Background: an optimization exercise with open tools, aiming at small area, a short achievable clock period and few clock cycles. Do not read the settings as production practice. Function was checked by simulation only, so behaviour that the tests miss may differ from the original. Some runs may be left out. An edit can pass the tests and still lose a function that they never use. Power figures rest on the tool's default switching activity, not on a simulated workload.

Fig. 1: run 1, floorplan with the power grid
Pins as bars on the die edge. Tap cells in gray.
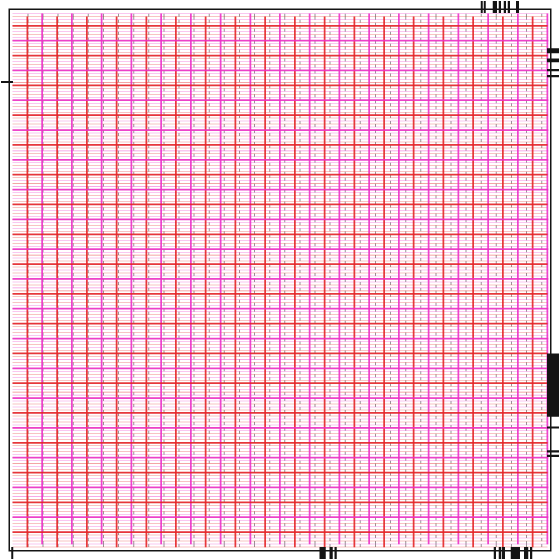
Fig. 2: run 1, cells colored by class
The bar under the picture is 100 um long. Fill, decap, tap and diode cells in gray.
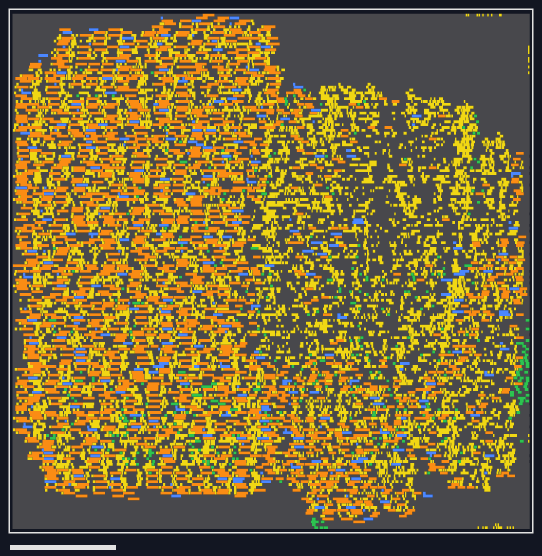
Fig. 3: run 1, routed clock nets over the placement
The bar under the picture is 100 um long.
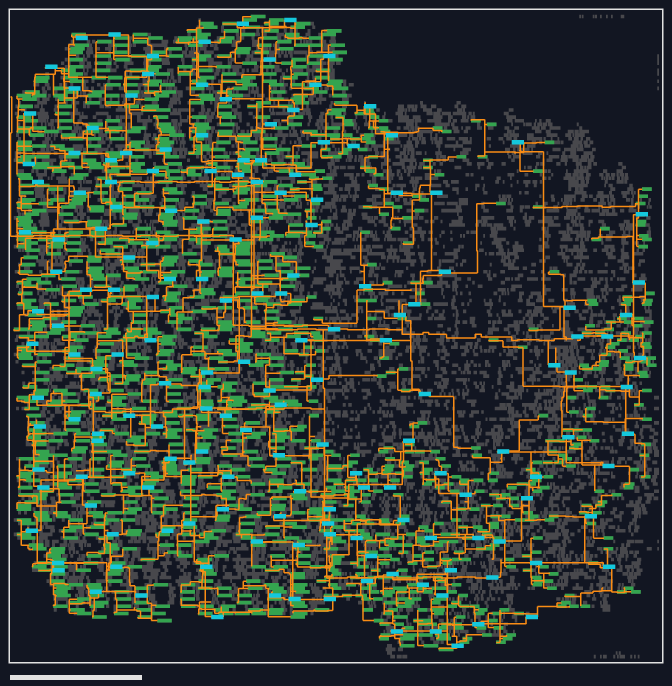
`config.mk`:
```
export PLATFORM = sky130hd
export DESIGN_NAME = cpu
export DESIGN_NICKNAME = cpu
export VERILOG_FILES = /design/flow/design.v
export SDC_FILE = /design/flow/constraint.sdc
export NUM_CORES = 8
export LEC_CHECK = 0
export CAP_MARGIN = 20
export CORE_MARGIN = 2
export CORE_UTILIZATION = 40
export SLEW_MARGIN = 20
```
`design.v`:
```
module Stallctrl(
    input wire rst,
    input wire if_stall,
    input wire id_stall,
    input wire mem_stall,
    output reg [5:0] stall_out
);
    always @ (*) begin
        if (rst == 1)
            stall_out <= 6'b000000;
        else if (mem_stall == 1)
            stall_out <= 6'b011111;
        else if (id_stall == 1)
            stall_out <= 6'b000111;
        else if (if_stall == 1)
            stall_out <= 6'b000011;
        else
            stall_out <= 6'b000000;
    end
endmodule
module Pc_Reg(
    input wire clk,
    input wire rst,
    input wire [5:0] stall,
    input wire branch_enable,
    input wire [31:0] branch_addr,
    output reg [31:0] pc
);
always @(posedge clk) begin
    if(rst)
        pc <= 0;
    else if(branch_enable)
        pc <= branch_addr;
    else if(stall[0] == 0)
        pc <= pc + 4;
end
endmodule
module Register(
    input wire clk,
    input wire rst,
    input wire write_enable,
    input wire [4:0] write_addr,
    input wire [31:0] write_data,
    input wire reg1_read_enable,   
    input wire [4:0] reg1_addr,
    output reg [31:0] reg1_data,
    input wire reg2_read_enable,   
    input wire [4:0] reg2_addr,
    output reg [31:0] reg2_data
);
reg[31:0] real_register[31:0];
integer i;
always @(posedge clk) begin
    if(rst == 1) begin
        for(i = 0; i<= 31; i = i + 1)
            real_register[i] <= 0;
    end
    else begin
        if(write_enable == 1 && rst == 0 && write_addr != 32'h0) 
            real_register[write_addr] <= write_data;
    end
end
always @(*) begin
    if(reg1_read_enable == 1 && rst == 0) begin
        if(reg1_addr == 5'h0)
            reg1_data = 32'h0;
        else
            reg1_data = real_register[reg1_addr];
    end
    else
        reg1_data = 32'h0;
end
always @(*) begin
    if(reg2_read_enable == 1 && rst == 0) begin
        if(reg2_addr == 5'h0)
            reg2_data = 32'h0;
        else
            reg2_data = real_register[reg2_addr];
    end
    else
        reg2_data = 32'h0;
end
endmodule
module IF(
    input wire rst,
    input wire [31:0] pc_in,
    input wire [31:0] mem_ctrl_inst_in,
    input wire mem_ctrl_busy_if_in,
    input wire mem_ctrl_busy_mem_in,
    input wire mem_ctrl_inst_done_in,
    input wire branch_enable,
    output reg mem_ctrl_enable_out,
    output reg [31:0] mem_ctrl_addr_out,
    output reg stall_from_if,
    output reg [31:0] pc_out,
    output reg [31:0] inst_out
);
always @(*) begin
    if(rst == 1) begin
        stall_from_if <= 0;
        pc_out <= 0;
        inst_out <= 0;
        mem_ctrl_enable_out <= 0;
        mem_ctrl_addr_out <= 0;
    end
    else if(branch_enable) begin
        stall_from_if <= 0;
        pc_out <= 0;
        inst_out <= 0;
        mem_ctrl_enable_out <= 0;
        mem_ctrl_addr_out <= 0;
    end
    else if(mem_ctrl_inst_done_in) begin
        stall_from_if <= 0;
        pc_out <= pc_in;
        inst_out <= mem_ctrl_inst_in;
        mem_ctrl_enable_out <= 0;
        mem_ctrl_addr_out <= 0;
    end
    else if(mem_ctrl_busy_mem_in) begin
        stall_from_if <= 0;
        pc_out <= 0;
        inst_out <= 0;
        mem_ctrl_enable_out <= 0;
        mem_ctrl_addr_out <= 0;
    end
    else if(mem_ctrl_busy_if_in == 1 && mem_ctrl_busy_mem_in == 0) begin
        stall_from_if <= 1;
        pc_out <= pc_in;
        inst_out <= 0;
        mem_ctrl_enable_out <= 1;
        mem_ctrl_addr_out <= pc_in;
    end
    else begin
        stall_from_if <= 1;
        pc_out <= pc_in;
        inst_out <= 0;
        mem_ctrl_enable_out <= 1;
        mem_ctrl_addr_out <= pc_in;
    end
end
endmodule
module IFID(
    input wire clk, 
    input wire rst,
    input wire [5:0] stall,
    input wire [31:0] if_pc,
    input wire [31:0] if_inst,
    output reg [31:0] id_pc,
    output reg [31:0] id_inst,
    input wire branch_enable
);
always @(posedge clk) begin
    if (rst == 1) begin
        id_pc <= 0;
        id_inst <= 0;
    end
    else if(stall[1] == 1 && stall[2] == 0) begin
        id_pc <= 0;
        id_inst <= 0;
    end  
    else if(branch_enable) begin
        id_pc <= 0;
        id_inst <= 0;
    end
    else if(stall[1] == 0) begin
        id_pc <= if_pc;
        id_inst <= if_inst;
    end
end
endmodule
module ID(
    input wire rst,
    input wire [31:0] pc_in,
    input wire [31:0] inst,
    input wire [31:0] reg1_data,
    input wire [31:0] reg2_data,
    output reg [31:0] pc_out,
    output reg [4:0] reg1_addr,
    output reg reg1_read_enable,
    output reg [4:0] reg2_addr,
    output reg reg2_read_enable,
    output reg [31:0] rs1_num,
    output reg [31:0] rs2_num,
    output reg [31:0] imm,
    output reg [4:0] rd,
    output reg rd_enable,
    output reg [5:0] aluop,
    output reg [2:0] alusel
    );
    wire[6:0] opcode = inst[6:0];
    wire[2:0] func3 = inst[14:12];
    wire[4:0] rs1 = inst[19:15];
    wire[4:0] rs2 = inst[24:20];
    wire[6:0] func7 = inst[31:25];
always @ (*) begin
    if (rst == 1) begin
        reg1_addr = 0;
        reg2_addr = 0;
    end
    else begin
        reg1_addr = inst[19:15];
        reg2_addr = inst[24:20];
    end
end
always @(*) begin
    imm = 0;
    rd_enable = 0;
    reg1_read_enable = 0;
    reg2_read_enable = 0;
    rd = 0; 
    aluop = 0;
    alusel = 0;
    case(opcode)
        7'b0110111: begin
            rd_enable = 1;
            rd = inst[11:7];
            imm = {inst[31:12], 12'h0};
            aluop = 6'd1;
        end
        7'b0010111: begin
            rd_enable = 1;
            rd = inst[11:7];
            imm = {inst[31:12], 12'h0};
            aluop = 6'd2;
        end
        7'b1101111: begin
            rd_enable = 1;
            rd = inst[11:7];
            imm = {{12{inst[31]}}, inst[19:12], inst[20], inst[30:25], inst[24:21], 1'b0};
            aluop = 6'd3;
        end
        7'b1100111: begin
            rd_enable = 1;
            rd = inst[11:7];
            reg1_read_enable = 1;
            imm = {{21{inst[31]}}, inst[30:20]};
            aluop = 6'd4;
        end
        7'b1100011: begin
            reg1_read_enable = 1;
            reg2_read_enable = 1;
            imm = {{20{inst[31]}}, inst[7], inst[30:25], inst[11:8], 1'b0};
            case(func3)
                3'b000: begin
                    aluop = 6'd5;
                end
                3'b001: begin
                    aluop = 6'd6;
                end
                3'b100: begin
                    aluop = 6'd7;
                end
                3'b101: begin
                    aluop = 6'd8;
                end
                3'b110: begin
                    aluop = 6'd9;
                end
                3'b111: begin
                    aluop = 6'd10;
                end
            endcase
        end
        7'b0000011: begin
            rd_enable = 1;
            rd = inst[11:7];
            reg1_read_enable = 1;
            imm = {{21{inst[31]}}, inst[30:20]};
            case(func3)
                3'b000: begin
                    aluop = 6'd11;
                end
                3'b001: begin
                    aluop = 6'd12;
                end
                3'b010: begin
                    aluop = 6'd13;
                end
                3'b100: begin
                    aluop = 6'd14;
                end
                3'b101: begin
                    aluop = 6'd15;
                end
            endcase
        end
        7'b0100011: begin
            reg1_read_enable = 1;
            reg2_read_enable = 1;
            imm = {{21{inst[31]}}, inst[30:25], inst[11:8], inst[7]};
            case(func3)
                3'b000: begin
                    aluop = 6'd16;
                end
                3'b001: begin
                    aluop = 6'd17;
                end
                3'b010: begin
                    aluop = 6'd18;
                end
            endcase
        end
        7'b0010011: begin
            rd_enable = 1;
            rd = inst[11:7];
            reg1_read_enable = 1;
            imm = {{21{inst[31]}}, inst[30:20]};
            case(func3)
                3'b000: begin
                    aluop = 6'd19;
                end
                3'b010: begin
                    aluop = 6'd20;
                end
                3'b011: begin
                    aluop = 6'd21;
                end
                3'b100: begin
                    aluop = 6'd22;
                end
                3'b110: begin
                    aluop = 6'd23;
                end
                3'b111: begin
                    aluop = 6'd24;
                end
                3'b001: begin
                    aluop = 6'd25;
                end
                3'b101: begin
                    imm = {27'b0, inst[24:20]};
                    if(func7 == 7'b0000000)
                        aluop = 6'd26;
                    else
                        aluop = 6'd27;
                end
            endcase
        end
        7'b0110011: begin
            rd_enable = 1;
            rd = inst[11:7];
            reg1_read_enable = 1;
            reg2_read_enable = 1;
            if(func3 == 3'b000 && func7 == 7'b0000000) begin
                aluop = 6'd28;
            end
            else if(func3 == 3'b000 && func7 == 7'b0100000) begin
                aluop = 6'd29;
            end
            else if(func3 == 3'b001 && func7 == 7'b0000000) begin
                aluop = 6'd30;
            end
            else if(func3 == 3'b010 && func7 == 7'b0000000) begin
                aluop = 6'd31;
            end
            else if(func3 == 3'b011 && func7 == 7'b0000000) begin
                aluop = 6'd32;
            end
            else if(func3 == 3'b100 && func7 == 7'b0000000) begin
                aluop = 6'd33;
            end
            else if(func3 == 3'b101 && func7 == 7'b0000000) begin
                aluop = 6'd34;
            end
            else if(func3 == 3'b101 && func7 == 7'b0100000) begin
                aluop = 6'd35;
            end
            else if(func3 == 3'b110 && func7 == 7'b0000000) begin
                aluop = 6'd36;
            end
            else if(func3 == 3'b111 && func7 == 7'b0000000) begin
                aluop = 6'd37;
            end
        end
    endcase
end
always @ (*) begin
    if (rst == 1) begin
        rs1_num = 0;
    end
    else if (reg1_read_enable == 0) begin
        rs1_num = 0;
    end
    else begin
        rs1_num = reg1_data;
    end
end
always @ (*) begin
    if (rst == 1) begin
        rs2_num = 0;
    end
    else if (reg2_read_enable == 0) begin
        rs2_num = 0;
    end
    else begin
        rs2_num = reg2_data;
    end
end
always @(*) begin
    pc_out = pc_in;
end
endmodule
module IDEX(
    input wire clk,
    input wire rst,
    input wire [5:0] stall,
    input wire [31:0] id_rs1,
    input wire [31:0] id_rs2,
    input wire [31:0] id_imm,
    input wire [4:0] id_rd_addr,
    input wire id_rd_enable,
    input wire [5:0] id_aluop,
    input wire [2:0] id_alusel,
    input wire [31:0] id_pc,
    input wire branch_enable,
    output reg [31:0] ex_rs1,
    output reg [31:0] ex_rs2,
    output reg [31:0] ex_imm,
    output reg [4:0] ex_rd_addr,
    output reg ex_rd_enable,
    output reg [5:0] ex_aluop,
    output reg [2:0] ex_alusel,
    output reg [31:0] ex_pc
    );
always @ (posedge clk) begin
    if (rst == 1) begin
        ex_aluop <= 0;
        ex_alusel <= 0;
        ex_rs1 <= 0;
        ex_rs2 <= 0;
        ex_rd_addr <= 0;
        ex_imm <= 0;
        ex_rd_enable <= 0;
        ex_pc <= 0;
    end
    else if(stall[2] == 1 && stall[3] == 0) begin
        ex_aluop <= 0;
        ex_alusel <= 0;
        ex_rs1 <= 0;
        ex_rs2 <= 0;
        ex_rd_addr <= 0;
        ex_imm <= 0;
        ex_rd_enable <= 0;
        ex_pc <= 0;
    end
    else if(branch_enable) begin
        ex_aluop <= 0;
        ex_alusel <= 0;
        ex_rs1 <= 0;
        ex_rs2 <= 0;
        ex_rd_addr <= 0;
        ex_imm <= 0;
        ex_rd_enable <= 0;
        ex_pc <= 0;
    end
    else if(stall[2] == 0) begin
        ex_rs1 <= id_rs1;
        ex_rs2 <= id_rs2;
        ex_imm <= id_imm;
        ex_rd_addr <= id_rd_addr;
        ex_rd_enable <= id_rd_enable;
        ex_aluop <= id_aluop;
        ex_alusel <= id_alusel;
        ex_pc <= id_pc;
    end
end
endmodule
module EX(
    input wire rst,
    input wire [31:0] rs1,
    input wire [31:0] rs2,
    input wire [31:0] imm,
    input wire [4:0] rd_addr_in,
    input wire rd_enable_in,
    input wire [5:0] aluop,
    input wire [2:0] alusel,
    input wire [31:0] pc_in,
    output reg pc_change,
    output reg [31:0] new_pc_num,
    output reg [31:0] rd_num_out,
    output reg [4:0] rd_addr_out,
    output reg rd_enable_out,
    output reg [31:0] val_store_num,
    output reg [31:0] val_store_and_load_addr,
    output reg val_store_enable,
    output reg val_load_enable
    );
    reg [31:0] temp_out;
    always @(*) begin
        if (rst == 1) begin
            pc_change = 0;
            new_pc_num = 0;
            temp_out = 0;
            rd_num_out = 0;
            rd_addr_out = 0;
            rd_enable_out = 0;
            val_store_num = 0;
            val_store_and_load_addr = 0;
            val_store_enable = 0;
            val_load_enable = 0;
        end
        else begin
            pc_change = 0;
            new_pc_num = 0;
            temp_out = 0;
            rd_num_out = 0;
            rd_addr_out = rd_addr_in;
            rd_enable_out = rd_enable_in;
            val_store_num = 0;
            val_store_and_load_addr = 0;
            val_store_enable = 0;
            val_load_enable = 0;
            case (aluop)
                6'd1: begin
                    rd_num_out = imm;
                end
                6'd2: begin
                    rd_num_out = pc_in + imm;
                end
                6'd3: begin
                    rd_num_out = pc_in + 4;
                    pc_change = 1;
                    new_pc_num = pc_in + imm;
                end
                6'd4: begin
                    rd_num_out = pc_in + 4;
                    pc_change = 1;
                    new_pc_num = (rs1 + imm) & 32'hFFFFFFFE;
                end
                6'd5: begin
                    if(rs1 == rs2) begin
                        pc_change = 1;
                        new_pc_num = pc_in + imm;
                    end
                    else begin
                        pc_change = 0;
                    end
                end
                6'd6: begin
                    if(rs1 != rs2) begin
                        pc_change = 1;
                        new_pc_num = pc_in + imm;
                    end
                    else begin
                        pc_change = 0;
                    end
                end
                6'd7: begin
                    if($signed(rs1) < $signed(rs2)) begin
                        pc_change = 1;
                        new_pc_num = pc_in + imm;
                    end
                    else begin
                        pc_change = 0;
                    end
                end
                6'd8: begin
                    if($signed(rs1) >= $signed(rs2)) begin
                        pc_change = 1;
                        new_pc_num = pc_in + imm;
                    end
                    else begin
                        pc_change = 0;
                    end
                end
                6'd9: begin
                    if(rs1 < rs2) begin
                        pc_change = 1;
                        new_pc_num = pc_in + imm;
                    end
                    else begin
                        pc_change = 0;
                    end
                end
                6'd10: begin
                    if(rs1 >= rs2) begin
                        pc_change = 1;
                        new_pc_num = pc_in + imm;
                    end
                    else begin
                        pc_change = 0;
                    end
                end
                6'd11: begin
                    val_load_enable = 1;
                    val_store_and_load_addr = rs1 + imm;
                end
                6'd12: begin
                    val_load_enable = 1;
                    val_store_and_load_addr = rs1 + imm;
                end
                6'd13: begin
                    val_load_enable = 1;
                    val_store_and_load_addr = rs1 + imm;
                end
                6'd14: begin
                    val_load_enable = 1;
                    val_store_and_load_addr = rs1 + imm;
                end
                6'd15: begin
                    val_load_enable = 1;
                    val_store_and_load_addr = rs1 + imm;
                end
                6'd16: begin
                    val_store_enable = 1;
                    val_store_num = rs2;
                    val_store_and_load_addr = rs1 + imm;
                end
                6'd17: begin
                    val_store_enable = 1;
                    val_store_num = rs2;
                    val_store_and_load_addr = rs1 + imm;
                end
                6'd18: begin
                    val_store_enable = 1;
                    val_store_num = rs2;
                    val_store_and_load_addr = rs1 + imm;
                end
                6'd19: begin
                    rd_num_out = rs1 + imm;
                end
                6'd20: begin
                    rd_num_out = $signed(rs1) < $signed(imm);
                end
                6'd21: begin
                    rd_num_out = rs1 < imm;
                end
                6'd22: begin
                    rd_num_out = rs1 ^ imm;
                end
                6'd23: begin
                    rd_num_out = rs1 | imm;
                end
                6'd24: begin
                    rd_num_out = rs1 & imm;
                end
                6'd25: begin
                    rd_num_out = rs1 << imm[4:0];
                end
                6'd26: begin
                    rd_num_out = rs1 >> imm[4:0];
                end
                6'd27: begin
                    rd_num_out = $signed(rs1) >>> imm[4:0];
                end
                6'd28: begin
                    rd_num_out = rs1 + rs2;
                end
                6'd29: begin
                    rd_num_out = rs1 - rs2;
                end
                6'd30: begin
                    rd_num_out = rs1 << rs2[4:0];
                end
                6'd31: begin
                    rd_num_out = $signed(rs1) < $signed(rs2);
                end
                6'd32: begin
                    rd_num_out = rs1 < rs2;
                end
                6'd33: begin
                    rd_num_out = rs1 ^ rs2;
                end
                6'd34: begin
                    rd_num_out = rs1 >> rs2[4:0];
                end
                6'd35: begin
                    rd_num_out = $signed(rs1) >>> rs2[4:0];
                end
                6'd36 : begin
                    rd_num_out = rs1 | rs2;
                end
                6'd37: begin
                    rd_num_out = rs1 & rs2;
                end
                default: 
                    rd_num_out = 0;
            endcase
        end
    end
endmodule
module EXMEM(
    input wire clk,
    input wire rst,
    input wire [5:0] stall,
    input wire ex_rd_enable,
    input wire [31:0] ex_rd_num,
    input wire [4:0] ex_rd_addr,
    input wire [5:0] ex_aluop,
    input wire [31:0] ex_val_store_num,
    input wire [31:0] ex_val_store_and_load_addr,
    input wire ex_val_store_enable,
    input wire ex_val_load_enable,
    output reg mem_rd_enable,
    output reg [31:0] mem_rd_num,
    output reg [4:0] mem_rd_addr,
    output reg [5:0] mem_aluop,
    output reg [31:0] mem_val_store_num,
    output reg [31:0] mem_val_store_and_load_addr,
    output reg mem_val_store_enable,
    output reg mem_val_load_enable
);
always @(posedge clk) begin
    if(rst == 1) begin
        mem_rd_enable <= 0;
        mem_rd_num <= 0;
        mem_rd_addr <= 0;
        mem_aluop <= 0;
        mem_val_store_num <= 0;
        mem_val_store_and_load_addr <= 0;
        mem_val_store_enable <= 0;
        mem_val_load_enable <= 0;
    end
    else if(stall[3] == 1 && stall[4] == 0) begin
        mem_rd_enable <= 0;
        mem_rd_num <= 0;
        mem_rd_addr <= 0;
        mem_aluop <= 0;
        mem_val_store_num <= 0;
        mem_val_store_and_load_addr <= 0;
        mem_val_store_enable <= 0;
        mem_val_load_enable <= 0;
    end
    else if(stall[3] == 0) begin
        mem_rd_enable <= ex_rd_enable;
        mem_rd_num <= ex_rd_num;
        mem_rd_addr <= ex_rd_addr;
        mem_aluop <= ex_aluop;
        mem_val_store_num <= ex_val_store_num;
        mem_val_store_and_load_addr <= ex_val_store_and_load_addr;
        mem_val_store_enable <= ex_val_store_enable;
        mem_val_load_enable <= ex_val_load_enable;
    end
end
endmodule
module MEM(
    input wire rst,
    input wire rd_enable_in,
    input wire [4:0] rd_addr_in,
    input wire [31:0] rd_num_in,
    input wire [5:0] aluop,
    input wire [31:0] val_store_num,
    input wire [31:0] val_store_and_load_addr,
    input wire val_store_enable,
    input wire val_load_enable,
    input wire mem_ctrl_enable_in,
    input wire mem_ctrl_if_busy_in,
    input wire mem_ctrl_mem_busy_in,
    input wire [31:0] mem_ctrl_addr_in,
    input wire [31:0] mem_ctrl_data_in,
    output reg mem_ctrl_enable_out,
    output reg mem_ctrl_rw_status_out,
    output reg [31:0] mem_ctrl_addr_out,
    output reg [31:0] mem_ctrl_data_out,
    output reg [2:0] mem_ctrl_data_len_out,
    output reg stall_from_mem,
    output reg rd_enable_out,
    output reg [31:0] rd_data_out,
    output reg [4:0] rd_addr_out
);
always @(*) begin
    mem_ctrl_data_len_out <= 0;
    if(rst == 1) begin
        mem_ctrl_enable_out <= 0;
        mem_ctrl_rw_status_out <= 0;
        mem_ctrl_addr_out <= 0;
        mem_ctrl_data_out <= 0;
        mem_ctrl_data_len_out <= 0;
        stall_from_mem <= 0;
        rd_enable_out <= 0;
        rd_data_out <= 0;
        rd_addr_out <= 0;
    end
    else if(mem_ctrl_enable_in) begin
        mem_ctrl_enable_out <= 0;
        mem_ctrl_rw_status_out <= 0;
        mem_ctrl_addr_out <= 0;
        mem_ctrl_data_out <= 0;
        stall_from_mem <= 0;
        rd_enable_out <= 1;
        rd_addr_out <= rd_addr_in;
        if (aluop == 6'd11)
            rd_data_out <= {{24{mem_ctrl_data_in[7]}}, mem_ctrl_data_in[7:0]};
        else if (aluop == 6'd14)
            rd_data_out <= mem_ctrl_data_in[7:0];
        else if (aluop == 6'd12)
            rd_data_out <= {{16{mem_ctrl_data_in[15]}}, mem_ctrl_data_in[15:0]};
        else if (aluop == 6'd15)
            rd_data_out <= mem_ctrl_data_in[15:0];
        else if (aluop == 6'd13)
            rd_data_out <= mem_ctrl_data_in;
        else
            rd_data_out <= 0;
    end
    else if(val_load_enable) begin
        if(mem_ctrl_if_busy_in) begin
            mem_ctrl_enable_out <= 0;
            mem_ctrl_rw_status_out <= 0;
            mem_ctrl_addr_out <= 0;
            mem_ctrl_data_out <= 0;
            stall_from_mem <= 1;
            rd_enable_out <= 0;
            rd_data_out <= 0;
            rd_addr_out <= 0;
        end
        else begin
            mem_ctrl_enable_out <= 1;
            mem_ctrl_rw_status_out <= 0;
            mem_ctrl_addr_out <= val_store_and_load_addr;
            mem_ctrl_data_out <= 0;
            stall_from_mem <= 1;
            rd_enable_out <= 0;
            rd_data_out <= 0;
            rd_addr_out <= 0;
        end
    end
    else if(val_store_enable) begin
        if(mem_ctrl_if_busy_in) begin
            mem_ctrl_enable_out <= 0;
            mem_ctrl_rw_status_out <= 0;
            mem_ctrl_addr_out <= 0;
            mem_ctrl_data_out <= 0;
            stall_from_mem <= 1;
            rd_enable_out <= 0;
            rd_data_out <= 0;
            rd_addr_out <= 0;
        end
        else begin
            mem_ctrl_enable_out <= 1;
            mem_ctrl_rw_status_out <= 1;
            mem_ctrl_addr_out <= val_store_and_load_addr;
            stall_from_mem <= 1;
            rd_enable_out <= 0;
            rd_data_out <= 0;
            rd_addr_out <= 0;
            if (aluop == 6'd16)
                mem_ctrl_data_out <= val_store_num[7:0];
            else if (aluop == 6'd17)
                mem_ctrl_data_out <= val_store_num[15:0];
            else if (aluop == 6'd18)
                mem_ctrl_data_out <= val_store_num;
            else
                mem_ctrl_data_out <= 0;
            if (aluop == 6'd16)
                mem_ctrl_data_len_out <= 1;
            else if (aluop == 6'd17)
                mem_ctrl_data_len_out <= 2;
            else if (aluop == 6'd18)
                mem_ctrl_data_len_out <= 4;
            else
                mem_ctrl_data_len_out <= 0;
        end
    end
    else begin
        mem_ctrl_enable_out <= 0;
        mem_ctrl_rw_status_out <= 0;
        mem_ctrl_addr_out <= 0;
        mem_ctrl_data_out <= 0;
        stall_from_mem <= 0;
        rd_enable_out <= rd_enable_in;
        rd_data_out <= rd_num_in;
        rd_addr_out <= rd_addr_in;
    end
end
endmodule
module MEMWB(
    input wire clk,
    input wire rst,
    input wire [5:0] stall,
    input wire mem_rd_enable,
    input wire[31:0] mem_rd_num,
    input wire[4:0] mem_rd_addr,
    output reg wb_rd_enable,
    output reg [31:0] wb_rd_num,
    output reg [4:0] wb_rd_addr
);
always @(posedge clk) begin
    if (rst == 1) begin
        wb_rd_enable <= 0;
        wb_rd_addr <= 0;
        wb_rd_num <= 0;
    end
    else if(stall[4] == 1 && stall[5] == 0) begin
        wb_rd_enable <= 0;
        wb_rd_addr <= 0;
        wb_rd_num <= 0;
    end
    else if(stall[4] == 0) begin
        wb_rd_enable <= mem_rd_enable;
        wb_rd_addr <= mem_rd_addr;
        wb_rd_num <= mem_rd_num;
    end  
end
endmodule
module MEMCTRL(
    input wire clk,
    input wire rst,
    input wire if_enable_in,
    input wire [31:0] if_addr_in,
    input wire mem_enable_in,
    input wire mem_rw_status_in,
    input wire [31:0] mem_addr_in,
    input wire [31:0] mem_data_in,
    input wire [2:0] mem_data_len_in,
    input wire [7:0] ram_data_in,
    output reg ram_rw_status_out,
    output wire [31:0] ram_addr_out,
    output reg [7:0] ram_data_out,
    output reg if_busy_out,
    output reg if_enable_out,
    output reg [31:0] if_inst_out,
    output reg mem_busy_out,
    output reg mem_enable_out,
    output reg [31:0] mem_data_out
);
wire [7:0] store_data [3:0];
assign store_data[0] = mem_data_in[7:0];
assign store_data[1] = mem_data_in[15:8];
assign store_data[2] = mem_data_in[23:16];
assign store_data[3] = mem_data_in[31:24];
reg[7:0] load_data[2:0];
reg[2:0] cnt;
assign ram_addr_out = if_enable_in ? (if_addr_in + cnt) : (mem_rw_status_in ? (cnt == 0? 0 : mem_addr_in + cnt - 1) :mem_addr_in + cnt);
always @(posedge clk) begin
    if (rst == 1) begin
        cnt <= 0;
        load_data[0] <= 8'b00000000;
        load_data[1] <= 8'b00000000;
        load_data[2] <= 8'b00000000;
        ram_rw_status_out <= 0;
        ram_data_out <= 0;
        mem_enable_out <= 0;
        mem_data_out <= 0;
        if_busy_out <= 0;
        if_enable_out <= 0;
        if_inst_out <= 0;
        mem_busy_out <= 0;
        mem_enable_out <= 0;
        mem_data_out <= 0;
    end
    else begin
        if(mem_enable_in == 1) begin
            ram_rw_status_out <= 0;
            ram_data_out <= 0;
            if_busy_out <= 0;
            if_enable_out <= 0;
            if_inst_out <= 0;
            mem_busy_out <= 1;
            mem_enable_out <= 0;
            mem_data_out <= 0;
            if(mem_rw_status_in == 0) begin
                if(cnt == 0) begin
                    cnt <= cnt + 1;
                end
                if(cnt < 4) begin
                    load_data[cnt-1] <= ram_data_in;
                    cnt <= cnt + 1;
                end
                else if(cnt == 4) begin
                    cnt <= 0;
                    mem_enable_out <= 1;
                    mem_data_out <= {ram_data_in, load_data[2], load_data[1], load_data[0]};
                    mem_busy_out <= 0;
                    if_busy_out <= 0;
                end
            end
            else if(mem_rw_status_in == 1) begin
                ram_rw_status_out <= 1;
                if(cnt < mem_data_len_in) begin
                    ram_data_out <= store_data[cnt];
                    cnt <= cnt + 1;
                end
                else if(cnt == mem_data_len_in) begin
                    cnt <= 0;
                    mem_enable_out <= 1;
                    mem_busy_out <= 0;
                    if_busy_out <= 0;
                    ram_rw_status_out <= 0;
                end
            end   
        end
        else if(if_enable_in == 1) begin
            ram_rw_status_out <= 0;
            if_busy_out <= 1;
            if_enable_out <= 0;
            if_inst_out <= 0;
            mem_busy_out <= 0;
            mem_enable_out <= 0;
            mem_data_out <= 0;
            if(cnt == 0) begin
                cnt <= cnt + 1;
            end
            if(cnt < 4) begin
                load_data[cnt-1] <= ram_data_in;
                cnt <= cnt + 1;
            end
            else if(cnt == 4) begin
                cnt <= 0;
                if_enable_out <= 1;
                if_inst_out <= {ram_data_in, load_data[2], load_data[1], load_data[0]};
                if_busy_out <= 0;
                mem_busy_out <= 0;
            end
        end
        else begin
            cnt <= 0;
            if_enable_out <= 0;
            mem_enable_out <= 0;
        end
    end
end
endmodule
module cpu(
    input  wire                 clk_in,			 
    input  wire                 rst_in,			 
	input  wire					rdy_in,			 
    input  wire [ 7:0]          mem_din,		 
    output wire [ 7:0]          mem_dout,		 
    output wire [31:0]          mem_a,			 
    output wire                 mem_wr,			 
	input  wire                 io_buffer_full,  
	output wire [31:0]			dbgreg_dout		 
);
wire rst = rst_in | (~rdy_in);
wire if_stall;
wire id_stall;
wire mem_stall;
assign id_stall = 1'b0;
wire [5:0] main_stall;
Stallctrl stallctrl(
    .rst(rst_in),
    .if_stall(if_stall),
    .id_stall(id_stall),
    .mem_stall(mem_stall),
    .stall_out(main_stall)
);
wire ex_out_branch_enable;
wire [31:0] ex_out_branch_addr;
wire [31:0] pc;
Pc_Reg pc_reg(
    .clk(clk_in),
    .rst(rst),
    .pc(pc),
    .stall(main_stall),
    .branch_enable(ex_out_branch_enable),
    .branch_addr(ex_out_branch_addr)
);
wire wb_rd_enable;
wire [31:0] wb_rd_num;
wire [4:0] wb_rd_addr;
wire reg1_read_enable;   
wire [4:0] reg1_addr;
wire [31:0] reg1_data;
wire reg2_read_enable;   
wire [4:0] reg2_addr;
wire [31:0] reg2_data;
Register register(
    .clk(clk_in),
    .rst(rst),
    .write_enable(wb_rd_enable),
    .write_addr(wb_rd_addr),
    .write_data(wb_rd_num),
    .reg1_read_enable(reg1_read_enable),   
    .reg1_addr(reg1_addr),
    .reg1_data(reg1_data),
    .reg2_read_enable(reg2_read_enable),   
    .reg2_addr(reg2_addr),
    .reg2_data(reg2_data)
);
wire [31:0] if_to_ifid_pc;
wire [31:0] if_inst;
wire if_to_mem_ctrl_enable;
wire [31:0] if_to_mem_ctrl_addr;
wire mem_ctrl_to_if_busy;
wire mem_ctrl_to_if_enable;
wire [31:0] mem_ctrl_to_if_inst;
wire mem_ctrl_to_mem_busy;
wire mem_ctrl_to_mem_enable;
IF ifif(
    .rst(rst),
    .pc_in(pc),
    .mem_ctrl_inst_in(mem_ctrl_to_if_inst),
    .mem_ctrl_busy_if_in(mem_ctrl_to_if_busy),
    .mem_ctrl_busy_mem_in(mem_ctrl_to_mem_busy),
    .mem_ctrl_inst_done_in(mem_ctrl_to_if_enable),
    .branch_enable(ex_out_branch_enable),
    .mem_ctrl_enable_out(if_to_mem_ctrl_enable),
    .mem_ctrl_addr_out(if_to_mem_ctrl_addr),
    .stall_from_if(if_stall),
    .pc_out(if_to_ifid_pc),
    .inst_out(if_inst)
);
wire [31:0] ifid_to_id_pc;
wire [31:0] id_inst;
IFID ifid(
    .clk(clk_in),
    .rst(rst),
    .stall(main_stall),
    .if_pc(if_to_ifid_pc),
    .if_inst(if_inst),
    .id_pc(ifid_to_id_pc),
    .id_inst(id_inst),
    .branch_enable(ex_out_branch_enable)
);
wire [31:0] id_rs1;
wire [31:0] id_rs2;
wire [31:0] id_imm;
wire [4:0] id_rd_addr;
wire id_rd_enable;
wire [5:0] id_aluop;
wire [2:0] id_alusel;
wire [31:0] id_to_idex_pc;
ID id(
    .rst(rst),
    .pc_in(ifid_to_id_pc),
    .pc_out(id_to_idex_pc),
    .inst(id_inst),
    .reg1_read_enable(reg1_read_enable),   
    .reg1_addr(reg1_addr),
    .reg1_data(reg1_data),
    .reg2_read_enable(reg2_read_enable),   
    .reg2_addr(reg2_addr),
    .reg2_data(reg2_data),
    .rs1_num(id_rs1),
    .rs2_num(id_rs2),
    .imm(id_imm),
    .rd(id_rd_addr),
    .rd_enable(id_rd_enable),
    .aluop(id_aluop),
    .alusel(id_alusel)
);
wire [31:0] ex_rs1;
wire [31:0] ex_rs2;
wire [31:0] ex_imm;
wire [4:0] idex_to_ex_rd_addr;
wire [31:0] idex_to_ex_pc;
wire idex_to_ex_rd_enable;
wire [5:0] ex_aluop;
wire [2:0] ex_alusel;
IDEX idex(
    .clk(clk_in),
    .rst(rst),
    .stall(main_stall),
    .id_rs1(id_rs1),
    .id_rs2(id_rs2),
    .id_imm(id_imm),
    .id_rd_addr(id_rd_addr),
    .id_rd_enable(id_rd_enable),
    .id_aluop(id_aluop),
    .id_alusel(id_alusel),
    .id_pc(id_to_idex_pc),
    .ex_rs1(ex_rs1),
    .ex_rs2(ex_rs2),
    .ex_imm(ex_imm),
    .ex_rd_addr(idex_to_ex_rd_addr),
    .ex_rd_enable(idex_to_ex_rd_enable),
    .ex_aluop(ex_aluop),
    .ex_alusel(ex_alusel),
    .ex_pc(idex_to_ex_pc),
    .branch_enable(ex_out_branch_enable)
); 
wire [31:0] ex_rd_num;
wire [4:0] ex_rd_addr;
wire ex_rd_enable;
wire [31:0] ex_val_store_num;
wire [31:0] ex_val_store_and_load_addr;
wire ex_val_store_enable;
wire ex_val_load_enable;
EX ex(
    .rst(rst),
    .rs1(ex_rs1),
    .rs2(ex_rs2),
    .imm(ex_imm),
    .rd_addr_in(idex_to_ex_rd_addr),
    .rd_enable_in(idex_to_ex_rd_enable),
    .aluop(ex_aluop),
    .alusel(ex_alusel),
    .pc_in(idex_to_ex_pc),
    .pc_change(ex_out_branch_enable),
    .new_pc_num(ex_out_branch_addr),
    .rd_num_out(ex_rd_num),
    .rd_addr_out(ex_rd_addr),
    .rd_enable_out(ex_rd_enable),
    .val_store_num(ex_val_store_num),
    .val_store_and_load_addr(ex_val_store_and_load_addr),
    .val_store_enable(ex_val_store_enable),
    .val_load_enable(ex_val_load_enable)
);
wire exmem_to_mem_rd_enable;
wire [31:0] exmem_to_mem_rd_num;
wire [4:0] exmem_to_mem_rd_addr;
wire [5:0] mem_aluop;
wire [31:0] mem_val_store_num;
wire [31:0] mem_val_store_and_load_addr;
wire mem_val_store_enable;
wire mem_val_load_enable;
EXMEM exmem(
    .clk(clk_in),
    .rst(rst),
    .stall(main_stall),
    .ex_rd_enable(ex_rd_enable),
    .ex_rd_num(ex_rd_num),
    .ex_rd_addr(ex_rd_addr),
    .ex_aluop(ex_aluop),
    .ex_val_store_num(ex_val_store_num),
    .ex_val_store_and_load_addr(ex_val_store_and_load_addr),
    .ex_val_store_enable(ex_val_store_enable),
    .ex_val_load_enable(ex_val_load_enable),
    .mem_rd_enable(exmem_to_mem_rd_enable),
    .mem_rd_num(exmem_to_mem_rd_num),
    .mem_rd_addr(exmem_to_mem_rd_addr),
    .mem_aluop(mem_aluop),
    .mem_val_store_num(mem_val_store_num),
    .mem_val_store_and_load_addr(mem_val_store_and_load_addr),
    .mem_val_store_enable(mem_val_store_enable),
    .mem_val_load_enable(mem_val_load_enable)
);
wire mem_rd_enable;
wire [31:0] mem_rd_num;
wire [4:0] mem_rd_addr;
wire [31:0] mem_ctrl_to_mem_addr;
assign mem_ctrl_to_mem_addr = 32'h0;
wire [31:0] mem_ctrl_to_mem_data;
wire mem_to_mem_ctrl_enable;
wire mem_to_mem_ctrl_rw_status;
wire [31:0] mem_to_mem_ctrl_addr;
wire [31:0] mem_to_mem_ctrl_data;
wire [2:0] mem_to_mem_ctrl_data_len;
MEM mem(
    .rst(rst),
    .rd_enable_in(exmem_to_mem_rd_enable),
    .rd_addr_in(exmem_to_mem_rd_addr),
    .rd_num_in(exmem_to_mem_rd_num),
    .aluop(mem_aluop),
    .val_store_num(mem_val_store_num),
    .val_store_and_load_addr(mem_val_store_and_load_addr),
    .val_store_enable(mem_val_store_enable),
    .val_load_enable(mem_val_load_enable),
    .mem_ctrl_enable_in(mem_ctrl_to_mem_enable),
    .mem_ctrl_if_busy_in(mem_ctrl_to_if_busy),
    .mem_ctrl_mem_busy_in(mem_ctrl_to_mem_busy),
    .mem_ctrl_addr_in(mem_ctrl_to_mem_addr),
    .mem_ctrl_data_in(mem_ctrl_to_mem_data),
    .mem_ctrl_enable_out(mem_to_mem_ctrl_enable),
    .mem_ctrl_rw_status_out(mem_to_mem_ctrl_rw_status),
    .mem_ctrl_addr_out(mem_to_mem_ctrl_addr),
    .mem_ctrl_data_out(mem_to_mem_ctrl_data),
    .mem_ctrl_data_len_out(mem_to_mem_ctrl_data_len),
    .stall_from_mem(mem_stall),
    .rd_enable_out(mem_rd_enable),
    .rd_data_out(mem_rd_num),
    .rd_addr_out(mem_rd_addr)
);
MEMCTRL memctrl(
    .clk(clk_in),
    .rst(rst),
    .if_enable_in(if_to_mem_ctrl_enable),
    .if_addr_in(if_to_mem_ctrl_addr),
    .mem_enable_in(mem_to_mem_ctrl_enable),
    .mem_rw_status_in(mem_to_mem_ctrl_rw_status),
    .mem_addr_in(mem_to_mem_ctrl_addr),
    .mem_data_in(mem_to_mem_ctrl_data),
    .mem_data_len_in(mem_to_mem_ctrl_data_len),
    .ram_data_in(mem_din),
    .ram_rw_status_out(mem_wr),
    .ram_addr_out(mem_a),
    .ram_data_out(mem_dout),
    .if_busy_out(mem_ctrl_to_if_busy),
    .if_enable_out(mem_ctrl_to_if_enable),
    .if_inst_out(mem_ctrl_to_if_inst),
    .mem_busy_out(mem_ctrl_to_mem_busy),
    .mem_enable_out(mem_ctrl_to_mem_enable),
    .mem_data_out(mem_ctrl_to_mem_data)
);
MEMWB memwb(
    .clk(clk_in),
    .rst(rst),
    .stall(main_stall),
    .mem_rd_enable(mem_rd_enable),
    .mem_rd_num(mem_rd_num),
    .mem_rd_addr(mem_rd_addr),
    .wb_rd_enable(wb_rd_enable),
    .wb_rd_num(wb_rd_num),
    .wb_rd_addr(wb_rd_addr)
);
assign dbgreg_dout = 32'h0;
endmodule
```
`run.sh`:
```
#!/bin/bash
# synth_recipe.tcl (not shown) runs the flow's synth.tcl, then flattens the netlist and writes it again
# the make line also repeats each setting of config.mk as NAME=value (left out here)
make -C /OpenROAD-flow-scripts/flow DESIGN_CONFIG=/design/flow/config.mk WORK_HOME=/design/flow/orfs CLKGATE_MAP_FILE= SYNTH_SCRIPT=/design/flow/synth_recipe.tcl finish
```
`constraint.sdc`:
```
create_clock -name core_clock -period 12.0 [get_ports {clk_in}]
set_input_delay 2.4000 -clock core_clock [delete_from_list [all_inputs] [get_ports {clk_in}]]
set_output_delay 2.4000 -clock core_clock [all_outputs]
set_load 0.01 [all_outputs]
```
==> out/metrics.cfg, run 1 <==
[critical_path]
critPathTopFamily = simple AND/OR/NAND/NOR gates
worst-path-buf-inv = 3
crit_arrival_ns = 8.66
crit_fanout = 56
endpoint = mem_a[24]
worstPathCellList = inv_1 > ha_1 > and3_1 > nand4_1 > nor4_1 > mux2i_1 > o311ai_2 > nor4_4 > buf_4 > nand2_1 > fa_1 > nor2b_1 > o2111ai_1 > nor2_1 > nand3_1 > or2_2 > nand2b_1 > xor2_1 > o22ai_1 > clkdlybuf4s50_1
path_class = flop to output pin
slowest_delay_ns = 0.99
reg2reg_from = idex.ex_rs2[31]

[logic_synthesis]
synth-xor-area-share_pct = 2.06
synth_fa_ha_area_share_pct = 2.42
synth_compound_area_share_pct = 17.8
synth_ff_type = edfxtp_1
netlist_area_um2 = 95700
ys_seq_area_share_pct = 42.6
ys_types = 110
synth-edff-count = 1048
synth_most_common_cell = nand2_1

[power_and_ir_drop]
static-leakage-power_uw = 0.0366
pwr_density_cell_nw_per_um2 = 111
p_sw_share_pct = 23.7
p_seq_uw = 5820
finalPower_uw = 11700
power_frac_seq_pct = 49.5
pg_comb_uw = 417
maxPowerGroup = registers
power.switching_uw = 2790

[cells_and_area]
n_clock_buffer = 222
clock_area_share_pct = 5.50
top_register = register.real_register
final_core_util_pct = 44.4
finalNonFillerCells = 13200
diodes = 7
multiInputGateArea_um2 = 51400
seq_area_um2 = 40800
syn_to_final_growth_pct = 10.3
finalInstanceArea_um2 = 106000
layout_commonest_cell = nand2_1

[die]
tap_cells = 3167
initial_core_util_pct = 40.2

[hold_path]
hp-class = flop to flop
hp-start = ifid.id_pc[5]
holdPathStages = 2
hold_end = idex.ex_pc[5]

[placed_design]
dp_cells = 12875

[drt]
routed_wl_um = 439000
routed-wl-met2_um = 194000
met1Wirelength_um = 163000
num_vias = 86771
vias_per_cell = 6.57
drc_errors = 0
highest_layer = met5

[sta]
finalCritPeriodShare_pct = 92.2
worst_pin_slew_ns = 1.32
hold_slack_ns = 0.446
max_slew_margin_pct = 10.5
slew_violations = 0

[run_status]
status = complete, no violations

[clock_tree]
cts_hold_buf = 0
cts_tree = built
clock-sinks = 1512

[job]
cap_violations = 0

[global_routing]
use_met1_pct = 43.2

Testbench counts for the RTL of run 1, summed over its fixed seeds: cycles 323,444.
-- Fig. 1 (at the start) --
- red: VSS
- magenta: VDD
- signal pins: 85
- tap cells: 3167
maximum vdd drop: 0.000109 V
die width: 493 um
die height: 493 um

-- Fig. 2 (at the start) --
- blue: clock drivers and dummy loads (cells 317)
- green: remaining buffers and delay cells (cells 356)
- yellow: combinational and other logic (cells 7841)
- orange: sequential cells (cells 1512)
Rows: 179
core box area: 238000 um2
Seq/total area: 38.6%

-- Fig. 3 (at the start) --
- green: flip-flops (count 1512)
- orange: clock wires (length 21.6 mm)
- cyan: clock drivers (count 174)
- routed clock nets: 175
- flops lie: spread over the die
clock power share: 46.9%
clock group total power: 5510 uW
Worst-Skew Late Latency: 0.90 ns

Fig. 4: run 1, routed metal, one color a layer
The bar under the picture is 100 um long.
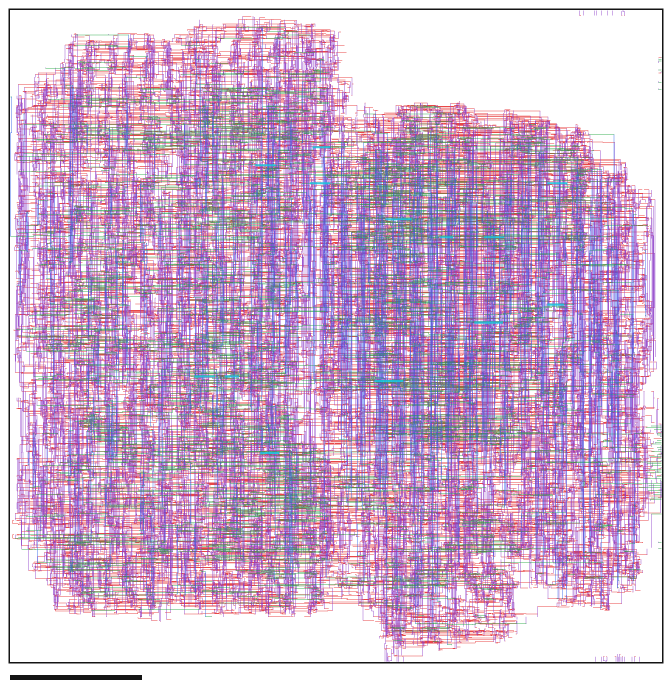

==> run 2: a larger rewrite; changed files in full <==
==> design.v <==
module cpu(
    input  wire        clk_in,
    input  wire        rst_in,
    input  wire        rdy_in,
    input  wire [ 7:0] mem_din,
    output wire [ 7:0] mem_dout,
    output wire [31:0] mem_a,
    output wire        mem_wr,
    input  wire        io_buffer_full,
    output wire [31:0] dbgreg_dout
);
wire clk = clk_in;
wire rst = rst_in | ~rdy_in;
assign dbgreg_dout = 32'h0;
reg  [1:0] ph;
reg  [1:0] clrc;
wire       clr = rst | (clrc != 2'd0);
always @(posedge clk) begin
    if (rst) begin
        ph   <= 2'd0;
        clrc <= 2'd3;
    end else begin
        ph <= ph + 2'd1;
        if (clrc != 2'd0) clrc <= clrc - 2'd1;
    end
end
wire p0 = (ph == 2'd0);
wire p1 = (ph == 2'd1);
wire p2 = (ph == 2'd2);
wire p3 = (ph == 2'd3);
reg  [31:0] FB;           
reg         fbh;          
reg  [2:0]  fbi;          
reg  [15:0] FA;           
reg         rq_ok;        
reg  [1:0]  rq_b;         
reg         fa_ok;        
reg  [1:0]  fa_b;         
reg         tgtu;         
reg  [31:0] IR;           
reg         XV;           
reg         XF;           
reg  [29:0] XPC;          
reg  [17:0] MA;           
reg         MW;           
reg  [7:0]  MD;           
reg  [1:0]  mcnt;         
reg         mst;          
reg         lreq;         
reg         ldin;         
reg  [7:0]  A, B;         
reg  [7:0]  D1, D2, D3;   
reg  [7:0]  SD;           
reg         cy;           
reg         lcy;          
reg         eqa;          
reg         sflag;        
reg         sgn;          
reg  [4:0]  shreg;        
reg         lsgn;         
reg  [7:0]  Wd;           
reg         Wwe;
reg  [4:0]  Wrd;
assign mem_a    = {14'h0, MA};
assign mem_wr   = MW;
assign mem_dout = MD;
wire [4:0] opc   = IR[6:2];
wire [2:0] f3    = IR[14:12];
wire [4:0] rdi   = IR[11:7];
wire isLUI   = (opc == 5'b01101);
wire isAUIPC = (opc == 5'b00101);
wire isJAL   = (opc == 5'b11011);
wire isJALR  = (opc == 5'b11001);
wire isBR    = (opc == 5'b11000);
wire isLD    = (opc == 5'b00000);
wire isST    = (opc == 5'b01000);
wire isOPI   = (opc == 5'b00100);
wire isOP    = (opc == 5'b01100);
wire isALU   = isOP | isOPI;
wire isSLT   = isALU & (f3[2:1] == 2'b01);
wire isSR    = isALU & (f3 == 3'b101);
wire isSLL   = isALU & (f3 == 3'b001);
wire isSUB   = isOP & (f3 == 3'b000) & IR[30];
wire multi   = isLD | isSLT | isSR;
wire back    = isBR & IR[31];
wire x0 = XV & ~XF;       
wire x1 = XV &  XF;       
wire [31:0] immI = {{20{IR[31]}}, IR[31:20]};
wire [31:0] immS = {{20{IR[31]}}, IR[31:25], IR[11:7]};
wire [31:0] immU = {IR[31:12], 12'h0};
wire [29:0] immJ = {{12{IR[31]}}, IR[19:12], IR[20], IR[30:22]};          
wire [29:0] immB = {{20{IR[31]}}, IR[7], IR[30:25], IR[11:9]};           
wire [31:0] imm  = (isLUI | isAUIPC) ? immU : (isST ? immS : immI);
reg  [7:0]  immb;
always @(*) begin
    case (ph)
        2'd0: immb = imm[7:0];
        2'd1: immb = imm[15:8];
        2'd2: immb = imm[23:16];
        default: immb = imm[31:24];
    endcase
end
wire [29:0] TA = XPC + (isJAL ? immJ : immB);
reg [7:0] pcb;
always @(*) begin
    case (ph)
        2'd0: pcb = {XPC[5:0], 2'b00};
        2'd1: pcb = XPC[13:6];
        2'd2: pcb = XPC[21:14];
        default: pcb = XPC[29:22];
    endcase
end
wire [31:0] wsel;
wire [7:0]  wdat = clr ? 8'h00 : Wd;
wire [255:0] rdf;         
assign rdf[7:0] = 8'h00;
genvar g;
generate
    for (g = 1; g < 32; g = g + 1) begin : RF
        reg [7:0] b0, b1, b2, b3;
        assign wsel[g] = clr | (Wwe & (Wrd == g));
        always @(posedge clk) begin
            b0 <= b1;
            b1 <= b2;
            b2 <= wsel[g] ? wdat : b3;
            b3 <= b0;
        end
        assign rdf[g*8 +: 8] = b1;
    end
endgenerate
assign wsel[0] = 1'b0;
wire       irbusy = x0 & multi;                   
wire       rsel_fb = p3 & ~irbusy;
wire [4:0] rs1i = rsel_fb ? FB[19:15] : IR[19:15];
wire [4:0] rs2i = rsel_fb ? FB[24:20] : IR[24:20];
wire [7:0] rA = rdf[rs1i*8 +: 8];
wire [7:0] rB = rdf[rs2i*8 +: 8];
wire [7:0] Ae = isAUIPC ? pcb : (isLUI ? 8'h00 : A);
wire       useimm = isOPI | isLD | isST | isJALR | isLUI | isAUIPC;
wire [7:0] Be = useimm ? immb : B;
wire       dosub = isSUB | isBR | isSLT;
wire [7:0] Bx = dosub ? ~Be : Be;
wire       cin = p0 ? dosub : cy;
wire [8:0] sum = {1'b0, Ae} + {1'b0, Bx} + {8'h00, cin};
wire       eqn = (p0 ? 1'b1 : eqa) & (A == Be);
wire       ltu = ~sum[8];
wire       lts = (A[7] ^ Be[7]) ? A[7] : ~sum[8];
reg        taken;
always @(*) begin
    case (f3)
        3'b000: taken = eqn;
        3'b001: taken = ~eqn;
        3'b100: taken = lts;
        3'b101: taken = ~lts;
        3'b110: taken = ltu;
        default: taken = ~ltu;
    endcase
end
wire [8:0] lk = {1'b0, pcb} + (p0 ? 9'd4 : {8'h00, lcy});
wire [4:0]  sh = isOPI ? IR[24:20] : ((~XF & p0) ? B[4:0] : shreg);
wire [31:0] Wv = {A, D1, D2, D3};
wire        sr = isSR;
wire [4:0]  rot = sr ? (5'd24 + sh) : (5'd24 - sh);
wire [63:0] Wvv = {Wv, Wv} >> rot;
wire [7:0]  shraw = Wvv[7:0];
wire [5:0]  base8 = {1'b0, ph, 3'b000};
wire [6:0]  tl = {1'b0, base8} - {2'b00, sh};        
wire [6:0]  tr = {1'b0, base8} + {2'b00, sh};        
wire        fillb = IR[30] & sgn;
reg  [7:0]  shout;
integer j;
always @(*) begin
    for (j = 0; j < 8; j = j + 1) begin
        if (sr) shout[j] = ((tr + j) <= 7'd31) ? shraw[j] : fillb;
        else    shout[j] = ($signed(tl) + j >= 0) ? shraw[j] : 1'b0;
    end
end
wire [1:0] lw = f3[1:0];            
wire       ldv = (lw == 2'd2) | (ph == 2'd0) | ((lw == 2'd1) & (ph == 2'd1));
wire [7:0] ldb = ldv ? D1 : {8{lsgn & ~f3[2]}};
reg [7:0] Y;
always @(*) begin
    if (XF & isLD)            Y = ldb;
    else if (XF & isSLT)      Y = {7'h00, sflag & p0};
    else if (isSR | isSLL)    Y = shout;
    else if (isJAL | isJALR)  Y = lk[7:0];
    else if (isALU & (f3 == 3'b100)) Y = A ^ Be;
    else if (isALU & (f3 == 3'b110)) Y = A | Be;
    else if (isALU & (f3 == 3'b111)) Y = A & Be;
    else Y = sum[7:0];
end
wire writer = (x0 & (isLUI | isAUIPC | isJAL | isJALR | (isALU & ~multi))) |
              (x1 & (isLD | isSR | isSLT));
wire [1:0]  a1716 = rA[1:0] + {IR[31], IR[31]} + {1'b0, sum[8]};
wire [17:0] daddr = {a1716, sum[7:0], D1};
wire mstart = x0 & (isLD | isST) & p1;
wire mcont  = (mcnt != 2'd0);
wire mbusy  = mstart | mcont;            
wire brr   = x0 & isBR & p3;
wire red_jal  = x0 & isJAL & p0;
wire red_jalr = x0 & isJALR & p1;
wire red_bt   = brr & taken & ~(fbh & tgtu);       
wire red_bn   = brr & ~taken & tgtu;               
wire flush    = red_jal | red_jalr | red_bt | (red_bn & fbh);
wire [15:0] fa_red = red_jalr ? daddr[17:2] :
                     (red_bn ? (XPC[15:0] + 16'd2) : TA[15:0]);
wire        redir = red_jal | red_jalr | red_bt | red_bn;
wire arr     = fa_ok & ~flush;                     
wire fbh_end = fbh | (arr & (fa_b == 2'd3));       
wire xfer    = p3 & fbh & ~irbusy;                 
wire [15:0] fa_e  = redir ? fa_red : FA;
wire [2:0]  fbi_e = redir ? ((red_bn & ~fbh) ? 3'd4 : 3'd0) : fbi;
wire        want  = (fbi_e != 3'd4) | (p1 & ~irbusy);
wire        fiss  = want & ~mbusy;
wire [1:0]  fidx  = (fbi_e == 3'd4) ? 2'd0 : fbi_e[1:0];
wire        ovr   = x0 & back & ~tgtu & ~p3 & ~redir;
wire        ovr3  = ovr & fiss & (fidx == 2'd3);
always @(posedge clk) begin
    if (rst) begin
        fbh   <= 1'b0;
        fbi   <= 3'd0;
        FA    <= 16'h0;
        rq_ok <= 1'b0;
        fa_ok <= 1'b0;
        tgtu  <= 1'b0;
    end else begin
        if (arr) FB[fa_b*8 +: 8] <= mem_din;
        fa_ok <= rq_ok & ~flush;
        fa_b  <= rq_b;
        rq_ok <= fiss;
        rq_b  <= fidx;
        if (fiss) begin
            if (fidx == 2'd3) begin
                FA  <= ovr3 ? TA[15:0] : fa_e + 16'd1;
                fbi <= 3'd4;
            end else begin
                FA  <= fa_e;
                fbi <= {1'b0, fidx} + 3'd1;
            end
        end else begin
            FA  <= fa_e;
            fbi <= (xfer & (fbi_e == 3'd4) & ~redir) ? 3'd0 : fbi_e;
        end
        if (flush) fbh <= 1'b0;
        else if (xfer) fbh <= 1'b0;
        else fbh <= fbh_end;
        if (xfer | redir) tgtu <= 1'b0;
        else if (ovr3) tgtu <= 1'b1;
    end
end
wire squash = x0 & ((isBR & taken) | isJAL | isJALR);
wire [29:0] jtgt = {sum[7:0], D1, D2, D3[7:2]};
always @(posedge clk) begin
    if (rst) begin
        XV  <= 1'b0;
        XF  <= 1'b0;
        XPC <= 30'h0;
    end else if (p3) begin
        if (irbusy) begin
            XF <= 1'b1;
        end else if (fbh) begin
            IR <= FB;
            XV <= ~squash;
            XF <= 1'b0;
        end else begin
            XV <= 1'b0;
            XF <= 1'b0;
        end
        if (x0) begin
            if (isJAL | (isBR & taken)) XPC <= TA;
            else if (isJALR)            XPC <= jtgt;
            else                        XPC <= XPC + 30'd1;
        end
    end
end
always @(posedge clk) begin
    A  <= rA;
    B  <= rB;
    SD <= B;
    D2 <= D1;
    D3 <= D2;
    if (ldin)                D1 <= mem_din;
    else if (isSR | isSLL)   D1 <= A;
    else                     D1 <= sum[7:0];
    cy  <= sum[8];
    lcy <= lk[8];
    eqa <= eqn;
    if (x0 & p3) begin
        sflag <= isSLT & (f3[0] ? ltu : lts);
        sgn   <= A[7];
    end
    if (x0 & p0) shreg <= B[4:0];
    if (x1 & (ph == {1'b0, lw[0]})) lsgn <= D1[7];
    Wd  <= Y;
    Wrd <= rdi;
end
always @(posedge clk) begin
    if (rst) Wwe <= 1'b0;
    else     Wwe <= writer & (rdi != 5'd0);
end
always @(posedge clk) begin
    if (rst) begin
        MA   <= 18'h0;
        MW   <= 1'b0;
        mcnt <= 2'd0;
        mst  <= 1'b0;
        lreq <= 1'b0;
        ldin <= 1'b0;
    end else begin
        lreq <= 1'b0;
        ldin <= lreq;
        MW   <= 1'b0;
        if (mstart) begin
            MA   <= daddr;
            mcnt <= (lw == 2'd2) ? 2'd3 : {1'b0, lw[0]};
            mst  <= isST;
            MW   <= isST;
            lreq <= isLD;
        end else if (mcont) begin
            MA   <= MA + 18'd1;
            mcnt <= mcnt - 2'd1;
            MW   <= mst;
            lreq <= ~mst;
        end else if (fiss) begin
            MA <= {fa_e, fidx};
        end
    end
end
always @(posedge clk) MD <= SD;
endmodule
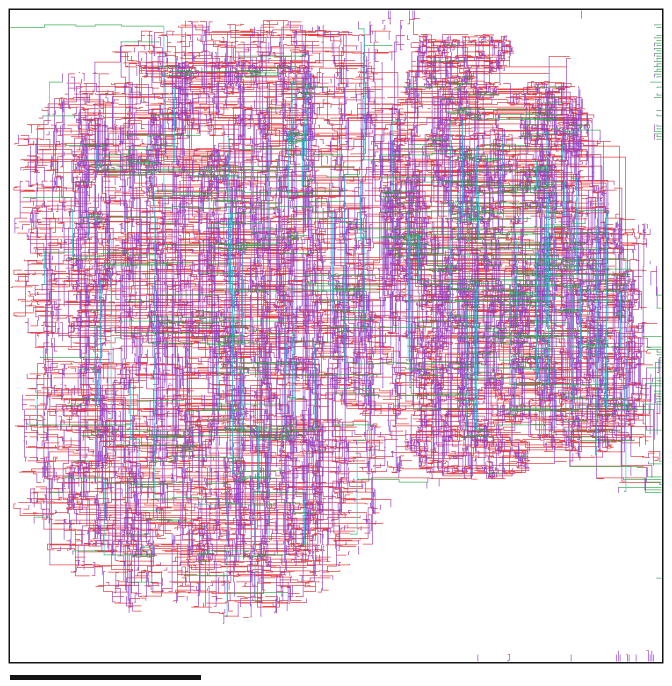
Fig. 5. Routed metal, one color a layer (run 2).
The bar under the picture is 100 um long.
- cyan: metal 4 (wire length 5860 um)
- green: metal 3 (wire length 9300 um)
- purple: metal 2 (wire length 62.1 mm)
- red: metal 1 (wire length 61.0 mm)
final WL: 138000 um
DR WL/cell: 22.3 um

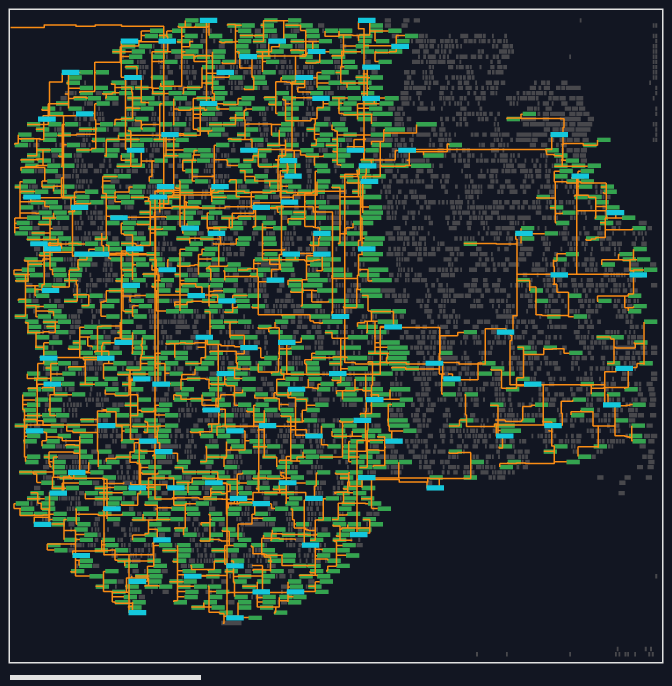
Fig. 6. Routed clock nets over the placement (run 2).
The bar under the picture is 100 um long.
- orange: clock wires (length 13400 um)
- green: flip-flops (count 1220)
- cyan: clock drivers (count 115)
- routed clock nets: 116

==> run 2 against run 1 <==
Die area decreased by 52%; sequential power down 29%; global-route usage decreased by 12 points; design area fell by 52%; critical path type is now flop to flop; cell count decreased by 53%; maximum frequency rose by 26%; area after synthesis shrank 52%; still clean; count of clock-buffer cells in the layout is 63 lower; hold slack lost 0.17 ns; first-iteration DRC count is 74% lower; wire length is 69% lower.
==> out/metrics.cfg, run 2 <==
[hold_path]
holdPathStages = 0  ; was 2
hp-class = flop to flop  ; unchanged
hp-start = RF[1].b2[7]  ; was ifid.id_pc[5]

[die]
tap_cells = 1500  ; was 3167
die_x_um = 341  ; was 493 um
die_area_um2 = 117000  ; was 243000 um2
core.rowCount = 123  ; was 179
initial_core_util_pct = 40.4  ; was 40.2%

[logic_synthesis]
synth_top_family_by_area = simple AND/OR/NAND/NOR gates  ; unchanged
netlist_area_um2 = 45500  ; was 95700 um2
synthCells = 4685  ; was 10296
ys_types = 95  ; was 110
synth_most_common_cell = dfxtp_1  ; was nand2_1
synth-edff-count = 72  ; was 1048
synth_ff_type = dfxtp_1  ; was edfxtp_1
ys_seq_area_share_pct = 55.2  ; was 42.6%
synth_top_area_share_pct = 50.5  ; was 32.9%
synth-xor-area-share_pct = 2.17  ; was 2.06%
synth_fa_ha_area_share_pct = 2.64  ; was 2.42%
synth_compound_area_share_pct = 11.8  ; was 17.8%

[power_and_ir_drop]
maxPowerGroup = registers  ; unchanged
pwr_density_cell_nw_per_um2 = 159  ; was 111 nW/um2
p_seq_uw = 4130  ; was 5820 uW
power_frac_seq_pct = 50.9  ; was 49.5%
static-leakage-power_uw = 0.0193  ; was 0.0366 uW
power.switching_uw = 1810  ; was 2790 uW
clock_power_share_pct = 45.9  ; was 46.9%
finalPower_uw = 8100  ; was 11700 uW
p_sw_share_pct = 22.3  ; was 23.7%

[critical_path]
cp-start-kind = flop  ; unchanged
crit_fanout = 22  ; was 56
worstPathCellList = nor4_1 > nand2_1 > mux2_2 > a222oi_1 > o32ai_1 > mux2_2 > xnor2_1 > fa_1 > inv_1 > fa_1 > nor2b_1 > o31a_1 > o22ai_1 > o32a_1 > o21a_1 > o211a_2 > nand2_1 > ha_1 > and2_1 > o21ai_1 > nand3_1 > nor2_1 > nor2_1 > a2111oi_0  ; was inv_1 > ha_1 > and3_1 > nand4_1 > nor4_1 > mux2i_1 > o311ai_2 > nor4_4 > buf_4 > nand2_1 > fa_1 > nor2b_1 > o2111ai_1 > nor2_1 > nand3_1 > or2_2 > nand2b_1 > xor2_1 > o22ai_1 > clkdlybuf4s50_1
critPathTopFamily = compound AO/OA/AOI/OAI gates  ; was simple AND/OR/NAND/NOR gates
crit_arrival_ns = 9.35  ; was 8.66 ns
reg2reg_from = IR[4]  ; was idex.ex_rs2[31]
worst-path-buf-inv = 1  ; was 3
endpoint = tgtu  ; was mem_a[24]
slowest_delay_ns = 0.98  ; was 0.99 ns

[clock_tree]
cts_tree = built  ; unchanged
cts_hold_buf = 0  ; unchanged
clock-sinks = 1220  ; was 1512
insertion_delay_ns = 0.74  ; was 0.90 ns

[drt]
num_vias = 34231  ; was 86771
routed-wl-met2_um = 62100  ; was 194000 um
vias_per_cell = 5.51  ; was 6.57
drc_errors = 0  ; unchanged
met1Wirelength_um = 61000  ; was 163000 um
highest_layer = met4  ; was met5

[sta]
hold_slack_ns = 0.278  ; was 0.446 ns
worst_pin_slew_ns = 1.10  ; was 1.32 ns
slew_violations = 0  ; unchanged
max_slew_margin_pct = 25.8  ; was 10.5%
finalHoldViolCount = 0  ; unchanged

[cells_and_area]
diodes = 0  ; was 7
multiInputGateArea_um2 = 18800  ; was 51400 um2
finalInstanceArea_um2 = 51100  ; was 106000 um2
final_core_util_pct = 45.4  ; was 44.4%
finalNonFillerCells = 6209  ; was 13200
multi_input_gates = 3066  ; was 7690
layout_commonest_cell = dfxtp_1  ; was nand2_1
n_clock_buffer = 159  ; was 222
syn_to_final_growth_pct = 12.2  ; was 10.3%
seq_area_um2 = 25200  ; was 40800 um2
sh_seq_area_pct = 49.2  ; was 38.6%
clock_area_share_pct = 7.71  ; was 5.50%

[global_routing]
use_met1_pct = 32.0  ; was 43.2%

[placed_design]
dp_cells = 5996  ; was 12875

[job]
cap_violations = 0  ; unchanged

[run_status]
status = complete, no violations  ; unchanged

Testbench counts for the RTL of run 2, summed over its fixed seeds: cycles 227,636.
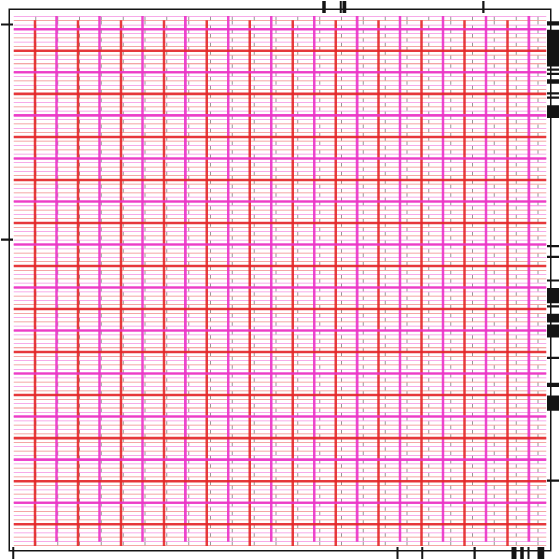
Fig. 7. Floorplan with the power grid (run 2).
Pins as bars on the die edge. Tap cells in gray.
- red: VSS
- magenta: VDD
- met1 rails: 124
- tap cells: 1500
- met5 straps: 24
core box area: 113000 um2
die height: 341 um

Fig. 8: run 2, the whole layout, all layers
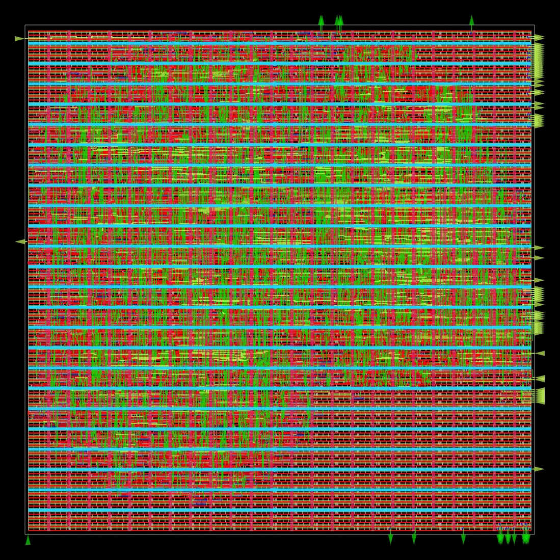

## Run 3: files that changed since run 2, shown whole
==> design.v <==
module cpu(
    input  wire        clk_in,
    input  wire        rst_in,
    input  wire        rdy_in,
    input  wire [ 7:0] mem_din,
    output wire [ 7:0] mem_dout,
    output wire [31:0] mem_a,
    output wire        mem_wr,
    input  wire        io_buffer_full,
    output wire [31:0] dbgreg_dout
);
wire clk = clk_in;
wire rst_n = rst_in | ~rdy_in;    
reg  rst;
always @(posedge clk) rst <= rst_n;
assign dbgreg_dout = 32'h0;
reg  [1:0] ph;
reg  [2:0] clrc;                  
wire       clr = (clrc != 3'd0);
always @(posedge clk) begin
    if (rst) begin
        ph   <= 2'd0;
        clrc <= 3'd4;
    end else begin
        ph <= ph + 2'd1;
        if (clr) clrc <= clrc - 3'd1;
    end
end
wire p0 = (ph == 2'd0);
wire p1 = (ph == 2'd1);
wire p2 = (ph == 2'd2);
wire p3 = (ph == 2'd3);
reg  [31:0] FB;           
reg         fbh;          
reg  [2:0]  fbi;          
reg  [15:0] FA;           
reg         rq_ok;        
reg  [1:0]  rq_b;         
reg         fa_ok;        
reg  [1:0]  fa_b;         
reg         tgtu;         
reg         rbt;          
reg         rbn;          
reg         rbf;          
reg  [31:0] IR;           
reg         XV;           
reg         XF;           
reg  [29:0] XPC;          
reg dLUI, dAUIPC, dJAL, dJALR, dBR, dLD, dST, dSLT, dSR, dSLL, dSHF;
reg dXOR, dOR, dAND, dUseImm, dSub, dMulti, dBack, dWr1, dWr2, dSRA;
reg dShOP, dBeq, dBltu, dBinv;    
reg [31:1] OH1, OH2;      
reg [4:0] rotr;           
reg [4:0] thr;            
reg  [17:0] MA;           
reg         MW;           
reg  [7:0]  MD;           
reg  [1:0]  mcnt;         
reg         mst;          
reg         lreq;         
reg         ldin;         
reg  [7:0]  A, B;         
reg  [7:0]  IMB;          
reg  [7:0]  PCB;          
reg  [7:0]  D1, D2, D3;   
reg  [7:0]  SD;           
reg         cy;           
reg         lcy;          
reg         eqa;          
reg         sflag;        
reg         sgn;          
reg         lsgn;         
reg  [7:0]  Wd;           
reg         Wwe;
reg  [4:0]  Wrd;
assign mem_a    = {14'h0, MA};
assign mem_wr   = MW;
assign mem_dout = MD;
wire x0 = XV & ~XF;       
wire x1 = XV &  XF;       
wire [2:0] f3  = IR[14:12];
wire [4:0] rdi = IR[11:7];
wire [31:0] wsel;
wire [7:0]  wdat = clr ? 8'h00 : Wd;
wire [255:0] rdf;         
assign rdf[7:0] = 8'h00;
genvar g;
generate
    for (g = 1; g < 32; g = g + 1) begin : RF
        reg [7:0] b0, b1, b2, b3;
        assign wsel[g] = clr | (Wwe & (Wrd == g));
        always @(posedge clk) begin
            b0 <= b1;
            b1 <= b2;
            b2 <= wsel[g] ? wdat : b3;
            b3 <= b0;
        end
        assign rdf[g*8 +: 8] = b1;
    end
endgenerate
assign wsel[0] = 1'b0;
wire       irbusy  = x0 & dMulti;                 
wire       rsel_fb = p3 & ~irbusy;
reg  [7:0] rA, rB;
integer k;
always @(*) begin
    rA = 8'h00;
    rB = 8'h00;
    for (k = 1; k < 32; k = k + 1) begin
        rA = rA | ({8{OH1[k]}} & rdf[k*8 +: 8]);
        rB = rB | ({8{OH2[k]}} & rdf[k*8 +: 8]);
    end
end
wire [4:0] fo = FB[6:2];
wire [2:0] ff3 = FB[14:12];
wire fLUI   = (fo == 5'b01101);
wire fAUIPC = (fo == 5'b00101);
wire fJAL   = (fo == 5'b11011);
wire fJALR  = (fo == 5'b11001);
wire fBR    = (fo == 5'b11000);
wire fLD    = (fo == 5'b00000);
wire fST    = (fo == 5'b01000);
wire fOPI   = (fo == 5'b00100);
wire fOP    = (fo == 5'b01100);
wire fALU   = fOP | fOPI;
wire fSLT   = fALU & (ff3[2:1] == 2'b01);
wire fSR    = fALU & (ff3 == 3'b101);
wire fSLL   = fALU & (ff3 == 3'b001);
wire fShOP  = fOP & (ff3[1:0] == 2'b01);          
wire fMulti = fLD | fSLT | fSR | fShOP;
wire frdnz  = (FB[11:7] != 5'd0);
function [7:0] immbyte;
    input [31:0] ins;
    input [1:0]  p;
    reg   [4:0]  o;
    reg   [31:0] im;
    begin
        o = ins[6:2];
        if (o == 5'b01101 || o == 5'b00101) im = {ins[31:12], 12'h0};
        else if (o == 5'b01000)             im = {{20{ins[31]}}, ins[31:25], ins[11:7]};
        else                                im = {{20{ins[31]}}, ins[31:20]};
        case (p)
            2'd0: immbyte = im[7:0];
            2'd1: immbyte = im[15:8];
            2'd2: immbyte = im[23:16];
            default: immbyte = im[31:24];
        endcase
    end
endfunction
wire [7:0] Ae = dAUIPC ? PCB : (dLUI ? 8'h00 : A);
wire [7:0] Be = dUseImm ? IMB : B;
wire [7:0] Bx = dSub ? ~Be : Be;
wire       cin = p0 ? dSub : cy;
wire [8:0] sum = {1'b0, Ae} + {1'b0, Bx} + {8'h00, cin};
wire       eqb = (A == B);
wire       eqn = (p0 ? 1'b1 : eqa) & eqb;
wire       ltu = ~sum[8];
wire       lts = (A[7] ^ Be[7]) ? A[7] : ~sum[8];
wire       bltu = (A < B) | (eqb & ~cy);
wire       blts = (A[7] ^ B[7]) ? A[7] : bltu;
wire       taken = dBinv ^ (dBeq ? eqn : (dBltu ? bltu : blts));
wire [8:0] lk = {1'b0, PCB} + (p0 ? 9'd4 : {8'h00, lcy});
reg [7:0] wlo, whi;
always @(*) begin
    case (rotr[4:3])
        2'd0: begin wlo = D3; whi = D2; end
        2'd1: begin wlo = D2; whi = D1; end
        2'd2: begin wlo = D1; whi = A;  end
        default: begin wlo = A; whi = D3; end
    endcase
end
wire [15:0] wpair = {whi, wlo} >> rotr[2:0];
wire        fillb = dSRA & sgn;
reg  [7:0]  shout;
integer j;
always @(*) begin
    for (j = 0; j < 8; j = j + 1) begin
        if (dSR) shout[j] = ({ph, j[2:0]} <= thr) ? wpair[j] : fillb;
        else     shout[j] = ({ph, j[2:0]} >= thr) ? wpair[j] : 1'b0;
    end
end
wire [1:0] lw = f3[1:0];            
wire       ldv = (lw == 2'd2) | p0 | ((lw == 2'd1) & p1);
wire [7:0] ldb = ldv ? D1 : {8{lsgn & ~f3[2]}};
reg [7:0] Y;
always @(*) begin
    if (XF & dLD)             Y = ldb;
    else if (XF & dSLT)       Y = {7'h00, sflag & p0};
    else if (dSHF)            Y = shout;
    else if (dJAL | dJALR)    Y = lk[7:0];
    else if (dXOR)            Y = A ^ Be;
    else if (dOR)             Y = A | Be;
    else if (dAND)            Y = A & Be;
    else                      Y = sum[7:0];
end
wire writer = (x0 & dWr1) | (x1 & dWr2);
wire [1:0]  a1716 = rA[1:0] + {IR[31], IR[31]} + {1'b0, sum[8]};
wire [17:0] daddr = {a1716, sum[7:0], D1};
wire [29:0] immJ = {{12{IR[31]}}, IR[19:12], IR[20], IR[30:22]};        
wire [29:0] immB = {{20{IR[31]}}, IR[7], IR[30:25], IR[11:9]};          
wire [29:0] TA   = XPC + (dJAL ? immJ : immB);
wire [29:0] XPC1 = XPC + 30'd1;
wire [29:0] jtgt = {sum[7:0], D1, D2, D3[7:2]};
wire mstart = x0 & (dLD | dST) & p1;
wire mcont  = (mcnt != 2'd0);
wire mbusy  = mstart | mcont | red_jalr;           
wire red_jal  = x0 & dJAL & p0;
wire red_jalr = x0 & dJALR & p1;                   
wire red_b    = (rbt | rbn) & ~red_jal;            
wire redir    = red_jal | red_b;
wire flush    = red_jal | red_jalr | rbt | (rbn & rbf);
wire [15:0] fa_red = red_jal ? TA[15:0] : (rbt ? XPC[15:0] : XPC1[15:0]);
wire arr     = fa_ok & ~flush;                     
wire fbh_end = fbh | (arr & (fa_b == 2'd3));       
wire xfer    = p3 & fbh & ~irbusy;                 
wire [15:0] fa_e  = redir ? fa_red : FA;
wire [2:0]  fbi_e = redir ? ((red_b & rbn & ~rbf) ? 3'd4 : 3'd0) : fbi;
wire        want  = (fbi_e != 3'd4) | (p1 & ~irbusy);
wire        fiss  = want & ~mbusy;
wire [1:0]  fidx  = (fbi_e == 3'd4) ? 2'd0 : fbi_e[1:0];
wire        ovr   = x0 & dBack & ~tgtu & ~p3;
wire        ovr3  = ovr & fiss & (fidx == 2'd3);
always @(posedge clk) begin
    if (rst) begin
        fbh   <= 1'b0;
        fbi   <= 3'd0;
        FA    <= 16'h0;
        rq_ok <= 1'b0;
        fa_ok <= 1'b0;
        tgtu  <= 1'b0;
    end else begin
        fa_ok <= rq_ok & ~flush;
        fa_b  <= rq_b;
        rq_ok <= fiss | red_jalr;
        rq_b  <= red_jalr ? 2'd0 : fidx;
        if (red_jalr) begin
            FA  <= daddr[17:2];
            fbi <= 3'd1;
        end else if (fiss) begin
            if (fidx == 2'd3) begin
                FA  <= ovr3 ? TA[15:0] : FA + 16'd1;
                fbi <= 3'd4;
            end else begin
                FA  <= fa_e;
                fbi <= {1'b0, fidx} + 3'd1;
            end
        end else begin
            FA  <= fa_e;
            fbi <= (xfer & (fbi_e == 3'd4) & ~redir) ? 3'd0 : fbi_e;
        end
        if (flush) fbh <= 1'b0;
        else if (xfer) fbh <= 1'b0;
        else fbh <= fbh_end;
        if (xfer | redir | red_jalr) tgtu <= 1'b0;
        else if (ovr3) tgtu <= 1'b1;
    end
end
always @(posedge clk) if (arr) FB[fa_b*8 +: 8] <= mem_din;
wire brt    = x0 & dBR & taken;
wire squash = brt | (x0 & (dJAL | dJALR));
wire [29:0] xpc_n = (dJAL | (dBR & taken)) ? TA : (dJALR ? jtgt : XPC1);
always @(posedge clk) begin
    if (rst) begin
        XV  <= 1'b0;
        XF  <= 1'b0;
        XPC <= 30'h0;
        rbt <= 1'b0;
        rbn <= 1'b0;
        rbf <= 1'b0;
    end else begin
        rbt <= p3 & brt & ~(fbh & tgtu);
        rbn <= p3 & x0 & dBR & ~taken & tgtu;
        rbf <= fbh;
        if (p3) begin
            if (irbusy) begin
                XF <= 1'b1;
            end else begin
                XV <= fbh & ~squash;
                XF <= 1'b0;
            end
            if (x0) XPC <= xpc_n;
        end
    end
end
always @(posedge clk) begin
    if (p3 & ~irbusy & fbh) begin
        IR      <= FB;
        dLUI    <= fLUI;
        dAUIPC  <= fAUIPC;
        dJAL    <= fJAL;
        dJALR   <= fJALR;
        dBR     <= fBR;
        dLD     <= fLD;
        dST     <= fST;
        dSLT    <= fSLT;
        dSR     <= fSR;
        dSLL    <= fSLL;
        dSHF    <= fSR | fSLL;
        dSRA    <= FB[30];
        dXOR    <= fALU & (ff3 == 3'b100);
        dOR     <= fALU & (ff3 == 3'b110);
        dAND    <= fALU & (ff3 == 3'b111);
        dUseImm <= fOPI | fLD | fST | fJALR | fLUI | fAUIPC;
        dSub    <= (fOP & (ff3 == 3'b000) & FB[30]) | fBR | fSLT;
        dMulti  <= fMulti;
        dBack   <= fBR & FB[31];
        dWr1    <= frdnz & (fLUI | fAUIPC | fJAL | fJALR | (fALU & ~fMulti));
        dWr2    <= frdnz & fMulti;
        dShOP   <= fShOP;
        dBeq    <= (ff3[2:1] == 2'b00);
        dBltu   <= ff3[1];
        dBinv   <= ff3[0];
    end
end
wire [4:0] shs  = (p3 & ~irbusy) ? FB[24:20] : B[4:0];
wire       shsr = (p3 & ~irbusy) ? fSR : dSR;
always @(posedge clk) begin
    if ((p3 & ~irbusy & fbh) | (x0 & p0 & dShOP)) begin
        rotr <= shsr ? (5'd24 + shs) : (5'd24 - shs);
        thr  <= shsr ? (5'd31 - shs) : shs;
    end
end
wire fb24 = (arr & (fa_b == 2'd3)) ? mem_din[0] : FB[24];
reg [4:0] ri1, ri2;
always @(*) begin
    if (p2 & ~irbusy) begin
        ri1 = FB[19:15];
        ri2 = {fb24, FB[23:20]};
    end else if (p3 & xfer) begin
        ri1 = FB[19:15];
        ri2 = FB[24:20];
    end else begin
        ri1 = IR[19:15];
        ri2 = IR[24:20];
    end
end
always @(posedge clk) begin
    for (k = 1; k < 32; k = k + 1) begin
        OH1[k] <= (ri1 == k);
        OH2[k] <= (ri2 == k);
    end
end
always @(posedge clk) begin
    A   <= rA;
    B   <= rB;
    IMB <= rsel_fb ? immbyte(FB, 2'd0) : immbyte(IR, ph + 2'd1);
    PCB <= p3 ? {(x0 ? XPC1[5:0] : XPC[5:0]), 2'b00} :
           p0 ? XPC[13:6] : p1 ? XPC[21:14] : XPC[29:22];
    SD  <= B;
    D2  <= D1;
    D3  <= D2;
    if (ldin)       D1 <= mem_din;
    else if (dSHF)  D1 <= A;
    else            D1 <= sum[7:0];
    cy  <= sum[8];
    lcy <= lk[8];
    eqa <= eqn;
    if (x0 & p3) begin
        sflag <= dSLT & (f3[0] ? ltu : lts);
        sgn   <= A[7];
    end
    if (x1 & (ph == {1'b0, lw[0]})) lsgn <= D1[7];
    Wd  <= Y;
    Wrd <= rdi;
end
always @(posedge clk) begin
    if (rst) Wwe <= 1'b0;
    else     Wwe <= writer;
end
always @(posedge clk) begin
    if (rst) begin
        MA   <= 18'h0;
        MW   <= 1'b0;
        mcnt <= 2'd0;
        mst  <= 1'b0;
        lreq <= 1'b0;
        ldin <= 1'b0;
    end else begin
        lreq <= 1'b0;
        ldin <= lreq;
        MW   <= 1'b0;
        if (mstart) begin
            MA   <= daddr;
            mcnt <= (lw == 2'd2) ? 2'd3 : {1'b0, lw[0]};
            mst  <= dST;
            MW   <= dST & ~rst_n;
            lreq <= dLD;
        end else if (red_jalr) begin
            MA   <= {daddr[17:2], 2'b00};
        end else if (mcont) begin
            MA   <= MA + 18'd1;
            mcnt <= mcnt - 2'd1;
            MW   <= mst & ~rst_n;
            lreq <= ~mst;
        end else if (fiss) begin
            MA <= {fa_e, fidx};
        end
    end
end
always @(posedge clk) MD <= SD;
endmodule
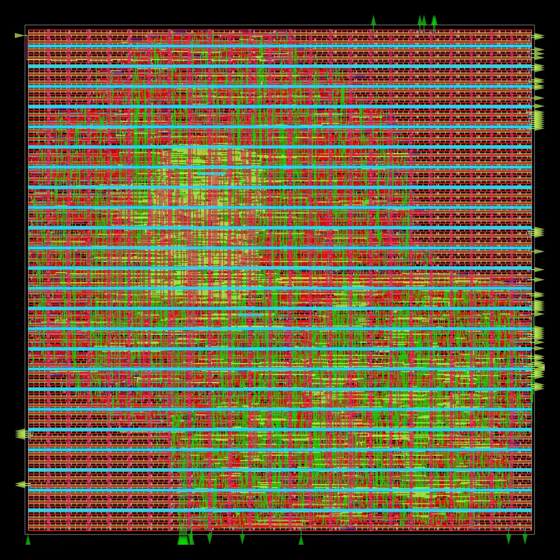
Fig. 9. The whole layout, all layers (run 3).
Rows: 124
die width: 343 um
Ports: 85
final WL: 154000 um
Final Core Density: 45.6%

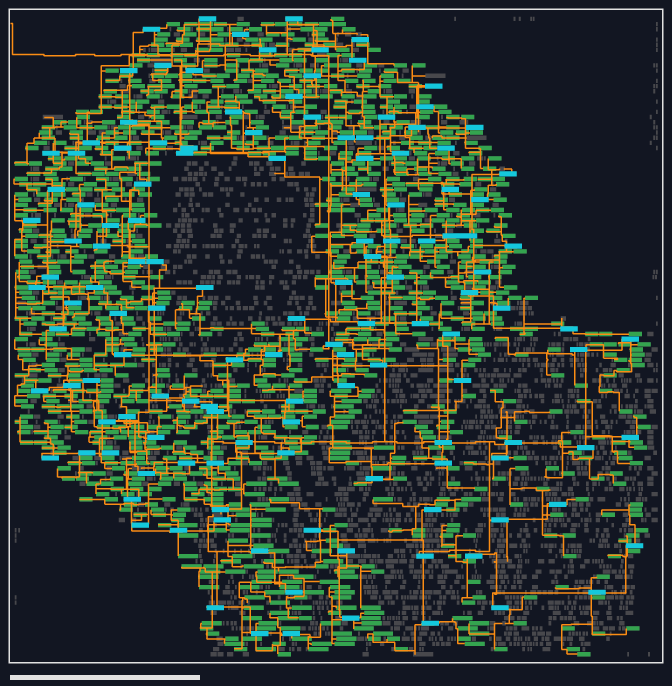
Fig. 10. Routed clock nets over the placement (run 3).
The bar under the picture is 100 um long.
- green: flip-flops (count 1329)
- cyan: clock drivers (count 134)
- orange: clock wires (length 14600 um)
- routed clock nets: 135
clock skew: 0.0323 ns
clock group total power: 4210 uW

==> run 3 against run 2 <==
Still clean on timing, DRC and antenna; maximum frequency grew 88%; area after synthesis is 1.2% higher; register-to-register slack improved by 4.1 ns; count of clock-buffer cells in the layout rose by 28; core utilization rose by 0.22 points; cell count down 5.3%; first-iteration DRC count up 30%; design area up 2.0%; critical path type unchanged; critical endpoint is now MA[17].
==> out/metrics.cfg, run 3 <==
[run_status]
status = complete, no violations  ; unchanged

[clock_tree]
insertion_delay_ns = 0.76  ; was 0.74 ns

[drt]
drc_errors = 0  ; unchanged
routed-wl-met2_um = 64300  ; was 62100 um
num_vias = 33414  ; was 34231
highest_layer = met5  ; was met4

[critical_path]
cp-start-kind = flop  ; unchanged
worstPathCellList = inv_1 > ha_1 > buf_4 > mux2i_1 > fa_1 > inv_1 > fa_1 > a21o_1 > a21oi_1 > nor2b_1 > nor2_1 > o21bai_1 > a21oi_1 > fa_1 > xnor2_1 > xnor2_1 > a21oi_1 > o21ai_0 > o21ai_0  ; was nor4_1 > nand2_1 > mux2_2 > a222oi_1 > o32ai_1 > mux2_2 > xnor2_1 > fa_1 > inv_1 > fa_1 > nor2b_1 > o31a_1 > o22ai_1 > o32a_1 > o21a_1 > o211a_2 > nand2_1 > ha_1 > and2_1 > o21ai_1 > nand3_1 > nor2_1 > nor2_1 > a2111oi_0
endpoint = MA[17]  ; was tgtu
reg2reg_from = ph[0]  ; was IR[4]
crit_arrival_ns = 5.28  ; was 9.35 ns
slowest_delay_ns = 0.51  ; was 0.98 ns

[sta]
finalHoldViolCount = 0  ; unchanged
worst_pin_slew_ns = 1.20  ; was 1.10 ns
finalCritPeriodShare_pct = 38.8  ; was 73.1%
max_slew_margin_pct = 20.0  ; was 25.8%

[die]
die_area_um2 = 118000  ; was 117000 um2
initial_core_util_pct = 40.3  ; was 40.4%

[cells_and_area]
layout_commonest_cell = dfxtp_1  ; unchanged
finalNonFillerCells = 5877  ; was 6209
multiInputGateArea_um2 = 17000  ; was 18800 um2
seq_area_um2 = 27600  ; was 25200 um2
diodes = 6  ; was 0

[power_and_ir_drop]
pwr_density_cell_nw_per_um2 = 169  ; was 159 nW/um2
power.switching_uw = 1890  ; was 1810 uW
finalPower_uw = 8830  ; was 8100 uW
clock_power_share_pct = 47.7  ; was 45.9%
ir_drop_v = 0.000137  ; was 0.000142 V
power_frac_seq_pct = 50.9  ; about the same

[hold_path]
hp-start = RF[15].b2[7]  ; was RF[1].b2[7]
holdPathStages = 0  ; unchanged

[logic_synthesis]
ys_seq_area_share_pct = 59.9  ; was 55.2%
synth-xor-area-share_pct = 2.21  ; was 2.17%
synth_top_area_share_pct = 53.5  ; was 50.5%
synth-edff-count = 98  ; was 72
synth_fa_ha_area_share_pct = 2.48  ; was 2.64%
synth_compound_area_share_pct = 12.4  ; was 11.8%
synth_most_common_cell = dfxtp_1  ; unchanged
synthCells = 4280  ; was 4685

[job]
cap_violations = 0  ; unchanged

[placed_design]
dp_cells = 5629  ; was 5996

[global_routing]
use_met1_pct = 35.4  ; was 32.0%

Testbench counts for the RTL of run 3, summed over its fixed seeds: cycles 227,676.
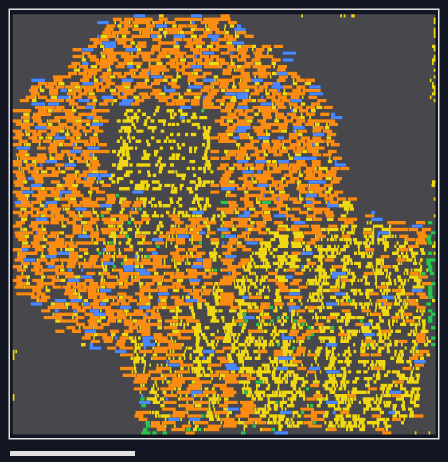
Fig. 11. Cells colored by class (run 3).
The bar under the picture is 100 um long. Fill, decap, tap and diode cells in gray.
- orange: sequential cells (cells 1329)
- green: remaining buffers and delay cells (cells 85)
- yellow: combinational and other logic (cells 2704)
- blue: clock drivers and dummy loads (cells 241)
core box area: 114000 um2
Final Cell Area: 52100 um2

Fig. 12: run 3, routed metal, one color a layer
The bar under the picture is 100 um long.
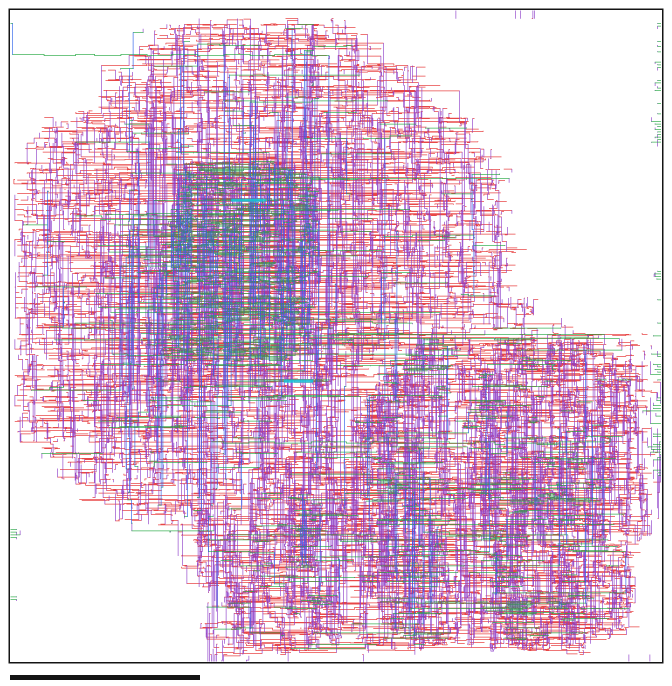

==> run 4, diff against run 3 <==
--- a/design.v
+++ b/design.v
@@ -26,10 +26,12 @@
         if (clr) clrc <= clrc - 3'd1;
     end
 end
-wire p0 = (ph == 2'd0);
-wire p1 = (ph == 2'd1);
-wire p2 = (ph == 2'd2);
-wire p3 = (ph == 2'd3);
+reg  [3:0] P;                     
+always @(posedge clk) P <= rst ? 4'b0001 : {P[2:0], P[3]};
+wire p0 = P[0];
+wire p1 = P[1];
+wire p2 = P[2];
+wire p3 = P[3];
 reg  [31:0] FB;           
 reg         fbh;          
 reg  [2:0]  fbi;          
@@ -39,6 +41,7 @@
 reg         fa_ok;        
 reg  [1:0]  fa_b;         
 reg         tgtu;         
+reg         tpend;        
 reg         rbt;          
 reg         rbn;          
 reg         rbf;          
@@ -198,28 +201,29 @@
 wire [17:0] daddr = {a1716, sum[7:0], D1};
 wire [29:0] immJ = {{12{IR[31]}}, IR[19:12], IR[20], IR[30:22]};        
 wire [29:0] immB = {{20{IR[31]}}, IR[7], IR[30:25], IR[11:9]};          
-wire [29:0] TA   = XPC + (dJAL ? immJ : immB);
+reg  [29:0] TAR;          
+always @(posedge clk) TAR <= XPC + (dJAL ? immJ : immB);
 wire [29:0] XPC1 = XPC + 30'd1;
 wire [29:0] jtgt = {sum[7:0], D1, D2, D3[7:2]};
 wire mstart = x0 & (dLD | dST) & p1;
 wire mcont  = (mcnt != 2'd0);
 wire mbusy  = mstart | mcont | red_jalr;           
-wire red_jal  = x0 & dJAL & p0;
+wire red_jal  = x0 & dJAL & p1;
 wire red_jalr = x0 & dJALR & p1;                   
-wire red_b    = (rbt | rbn) & ~red_jal;            
+wire red_b    = rbt | rbn;                         
 wire redir    = red_jal | red_b;
 wire flush    = red_jal | red_jalr | rbt | (rbn & rbf);
-wire [15:0] fa_red = red_jal ? TA[15:0] : (rbt ? XPC[15:0] : XPC1[15:0]);
+wire [15:0] fa_red = red_jal ? TAR[15:0] : (rbt ? XPC[15:0] : XPC1[15:0]);
 wire arr     = fa_ok & ~flush;                     
 wire fbh_end = fbh | (arr & (fa_b == 2'd3));       
 wire xfer    = p3 & fbh & ~irbusy;                 
-wire [15:0] fa_e  = redir ? fa_red : FA;
+wire [15:0] fa_e  = redir ? fa_red : (usetgt ? TAR[15:0] : FA);
 wire [2:0]  fbi_e = redir ? ((red_b & rbn & ~rbf) ? 3'd4 : 3'd0) : fbi;
+wire        usetgt = tpend & p1 & ~redir;
 wire        want  = (fbi_e != 3'd4) | (p1 & ~irbusy);
 wire        fiss  = want & ~mbusy;
 wire [1:0]  fidx  = (fbi_e == 3'd4) ? 2'd0 : fbi_e[1:0];
-wire        ovr   = x0 & dBack & ~tgtu & ~p3;
-wire        ovr3  = ovr & fiss & (fidx == 2'd3);
+wire        ovr3  = x0 & dBack & ~tgtu & ~tpend & ~p3 & fiss & (fidx == 2'd3);
 always @(posedge clk) begin
     if (rst) begin
         fbh   <= 1'b0;
@@ -228,6 +232,7 @@
         rq_ok <= 1'b0;
         fa_ok <= 1'b0;
         tgtu  <= 1'b0;
+        tpend <= 1'b0;
     end else begin
         fa_ok <= rq_ok & ~flush;
         fa_b  <= rq_b;
@@ -238,7 +243,7 @@
             fbi <= 3'd1;
         end else if (fiss) begin
             if (fidx == 2'd3) begin
-                FA  <= ovr3 ? TA[15:0] : FA + 16'd1;
+                FA  <= FA + 16'd1;
                 fbi <= 3'd4;
             end else begin
                 FA  <= fa_e;
@@ -252,13 +257,15 @@
         else if (xfer) fbh <= 1'b0;
         else fbh <= fbh_end;
         if (xfer | redir | red_jalr) tgtu <= 1'b0;
-        else if (ovr3) tgtu <= 1'b1;
+        else if (usetgt & fiss) tgtu <= 1'b1;
+        if (xfer | redir | red_jalr | p3 | (usetgt & fiss) | p1) tpend <= 1'b0;
+        else if (ovr3) tpend <= 1'b1;
     end
 end
 always @(posedge clk) if (arr) FB[fa_b*8 +: 8] <= mem_din;
 wire brt    = x0 & dBR & taken;
 wire squash = brt | (x0 & (dJAL | dJALR));
-wire [29:0] xpc_n = (dJAL | (dBR & taken)) ? TA : (dJALR ? jtgt : XPC1);
+wire [29:0] xpc_n = (dJAL | (dBR & taken)) ? TAR : (dJALR ? jtgt : XPC1);
 always @(posedge clk) begin
     if (rst) begin
         XV  <= 1'b0;
==> flow/run.sh (new file) <==
#!/bin/bash
# Standard ORFS layout (standard.sh, unchanged synthesis), with two
# placement/repair choices of our own:
#  - ports are buffered with buf_4 instead of the default delay buffer;
#  - repair_timing aims for 8 ns of setup slack at the design's clock, so that
#    the resizer keeps improving paths well beyond the required period.
set -euo pipefail
export SETUP_SLACK_MARGIN=8
export BUFFER_PORTS_ARGS="-buffer_cell sky130_fd_sc_hd__buf_4"
bash standard.sh > run_standard.log 2>&1
==> standard.sh (new file) <==
#!/bin/bash
# synth_recipe.tcl (not shown) runs the flow's synth.tcl, then flattens the netlist and writes it again
# the make line also repeats each setting of config.mk as NAME=value (left out here)
make -C /OpenROAD-flow-scripts/flow DESIGN_CONFIG=/design/flow/config.mk WORK_HOME=/design/flow/orfs CLKGATE_MAP_FILE= SYNTH_SCRIPT=/design/flow/synth_recipe.tcl "${@:-finish}"
removed: run.sh
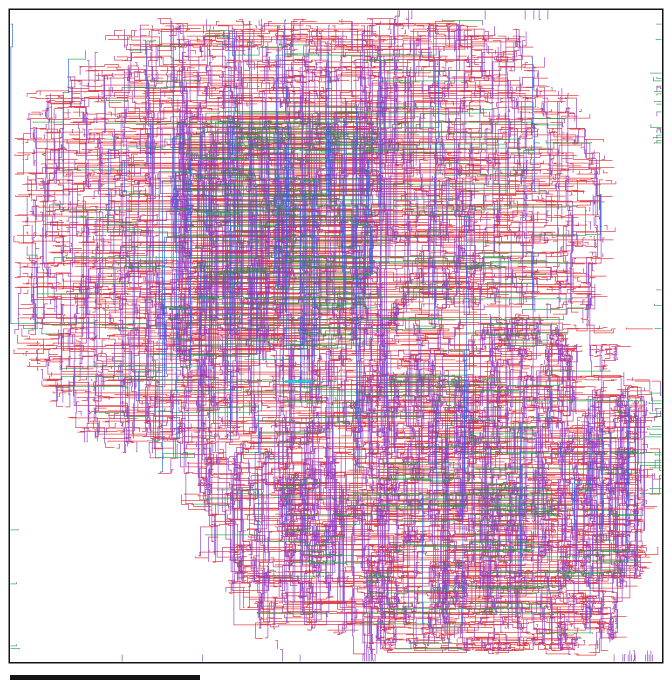
Fig. 13. Routed metal, one color a layer (run 4).
The bar under the picture is 100 um long.
- blue: metal 4 (wire length 7350 um)
- red: metal 1 (wire length 74.1 mm)
- green: metal 3 (wire length 14600 um)
- cyan: metal 5 (wire length 12.9 um)
- purple: metal 2 (wire length 64.3 mm)
GRT Util Overall: 26.8%
via count: 32648

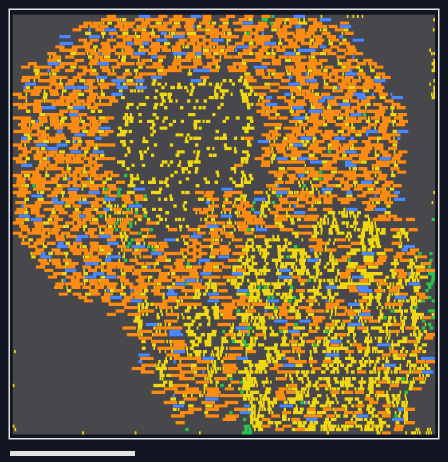
Fig. 14. Cells colored by class (run 4).
The bar under the picture is 100 um long. Fill, decap, tap and diode cells in gray.
- yellow: combinational and other logic (cells 2597)
- green: remaining buffers and delay cells (cells 110)
- orange: sequential cells (cells 1364)
- blue: clock drivers and dummy loads (cells 249)

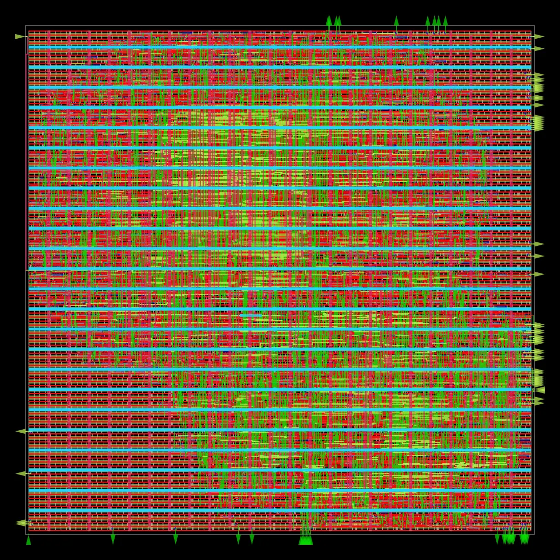
Fig. 15. The whole layout, all layers (run 4).
die height: 344 um
Final Cell Area: 52700 um2

==> run 4 against run 3 <==
Sequential power is 3% higher; power is 4.0% higher; cell count is 0.70% lower; combinational power is 13% higher; core utilization is 0.49 points higher; largest cell class unchanged.
==> out/metrics.cfg, run 4 <==
[cells_and_area]
final_core_util_pct = 46.1  ; was 45.6%
sh_seq_area_pct = 53.7  ; was 53.0%
nFillCells = 10478  ; was 10523
top_area_cell_class = registers  ; unchanged
clock_area_share_pct = 9.05  ; was 8.62%
finalNonFillerCells = 5836  ; was 5877
multi_input_area_share_pct = 31.3  ; was 32.6%
buffers = 110  ; was 85
seq_area_um2 = 28300  ; was 27600 um2
area_share_nonclk_buffers_pct = 1.58  ; was 1.44%
layout_commonest_cell = dfxtp_1  ; unchanged
multiInputGateArea_um2 = 16500  ; was 17000 um2
multi_input_gates = 2494  ; was 2603
n_clock_buffer = 202  ; was 187
drive_gt1_share_pct = 9.56  ; was 7.73%
diodes = 4  ; was 6
syn_to_final_growth_pct = 14.1  ; was 13.1%

[critical_path]
crit_fanout = 7  ; was 34
slowest_delay_ns = 0.93  ; was 0.51 ns
critPathTopFamily = XOR/XNOR gates  ; was compound AO/OA/AOI/OAI gates
cp-start-kind = flop  ; unchanged
crit_arrival_ns = 4.56  ; was 5.28 ns
path_class = flop to flop  ; unchanged
reg2reg_from = dUseImm  ; was ph[0]
slowest_stage = xnor2_1  ; unchanged
worst-path-buf-inv = 1  ; was 3
endpoint = Wd[5]  ; was MA[17]
cp_common_cell = xnor2_1
reg2regPathDepth = 13  ; was 19
worstPathCellList = buf_4 > mux2i_1 > xnor2_1 > ha_1 > nor2b_1 > o21ai_0 > a21oi_1 > nor3_1 > xnor2_1 > nand2b_1 > a221oi_1 > a211oi_1 > o31ai_1  ; was inv_1 > ha_1 > buf_4 > mux2i_1 > fa_1 > inv_1 > fa_1 > a21o_1 > a21oi_1 > nor2b_1 > nor2_1 > o21bai_1 > a21oi_1 > fa_1 > xnor2_1 > xnor2_1 > a21oi_1 > o21ai_0 > o21ai_0
startpoint = dUseImm  ; was ph[0]

[sta]
max_slew_margin_pct = 20.1  ; was 20.0%
hold_slack_ns = 0.297  ; was 0.308 ns
fin_skew_ns = 0.0504  ; was 0.0323 ns
finalCritPeriodShare_pct = 32.5  ; was 38.8%
worst_pin_slew_ns = 1.19  ; was 1.20 ns
max_freq_mhz = 256  ; was 215 MHz
setup_ws_ns = 8.10  ; was 7.34 ns
slew_violations = 0  ; unchanged
finalHoldViolCount = 0  ; unchanged
period_needed_ns = 3.90  ; was 4.66 ns
setup_violations = 0  ; unchanged
rsz0062_at_grt = yes  ; was no
setup_tns_ns = 0  ; unchanged

[drt]
wl_met3_um = 14600  ; was 14900 um
drc_errors = 0  ; unchanged
met1Wirelength_um = 74100  ; was 66800 um
wl_per_cell_um = 27.5  ; was 26.3 um
vias_per_cell = 5.59  ; was 5.69
drtIter0Drc = 4024  ; was 4223
highest_layer = met5  ; unchanged
routed_wl_um = 160000  ; was 154000 um
routed-wl-met2_um = 64300  ; about the same

[power_and_ir_drop]
ir_drop_v = 0.000134  ; was 0.000137 V
maxPowerGroup = registers  ; unchanged
internal_power_uw = 7170  ; was 6940 uW
clk-power_uw = 4410  ; was 4210 uW
power.switching_uw = 2010  ; was 1890 uW
p_sw_share_pct = 21.9  ; was 21.4%
static-leakage-power_uw = 0.0207  ; was 0.0203 uW
p_seq_uw = 4620  ; was 4490 uW
pwr_density_cell_nw_per_um2 = 174  ; was 169 nW/um2
pg_comb_uw = 146  ; was 129 uW
clock_power_share_pct = 48.0  ; was 47.7%
finalPower_uw = 9180  ; was 8830 uW
power_frac_seq_pct = 50.4  ; was 50.9%

[placed_design]
dp_cells = 5571  ; was 5629
detailedPlace.worstSlack_ns = 7.26  ; was 7.44 ns

[clock_tree]
clockBufferDepth = 3  ; unchanged
cts_hold_buf = 0  ; unchanged
cts_tree = built  ; unchanged
clock-sinks = 1364  ; was 1329
ctsResizeCount = 4  ; was 0
insertion_delay_ns = 0.77  ; was 0.76 ns
path_clk_slew_ns = 0.06  ; about the same

[logic_synthesis]
synth_most_common_cell = dfxtp_1  ; unchanged
synth_compound_area_share_pct = 11.5  ; was 12.4%
ys_seq_area_share_pct = 61.3  ; was 59.9%
yosysWarningCount = 1  ; unchanged
synthTopCellsByArea = dfxtp_1, mux2i_1, edfxtp_1  ; unchanged
synth-xor-area-share_pct = 2.58  ; was 2.21%
synth-edff-count = 98  ; unchanged
synth_ff_type = dfxtp_1  ; unchanged
synth_top_area_cell = dfxtp_1  ; unchanged
netlist_area_um2 = 46200  ; was 46100 um2
ys_types = 77  ; was 87
synth_top_area_share_pct = 54.9  ; was 53.5%
synth_fa_ha_area_share_pct = 2.45  ; was 2.48%
synthCells = 4196  ; was 4280
synth_top_family_by_area = compound AO/OA/AOI/OAI gates  ; unchanged

[die]
die_x_um = 344  ; was 343 um
coreArea_um2 = 114000  ; unchanged
tap_cells = 1512  ; unchanged
core.rowCount = 124  ; unchanged
die_area_um2 = 118000  ; about the same
initial_core_util_pct = 40.4  ; was 40.3%
boundaryPins = 85  ; unchanged

[hold_path]
hold_end = RF[30].b1[0]  ; was RF[15].b1[7]
hp-start = RF[30].b2[0]  ; was RF[15].b2[7]
holdPathStages = 0  ; unchanged
hp-class = flop to flop  ; unchanged

[global_routing]
grt.met3_usage_pct = 6.33  ; was 6.54%
grt_pass1_vias = 30163  ; was 30779
use_met1_pct = 39.4  ; was 35.4%
grt_busiest_layer = met1  ; was met2

[run_status]
status = complete, no violations  ; unchanged

[job]
cap_violations = 0  ; unchanged

Testbench counts for the RTL of run 4, summed over its fixed seeds: cycles 227,676.
Fig. 16: run 4, floorplan with the power grid
Pins as bars on the die edge. Tap cells in gray.
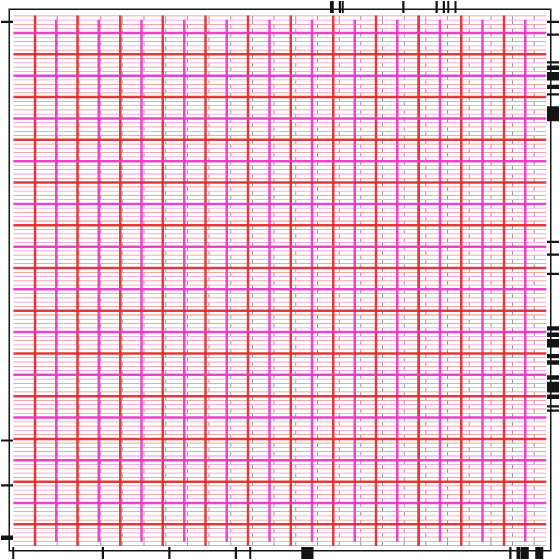

==> run 5, diff against run 4 <==
--- a/design.v
+++ b/design.v
@@ -52,7 +52,7 @@
 reg dLUI, dAUIPC, dJAL, dJALR, dBR, dLD, dST, dSLT, dSR, dSLL, dSHF;
 reg dXOR, dOR, dAND, dUseImm, dSub, dMulti, dBack, dWr1, dWr2, dSRA;
 reg dShOP, dBeq, dBltu, dBinv;    
-reg [31:1] OH1, OH2;      
+reg [4:0] RI1, RI2;
 reg [4:0] rotr;           
 reg [4:0] thr;            
 reg  [17:0] MA;           
@@ -110,8 +110,8 @@
     rA = 8'h00;
     rB = 8'h00;
     for (k = 1; k < 32; k = k + 1) begin
-        rA = rA | ({8{OH1[k]}} & rdf[k*8 +: 8]);
-        rB = rB | ({8{OH2[k]}} & rdf[k*8 +: 8]);
+        rA = rA | ({8{RI1 == k}} & rdf[k*8 +: 8]);
+        rB = rB | ({8{RI2 == k}} & rdf[k*8 +: 8]);
     end
 end
 wire [4:0] fo = FB[6:2];
@@ -201,8 +201,7 @@
 wire [17:0] daddr = {a1716, sum[7:0], D1};
 wire [29:0] immJ = {{12{IR[31]}}, IR[19:12], IR[20], IR[30:22]};        
 wire [29:0] immB = {{20{IR[31]}}, IR[7], IR[30:25], IR[11:9]};          
-reg  [29:0] TAR;          
-always @(posedge clk) TAR <= XPC + (dJAL ? immJ : immB);
+wire [29:0] TAR = XPC + (dJAL ? immJ : immB);    
 wire [29:0] XPC1 = XPC + 30'd1;
 wire [29:0] jtgt = {sum[7:0], D1, D2, D3[7:2]};
 wire mstart = x0 & (dLD | dST) & p1;
@@ -342,10 +341,7 @@
     end
 end
 always @(posedge clk) begin
-    for (k = 1; k < 32; k = k + 1) begin
-        OH1[k] <= (ri1 == k);
-        OH2[k] <= (ri2 == k);
-    end
+    RI1 <= ri1; RI2 <= ri2;
 end
 always @(posedge clk) begin
     A   <= rA;
==> flow/run.sh (replaced) <==
#!/bin/bash
# Standard ORFS layout (standard.sh, unchanged synthesis), with choices
# of our own for how the layout is made:
#  - ports are buffered with buf_4 instead of the default delay buffer;
#  - repair_timing aims for 8.3 ns of setup slack at the design's clock, so that
#    the resizer keeps improving paths well beyond the required period;
#  - clock tree: larger sink clusters, clkbuf_16 only.
set -euo pipefail
export SETUP_SLACK_MARGIN=8.3
export BUFFER_PORTS_ARGS="-buffer_cell sky130_fd_sc_hd__buf_4"
export CTS_CLUSTER_SIZE=30
export CTS_CLUSTER_DIAMETER=80
export CTS_BUF_LIST=sky130_fd_sc_hd__clkbuf_16
bash standard.sh > run_standard.log 2>&1
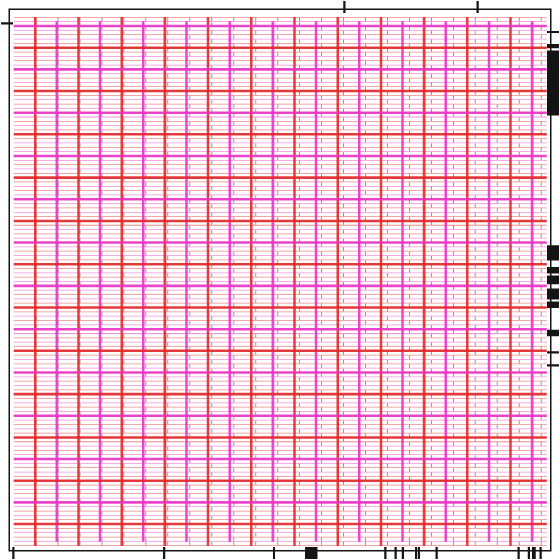
Fig. 17. Floorplan with the power grid (run 5).
Pins as bars on the die edge. Tap cells in gray.
- red: VSS
- magenta: VDD
- met1 rails: 123
- met5 straps: 24

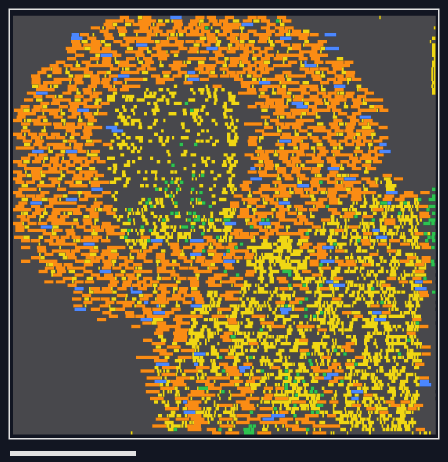
Fig. 18. Cells colored by class (run 5).
The bar under the picture is 100 um long. Fill, decap, tap and diode cells in gray.
- blue: clock drivers and dummy loads (cells 89)
- green: remaining buffers and delay cells (cells 161)
- orange: sequential cells (cells 1282)
- yellow: combinational and other logic (cells 2672)
Rows: 122
Final Cell Area: 49400 um2
Final Core Density: 44.5%
core box area: 111000 um2

==> run 5 against run 4 <==
Count of clock-buffer cells in the layout down 142; sequential cell count is 82 lower; cell count fell by 2.3%; clock skew grew 0.010 ns; critical path depth down 12; largest cell class unchanged.
==> out/metrics.cfg, run 5 <==
[run_status]
status = complete, no violations  ; unchanged

[critical_path]
worst-path-buf-inv = 1  ; unchanged
crit_fanout = 6  ; was 7
worstPathCellList = buf_4  ; was buf_4 > mux2i_1 > xnor2_1 > ha_1 > nor2b_1 > o21ai_0 > a21oi_1 > nor3_1 > xnor2_1 > nand2b_1 > a221oi_1 > a211oi_1 > o31ai_1

[cells_and_area]
seq_area_um2 = 26700  ; was 28300 um2
n_clock_buffer = 60  ; was 202
multi_input_area_share_pct = 34.9  ; was 31.3%

[logic_synthesis]
netlist_area_um2 = 44900  ; was 46200 um2
synth-xor-area-share_pct = 2.47  ; was 2.58%
synth_ff_type = dfxtp_1  ; unchanged
synth_top_area_share_pct = 52.7  ; was 54.9%
synth_most_common_cell = dfxtp_1  ; unchanged
synthTopCellsByArea = dfxtp_1, mux2i_1, edfxtp_1  ; unchanged
yosysWarningCount = 1  ; unchanged
synthCells = 4141  ; was 4196

[clock_tree]
cts_tree = built  ; unchanged

[hold_path]
hold_end = RF[3].b3[1]  ; was RF[30].b1[0]
hp-start = RF[3].b0[1]  ; was RF[30].b2[0]

[power_and_ir_drop]
power_frac_seq_pct = 62.4  ; was 50.4%
ir_drop_v = 0.000129  ; was 0.000134 V
p_sw_share_pct = 22.8  ; was 21.9%
p_seq_uw = 4340  ; was 4620 uW

[drt]
num_vias = 32182  ; was 32648
highest_layer = met5  ; unchanged
routed_wl_um = 154000  ; was 160000 um
routed-wl-met2_um = 64400  ; was 64300 um
wl_met3_um = 13900  ; was 14600 um
drtIter0Drc = 3647  ; was 4024
vias_per_cell = 5.64  ; was 5.59

[sta]
period_needed_ns = 3.66  ; was 3.90 ns
setup_tns_ns = 0  ; unchanged
fin_skew_ns = 0.0607  ; was 0.0504 ns
hold_slack_ns = 0.307  ; was 0.297 ns

[die]
fp.dieH_um = 339  ; was 344 um
tap_cells = 1488  ; was 1512
die_x_um = 339  ; was 344 um
boundaryPins = 85  ; unchanged
die_area_um2 = 115000  ; was 118000 um2

[job]
cap_violations = 0  ; unchanged

[global_routing]
track_usage_pct = 26.0  ; was 26.8%
grt.met3_usage_pct = 5.78  ; was 6.33%

[placed_design]
dp_cells = 5572  ; was 5571

Testbench counts for the RTL of run 5, summed over its fixed seeds: cycles 227,676.
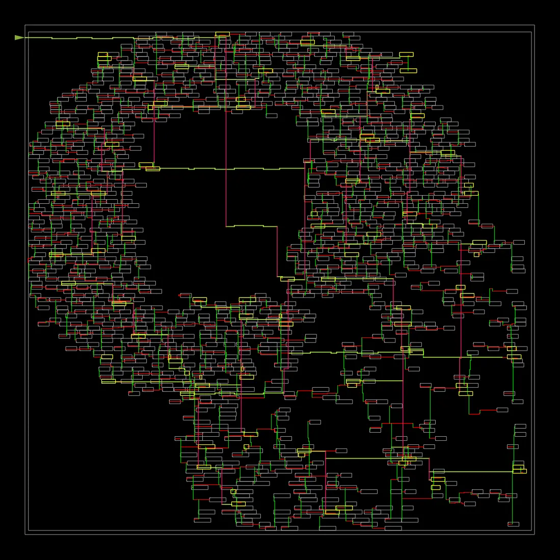
Fig. 19. The clock network (run 5).
clock group total power: 2460 uW
clk sinks: 1282
Worst-Skew Late Latency: 0.73 ns
CTS buffer count: 59

Fig. 20: run 5, the whole layout, all layers
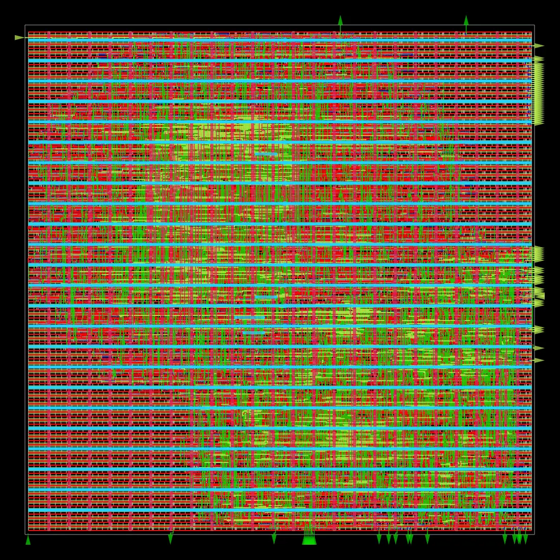

==> run 6, diff against run 5 <==
--- a/design.v
+++ b/design.v
@@ -43,6 +43,12 @@
 reg         tgtu;         
 reg         tpend;        
 reg         rbt;          
+reg         BV;
+reg  [5:0]  BTAG;
+reg  [15:0] BTGT;
+reg         s_hit;        
+reg         fbp;          
+reg         irp;          
 reg         rbn;          
 reg         rbf;          
 reg  [31:0] IR;           
@@ -207,7 +213,8 @@
 wire mstart = x0 & (dLD | dST) & p1;
 wire mcont  = (mcnt != 2'd0);
 wire mbusy  = mstart | mcont | red_jalr;           
-wire red_jal  = x0 & dJAL & p1;
+wire tmatch   = (BTGT == TAR[15:0]);
+wire red_jal  = x0 & dJAL & p1 & ~(irp & tmatch);
 wire red_jalr = x0 & dJALR & p1;                   
 wire red_b    = rbt | rbn;                         
 wire redir    = red_jal | red_b;
@@ -222,7 +229,7 @@
 wire        want  = (fbi_e != 3'd4) | (p1 & ~irbusy);
 wire        fiss  = want & ~mbusy;
 wire [1:0]  fidx  = (fbi_e == 3'd4) ? 2'd0 : fbi_e[1:0];
-wire        ovr3  = x0 & dBack & ~tgtu & ~tpend & ~p3 & fiss & (fidx == 2'd3);
+wire        ovr3  = x0 & dBack & ~irp & ~tgtu & ~tpend & ~p3 & fiss & (fidx == 2'd3);
 always @(posedge clk) begin
     if (rst) begin
         fbh   <= 1'b0;
@@ -232,7 +239,13 @@
         fa_ok <= 1'b0;
         tgtu  <= 1'b0;
         tpend <= 1'b0;
+        s_hit <= 1'b0;
+        fbp   <= 1'b0;
     end else begin
+        if (flush | red_jalr) s_hit <= 1'b0;
+        else if (fiss & (fidx == 2'd0)) s_hit <= BV & (BTAG == fa_e[5:0]);
+        if (flush | red_jalr | xfer | redir | (usetgt & fiss)) fbp <= 1'b0;
+        else if (fiss & (fidx == 2'd3)) fbp <= s_hit;
         fa_ok <= rq_ok & ~flush;
         fa_b  <= rq_b;
         rq_ok <= fiss | red_jalr;
@@ -242,7 +255,7 @@
             fbi <= 3'd1;
         end else if (fiss) begin
             if (fidx == 2'd3) begin
-                FA  <= FA + 16'd1;
+                FA  <= s_hit ? BTGT : FA + 16'd1;
                 fbi <= 3'd4;
             end else begin
                 FA  <= fa_e;
@@ -263,7 +276,9 @@
 end
 always @(posedge clk) if (arr) FB[fa_b*8 +: 8] <= mem_din;
 wire brt    = x0 & dBR & taken;
-wire squash = brt | (x0 & (dJAL | dJALR));
+wire pok    = irp & tmatch & (dJAL | (dBR & taken));       
+wire squash = x0 & (irp ? ~pok : ((dBR & taken) | dJAL | dJALR));
+wire btb_ins   = x0 & p3 & (dJAL | (dBR & taken & dBack)) & ~pok & ~fbp;
 wire [29:0] xpc_n = (dJAL | (dBR & taken)) ? TAR : (dJALR ? jtgt : XPC1);
 always @(posedge clk) begin
     if (rst) begin
@@ -273,9 +288,17 @@
         rbt <= 1'b0;
         rbn <= 1'b0;
         rbf <= 1'b0;
+        BV  <= 1'b0;
     end else begin
-        rbt <= p3 & brt & ~(fbh & tgtu);
-        rbn <= p3 & x0 & dBR & ~taken & tgtu;
+        rbt <= p3 & x0 & (irp ? (~pok & ~dJAL & ~dJALR) : (dBR & taken & ~(fbh & tgtu)));
+        rbn <= p3 & x0 & dBR & ~taken & tgtu & ~irp;
+        if (btb_ins) begin
+            BV   <= 1'b1;
+            BTAG <= XPC[5:0];
+            BTGT <= TAR[15:0];
+        end else if (p3 & x0 & irp & ~pok) begin
+            BV   <= 1'b0;
+        end
         rbf <= fbh;
         if (p3) begin
             if (irbusy) begin
@@ -289,8 +312,10 @@
     end
 end
 always @(posedge clk) begin
+    if (rbn) irp <= 1'b0;                       
     if (p3 & ~irbusy & fbh) begin
         IR      <= FB;
+        irp     <= fbp & ~rbn;
         dLUI    <= fLUI;
         dAUIPC  <= fAUIPC;
         dJAL    <= fJAL;
@@ -347,7 +372,7 @@
     A   <= rA;
     B   <= rB;
     IMB <= rsel_fb ? immbyte(FB, 2'd0) : immbyte(IR, ph + 2'd1);
-    PCB <= p3 ? {(x0 ? XPC1[5:0] : XPC[5:0]), 2'b00} :
+    PCB <= p3 ? {(x0 ? (irp ? TAR[5:0] : XPC1[5:0]) : XPC[5:0]), 2'b00} :
            p0 ? XPC[13:6] : p1 ? XPC[21:14] : XPC[29:22];
     SD  <= B;
     D2  <= D1;
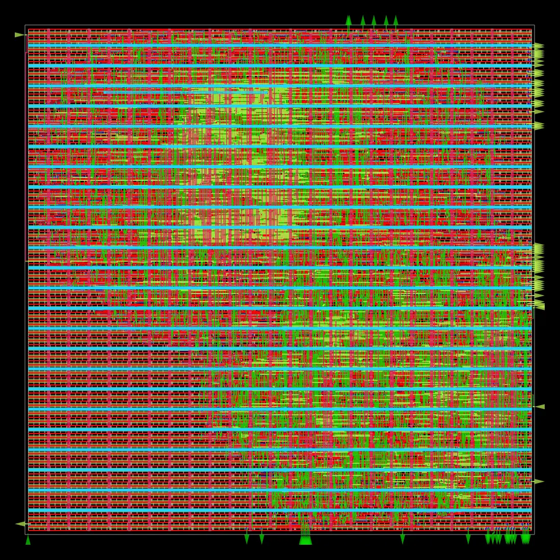
Fig. 21. The whole layout, all layers (run 6).
Final Core Density: 44.7%
die width: 343 um

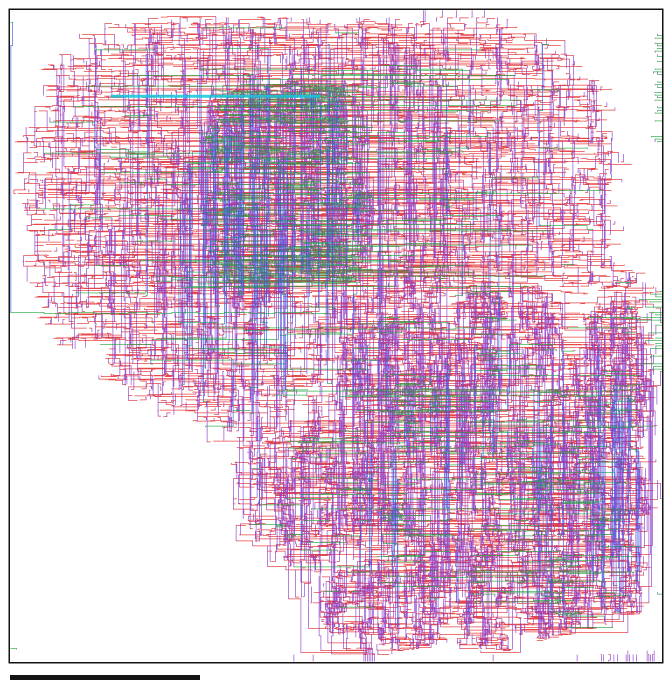
Fig. 22. Routed metal, one color a layer (run 6).
The bar under the picture is 100 um long.
- red: metal 1 (wire length 70.7 mm)
- purple: metal 2 (wire length 64.8 mm)
- cyan: metal 5 (wire length 109 um)
- blue: metal 4 (wire length 8050 um)
- green: metal 3 (wire length 15900 um)

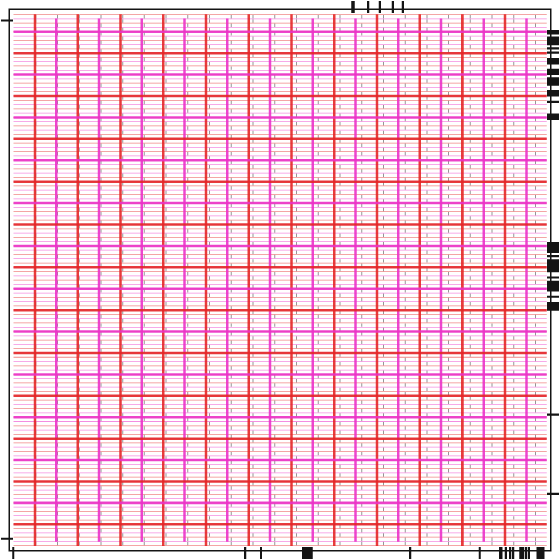
Fig. 23. Floorplan with the power grid (run 6).
Pins as bars on the die edge. Tap cells in gray.
- red: VSS
- magenta: VDD
- met1 rails: 125
- signal pins: 85
- tap cells: 1512

==> run 6 against run 5 <==
Maximum frequency fell by 35%; combinational power rose by 3%; still clean on timing, DRC and antenna; clock power rose by 2%; design area rose by 3.4%; sequential share of layout area fell by 0.32 points; critical path type is now flop to flop; area after synthesis rose by 2.2%; cell count rose by 2.2%.
==> out/metrics.cfg, run 6 <==
[drt]
wl_per_cell_um = 27.4  ; was 27.0 um
vias_per_cell = 5.76  ; was 5.64
drc_errors = 0  ; unchanged
routed-wl-met2_um = 64800  ; was 64400 um
wl_met3_um = 15900  ; was 13900 um
highest_layer = met5  ; unchanged
drtIter0Drc = 4226  ; was 3647
met1Wirelength_um = 70700  ; was 68800 um

[clock_tree]
insertion_delay_ns = 0.74  ; was 0.73 ns
cts_hold_buf = 0  ; unchanged
ctsResizeCount = 97  ; was 42
path_clk_slew_ns = 0.11  ; was 0.10 ns
cts-buffers-inserted = 60  ; was 59
clockBufferDepth = 3  ; unchanged
clock-sinks = 1308  ; was 1282

[power_and_ir_drop]
pwr_density_cell_nw_per_um2 = 139  ; was 141 nW/um2
p_sw_share_pct = 22.9  ; was 22.8%
static-leakage-power_uw = 0.0197  ; was 0.0190 uW
pg_comb_uw = 159  ; was 155 uW
clk-power_uw = 2510  ; was 2460 uW
power.switching_uw = 1630  ; was 1580 uW
clock_power_share_pct = 35.3  ; was 35.4%
ir_drop_v = 0.000118  ; was 0.000129 V
finalPower_uw = 7100  ; was 6960 uW

[global_routing]
track_usage_pct = 26.3  ; was 26.0%
grt.met3_usage_pct = 6.63  ; was 5.78%
grt_busiest_layer = met1  ; was met2
use_met1_pct = 37.9  ; was 37.0%

[logic_synthesis]
synth_fa_ha_area_share_pct = 2.46  ; was 2.52%
netlist_area_um2 = 45900  ; was 44900 um2
synth_most_common_cell = dfxtp_1  ; unchanged
synth_compound_area_share_pct = 12.8  ; was 12.1%
ys_types = 91  ; was 93
synth_top_area_share_pct = 51.7  ; was 52.7%
synthCells = 4228  ; was 4141
synth_top_family_by_area = compound AO/OA/AOI/OAI gates  ; unchanged
synthTopCellsByArea = dfxtp_1, edfxtp_1, mux2i_1  ; was dfxtp_1, mux2i_1, edfxtp_1
synth_top_area_cell = dfxtp_1  ; unchanged
synth-edff-count = 121  ; was 98
synth-xor-area-share_pct = 2.67  ; was 2.47%

[hold_path]
holdPathStages = 0  ; unchanged
hold_end = RF[1].b3[7]  ; was RF[3].b3[1]
hp-class = flop to flop  ; unchanged

[die]
boundaryPins = 85  ; unchanged
core.rowCount = 124  ; was 122
coreArea_um2 = 114000  ; was 111000 um2
die_area_um2 = 118000  ; was 115000 um2
tap_cells = 1512  ; was 1488
initial_core_util_pct = 40.2  ; was 40.4%

[sta]
period_needed_ns = 5.63  ; was 3.66 ns
setup_violations = 0  ; unchanged
worst_pin_slew_ns = 1.26  ; was 1.33 ns
max_slew_margin_pct = 15.6  ; was 10.9%
finalHoldViolCount = 0  ; unchanged
rsz0062_at_grt = yes  ; unchanged
slew_violations = 0  ; unchanged
finalCritPeriodShare_pct = 46.9  ; was 30.5%
setup_tns_ns = 0  ; unchanged
hold_slack_ns = 0.305  ; was 0.307 ns

[cells_and_area]
drive_gt1_share_pct = 11.3  ; was 9.59%
multi_input_gates = 2616  ; was 2567
n_clock_buffer = 61  ; was 60
finalNonFillerCells = 5829  ; was 5701
diodes = 6  ; was 9
syn_to_final_growth_pct = 11.2  ; was 9.91%
clock_area_share_pct = 3.95  ; was 3.93%
layout_commonest_cell = dfxtp_1  ; unchanged
sh_seq_area_pct = 53.7  ; was 54.1%
multiInputGateArea_um2 = 17700  ; was 17200 um2
top_area_cell_class = registers  ; unchanged
multi_input_area_share_pct = 34.7  ; was 34.9%
finalInstanceArea_um2 = 51100  ; was 49400 um2

[placed_design]
dp_cells = 5661  ; was 5572

[critical_path]
path_class = flop to flop  ; was flop to output pin
worst-path-buf-inv = 5  ; was 1
reg2regPathDepth = 25  ; was 12
endpoint = tpend  ; was mem_a[1]
slowest_stage = or4b_4  ; was dfxtp_4
critPathTopFamily = simple AND/OR/NAND/NOR gates  ; was flip-flops
cp-start-kind = flop  ; unchanged
reg2reg_from = dJAL  ; was RI1[1]
crit_arrival_ns = 6.27  ; was 1.26 ns
slowest_delay_ns = 0.56  ; was 0.41 ns

[run_status]
status = complete, no violations  ; unchanged

[job]
cap_violations = 0  ; unchanged

Testbench counts for the RTL of run 6, summed over its fixed seeds: cycles 213,280.
Fig. 24: run 6, routed clock nets over the placement
The bar under the picture is 100 um long.
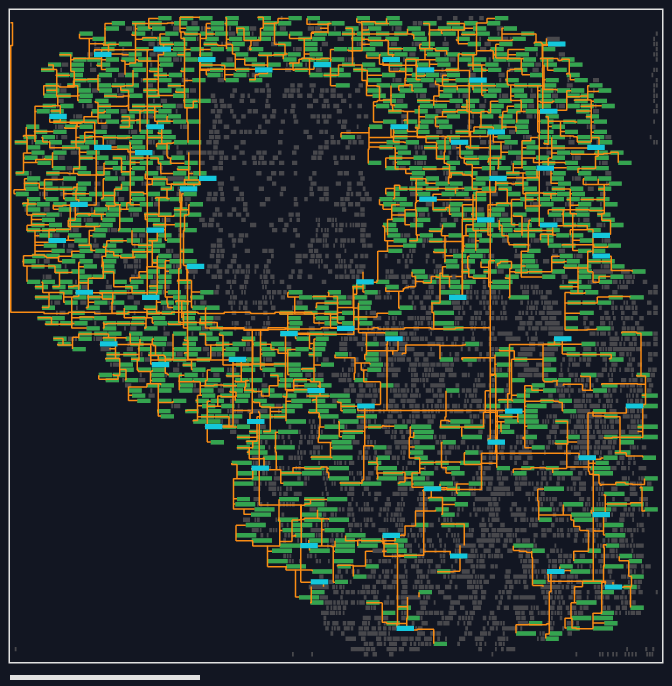

==> run 7, diff against run 6 <==
--- a/design.v
+++ b/design.v
@@ -55,7 +55,7 @@
 reg         XV;           
 reg         XF;           
 reg  [29:0] XPC;          
-reg dLUI, dAUIPC, dJAL, dJALR, dBR, dLD, dST, dSLT, dSR, dSLL, dSHF;
+reg dLUI, dAUIPC, dJAL, dJALR, dBR, dLD, dST, dSLT, dSR, dSLL, dSHF, dSR1;
 reg dXOR, dOR, dAND, dUseImm, dSub, dMulti, dBack, dWr1, dWr2, dSRA;
 reg dShOP, dBeq, dBltu, dBinv;    
 reg [4:0] RI1, RI2;
@@ -136,7 +136,8 @@
 wire fSR    = fALU & (ff3 == 3'b101);
 wire fSLL   = fALU & (ff3 == 3'b001);
 wire fShOP  = fOP & (ff3[1:0] == 2'b01);          
-wire fMulti = fLD | fSLT | fSR | fShOP;
+wire fSR1   = fSR & fOPI & (FB[24:23] == 2'b00);    
+wire fMulti = fLD | fSLT | (fSR & ~fSR1) | fShOP;
 wire frdnz  = (FB[11:7] != 5'd0);
 function [7:0] immbyte;
     input [31:0] ins;
@@ -175,11 +176,11 @@
         2'd0: begin wlo = D3; whi = D2; end
         2'd1: begin wlo = D2; whi = D1; end
         2'd2: begin wlo = D1; whi = A;  end
-        default: begin wlo = A; whi = D3; end
+        default: begin wlo = A; whi = dSR1 ? rA : D3; end
     endcase
 end
 wire [15:0] wpair = {whi, wlo} >> rotr[2:0];
-wire        fillb = dSRA & sgn;
+wire        fillb = dSRA & (dSR1 ? A[7] : sgn);
 reg  [7:0]  shout;
 integer j;
 always @(*) begin
@@ -213,7 +214,8 @@
 wire mstart = x0 & (dLD | dST) & p1;
 wire mcont  = (mcnt != 2'd0);
 wire mbusy  = mstart | mcont | red_jalr;           
-wire tmatch   = (BTGT == TAR[15:0]);
+reg  tmatch;              
+always @(posedge clk) if (p0) tmatch <= (BTGT == TAR[15:0]);
 wire red_jal  = x0 & dJAL & p1 & ~(irp & tmatch);
 wire red_jalr = x0 & dJALR & p1;                   
 wire red_b    = rbt | rbn;                         
@@ -271,7 +273,6 @@
         if (xfer | redir | red_jalr) tgtu <= 1'b0;
         else if (usetgt & fiss) tgtu <= 1'b1;
         if (xfer | redir | red_jalr | p3 | (usetgt & fiss) | p1) tpend <= 1'b0;
-        else if (ovr3) tpend <= 1'b1;
     end
 end
 always @(posedge clk) if (arr) FB[fa_b*8 +: 8] <= mem_din;
@@ -325,6 +326,7 @@
         dST     <= fST;
         dSLT    <= fSLT;
         dSR     <= fSR;
+        dSR1    <= fSR1;
         dSLL    <= fSLL;
         dSHF    <= fSR | fSLL;
         dSRA    <= FB[30];
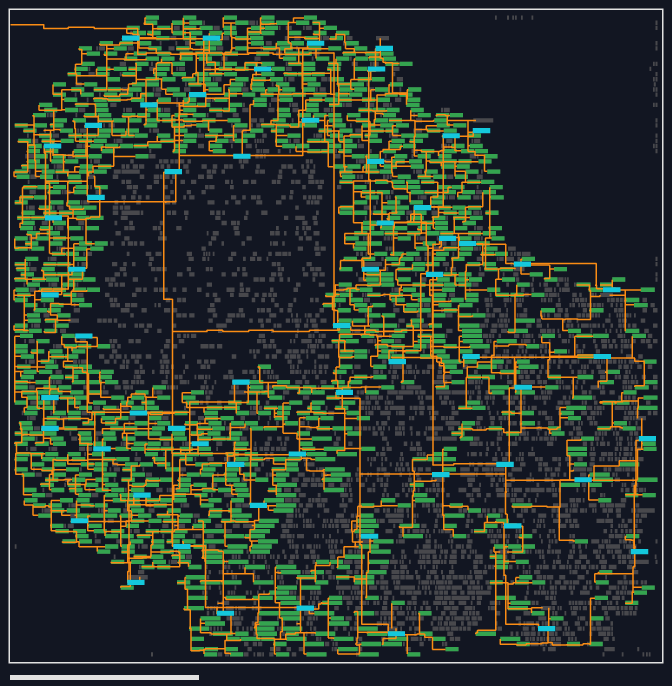
Fig. 25. Routed clock nets over the placement (run 7).
The bar under the picture is 100 um long.
- orange: clock wires (length 12700 um)
- cyan: clock drivers (count 60)
- green: flip-flops (count 1306)
- flops lie: spread over the die
- routed clock nets: 61
clock group total power: 2500 uW
Worst-Skew Late Latency: 0.74 ns
clock skew: 0.0649 ns
clock power share: 35.3%

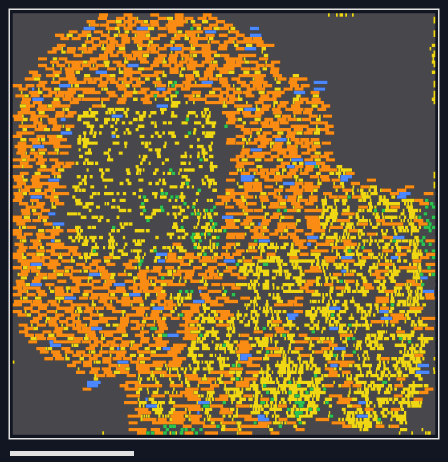
Fig. 26. Cells colored by class (run 7).
The bar under the picture is 100 um long. Fill, decap, tap and diode cells in gray.
- green: remaining buffers and delay cells (cells 159)
- yellow: combinational and other logic (cells 2832)
- blue: clock drivers and dummy loads (cells 94)
- orange: sequential cells (cells 1306)

==> run 7 against run 6 <==
Design area is 0.10% higher; synthesized cell count rose by 3.3%; register-to-register slack improved by 1.9 ns; largest power group unchanged; first-iteration DRC count is 17% lower; count of clock-buffer cells in the layout down 1; non-clock buffer count shrank 30; sequential cell count shrank 2; global-route usage fell by 0.052 points.
==> out/metrics.cfg, run 7 <==
[placed_design]
dp_cells = 5785  ; was 5661
detailedPlace.worstSlack_ns = 7.40  ; was 4.89 ns

[hold_path]
holdPathStages = 0  ; unchanged
hold_end = RF[3].b1[0]  ; was RF[1].b3[7]
hp-start = RF[3].b2[0]  ; was RF[1].b0[7]
hp-class = flop to flop  ; unchanged

[drt]
num_vias = 33635  ; was 33582
routed-wl-met2_um = 70100  ; was 64800 um
vias_per_cell = 5.68  ; was 5.76
highest_layer = met5  ; unchanged
drtIter0Drc = 3501  ; was 4226
wl_met3_um = 11600  ; was 15900 um
met1Wirelength_um = 70900  ; was 70700 um
routed_wl_um = 161000  ; was 160000 um
wl_per_cell_um = 27.3  ; was 27.4 um
drc_errors = 0  ; unchanged

[sta]
max_slew_margin_pct = 15.1  ; was 15.6%
rsz0062_at_grt = yes  ; unchanged
setup_ws_ns = 8.29  ; was 6.37 ns
max_freq_mhz = 270  ; was 178 MHz
setup_tns_ns = 0  ; unchanged
worst_pin_slew_ns = 1.27  ; was 1.26 ns
hold_slack_ns = 0.304  ; was 0.305 ns
setup_violations = 0  ; unchanged
finalHoldViolCount = 0  ; unchanged
slew_violations = 0  ; unchanged
period_needed_ns = 3.71  ; was 5.63 ns

[die]
boundaryPins = 85  ; unchanged
tap_cells = 1524  ; was 1512
core.rowCount = 125  ; was 124
die_area_um2 = 119000  ; was 118000 um2

[cells_and_area]
n_clock_buffer = 60  ; was 61
multi_input_gates = 2712  ; was 2616
multiInputGateArea_um2 = 18100  ; was 17700 um2
clock_area_share_pct = 3.91  ; was 3.95%
multi_input_area_share_pct = 35.4  ; was 34.7%
nFillCells = 10930  ; was 10703
seq_area_um2 = 27400  ; was 27500 um2
buffers = 159  ; was 189
finalNonFillerCells = 5917  ; was 5829
drive_gt1_share_pct = 9.75  ; was 11.3%
sh_seq_area_pct = 53.6  ; was 53.7%
final_core_util_pct = 44.1  ; was 44.7%
layout_commonest_cell = dfxtp_1  ; unchanged
finalInstanceArea_um2 = 51100  ; about the same
syn_to_final_growth_pct = 9.71  ; was 11.2%
top_area_cell_class = registers  ; unchanged
diodes = 2  ; was 6
area_share_nonclk_buffers_pct = 2.43  ; was 3.05%

[critical_path]
crit_arrival_ns = 4.38  ; was 6.27 ns
reg2reg_from = RI1[3]  ; was dJAL
endpoint = Wd[6]  ; was tpend
slowest_delay_ns = 0.89  ; was 0.56 ns
path_class = flop to flop  ; unchanged
startpoint = RI1[3]  ; was dJAL
reg2regPathDepth = 9  ; was 25
worstPathCellList = nand3_1 > nor2_1 > a2111oi_0 > nand4_1 > or3_1 > o21ai_1 > o2bb2ai_1 > a2111o_1 > a31oi_1
cp-start-kind = flop  ; unchanged
critPathTopFamily = simple AND/OR/NAND/NOR gates  ; unchanged
slowest_stage = nor2_1  ; was or4b_4
worst-path-buf-inv = 0  ; was 5
crit_fanout = 18  ; was 8

[logic_synthesis]
ys_types = 93  ; was 91
yosysWarningCount = 1  ; unchanged
synth_top_family_by_area = simple AND/OR/NAND/NOR gates  ; was compound AO/OA/AOI/OAI gates
synth-xor-area-share_pct = 2.50  ; was 2.67%
synthCells = 4366  ; was 4228
ys_seq_area_share_pct = 58.7  ; was 59.6%
synth_top_area_share_pct = 50.8  ; was 51.7%
netlist_area_um2 = 46600  ; was 45900 um2
synth-edff-count = 123  ; was 121
synth_fa_ha_area_share_pct = 2.45  ; was 2.46%
synth_compound_area_share_pct = 11.6  ; was 12.8%
synth_ff_type = dfxtp_1  ; unchanged
synth_most_common_cell = dfxtp_1  ; unchanged
synthTopCellsByArea = dfxtp_1, edfxtp_1, mux2i_1  ; unchanged
synth_top_area_cell = dfxtp_1  ; unchanged

[power_and_ir_drop]
power_frac_seq_pct = 62.6  ; was 62.4%
pg_comb_uw = 147  ; was 159 uW
pwr_density_cell_nw_per_um2 = 138  ; was 139 nW/um2
static-leakage-power_uw = 0.0199  ; was 0.0197 uW
internal_power_uw = 5460  ; was 5470 uW
finalPower_uw = 7080  ; was 7100 uW

[global_routing]
grt.met3_usage_pct = 3.80  ; was 6.63%
use_met1_pct = 36.8  ; was 37.9%
track_usage_pct = 26.3  ; about the same
grt_pass1_vias = 30810  ; was 30322
grt_busiest_layer = met2  ; was met1

[clock_tree]
clock-sinks = 1306  ; was 1308
path_clk_slew_ns = 0.11  ; about the same
cts-buffers-inserted = 60  ; unchanged
cts_hold_buf = 0  ; unchanged
ctsResizeCount = 63  ; was 97
clockBufferDepth = 3  ; unchanged

[run_status]
status = complete, no violations  ; unchanged

[job]
cap_violations = 0  ; unchanged

Testbench counts for the RTL of run 7, summed over its fixed seeds: cycles 209,556.
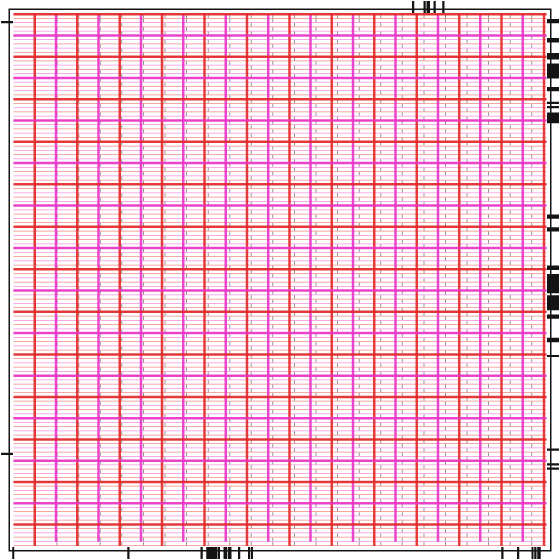
Fig. 27. Floorplan with the power grid (run 7).
Pins as bars on the die edge. Tap cells in gray.
- magenta: VDD
- red: VSS
- signal pins: 85
- rows: 125
core box area: 116000 um2
maximum vdd drop: 0.000131 V
die width: 345 um
die height: 345 um

Fig. 28: run 7, the whole layout, all layers
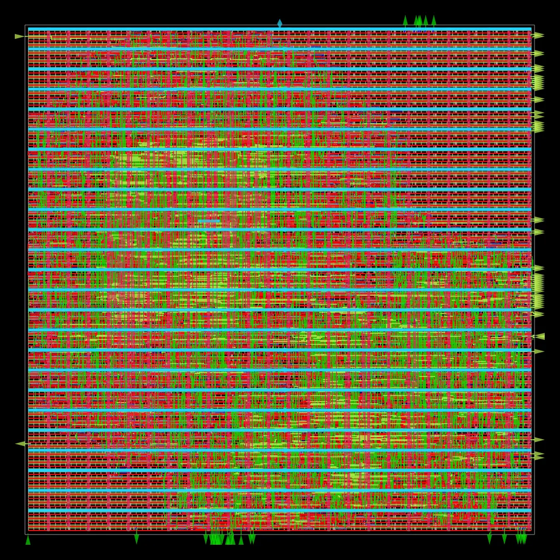

==> run 8, diff against run 7 <==
--- a/design.v
+++ b/design.v
@@ -40,8 +40,6 @@
 reg  [1:0]  rq_b;         
 reg         fa_ok;        
 reg  [1:0]  fa_b;         
-reg         tgtu;         
-reg         tpend;        
 reg         rbt;          
 reg         BV;
 reg  [5:0]  BTAG;
@@ -49,8 +47,6 @@
 reg         s_hit;        
 reg         fbp;          
 reg         irp;          
-reg         rbn;          
-reg         rbf;          
 reg  [31:0] IR;           
 reg         XV;           
 reg         XF;           
@@ -218,20 +214,18 @@
 always @(posedge clk) if (p0) tmatch <= (BTGT == TAR[15:0]);
 wire red_jal  = x0 & dJAL & p1 & ~(irp & tmatch);
 wire red_jalr = x0 & dJALR & p1;                   
-wire red_b    = rbt | rbn;                         
+wire red_b    = rbt;                               
 wire redir    = red_jal | red_b;
-wire flush    = red_jal | red_jalr | rbt | (rbn & rbf);
-wire [15:0] fa_red = red_jal ? TAR[15:0] : (rbt ? XPC[15:0] : XPC1[15:0]);
+wire flush    = red_jal | red_jalr | rbt;
+wire [15:0] fa_red = red_jal ? TAR[15:0] : XPC[15:0];
 wire arr     = fa_ok & ~flush;                     
 wire fbh_end = fbh | (arr & (fa_b == 2'd3));       
 wire xfer    = p3 & fbh & ~irbusy;                 
-wire [15:0] fa_e  = redir ? fa_red : (usetgt ? TAR[15:0] : FA);
-wire [2:0]  fbi_e = redir ? ((red_b & rbn & ~rbf) ? 3'd4 : 3'd0) : fbi;
-wire        usetgt = tpend & p1 & ~redir;
+wire [15:0] fa_e  = redir ? fa_red : FA;
+wire [2:0]  fbi_e = redir ? 3'd0 : fbi;
 wire        want  = (fbi_e != 3'd4) | (p1 & ~irbusy);
 wire        fiss  = want & ~mbusy;
 wire [1:0]  fidx  = (fbi_e == 3'd4) ? 2'd0 : fbi_e[1:0];
-wire        ovr3  = x0 & dBack & ~irp & ~tgtu & ~tpend & ~p3 & fiss & (fidx == 2'd3);
 always @(posedge clk) begin
     if (rst) begin
         fbh   <= 1'b0;
@@ -239,14 +233,12 @@
         FA    <= 16'h0;
         rq_ok <= 1'b0;
         fa_ok <= 1'b0;
-        tgtu  <= 1'b0;
-        tpend <= 1'b0;
         s_hit <= 1'b0;
         fbp   <= 1'b0;
     end else begin
         if (flush | red_jalr) s_hit <= 1'b0;
         else if (fiss & (fidx == 2'd0)) s_hit <= BV & (BTAG == fa_e[5:0]);
-        if (flush | red_jalr | xfer | redir | (usetgt & fiss)) fbp <= 1'b0;
+        if (flush | red_jalr | xfer | redir) fbp <= 1'b0;
         else if (fiss & (fidx == 2'd3)) fbp <= s_hit;
         fa_ok <= rq_ok & ~flush;
         fa_b  <= rq_b;
@@ -270,15 +262,13 @@
         if (flush) fbh <= 1'b0;
         else if (xfer) fbh <= 1'b0;
         else fbh <= fbh_end;
-        if (xfer | redir | red_jalr) tgtu <= 1'b0;
-        else if (usetgt & fiss) tgtu <= 1'b1;
-        if (xfer | redir | red_jalr | p3 | (usetgt & fiss) | p1) tpend <= 1'b0;
     end
 end
 always @(posedge clk) if (arr) FB[fa_b*8 +: 8] <= mem_din;
 wire brt    = x0 & dBR & taken;
 wire pok    = irp & tmatch & (dJAL | (dBR & taken));       
 wire squash = x0 & (irp ? ~pok : ((dBR & taken) | dJAL | dJALR));
+wire skip1  = dBR & taken & ~irp & ~fbp & fbh & (immB == 30'd2);
 wire btb_ins   = x0 & p3 & (dJAL | (dBR & taken & dBack)) & ~pok & ~fbp;
 wire [29:0] xpc_n = (dJAL | (dBR & taken)) ? TAR : (dJALR ? jtgt : XPC1);
 always @(posedge clk) begin
@@ -287,12 +277,9 @@
         XF  <= 1'b0;
         XPC <= 30'h0;
         rbt <= 1'b0;
-        rbn <= 1'b0;
-        rbf <= 1'b0;
         BV  <= 1'b0;
     end else begin
-        rbt <= p3 & x0 & (irp ? (~pok & ~dJAL & ~dJALR) : (dBR & taken & ~(fbh & tgtu)));
-        rbn <= p3 & x0 & dBR & ~taken & tgtu & ~irp;
+        rbt <= p3 & x0 & (irp ? (~pok & ~dJAL & ~dJALR) : (dBR & taken & ~skip1));
         if (btb_ins) begin
             BV   <= 1'b1;
             BTAG <= XPC[5:0];
@@ -300,7 +287,6 @@
         end else if (p3 & x0 & irp & ~pok) begin
             BV   <= 1'b0;
         end
-        rbf <= fbh;
         if (p3) begin
             if (irbusy) begin
                 XF <= 1'b1;
@@ -313,10 +299,9 @@
     end
 end
 always @(posedge clk) begin
-    if (rbn) irp <= 1'b0;                       
     if (p3 & ~irbusy & fbh) begin
         IR      <= FB;
-        irp     <= fbp & ~rbn;
+        irp     <= fbp;
         dLUI    <= fLUI;
         dAUIPC  <= fAUIPC;
         dJAL    <= fJAL;
--- a/flow/run.sh
+++ b/flow/run.sh
@@ -4,9 +4,11 @@
 #  - ports are buffered with buf_4 instead of the default delay buffer;
 #  - repair_timing aims for 8.3 ns of setup slack at the design's clock, so that
 #    the resizer keeps improving paths well beyond the required period;
-#  - clock tree: larger sink clusters, clkbuf_16 only.
+#  - clock tree: larger sink clusters, clkbuf_16 only;
+#  - ABC maps for area (the resizer then fixes the timing).
 set -euo pipefail
 export SETUP_SLACK_MARGIN=8.3
+export ABC_AREA=1
 export BUFFER_PORTS_ARGS="-buffer_cell sky130_fd_sc_hd__buf_4"
 export CTS_CLUSTER_SIZE=30
 export CTS_CLUSTER_DIAMETER=80
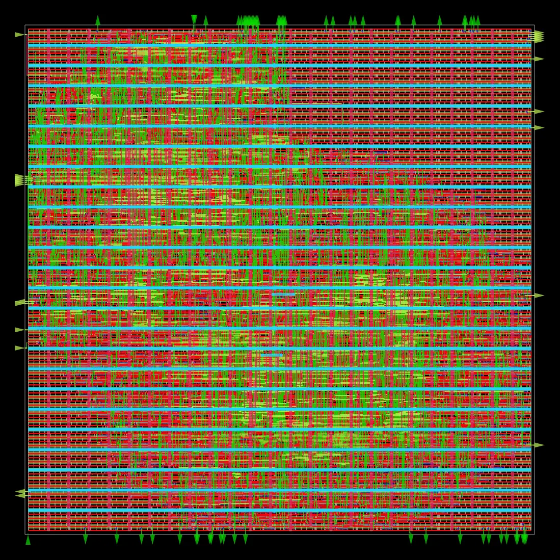
Fig. 29. The whole layout, all layers (run 8).
Rows: 124
die height: 343 um
non-filler cells, final: 6569

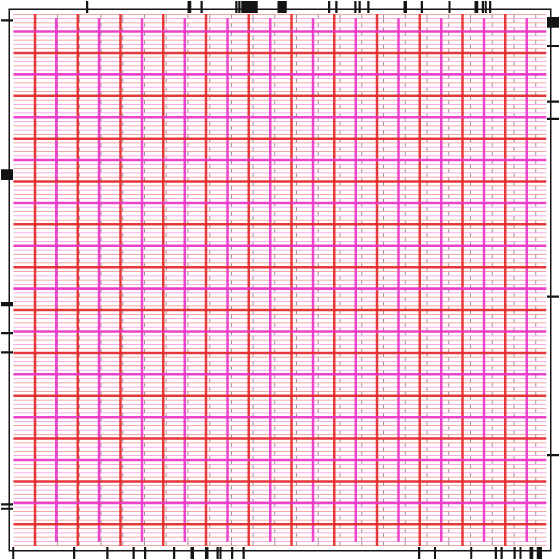
Fig. 30. Floorplan with the power grid (run 8).
Pins as bars on the die edge. Tap cells in gray.
- magenta: VDD
- red: VSS
- signal pins: 85
- tap cells: 1512

==> run 8 against run 7 <==
Still clean on timing, DRC and antenna; maximum frequency fell by 0.69%; cell count rose by 11%; non-clock buffer count fell by 46; count of clock-buffer cells in the layout fell by 2; clock skew fell by 0.0022 ns; power rose by 2.9%; wire length fell by 5.8%; sequential power rose by 4%; first-iteration DRC count rose by 29%.
==> out/metrics.cfg, run 8 <==
[run_status]
status = complete, no violations  ; unchanged

[cells_and_area]
top_area_cell_class = registers  ; unchanged
finalInstanceArea_um2 = 49900  ; was 51100 um2
clock_area_share_pct = 3.64  ; was 3.91%
diodes = 1  ; was 2
area_share_nonclk_buffers_pct = 1.78  ; was 2.43%
syn_to_final_growth_pct = 8.74  ; was 9.71%
layout_commonest_cell = dfxtp_1  ; unchanged
seq_area_um2 = 27400  ; about the same
nFillCells = 11227  ; was 10930
n_clock_buffer = 58  ; was 60
sh_seq_area_pct = 54.9  ; was 53.6%
multi_input_area_share_pct = 32.1  ; was 35.4%
multi_input_gates = 3053  ; was 2712
final_cell_mix = dfxtp_1, nand2_1, o21ai_0  ; was dfxtp_1, nor2_1, mux2i_1
final_core_util_pct = 43.8  ; was 44.1%

[clock_tree]
cts-buffers-inserted = 57  ; was 60
clock-sinks = 1306  ; unchanged
clockBufferDepth = 3  ; unchanged
path_clk_slew_ns = 0.10  ; was 0.11 ns
ctsResizeCount = 50  ; was 63

[logic_synthesis]
ys_seq_area_share_pct = 59.6  ; was 58.7%
netlist_area_um2 = 45900  ; was 46600 um2
synth_top_area_cell = dfxtp_1  ; unchanged
synth-xor-area-share_pct = 2.04  ; was 2.50%
synth_most_common_cell = dfxtp_1  ; unchanged
synthCells = 5026  ; was 4366
synthTopCellsByArea = dfxtp_1, nand2_1, edfxtp_1  ; was dfxtp_1, edfxtp_1, mux2i_1
synth_ff_type = dfxtp_1  ; unchanged
ys_types = 68  ; was 93
synth_top_area_share_pct = 51.6  ; was 50.8%
synth_compound_area_share_pct = 13.4  ; was 11.6%
synth_top_family_by_area = simple AND/OR/NAND/NOR gates  ; unchanged
synth-edff-count = 123  ; unchanged
synthSimpleGateAreaFrac_pct = 16.0  ; was 12.8%

[critical_path]
critPathTopFamily = adder cells  ; was simple AND/OR/NAND/NOR gates
crit_fanout = 5  ; was 18
reg2regPathDepth = 20  ; was 9
endpoint = MA[17]  ; was Wd[6]
slowest_delay_ns = 0.59  ; was 0.89 ns
path_class = flop to flop  ; unchanged
reg2reg_from = B[0]  ; was RI1[3]
worst-path-buf-inv = 3  ; was 0
crit_arrival_ns = 4.35  ; was 4.38 ns
slowest_stage = dfxtp_1  ; was nor2_1
startpoint = B[0]  ; was RI1[3]
worstPathCellList = o21ai_2 > xor2_2 > fa_2 > inv_2 > fa_2 > a21oi_2 > o21bai_1 > a21oi_1 > o21bai_1 > nand2_1 > inv_2 > nor2_4 > nor2_4 > nor2_4 > fa_2 > xnor2_2 > xor2_2 > buf_6 > o211ai_1 > a21oi_1  ; was nand3_1 > nor2_1 > a2111oi_0 > nand4_1 > or3_1 > o21ai_1 > o2bb2ai_1 > a2111o_1 > a31oi_1

[placed_design]
detailedPlace.worstSlack_ns = 7.28  ; was 7.40 ns
dp_cells = 6446  ; was 5785
io_buffers = 37  ; unchanged

[sta]
max_freq_mhz = 268  ; was 270 MHz
setup_ws_ns = 8.27  ; was 8.29 ns
rsz0062_at_grt = yes  ; unchanged
setup_tns_ns = 0  ; unchanged
max_slew_margin_pct = 29.2  ; was 15.1%
finalHoldViolCount = 0  ; unchanged
period_needed_ns = 3.73  ; was 3.71 ns
slew_violations = 0  ; unchanged

[power_and_ir_drop]
power.switching_uw = 1730  ; was 1620 uW
static-leakage-power_uw = 0.0201  ; was 0.0199 uW
ir_drop_v = 0.000116  ; was 0.000131 V
power_frac_seq_pct = 63.4  ; was 62.6%
pwr_density_cell_nw_per_um2 = 146  ; was 138 nW/um2
internal_power_uw = 5560  ; was 5460 uW
p_sw_share_pct = 23.7  ; was 22.9%
p_seq_uw = 4620  ; was 4430 uW
pg_comb_uw = 290  ; was 147 uW

[die]
coreArea_um2 = 114000  ; was 116000 um2
tap_cells = 1512  ; was 1524
boundaryPins = 85  ; unchanged
die_area_um2 = 118000  ; was 119000 um2
die_x_um = 343  ; was 345 um
initial_core_util_pct = 40.3  ; was 40.2%

[job]
cap_violations = 0  ; unchanged

[global_routing]
use_met1_pct = 37.2  ; was 36.8%
track_usage_pct = 25.2  ; was 26.3%
grt_busiest_layer = met1  ; was met2

[drt]
vias_per_cell = 5.41  ; was 5.68
highest_layer = met5  ; unchanged
wl_per_cell_um = 23.2  ; was 27.3 um
routed_wl_um = 152000  ; was 161000 um
drc_errors = 0  ; unchanged
routed-wl-met2_um = 63500  ; was 70100 um
drtIter0Drc = 4530  ; was 3501
met1Wirelength_um = 69800  ; was 70900 um

[hold_path]
hp-class = flop to flop  ; unchanged
hp-start = RF[28].b2[4]  ; was RF[3].b2[0]
hold_end = RF[28].b1[4]  ; was RF[3].b1[0]

Testbench counts for the RTL of run 8, summed over its fixed seeds: cycles 208,292.
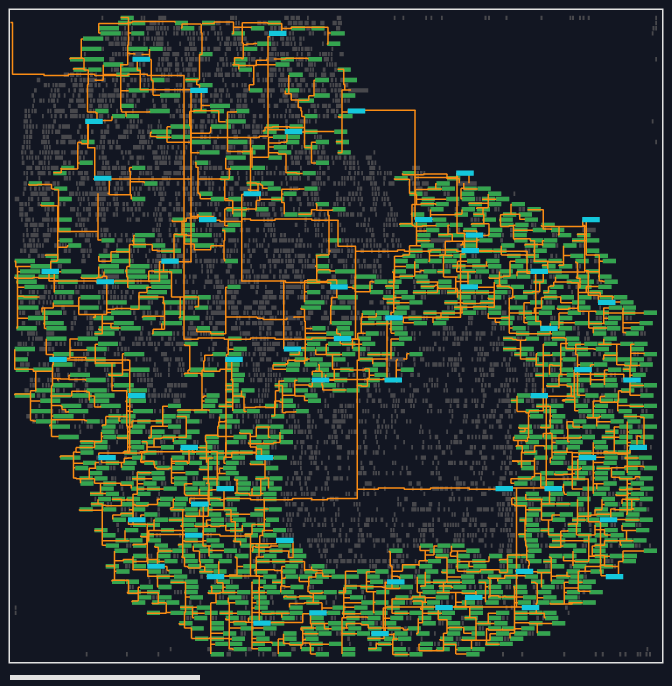
Fig. 31. Routed clock nets over the placement (run 8).
The bar under the picture is 100 um long.
- orange: clock wires (length 12600 um)
- green: flip-flops (count 1306)
- cyan: clock drivers (count 57)
- routed clock nets: 58
- flops lie: spread over the die
clock skew: 0.0626 ns
Worst-Skew Late Latency: 0.73 ns
clock power share: 32.6%
clock group total power: 2370 uW

Fig. 32: run 8, the clock network
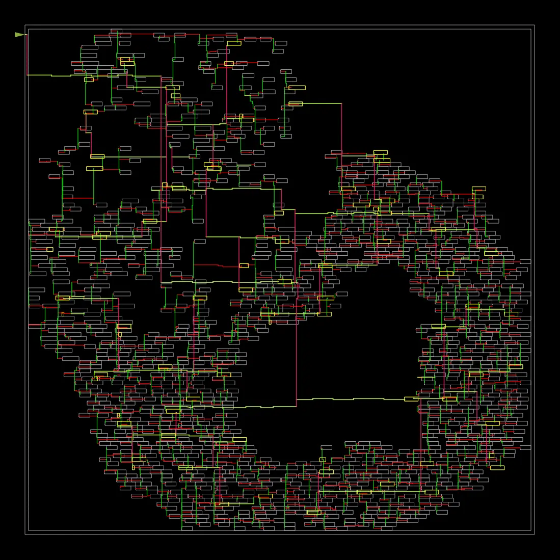

==> run 9, diff against run 8 <==
--- a/design.v
+++ b/design.v
@@ -143,6 +143,8 @@
     begin
         o = ins[6:2];
         if (o == 5'b01101 || o == 5'b00101) im = {ins[31:12], 12'h0};
+        else if (o == 5'b11011)             im = {{12{ins[31]}}, ins[19:12], ins[20], ins[30:21], 1'b0};
+        else if (o == 5'b11000)             im = {{20{ins[31]}}, ins[7], ins[30:25], ins[11:8], 1'b0};
         else if (o == 5'b01000)             im = {{20{ins[31]}}, ins[31:25], ins[11:7]};
         else                                im = {{20{ins[31]}}, ins[31:20]};
         case (p)
@@ -202,22 +204,26 @@
 wire writer = (x0 & dWr1) | (x1 & dWr2);
 wire [1:0]  a1716 = rA[1:0] + {IR[31], IR[31]} + {1'b0, sum[8]};
 wire [17:0] daddr = {a1716, sum[7:0], D1};
-wire [29:0] immJ = {{12{IR[31]}}, IR[19:12], IR[20], IR[30:22]};        
-wire [29:0] immB = {{20{IR[31]}}, IR[7], IR[30:25], IR[11:9]};          
-wire [29:0] TAR = XPC + (dJAL ? immJ : immB);    
+reg        pcy;
+wire [8:0] padd = {1'b0, PCB} + {1'b0, IMB} + {8'h00, ~p0 & pcy};
+always @(posedge clk) pcy <= padd[8];
+wire [1:0]  t1716 = XPC[15:14] + (dJAL ? IR[17:16] : {IR[31], IR[31]}) + {1'b0, padd[8]};
+wire [15:0] tgt16 = {t1716, padd[7:0], D1[7:2]};
+wire [29:0] TAR = {padd[7:0], D1, D2, D3[7:2]};
 wire [29:0] XPC1 = XPC + 30'd1;
 wire [29:0] jtgt = {sum[7:0], D1, D2, D3[7:2]};
 wire mstart = x0 & (dLD | dST) & p1;
 wire mcont  = (mcnt != 2'd0);
 wire mbusy  = mstart | mcont | red_jalr;           
+wire tmatchc = (BTGT == tgt16);
 reg  tmatch;              
-always @(posedge clk) if (p0) tmatch <= (BTGT == TAR[15:0]);
-wire red_jal  = x0 & dJAL & p1 & ~(irp & tmatch);
+always @(posedge clk) if (p1) tmatch <= tmatchc;
+wire red_jal  = x0 & dJAL & p1 & ~(irp & tmatchc);
 wire red_jalr = x0 & dJALR & p1;                   
 wire red_b    = rbt;                               
 wire redir    = red_jal | red_b;
 wire flush    = red_jal | red_jalr | rbt;
-wire [15:0] fa_red = red_jal ? TAR[15:0] : XPC[15:0];
+wire [15:0] fa_red = red_jal ? tgt16 : XPC[15:0];
 wire arr     = fa_ok & ~flush;                     
 wire fbh_end = fbh | (arr & (fa_b == 2'd3));       
 wire xfer    = p3 & fbh & ~irbusy;                 
@@ -268,7 +274,7 @@
 wire brt    = x0 & dBR & taken;
 wire pok    = irp & tmatch & (dJAL | (dBR & taken));       
 wire squash = x0 & (irp ? ~pok : ((dBR & taken) | dJAL | dJALR));
-wire skip1  = dBR & taken & ~irp & ~fbp & fbh & (immB == 30'd2);
+wire skip1  = dBR & taken & ~irp & ~fbp & fbh & (IR[31:25] == 7'd0) & (IR[11:7] == 5'b01000);
 wire btb_ins   = x0 & p3 & (dJAL | (dBR & taken & dBack)) & ~pok & ~fbp;
 wire [29:0] xpc_n = (dJAL | (dBR & taken)) ? TAR : (dJALR ? jtgt : XPC1);
 always @(posedge clk) begin
@@ -366,6 +372,7 @@
     D3  <= D2;
     if (ldin)       D1 <= mem_din;
     else if (dSHF)  D1 <= A;
+    else if (dBR | dJAL) D1 <= padd[7:0];
     else            D1 <= sum[7:0];
     cy  <= sum[8];
     lcy <= lk[8];
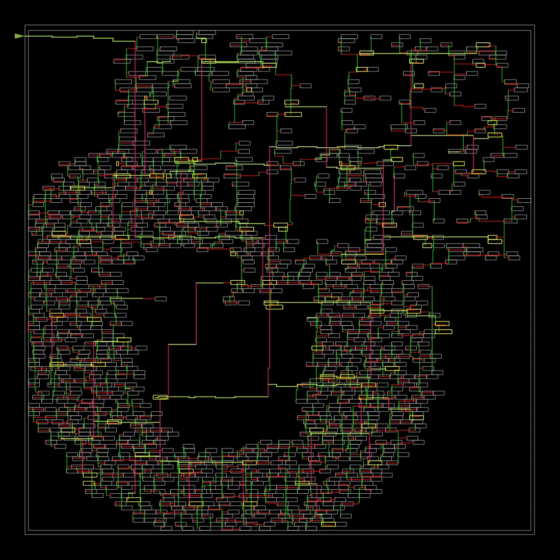
Fig. 33. The clock network (run 9).
clock skew: 0.0538 ns
Seq cells: 1307
clock group total power: 2400 uW
CTS buffer count: 58
clk sinks: 1307

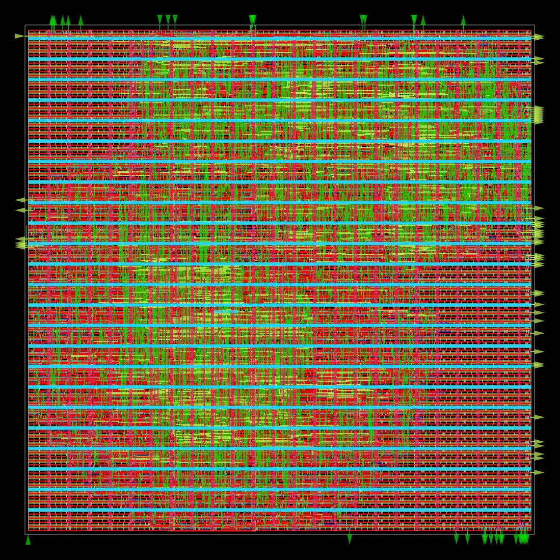
Fig. 34. The whole layout, all layers (run 9).
final WL: 150000 um
Die Footprint: 114000 um2
Rows: 122

==> run 9 against run 8 <==
Still clean; global-route usage up 0.18 points; clock skew is 0.0088 ns lower; sequential power hardly changed; sequential share of layout area up 0.68 points; maximum frequency is 17% lower; critical path type unchanged; critical endpoint is now FA[9]; largest power group unchanged; highest routed layer unchanged.
==> out/metrics.cfg, run 9 <==
[power_and_ir_drop]
ir_drop_v = 0.000143  ; was 0.000116 V
maxPowerGroup = registers  ; unchanged
static-leakage-power_uw = 0.0195  ; was 0.0201 uW
internal_power_uw = 5600  ; was 5560 uW
p_seq_uw = 4640  ; was 4620 uW
finalPower_uw = 7410  ; was 7280 uW
pg_comb_uw = 372  ; was 290 uW
p_sw_share_pct = 24.5  ; was 23.7%
pwr_density_cell_nw_per_um2 = 150  ; was 146 nW/um2
power.switching_uw = 1810  ; was 1730 uW
power_frac_seq_pct = 62.6  ; was 63.4%
clock_power_share_pct = 32.4  ; was 32.6%

[hold_path]
hp-class = flop to flop  ; unchanged
holdPathStages = 0  ; unchanged
hold_end = RF[26].b1[2]  ; was RF[28].b1[4]
hp-start = RF[26].b2[2]  ; was RF[28].b2[4]

[cells_and_area]
final_cell_mix = dfxtp_1, nand2_1, inv_1  ; was dfxtp_1, nand2_1, o21ai_0
area_share_nonclk_buffers_pct = 2.24  ; was 1.78%
nFillCells = 10727  ; was 11227
seq_area_um2 = 27400  ; about the same
buffers = 117  ; was 113
finalNonFillerCells = 6394  ; was 6569
final_core_util_pct = 44.6  ; was 43.8%
n_clock_buffer = 59  ; was 58
layout_commonest_cell = dfxtp_1  ; unchanged
nets = 4960  ; was 5133
multiInputGateArea_um2 = 15000  ; was 16000 um2
syn_to_final_growth_pct = 10.5  ; was 8.74%
clock_area_share_pct = 3.73  ; was 3.64%
drive_gt1_share_pct = 7.46  ; was 6.45%
top_area_cell_class = registers  ; unchanged
multi_input_area_share_pct = 30.3  ; was 32.1%
diodes = 3  ; was 1
multi_input_gates = 2839  ; was 3053

[sta]
period_needed_ns = 4.48  ; was 3.73 ns
setup_ws_ns = 7.52  ; was 8.27 ns
hold_slack_ns = 0.312  ; was 0.309 ns
rsz0062_at_grt = yes  ; unchanged
finalCritPeriodShare_pct = 37.4  ; was 31.1%
setup_tns_ns = 0  ; unchanged
max_freq_mhz = 223  ; was 268 MHz
finalHoldViolCount = 0  ; unchanged
worst_pin_slew_ns = 1.14  ; was 1.06 ns
slew_violations = 0  ; unchanged
max_slew_margin_pct = 24.0  ; was 29.2%
setup_violations = 0  ; unchanged

[critical_path]
endpoint = FA[9]  ; was MA[17]
critPathTopFamily = simple AND/OR/NAND/NOR gates  ; was adder cells
worst-path-buf-inv = 8  ; was 3
reg2regPathDepth = 35  ; was 20
slowest_delay_ns = 0.38  ; was 0.59 ns
reg2reg_from = P[0]  ; was B[0]
cp_common_cell = nand2_2
startpoint = P[0]  ; was B[0]
cp.depth = 35  ; was 20
cp-start-kind = flop  ; unchanged
end_kind = flop  ; unchanged
slowest_stage = dfxtp_4  ; was dfxtp_1
crit_fanout = 8  ; was 5
path_class = flop to flop  ; unchanged

[die]
tap_cells = 1488  ; was 1512
boundaryPins = 85  ; unchanged
fp.dieH_um = 338  ; was 343 um
die_x_um = 338  ; was 343 um
initial_core_util_pct = 40.4  ; was 40.3%

[logic_synthesis]
synthCells = 4836  ; was 5026
synth_most_common_cell = dfxtp_1  ; unchanged
ys_seq_area_share_pct = 61.3  ; was 59.6%
synthSimpleGateAreaFrac_pct = 14.8  ; was 16.0%
synth_ff_type = dfxtp_1  ; unchanged
netlist_area_um2 = 44700  ; was 45900 um2
synth_compound_area_share_pct = 13.4  ; about the same
synth_top_area_share_pct = 53.1  ; was 51.6%
synth-edff-count = 123  ; unchanged
synth_top_family_by_area = simple AND/OR/NAND/NOR gates  ; unchanged
synth_top_area_cell = dfxtp_1  ; unchanged
synth_fa_ha_area_share_pct = 2.03  ; was 2.49%
ys_types = 65  ; was 68
synthTopCellsByArea = dfxtp_1, nand2_1, edfxtp_1  ; unchanged
synth-xor-area-share_pct = 1.51  ; was 2.04%
yosysWarningCount = 1  ; unchanged

[clock_tree]
cts_tree = built  ; unchanged
ctsResizeCount = 119  ; was 50
cts_hold_buf = 0  ; unchanged
path_clk_slew_ns = 0.12  ; was 0.10 ns
clockBufferDepth = 3  ; unchanged
insertion_delay_ns = 0.72  ; was 0.73 ns

[placed_design]
io_buffers = 37  ; unchanged
place.gp.congestion = 1.03  ; about the same
dp_hpwl_um = 110000  ; was 113000 um
detailedPlace.worstSlack_ns = 6.32  ; was 7.28 ns
dp_cells = 6246  ; was 6446

[drt]
highest_layer = met5  ; unchanged
vias_per_cell = 5.35  ; was 5.41
dr.pass1.iters = 6  ; unchanged
wl_per_cell_um = 23.5  ; was 23.2 um
wl_met3_um = 11900  ; was 12600 um
met1Wirelength_um = 68300  ; was 69800 um
routed-wl-met2_um = 64000  ; was 63500 um
num_vias = 34190  ; was 35522
ant_nets = 0  ; unchanged
drtIter0Drc = 3899  ; was 4530
drc_errors = 0  ; unchanged

[global_routing]
track_usage_pct = 25.4  ; was 25.2%
grt_busiest_layer = met2  ; was met1
grt.met3_usage_pct = 3.56  ; was 4.13%
use_met1_pct = 37.4  ; was 37.2%
grt_pass1_vias = 31006  ; was 31961

[run_status]
status = complete, no violations  ; unchanged

[job]
cap_violations = 0  ; unchanged

Testbench counts for the RTL of run 9, summed over its fixed seeds: cycles 208,292.
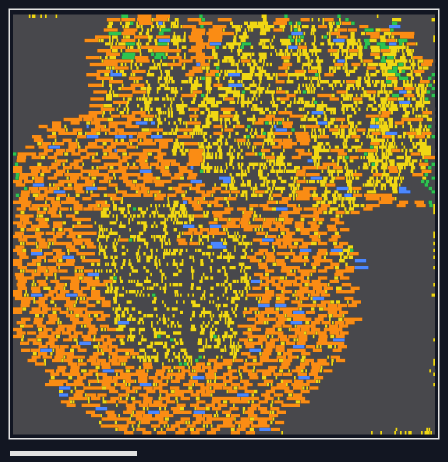
Fig. 35. Cells colored by class (run 9).
The bar under the picture is 100 um long. Fill, decap, tap and diode cells in gray.
- blue: clock drivers and dummy loads (cells 84)
- orange: sequential cells (cells 1307)
- yellow: combinational and other logic (cells 3395)
- green: remaining buffers and delay cells (cells 117)
Final Cell Area: 49400 um2
core box area: 111000 um2
Seq/total area: 55.6%

Fig. 36: run 9, routed metal, one color a layer
The bar under the picture is 100 um long.
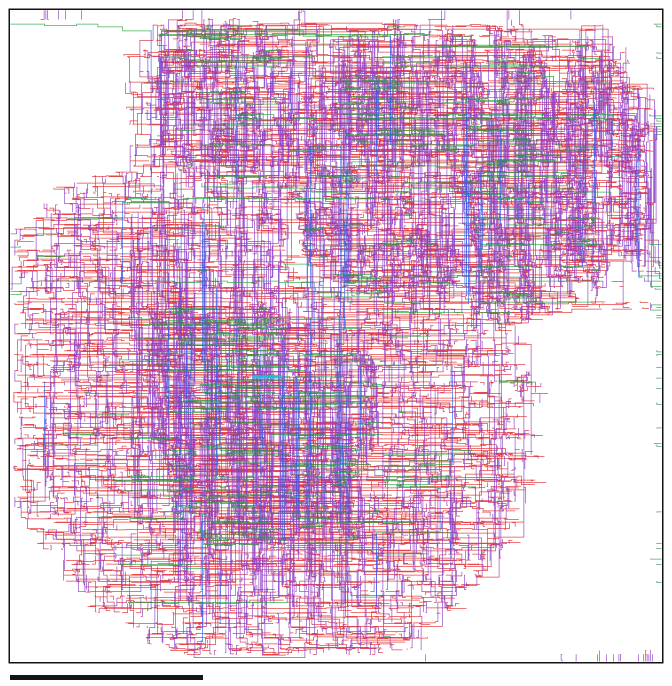

==> run 10, diff against run 9 <==
--- a/design.v
+++ b/design.v
@@ -209,16 +209,13 @@
 always @(posedge clk) pcy <= padd[8];
 wire [1:0]  t1716 = XPC[15:14] + (dJAL ? IR[17:16] : {IR[31], IR[31]}) + {1'b0, padd[8]};
 wire [15:0] tgt16 = {t1716, padd[7:0], D1[7:2]};
-wire [29:0] TAR = {padd[7:0], D1, D2, D3[7:2]};
+wire [29:0] TAR = {(dJALR ? sum[7:0] : padd[7:0]), D1, D2, D3[7:2]};    
 wire [29:0] XPC1 = XPC + 30'd1;
-wire [29:0] jtgt = {sum[7:0], D1, D2, D3[7:2]};
 wire mstart = x0 & (dLD | dST) & p1;
 wire mcont  = (mcnt != 2'd0);
 wire mbusy  = mstart | mcont | red_jalr;           
-wire tmatchc = (BTGT == tgt16);
-reg  tmatch;              
-always @(posedge clk) if (p1) tmatch <= tmatchc;
-wire red_jal  = x0 & dJAL & p1 & ~(irp & tmatchc);
+wire tmatch  = (BTGT == TAR[15:0]);     
+wire red_jal  = x0 & dJAL & p1 & ~irp;            
 wire red_jalr = x0 & dJALR & p1;                   
 wire red_b    = rbt;                               
 wire redir    = red_jal | red_b;
@@ -276,7 +273,7 @@
 wire squash = x0 & (irp ? ~pok : ((dBR & taken) | dJAL | dJALR));
 wire skip1  = dBR & taken & ~irp & ~fbp & fbh & (IR[31:25] == 7'd0) & (IR[11:7] == 5'b01000);
 wire btb_ins   = x0 & p3 & (dJAL | (dBR & taken & dBack)) & ~pok & ~fbp;
-wire [29:0] xpc_n = (dJAL | (dBR & taken)) ? TAR : (dJALR ? jtgt : XPC1);
+wire [29:0] xpc_n = (dJAL | dJALR | (dBR & taken)) ? TAR : XPC1;
 always @(posedge clk) begin
     if (rst) begin
         XV  <= 1'b0;
@@ -285,7 +282,7 @@
         rbt <= 1'b0;
         BV  <= 1'b0;
     end else begin
-        rbt <= p3 & x0 & (irp ? (~pok & ~dJAL & ~dJALR) : (dBR & taken & ~skip1));
+        rbt <= p3 & x0 & (irp ? (~pok & ~dJALR) : (dBR & taken & ~skip1));
         if (btb_ins) begin
             BV   <= 1'b1;
             BTAG <= XPC[5:0];
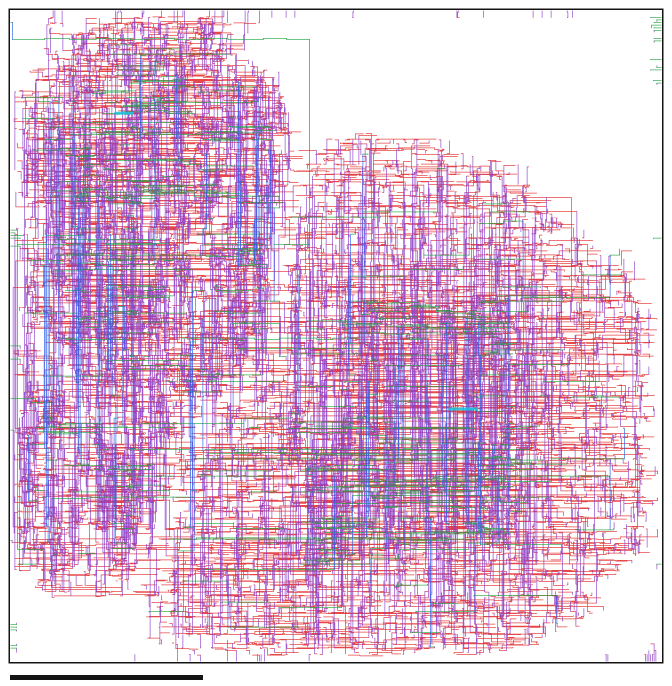
Fig. 37. Routed metal, one color a layer (run 10).
The bar under the picture is 100 um long.
- cyan: metal 5 (wire length 22.1 um)
- purple: metal 2 (wire length 66.3 mm)
- red: metal 1 (wire length 64.4 mm)
- green: metal 3 (wire length 9800 um)
- blue: metal 4 (wire length 7960 um)
via count: 33378
DR WL/cell: 23.6 um
final WL: 148000 um
GRT Util Overall: 25.8%

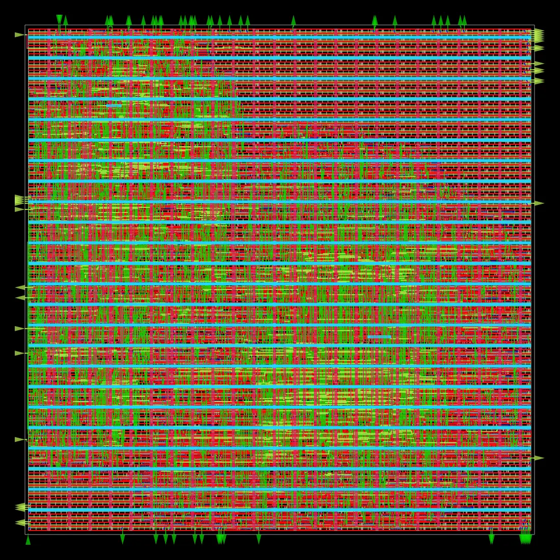
Fig. 38. The whole layout, all layers (run 10).
Final Core Density: 43.9%
Final Cell Area: 48400 um2

==> run 10 against run 9 <==
Sequential power about the same; wire length decreased by 1.2%; cell count fell by 1.5%; non-clock buffer count decreased by 25; critical endpoint is now MA[17]; die area is 0.51% lower; count of clock-buffer cells in the layout is 1 higher; sequential cell count decreased by 1; setup slack better by 0.75 ns; power grew 0.45%.
==> out/metrics.cfg, run 10 <==
[run_status]
status = complete, no violations  ; unchanged

[die]
initial_core_util_pct = 40.3  ; was 40.4%
boundaryPins = 85  ; unchanged
die_area_um2 = 114000  ; about the same
die_x_um = 337  ; was 338 um

[hold_path]
hp-start = RF[2].b0[5]  ; was RF[26].b2[2]
hp-class = flop to flop  ; unchanged
hold_end = RF[2].b3[5]  ; was RF[26].b1[2]

[logic_synthesis]
synth_top_area_cell = dfxtp_1  ; unchanged
synth_top_family_by_area = simple AND/OR/NAND/NOR gates  ; unchanged
synth-edff-count = 122  ; was 123
synthTopCellsByArea = dfxtp_1, nand2_1, edfxtp_1  ; unchanged
synth-xor-area-share_pct = 1.69  ; was 1.51%
synthCells = 4782  ; was 4836

[global_routing]
grt.met3_usage_pct = 3.24  ; was 3.56%
use_met1_pct = 35.0  ; was 37.4%
grt_pass1_vias = 31070  ; was 31006
grt_busiest_layer = met2  ; unchanged

[cells_and_area]
nFillCells = 10839  ; was 10727
buffers = 92  ; was 117
top_area_cell_class = registers  ; unchanged
area_share_nonclk_buffers_pct = 1.47  ; was 2.24%
drive_gt1_share_pct = 6.17  ; was 7.46%
final_cell_mix = dfxtp_1, nand2_1, o21ai_0  ; was dfxtp_1, nand2_1, inv_1
multi_input_gates = 2875  ; was 2839
multiInputGateArea_um2 = 14800  ; was 15000 um2
finalNonFillerCells = 6301  ; was 6394
multi_input_area_share_pct = 30.6  ; was 30.3%
diodes = 2  ; was 3
clock_area_share_pct = 4.01  ; was 3.73%
seq_cells = 1306  ; was 1307
n_clock_buffer = 60  ; was 59

[sta]
setup_ws_ns = 8.27  ; was 7.52 ns
fin_skew_ns = 0.0722  ; was 0.0538 ns
max_freq_mhz = 268  ; was 223 MHz
setup_tns_ns = 0  ; unchanged
setup_violations = 0  ; unchanged
hold_slack_ns = 0.304  ; was 0.312 ns
period_needed_ns = 3.73  ; was 4.48 ns
slew_violations = 0  ; unchanged

[power_and_ir_drop]
pwr_density_cell_nw_per_um2 = 154  ; was 150 nW/um2
power.switching_uw = 1810  ; about the same
maxPowerGroup = registers  ; unchanged
ir_drop_v = 0.000124  ; was 0.000143 V
p_seq_uw = 4660  ; was 4640 uW
finalPower_uw = 7450  ; was 7410 uW
p_sw_share_pct = 24.3  ; was 24.5%

[placed_design]
dp_hpwl_um = 111000  ; was 110000 um
place.gp.congestion = 1.03  ; about the same

[critical_path]
slowest_stage = edfxtp_1  ; was dfxtp_4
worstPathCellList = nand2_2 > o21ai_4 > xor2_2 > fa_2 > inv_2 > fa_2 > nand3_1 > nand3_2 > a21oi_1 > o21ai_1 > inv_1 > nor2_2 > nor2_1 > nor2_1 > nor2_2 > fa_2 > xnor2_2 > xor2_2 > buf_4 > nand2_1 > nand3_1 > o211ai_1 > inv_1
crit_arrival_ns = 4.34  ; was 5.16 ns
reg2reg_from = dUseImm  ; was P[0]
slowest_delay_ns = 0.52  ; was 0.38 ns
worst-path-buf-inv = 4  ; was 8
end_kind = flop  ; unchanged
cp.depth = 23  ; was 35
cp_common_cell = fa_2  ; was nand2_2
reg2regPathDepth = 23  ; was 35
cp-start-kind = flop  ; unchanged

[clock_tree]
clock-sinks = 1306  ; was 1307
ctsResizeCount = 52  ; was 119

[drt]
drc_errors = 0  ; unchanged
dr.pass1.iters = 6  ; unchanged
routed-wl-met2_um = 66300  ; was 64000 um
ant_nets = 0  ; unchanged
vias_per_cell = 5.30  ; was 5.35
met1Wirelength_um = 64400  ; was 68300 um

Testbench counts for the RTL of run 10, summed over its fixed seeds: cycles 208,292.
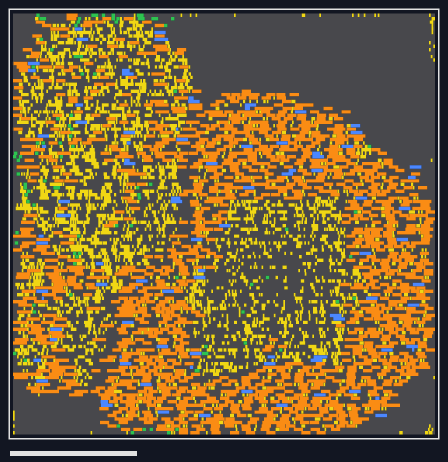
Fig. 39. Cells colored by class (run 10).
The bar under the picture is 100 um long. Fill, decap, tap and diode cells in gray.
- blue: clock drivers and dummy loads (cells 91)
- green: remaining buffers and delay cells (cells 92)
- yellow: combinational and other logic (cells 3322)
- orange: sequential cells (cells 1306)
Seq/total area: 56.6%
core box area: 110000 um2

Fig. 40: run 10, the clock network
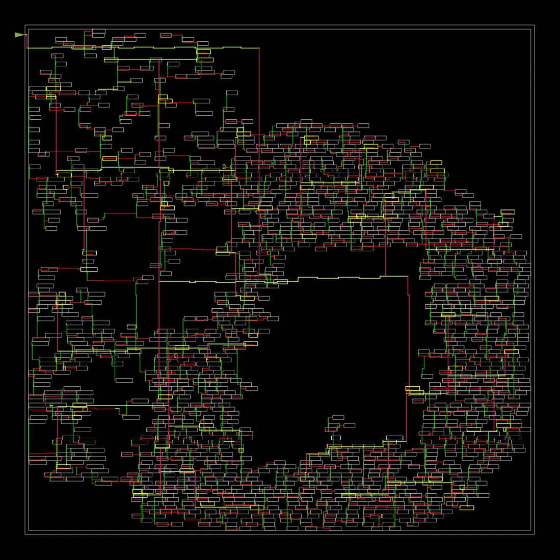

==> run 11, diff against run 10 <==
--- a/design.v
+++ b/design.v
@@ -42,7 +42,7 @@
 reg  [1:0]  fa_b;         
 reg         rbt;          
 reg         BV;
-reg  [5:0]  BTAG;
+reg  [3:0]  BTAG;
 reg  [15:0] BTGT;
 reg         s_hit;        
 reg         fbp;          
@@ -51,9 +51,9 @@
 reg         XV;           
 reg         XF;           
 reg  [29:0] XPC;          
-reg dLUI, dAUIPC, dJAL, dJALR, dBR, dLD, dST, dSLT, dSR, dSLL, dSHF, dSR1;
+reg dLUI, dAUIPC, dJAL, dJALR, dBR, dLD, dST, dSLT, dSR, dSLL, dSR1;
 reg dXOR, dOR, dAND, dUseImm, dSub, dMulti, dBack, dWr1, dWr2, dSRA;
-reg dShOP, dBeq, dBltu, dBinv;    
+reg dShOP;                
 reg [4:0] RI1, RI2;
 reg [4:0] rotr;           
 reg [4:0] thr;            
@@ -81,6 +81,7 @@
 assign mem_a    = {14'h0, MA};
 assign mem_wr   = MW;
 assign mem_dout = MD;
+wire dSHF = dSR | dSLL;
 wire x0 = XV & ~XF;       
 wire x1 = XV &  XF;       
 wire [2:0] f3  = IR[14:12];
@@ -138,15 +139,14 @@
 function [7:0] immbyte;
     input [31:0] ins;
     input [1:0]  p;
-    reg   [4:0]  o;
+    input        u, jj, bb, ss;
     reg   [31:0] im;
     begin
-        o = ins[6:2];
-        if (o == 5'b01101 || o == 5'b00101) im = {ins[31:12], 12'h0};
-        else if (o == 5'b11011)             im = {{12{ins[31]}}, ins[19:12], ins[20], ins[30:21], 1'b0};
-        else if (o == 5'b11000)             im = {{20{ins[31]}}, ins[7], ins[30:25], ins[11:8], 1'b0};
-        else if (o == 5'b01000)             im = {{20{ins[31]}}, ins[31:25], ins[11:7]};
-        else                                im = {{20{ins[31]}}, ins[31:20]};
+        if (u)       im = {ins[31:12], 12'h0};
+        else if (jj) im = {{12{ins[31]}}, ins[19:12], ins[20], ins[30:21], 1'b0};
+        else if (bb) im = {{20{ins[31]}}, ins[7], ins[30:25], ins[11:8], 1'b0};
+        else if (ss) im = {{20{ins[31]}}, ins[31:25], ins[11:7]};
+        else         im = {{20{ins[31]}}, ins[31:20]};
         case (p)
             2'd0: immbyte = im[7:0];
             2'd1: immbyte = im[15:8];
@@ -166,7 +166,7 @@
 wire       lts = (A[7] ^ Be[7]) ? A[7] : ~sum[8];
 wire       bltu = (A < B) | (eqb & ~cy);
 wire       blts = (A[7] ^ B[7]) ? A[7] : bltu;
-wire       taken = dBinv ^ (dBeq ? eqn : (dBltu ? bltu : blts));
+wire       taken = f3[0] ^ (~f3[2] ? eqn : (f3[1] ? bltu : blts));
 wire [8:0] lk = {1'b0, PCB} + (p0 ? 9'd4 : {8'h00, lcy});
 reg [7:0] wlo, whi;
 always @(*) begin
@@ -240,7 +240,7 @@
         fbp   <= 1'b0;
     end else begin
         if (flush | red_jalr) s_hit <= 1'b0;
-        else if (fiss & (fidx == 2'd0)) s_hit <= BV & (BTAG == fa_e[5:0]);
+        else if (fiss & (fidx == 2'd0)) s_hit <= BV & (BTAG == fa_e[3:0]);
         if (flush | red_jalr | xfer | redir) fbp <= 1'b0;
         else if (fiss & (fidx == 2'd3)) fbp <= s_hit;
         fa_ok <= rq_ok & ~flush;
@@ -285,7 +285,7 @@
         rbt <= p3 & x0 & (irp ? (~pok & ~dJALR) : (dBR & taken & ~skip1));
         if (btb_ins) begin
             BV   <= 1'b1;
-            BTAG <= XPC[5:0];
+            BTAG <= XPC[3:0];
             BTGT <= TAR[15:0];
         end else if (p3 & x0 & irp & ~pok) begin
             BV   <= 1'b0;
@@ -316,7 +316,6 @@
         dSR     <= fSR;
         dSR1    <= fSR1;
         dSLL    <= fSLL;
-        dSHF    <= fSR | fSLL;
         dSRA    <= FB[30];
         dXOR    <= fALU & (ff3 == 3'b100);
         dOR     <= fALU & (ff3 == 3'b110);
@@ -328,9 +327,6 @@
         dWr1    <= frdnz & (fLUI | fAUIPC | fJAL | fJALR | (fALU & ~fMulti));
         dWr2    <= frdnz & fMulti;
         dShOP   <= fShOP;
-        dBeq    <= (ff3[2:1] == 2'b00);
-        dBltu   <= ff3[1];
-        dBinv   <= ff3[0];
     end
 end
 wire [4:0] shs  = (p3 & ~irbusy) ? FB[24:20] : B[4:0];
@@ -361,7 +357,8 @@
 always @(posedge clk) begin
     A   <= rA;
     B   <= rB;
-    IMB <= rsel_fb ? immbyte(FB, 2'd0) : immbyte(IR, ph + 2'd1);
+    IMB <= rsel_fb ? immbyte(FB, 2'd0, fLUI | fAUIPC, fJAL, fBR, fST)
+                   : immbyte(IR, ph + 2'd1, dLUI | dAUIPC, dJAL, dBR, dST);
     PCB <= p3 ? {(x0 ? (irp ? TAR[5:0] : XPC1[5:0]) : XPC[5:0]), 2'b00} :
            p0 ? XPC[13:6] : p1 ? XPC[21:14] : XPC[29:22];
     SD  <= B;
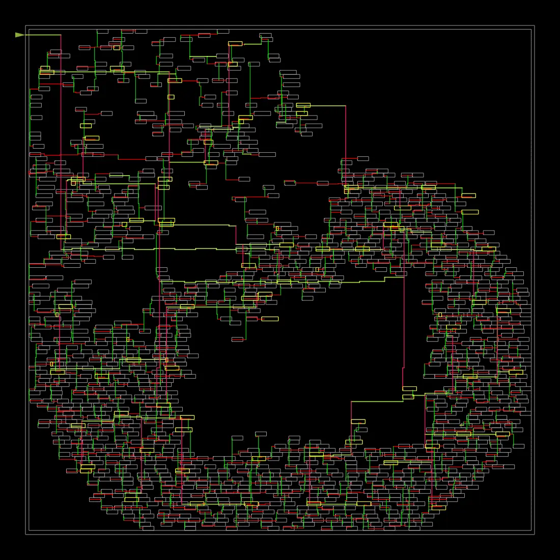
Fig. 41. The clock network (run 11).
Seq cells: 1298
clock buf count: 58

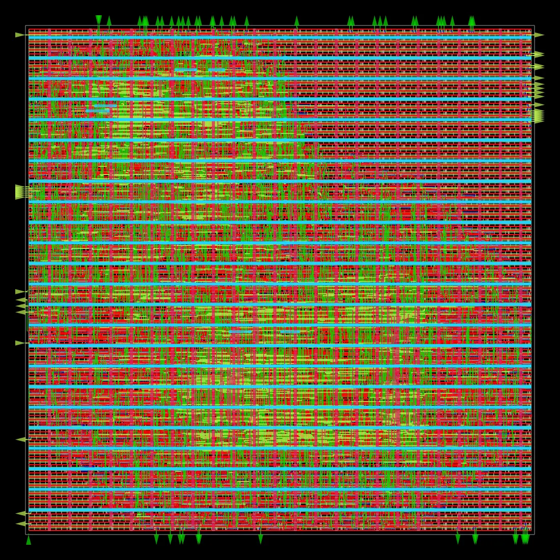
Fig. 42. The whole layout, all layers (run 11).
die height: 337 um
Final Cell Area: 48400 um2
Final Core Density: 43.9%
die width: 337 um

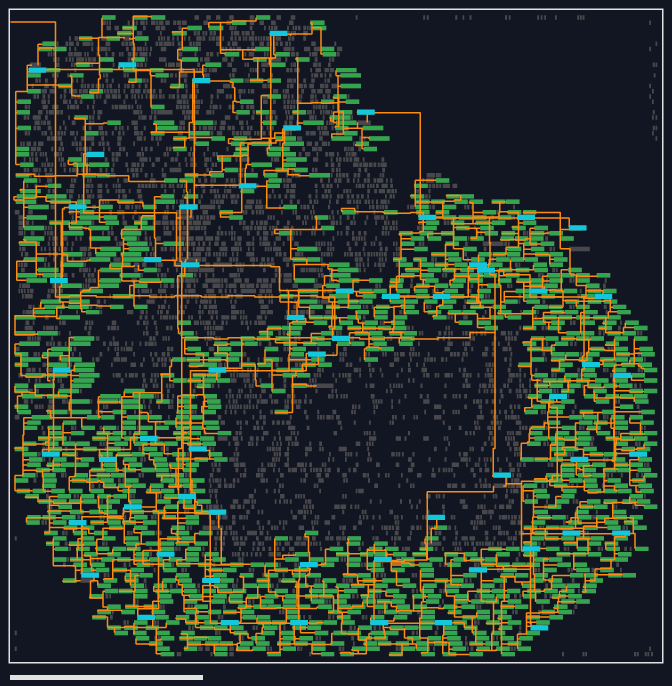
Fig. 43. Routed clock nets over the placement (run 11).
The bar under the picture is 100 um long.
- green: flip-flops (count 1298)
- orange: clock wires (length 12500 um)
- cyan: clock drivers (count 58)
- routed clock nets: 59

==> run 11 against run 10 <==
Power decreased by 0.11%; design area about the same; die area decreased by 0.15%; sequential power about the same; maximum frequency increased by 1.8%; first-iteration DRC count increased by 12%; critical endpoint is now mem_a[6]; largest power group unchanged.
==> out/metrics.cfg, run 11 <==
[drt]
drtIter0Drc = 4119  ; was 3679
ant_nets = 0  ; unchanged
routed_wl_um = 152000  ; was 148000 um
vias_per_cell = 5.39  ; was 5.30
dr.pass1.iters = 6  ; unchanged
met1Wirelength_um = 71400  ; was 64400 um
drc_errors = 0  ; unchanged

[placed_design]
place.gp.congestion = 1.01  ; was 1.03
dp_cells = 6202  ; was 6186

[critical_path]
crit_fanout = 7  ; was 5
reg2regPathDepth = 16  ; was 23
reg2reg_from = RI1[2]  ; was dUseImm
cp-start-kind = flop  ; unchanged
slowest_delay_ns = 0.39  ; was 0.52 ns
end_kind = output pin  ; was flop
path_class = flop to output pin  ; was flop to flop
worstPathCellList = buf_4  ; was nand2_2 > o21ai_4 > xor2_2 > fa_2 > inv_2 > fa_2 > nand3_1 > nand3_2 > a21oi_1 > o21ai_1 > inv_1 > nor2_2 > nor2_1 > nor2_1 > nor2_2 > fa_2 > xnor2_2 > xor2_2 > buf_4 > nand2_1 > nand3_1 > o211ai_1 > inv_1
startpoint = MA[6]  ; was dUseImm
crit_arrival_ns = 1.27  ; was 4.34 ns
worst-path-buf-inv = 1  ; was 4

[logic_synthesis]
synth_top_family_by_area = simple AND/OR/NAND/NOR gates  ; unchanged
synth_fa_ha_area_share_pct = 2.05  ; was 2.04%
netlist_area_um2 = 44400  ; about the same
synth_top_area_share_pct = 53.4  ; was 53.3%
synth_most_common_cell = dfxtp_1  ; unchanged

[cells_and_area]
multiInputGateArea_um2 = 15100  ; was 14800 um2
area_share_nonclk_buffers_pct = 1.63  ; was 1.47%
finalNonFillerCells = 6321  ; was 6301
multi_input_area_share_pct = 31.3  ; was 30.6%
multi_input_gates = 2934  ; was 2875
sh_seq_area_pct = 56.1  ; was 56.6%

[clock_tree]
cts_hold_buf = 0  ; unchanged
cts-buffers-inserted = 58  ; was 59
clock-sinks = 1298  ; was 1306
insertion_delay_ns = 0.75  ; was 0.73 ns
clockBufferDepth = 3  ; unchanged
cts_tree = built  ; unchanged

[sta]
hold_slack_ns = 0.292  ; was 0.304 ns
setup_tns_ns = 0  ; unchanged
finalHoldViolCount = 0  ; unchanged
max_slew_margin_pct = 20.8  ; was 14.9%
setup_ws_ns = 8.33  ; was 8.27 ns
finalCritPeriodShare_pct = 30.6  ; was 31.1%
setup_violations = 0  ; unchanged
period_needed_ns = 3.67  ; was 3.73 ns
slew_violations = 0  ; unchanged

[power_and_ir_drop]
maxPowerGroup = registers  ; unchanged
pg_comb_uw = 354  ; was 330 uW
p_sw_share_pct = 24.6  ; was 24.3%
clock_power_share_pct = 32.4  ; was 33.0%
finalPower_uw = 7440  ; was 7450 uW
power.switching_uw = 1830  ; was 1810 uW

[run_status]
status = complete, no violations  ; unchanged

[hold_path]
holdPathStages = 0  ; unchanged
hp-class = flop to flop  ; unchanged

[job]
cap_violations = 0  ; unchanged

[die]
boundaryPins = 85  ; unchanged

[global_routing]
track_usage_pct = 26.2  ; was 25.8%

Testbench counts for the RTL of run 11, summed over its fixed seeds: cycles 208,380.
Fig. 44: run 11, routed metal, one color a layer
The bar under the picture is 100 um long.
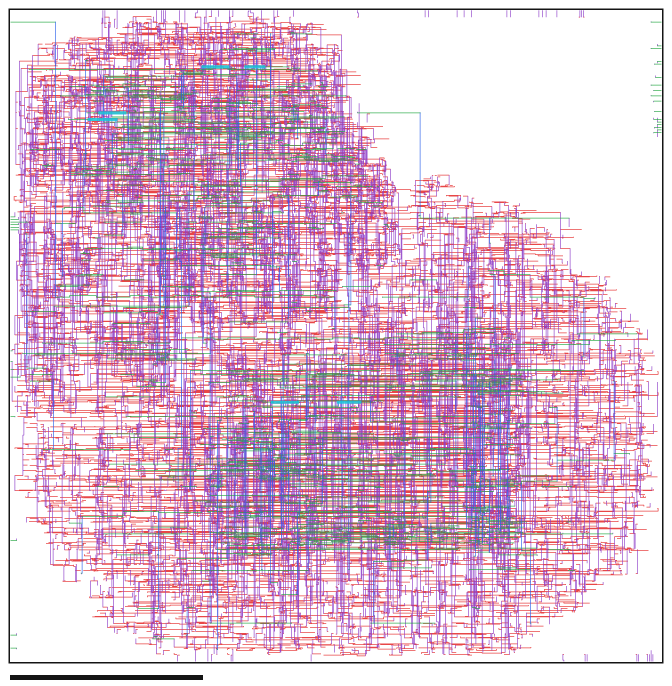

==> run 12, diff against run 11 <==
==> flow/run.sh (replaced) <==
#!/bin/bash
# Standard ORFS layout (standard.sh, unchanged synthesis), with choices
# of our own for how the layout is made:
#  - ports are buffered with buf_4 instead of the default delay buffer;
#  - repair_timing aims for 8.5 ns of setup slack at the design's clock, so that
#    the resizer keeps improving paths well beyond the required period;
#  - clock tree: larger sink clusters, clkbuf_16 only;
#  - ABC maps for area (the resizer then fixes the timing).
set -euo pipefail
export SETUP_SLACK_MARGIN=8.5
export ABC_AREA=1
export BUFFER_PORTS_ARGS="-buffer_cell sky130_fd_sc_hd__buf_4"
export CTS_CLUSTER_SIZE=30
export CTS_CLUSTER_DIAMETER=80
export CTS_BUF_LIST=sky130_fd_sc_hd__clkbuf_16
bash standard.sh > run_standard.log 2>&1
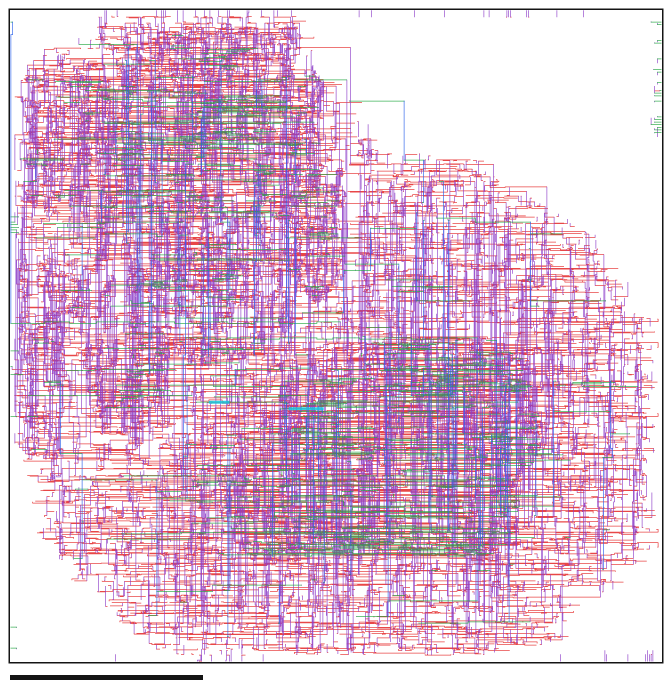
Fig. 45. Routed metal, one color a layer (run 12).
The bar under the picture is 100 um long.
- blue: metal 4 (wire length 5650 um)
- red: metal 1 (wire length 69.0 mm)
- cyan: metal 5 (wire length 25.8 um)
- purple: metal 2 (wire length 65.8 mm)
- green: metal 3 (wire length 12600 um)

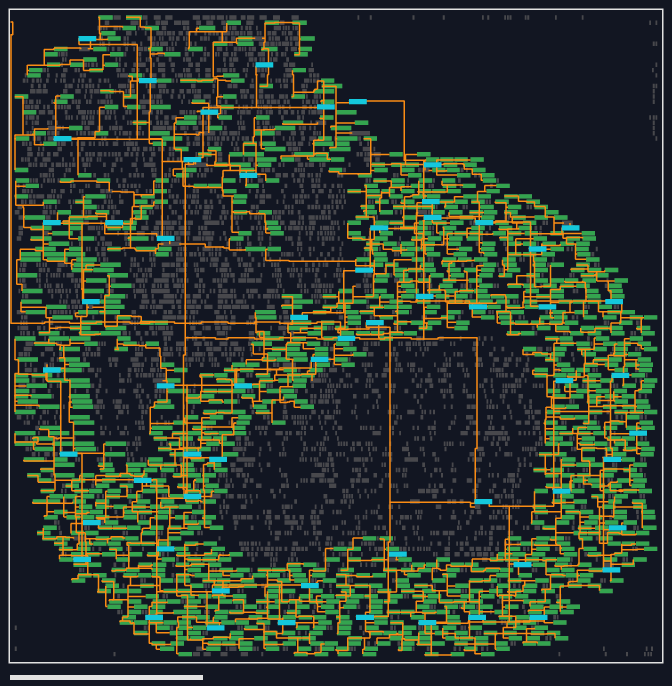
Fig. 46. Routed clock nets over the placement (run 12).
The bar under the picture is 100 um long.
- cyan: clock drivers (count 59)
- orange: clock wires (length 12600 um)
- green: flip-flops (count 1298)
- routed clock nets: 60
- flops lie: spread over the die
clock skew: 0.0482 ns
clock group total power: 2440 uW

==> run 12 against run 11 <==
Hold slack better by 0.014 ns; sequential share of layout area is 0.66 points lower; setup slack better by 0.073 ns; design area is 1.3% higher; critical path type unchanged; clock power hardly changed; via count is 0.20% higher; count of clock-buffer cells in the layout is 1 higher.
==> out/metrics.cfg, run 12 <==
[logic_synthesis]
synthSimpleGateAreaFrac_pct = 17.2  ; unchanged
synth_top_family_by_area = simple AND/OR/NAND/NOR gates  ; unchanged
synth_compound_area_share_pct = 12.2  ; unchanged
synthTopCellsByArea = dfxtp_1, nand2_1, edfxtp_1  ; unchanged
synth_fa_ha_area_share_pct = 2.05  ; unchanged
synthCells = 4813  ; unchanged
synth_top_area_share_pct = 53.4  ; unchanged
synth_ff_type = dfxtp_1  ; unchanged
ys_types = 59  ; unchanged
synth_most_common_cell = dfxtp_1  ; unchanged
synth_common_cells = dfxtp_1, nand2_1, o21ai_0, inv_1, nor2_1  ; unchanged
synth-edff-count = 114  ; unchanged
netlist_area_um2 = 44400  ; unchanged
ys_seq_area_share_pct = 61.1  ; unchanged
yosysWarningCount = 1  ; unchanged

[placed_design]
io_buffers = 37  ; unchanged
dp_cells = 6199  ; was 6202
place.gp.congestion = 1.03  ; was 1.01
dp_hpwl_um = 113000  ; about the same

[drt]
drtIter0Drc = 4295  ; was 4119
wl_met3_um = 12600  ; was 13700 um
ant_nets = 0  ; unchanged
dr.pass1.iters = 6  ; unchanged
routed-wl-met2_um = 65800  ; was 61800 um
wl_per_cell_um = 24.1  ; about the same
vias_per_cell = 5.37  ; was 5.39
highest_layer = met5  ; unchanged
met1Wirelength_um = 69000  ; was 71400 um
num_vias = 34169  ; was 34101
drc_errors = 0  ; unchanged

[cells_and_area]
multi_input_gates = 2934  ; unchanged
clock_area_share_pct = 3.92  ; was 3.91%
buffers = 141  ; was 103
drive_gt1_share_pct = 7.89  ; was 6.50%
multiInputGateArea_um2 = 15200  ; was 15100 um2
nFillCells = 10770  ; was 10827
sh_seq_area_pct = 55.4  ; was 56.1%
area_share_nonclk_buffers_pct = 2.61  ; was 1.63%
nets = 4922  ; was 4883
diodes = 3  ; was 5
seq_area_um2 = 27200  ; about the same
syn_to_final_growth_pct = 10.6  ; was 9.16%
final_cell_mix = dfxtp_1, nand2_1, o21ai_0  ; unchanged
layout_commonest_cell = dfxtp_1  ; unchanged
n_clock_buffer = 59  ; was 58
multi_input_area_share_pct = 31.0  ; was 31.3%
top_area_cell_class = registers  ; unchanged

[die]
core.rowCount = 122  ; unchanged
tap_cells = 1488  ; unchanged
die_area_um2 = 114000  ; unchanged
initial_core_util_pct = 40.2  ; unchanged
boundaryPins = 85  ; unchanged
fp.dieH_um = 337  ; unchanged
coreArea_um2 = 110000  ; unchanged

[power_and_ir_drop]
power.switching_uw = 1860  ; was 1830 uW
static-leakage-power_uw = 0.0199  ; was 0.0196 uW
internal_power_uw = 5610  ; about the same
maxPowerGroup = registers  ; unchanged
power_frac_seq_pct = 62.5  ; was 62.8%
pwr_density_cell_nw_per_um2 = 152  ; was 154 nW/um2
ir_drop_v = 0.000124  ; was 0.000128 V
finalPower_uw = 7470  ; was 7440 uW
p_seq_uw = 4670  ; about the same
pg_comb_uw = 360  ; was 354 uW
clock_power_share_pct = 32.6  ; was 32.4%
p_sw_share_pct = 24.9  ; was 24.6%

[critical_path]
endpoint = mem_a[6]  ; unchanged
slowest_delay_ns = 0.37  ; was 0.39 ns
cp-start-kind = flop  ; unchanged
startpoint = MA[6]  ; unchanged
crit_arrival_ns = 1.19  ; was 1.27 ns
slowest_stage = dfxtp_4  ; unchanged
cp.depth = 1  ; unchanged
reg2reg_from = P[0]  ; was RI1[2]
worstPathCellList = buf_6  ; was buf_4
end_kind = output pin  ; unchanged
reg2regPathDepth = 22  ; was 16
worst-path-buf-inv = 1  ; unchanged
path_class = flop to output pin  ; unchanged
crit_fanout = 2  ; was 7

[hold_path]
hold_end = RF[24].b1[7]  ; was RF[26].b1[7]
hp-start = RF[24].b2[7]  ; was RF[26].b2[7]
hp-class = flop to flop  ; unchanged
holdPathStages = 0  ; unchanged

[sta]
slew_violations = 0  ; unchanged
period_needed_ns = 3.59  ; was 3.67 ns
finalHoldViolCount = 0  ; unchanged
rsz0062_at_grt = yes  ; unchanged
max_freq_mhz = 278  ; was 273 MHz
setup_ws_ns = 8.41  ; was 8.33 ns
max_slew_margin_pct = 25.5  ; was 20.8%
finalCritPeriodShare_pct = 30.0  ; was 30.6%
worst_pin_slew_ns = 1.10  ; was 1.17 ns
setup_tns_ns = 0  ; unchanged
hold_slack_ns = 0.306  ; was 0.292 ns
setup_violations = 0  ; unchanged

[global_routing]
use_met1_pct = 38.3  ; was 39.6%
grt_busiest_layer = met2  ; was met1
grt.met3_usage_pct = 4.16  ; was 5.31%
grt_pass1_vias = 30825  ; was 30008
track_usage_pct = 26.5  ; was 26.2%

[clock_tree]
cts-buffers-inserted = 59  ; was 58
cts_tree = built  ; unchanged
cts_hold_buf = 0  ; unchanged
ctsResizeCount = 129  ; was 69
path_clk_slew_ns = 0.10  ; was 0.11 ns
clock-sinks = 1298  ; unchanged
clockBufferDepth = 3  ; unchanged
insertion_delay_ns = 0.73  ; was 0.75 ns

[run_status]
status = complete, no violations  ; unchanged

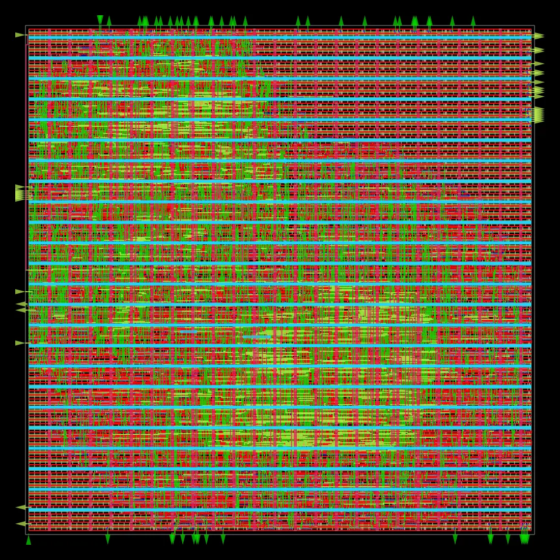
Fig. 47. The whole layout, all layers (run 12).
non-filler cells, final: 6360
final WL: 153000 um
Final Core Density: 44.5%
Final Cell Area: 49100 um2

Fig. 48: run 12, floorplan with the power grid
Pins as bars on the die edge. Tap cells in gray.
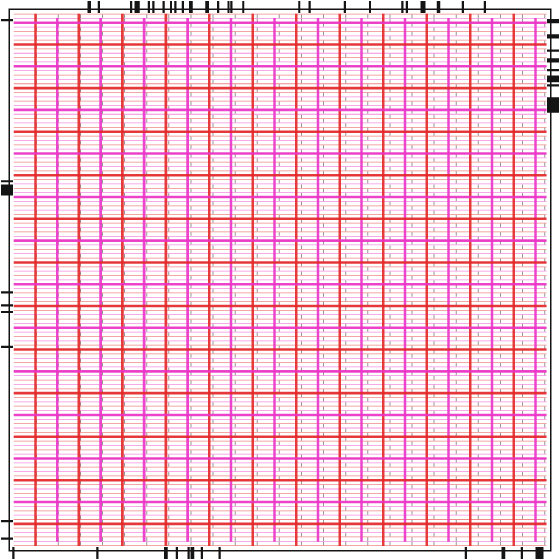

==> run 13, diff against run 12 <==
--- a/design.v
+++ b/design.v
@@ -14,17 +14,11 @@
 reg  rst;
 always @(posedge clk) rst <= rst_n;
 assign dbgreg_dout = 32'h0;
-reg  [1:0] ph;
 reg  [2:0] clrc;                  
 wire       clr = (clrc != 3'd0);
 always @(posedge clk) begin
-    if (rst) begin
-        ph   <= 2'd0;
-        clrc <= 3'd4;
-    end else begin
-        ph <= ph + 2'd1;
-        if (clr) clrc <= clrc - 3'd1;
-    end
+    if (rst) clrc <= 3'd4;
+    else if (clr) clrc <= clrc - 3'd1;
 end
 reg  [3:0] P;                     
 always @(posedge clk) P <= rst ? 4'b0001 : {P[2:0], P[3]};
@@ -32,6 +26,7 @@
 wire p1 = P[1];
 wire p2 = P[2];
 wire p3 = P[3];
+wire [1:0] ph = {P[2] | P[3], P[1] | P[3]};
 reg  [31:0] FB;           
 reg         fbh;          
 reg  [2:0]  fbi;          
@@ -52,11 +47,10 @@
 reg         XF;           
 reg  [29:0] XPC;          
 reg dLUI, dAUIPC, dJAL, dJALR, dBR, dLD, dST, dSLT, dSR, dSLL, dSR1;
-reg dXOR, dOR, dAND, dUseImm, dSub, dMulti, dBack, dWr1, dWr2, dSRA;
+reg dALU, dUseImm, dSub, dMulti, dBack, dWr1, dWr2, dSRA;
 reg dShOP;                
 reg [4:0] RI1, RI2;
 reg [4:0] rotr;           
-reg [4:0] thr;            
 reg  [17:0] MA;           
 reg         MW;           
 reg  [7:0]  MD;           
@@ -68,9 +62,7 @@
 reg  [7:0]  IMB;          
 reg  [7:0]  PCB;          
 reg  [7:0]  D1, D2, D3;   
-reg  [7:0]  SD;           
 reg         cy;           
-reg         lcy;          
 reg         eqa;          
 reg         sflag;        
 reg         sgn;          
@@ -86,6 +78,10 @@
 wire x1 = XV &  XF;       
 wire [2:0] f3  = IR[14:12];
 wire [4:0] rdi = IR[11:7];
+wire dXOR = dALU & (f3 == 3'b100);
+wire dOR  = dALU & (f3 == 3'b110);
+wire dAND = dALU & (f3 == 3'b111);
+wire [4:0] thr = (dSR ? 5'd23 : 5'd24) - rotr;
 wire [31:0] wsel;
 wire [7:0]  wdat = clr ? 8'h00 : Wd;
 wire [255:0] rdf;         
@@ -155,8 +151,9 @@
         endcase
     end
 endfunction
-wire [7:0] Ae = dAUIPC ? PCB : (dLUI ? 8'h00 : A);
-wire [7:0] Be = dUseImm ? IMB : B;
+wire [7:0] c4 = {5'b00000, p0, 2'b00};             
+wire [7:0] Ae = (dAUIPC | dJAL) ? PCB : (dLUI ? 8'h00 : A);
+wire [7:0] Be = dUseImm ? IMB : (dJAL ? c4 : B);    
 wire [7:0] Bx = dSub ? ~Be : Be;
 wire       cin = p0 ? dSub : cy;
 wire [8:0] sum = {1'b0, Ae} + {1'b0, Bx} + {8'h00, cin};
@@ -167,7 +164,9 @@
 wire       bltu = (A < B) | (eqb & ~cy);
 wire       blts = (A[7] ^ B[7]) ? A[7] : bltu;
 wire       taken = f3[0] ^ (~f3[2] ? eqn : (f3[1] ? bltu : blts));
-wire [8:0] lk = {1'b0, PCB} + (p0 ? 9'd4 : {8'h00, lcy});
+reg        pcy;
+wire [8:0] padd = {1'b0, PCB} + {1'b0, (dJALR ? c4 : IMB)} + {8'h00, ~p0 & pcy};
+always @(posedge clk) pcy <= padd[8];
 reg [7:0] wlo, whi;
 always @(*) begin
     case (rotr[4:3])
@@ -195,7 +194,7 @@
     if (XF & dLD)             Y = ldb;
     else if (XF & dSLT)       Y = {7'h00, sflag & p0};
     else if (dSHF)            Y = shout;
-    else if (dJAL | dJALR)    Y = lk[7:0];
+    else if (dJALR)           Y = padd[7:0];
     else if (dXOR)            Y = A ^ Be;
     else if (dOR)             Y = A | Be;
     else if (dAND)            Y = A & Be;
@@ -204,9 +203,6 @@
 wire writer = (x0 & dWr1) | (x1 & dWr2);
 wire [1:0]  a1716 = rA[1:0] + {IR[31], IR[31]} + {1'b0, sum[8]};
 wire [17:0] daddr = {a1716, sum[7:0], D1};
-reg        pcy;
-wire [8:0] padd = {1'b0, PCB} + {1'b0, IMB} + {8'h00, ~p0 & pcy};
-always @(posedge clk) pcy <= padd[8];
 wire [1:0]  t1716 = XPC[15:14] + (dJAL ? IR[17:16] : {IR[31], IR[31]}) + {1'b0, padd[8]};
 wire [15:0] tgt16 = {t1716, padd[7:0], D1[7:2]};
 wire [29:0] TAR = {(dJALR ? sum[7:0] : padd[7:0]), D1, D2, D3[7:2]};    
@@ -317,9 +313,7 @@
         dSR1    <= fSR1;
         dSLL    <= fSLL;
         dSRA    <= FB[30];
-        dXOR    <= fALU & (ff3 == 3'b100);
-        dOR     <= fALU & (ff3 == 3'b110);
-        dAND    <= fALU & (ff3 == 3'b111);
+        dALU    <= fALU;
         dUseImm <= fOPI | fLD | fST | fJALR | fLUI | fAUIPC;
         dSub    <= (fOP & (ff3 == 3'b000) & FB[30]) | fBR | fSLT;
         dMulti  <= fMulti;
@@ -334,7 +328,6 @@
 always @(posedge clk) begin
     if ((p3 & ~irbusy & fbh) | (x0 & p0 & dShOP)) begin
         rotr <= shsr ? (5'd24 + shs) : (5'd24 - shs);
-        thr  <= shsr ? (5'd31 - shs) : shs;
     end
 end
 wire fb24 = (arr & (fa_b == 2'd3)) ? mem_din[0] : FB[24];
@@ -361,15 +354,13 @@
                    : immbyte(IR, ph + 2'd1, dLUI | dAUIPC, dJAL, dBR, dST);
     PCB <= p3 ? {(x0 ? (irp ? TAR[5:0] : XPC1[5:0]) : XPC[5:0]), 2'b00} :
            p0 ? XPC[13:6] : p1 ? XPC[21:14] : XPC[29:22];
-    SD  <= B;
-    D2  <= D1;
+    D2  <= dST ? B : D1;                 
     D3  <= D2;
     if (ldin)       D1 <= mem_din;
     else if (dSHF)  D1 <= A;
     else if (dBR | dJAL) D1 <= padd[7:0];
     else            D1 <= sum[7:0];
     cy  <= sum[8];
-    lcy <= lk[8];
     eqa <= eqn;
     if (x0 & p3) begin
         sflag <= dSLT & (f3[0] ? ltu : lts);
@@ -413,5 +404,5 @@
         end
     end
 end
-always @(posedge clk) MD <= SD;
+always @(posedge clk) MD <= D2;         
 endmodule
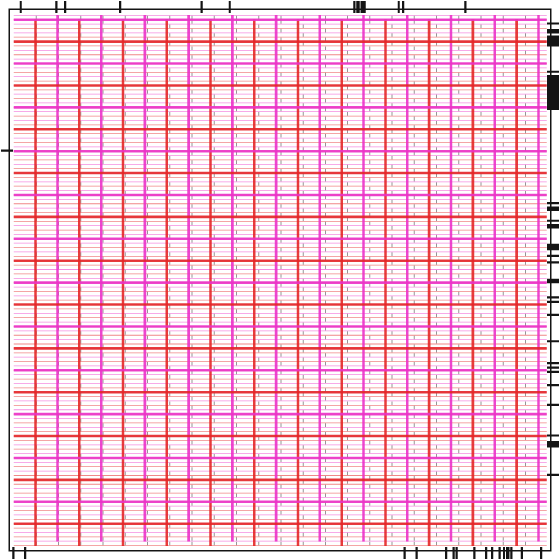
Fig. 49. Floorplan with the power grid (run 13).
Pins as bars on the die edge. Tap cells in gray.
- magenta: VDD
- red: VSS
- signal pins: 85
- met4 straps: 24
- rows: 121
- met5 straps: 24

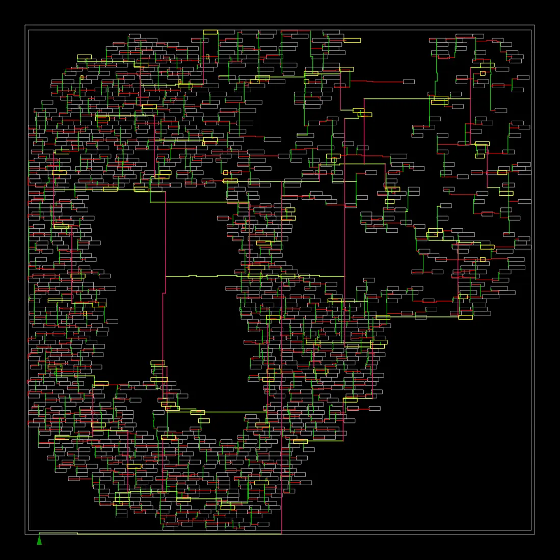
Fig. 50. The clock network (run 13).
clock group total power: 2400 uW
Seq cells: 1272

==> run 13 against run 12 <==
Power is 3.4% lower; sequential share of layout area is 0.48 points lower; combinational power down 18%; die area decreased by 1.2%; wire length fell by 0.89%; core utilization about the same; clock power fell by 2%; critical path depth is 21 higher; sequential power is 3% lower; clock skew grew 0.032 ns; setup slack worse by 0.10 ns; critical path type is now flop to flop; critical endpoint is now MA[17].
==> out/metrics.cfg, run 13 <==
[clock_tree]
cts-buffers-inserted = 57  ; was 59
ctsResizeCount = 116  ; was 129
path_clk_slew_ns = 0.11  ; was 0.10 ns
clockBufferDepth = 3  ; unchanged
cts_hold_buf = 0  ; unchanged
insertion_delay_ns = 0.74  ; was 0.73 ns

[die]
boundaryPins = 85  ; unchanged
coreArea_um2 = 109000  ; was 110000 um2
core.rowCount = 121  ; was 122
die_x_um = 335  ; was 337 um
initial_core_util_pct = 40.3  ; was 40.2%
tap_cells = 1414  ; was 1488
fp.dieH_um = 335  ; was 337 um

[power_and_ir_drop]
power.switching_uw = 1750  ; was 1860 uW
p_seq_uw = 4530  ; was 4670 uW
ir_drop_v = 0.000138  ; was 0.000124 V
pg_comb_uw = 294  ; was 360 uW
power_frac_seq_pct = 62.7  ; was 62.5%
pwr_density_cell_nw_per_um2 = 149  ; was 152 nW/um2
internal_power_uw = 5470  ; was 5610 uW
p_sw_share_pct = 24.2  ; was 24.9%
maxPowerGroup = registers  ; unchanged

[sta]
setup_violations = 0  ; unchanged
finalCritPeriodShare_pct = 30.8  ; was 30.0%
slew_violations = 0  ; unchanged
finalHoldViolCount = 0  ; unchanged
period_needed_ns = 3.70  ; was 3.59 ns
setup_tns_ns = 0  ; unchanged
setup_ws_ns = 8.30  ; was 8.41 ns
worst_pin_slew_ns = 1.12  ; was 1.10 ns
hold_slack_ns = 0.307  ; was 0.306 ns

[cells_and_area]
multiInputGateArea_um2 = 15200  ; about the same
n_clock_buffer = 58  ; was 59
multi_input_area_share_pct = 31.4  ; was 31.0%
finalNonFillerCells = 6280  ; was 6360
final_core_util_pct = 44.5  ; about the same
nFillCells = 10663  ; was 10770
syn_to_final_growth_pct = 10.4  ; was 10.6%
seq_area_um2 = 26600  ; was 27200 um2
clock_area_share_pct = 3.88  ; was 3.92%
drive_gt1_share_pct = 8.55  ; was 7.89%
top_area_cell_class = registers  ; unchanged
sh_seq_area_pct = 54.9  ; was 55.4%
area_share_nonclk_buffers_pct = 2.77  ; was 2.61%
layout_commonest_cell = dfxtp_1  ; unchanged
diodes = 0  ; was 3
finalInstanceArea_um2 = 48400  ; was 49100 um2
buffers = 151  ; was 141

[logic_synthesis]
synth_common_cells = dfxtp_1, nand2_1, o21ai_0, inv_1, nor2_1  ; unchanged
synth_most_common_cell = dfxtp_1  ; unchanged
synth-edff-count = 107  ; was 114
synth_top_family_by_area = simple AND/OR/NAND/NOR gates  ; unchanged
ys_seq_area_share_pct = 60.5  ; was 61.1%
ys_types = 62  ; was 59
synth_compound_area_share_pct = 12.8  ; was 12.2%
yosysWarningCount = 1  ; unchanged
synthSimpleGateAreaFrac_pct = 17.2  ; about the same
netlist_area_um2 = 43900  ; was 44400 um2
synth_ff_type = dfxtp_1  ; unchanged
synth_top_area_share_pct = 53.2  ; was 53.4%
synthCells = 4808  ; was 4813

[placed_design]
dp_cells = 6114  ; was 6199
detailedPlace.worstSlack_ns = 7.15  ; was 6.94 ns
dp_hpwl_um = 110000  ; was 113000 um
io_buffers = 37  ; unchanged
place.gp.congestion = 1.05  ; was 1.03

[critical_path]
critPathTopFamily = compound AO/OA/AOI/OAI gates  ; was flip-flops
crit_arrival_ns = 4.33  ; was 1.19 ns
slowest_stage = edfxtp_1  ; was dfxtp_4
startpoint = dJALR  ; was MA[6]
slowest_delay_ns = 0.45  ; was 0.37 ns
cp-start-kind = flop  ; unchanged
worst-path-buf-inv = 4  ; was 1
reg2regPathDepth = 22  ; unchanged
endpoint = MA[17]  ; was mem_a[6]
cp_common_cell = fa_2
worstPathCellList = buf_12 > clkinv_8 > nand2_4 > fa_2 > fa_2 > o21ai_2 > a21oi_2 > o21a_1 > nor2_1 > o21ai_1 > nand2_1 > fa_2 > inv_2 > or2_4 > nand3_2 > o22ai_2 > a31oi_2 > a21oi_1 > o21ai_1 > nand3_2 > o211ai_1 > inv_1  ; was buf_6
end_kind = flop  ; was output pin

[hold_path]
holdPathStages = 0  ; unchanged
hp-start = RF[23].b0[0]  ; was RF[24].b2[7]
hp-class = flop to flop  ; unchanged
hold_end = RF[23].b3[0]  ; was RF[24].b1[7]

[global_routing]
grt_busiest_layer = met2  ; unchanged
grt.met3_usage_pct = 3.77  ; was 4.16%
grt_pass1_vias = 31173  ; was 30825
track_usage_pct = 26.3  ; was 26.5%
use_met1_pct = 34.8  ; was 38.3%

[drt]
wl_per_cell_um = 24.1  ; about the same
num_vias = 33958  ; was 34169
vias_per_cell = 5.41  ; was 5.37
wl_met3_um = 10400  ; was 12600 um
met1Wirelength_um = 63900  ; was 69000 um
highest_layer = met5  ; unchanged
routed_wl_um = 152000  ; was 153000 um
drtIter0Drc = 3515  ; was 4295
ant_nets = 0  ; unchanged

[run_status]
status = complete, no violations  ; unchanged

[job]
cap_violations = 0  ; unchanged

Testbench counts for the RTL of run 13, summed over its fixed seeds: cycles 208,380.
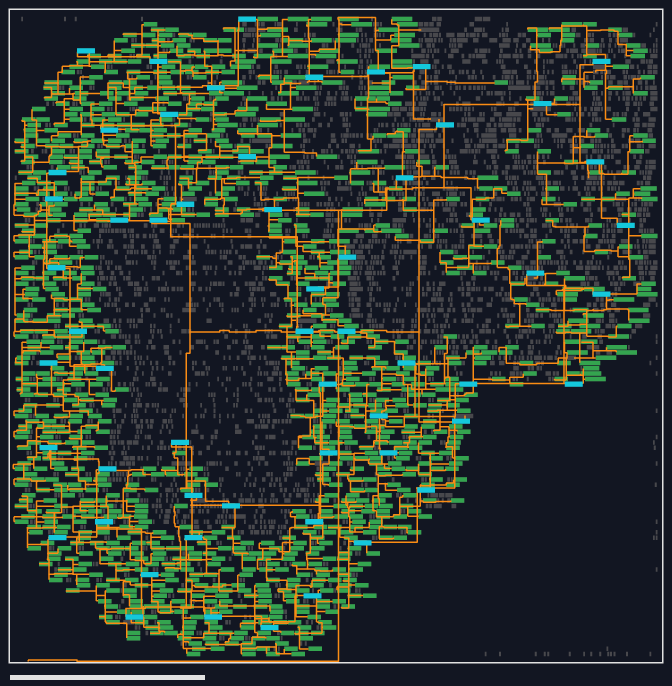
Fig. 51. Routed clock nets over the placement (run 13).
The bar under the picture is 100 um long.
- orange: clock wires (length 12500 um)
- cyan: clock drivers (count 57)
- green: flip-flops (count 1272)
- routed clock nets: 58
clock power share: 33.2%
clock skew: 0.0805 ns

afterwards: timing with drivers on the ports:
The results above use ideal ports. As a check the final layouts listed here were re-extracted and re-timed, cells and wires unchanged.
Step 1 sets driving cells, clkbuf_16 on the clock port and buf_2 on the other inputs (assumed; they add their load-dependent delay and slew).
Step 2 also shifts input and output timing later by t, the mid clock arrival at the registers, as if the neighbouring blocks saw the same clock.
Slacks: ideal ports / drivers / drivers and shift; pairs: ideal ports / drivers.
run | t (ns) | setup WS [ns] | worst setup path after step 2 | slew at the worst register clock pin (ns)
run 1 | 0.943 | 0.936 / 0.846 / 1.788 | register to output | 0.07 / 0.07
run 2 | 0.777 | 3.230 / 3.230 / 3.230 | register to register | 0.07 / 0.07
run 3 | 0.823 | 7.339 / 7.339 / 7.339 | register to register | 0.07 / 0.07
run 4 | 0.813 | 8.097 / 8.097 / 8.097 | register to register | 0.07 / 0.07
run 5 | 0.778 | 8.342 / 8.265 / 8.352 | register to register | 0.11 / 0.11
run 6 | 0.772 | 6.374 / 6.374 / 6.374 | register to register | 0.12 / 0.12
run 7 | 0.791 | 8.291 / 8.241 / 8.291 | register to register | 0.12 / 0.12
run 8 | 0.776 | 8.266 / 8.259 / 8.266 | register to register | 0.12 / 0.12
run 9 | 0.766 | 7.516 / 7.516 / 7.516 | register to register | 0.12 / 0.12
run 10 | 0.768 | 8.266 / 8.266 / 8.266 | register to register | 0.12 / 0.12
run 11 | 0.778 | 8.332 / 8.253 / 8.337 | register to register | 0.12 / 0.12
run 12 | 0.774 | 8.405 / 8.335 / 8.453 | register to register | 0.12 / 0.12
run 13 | 0.766 | 8.301 / 8.276 / 8.301 | register to register | 0.12 / 0.12
After both steps every run listed still meets setup and hold.
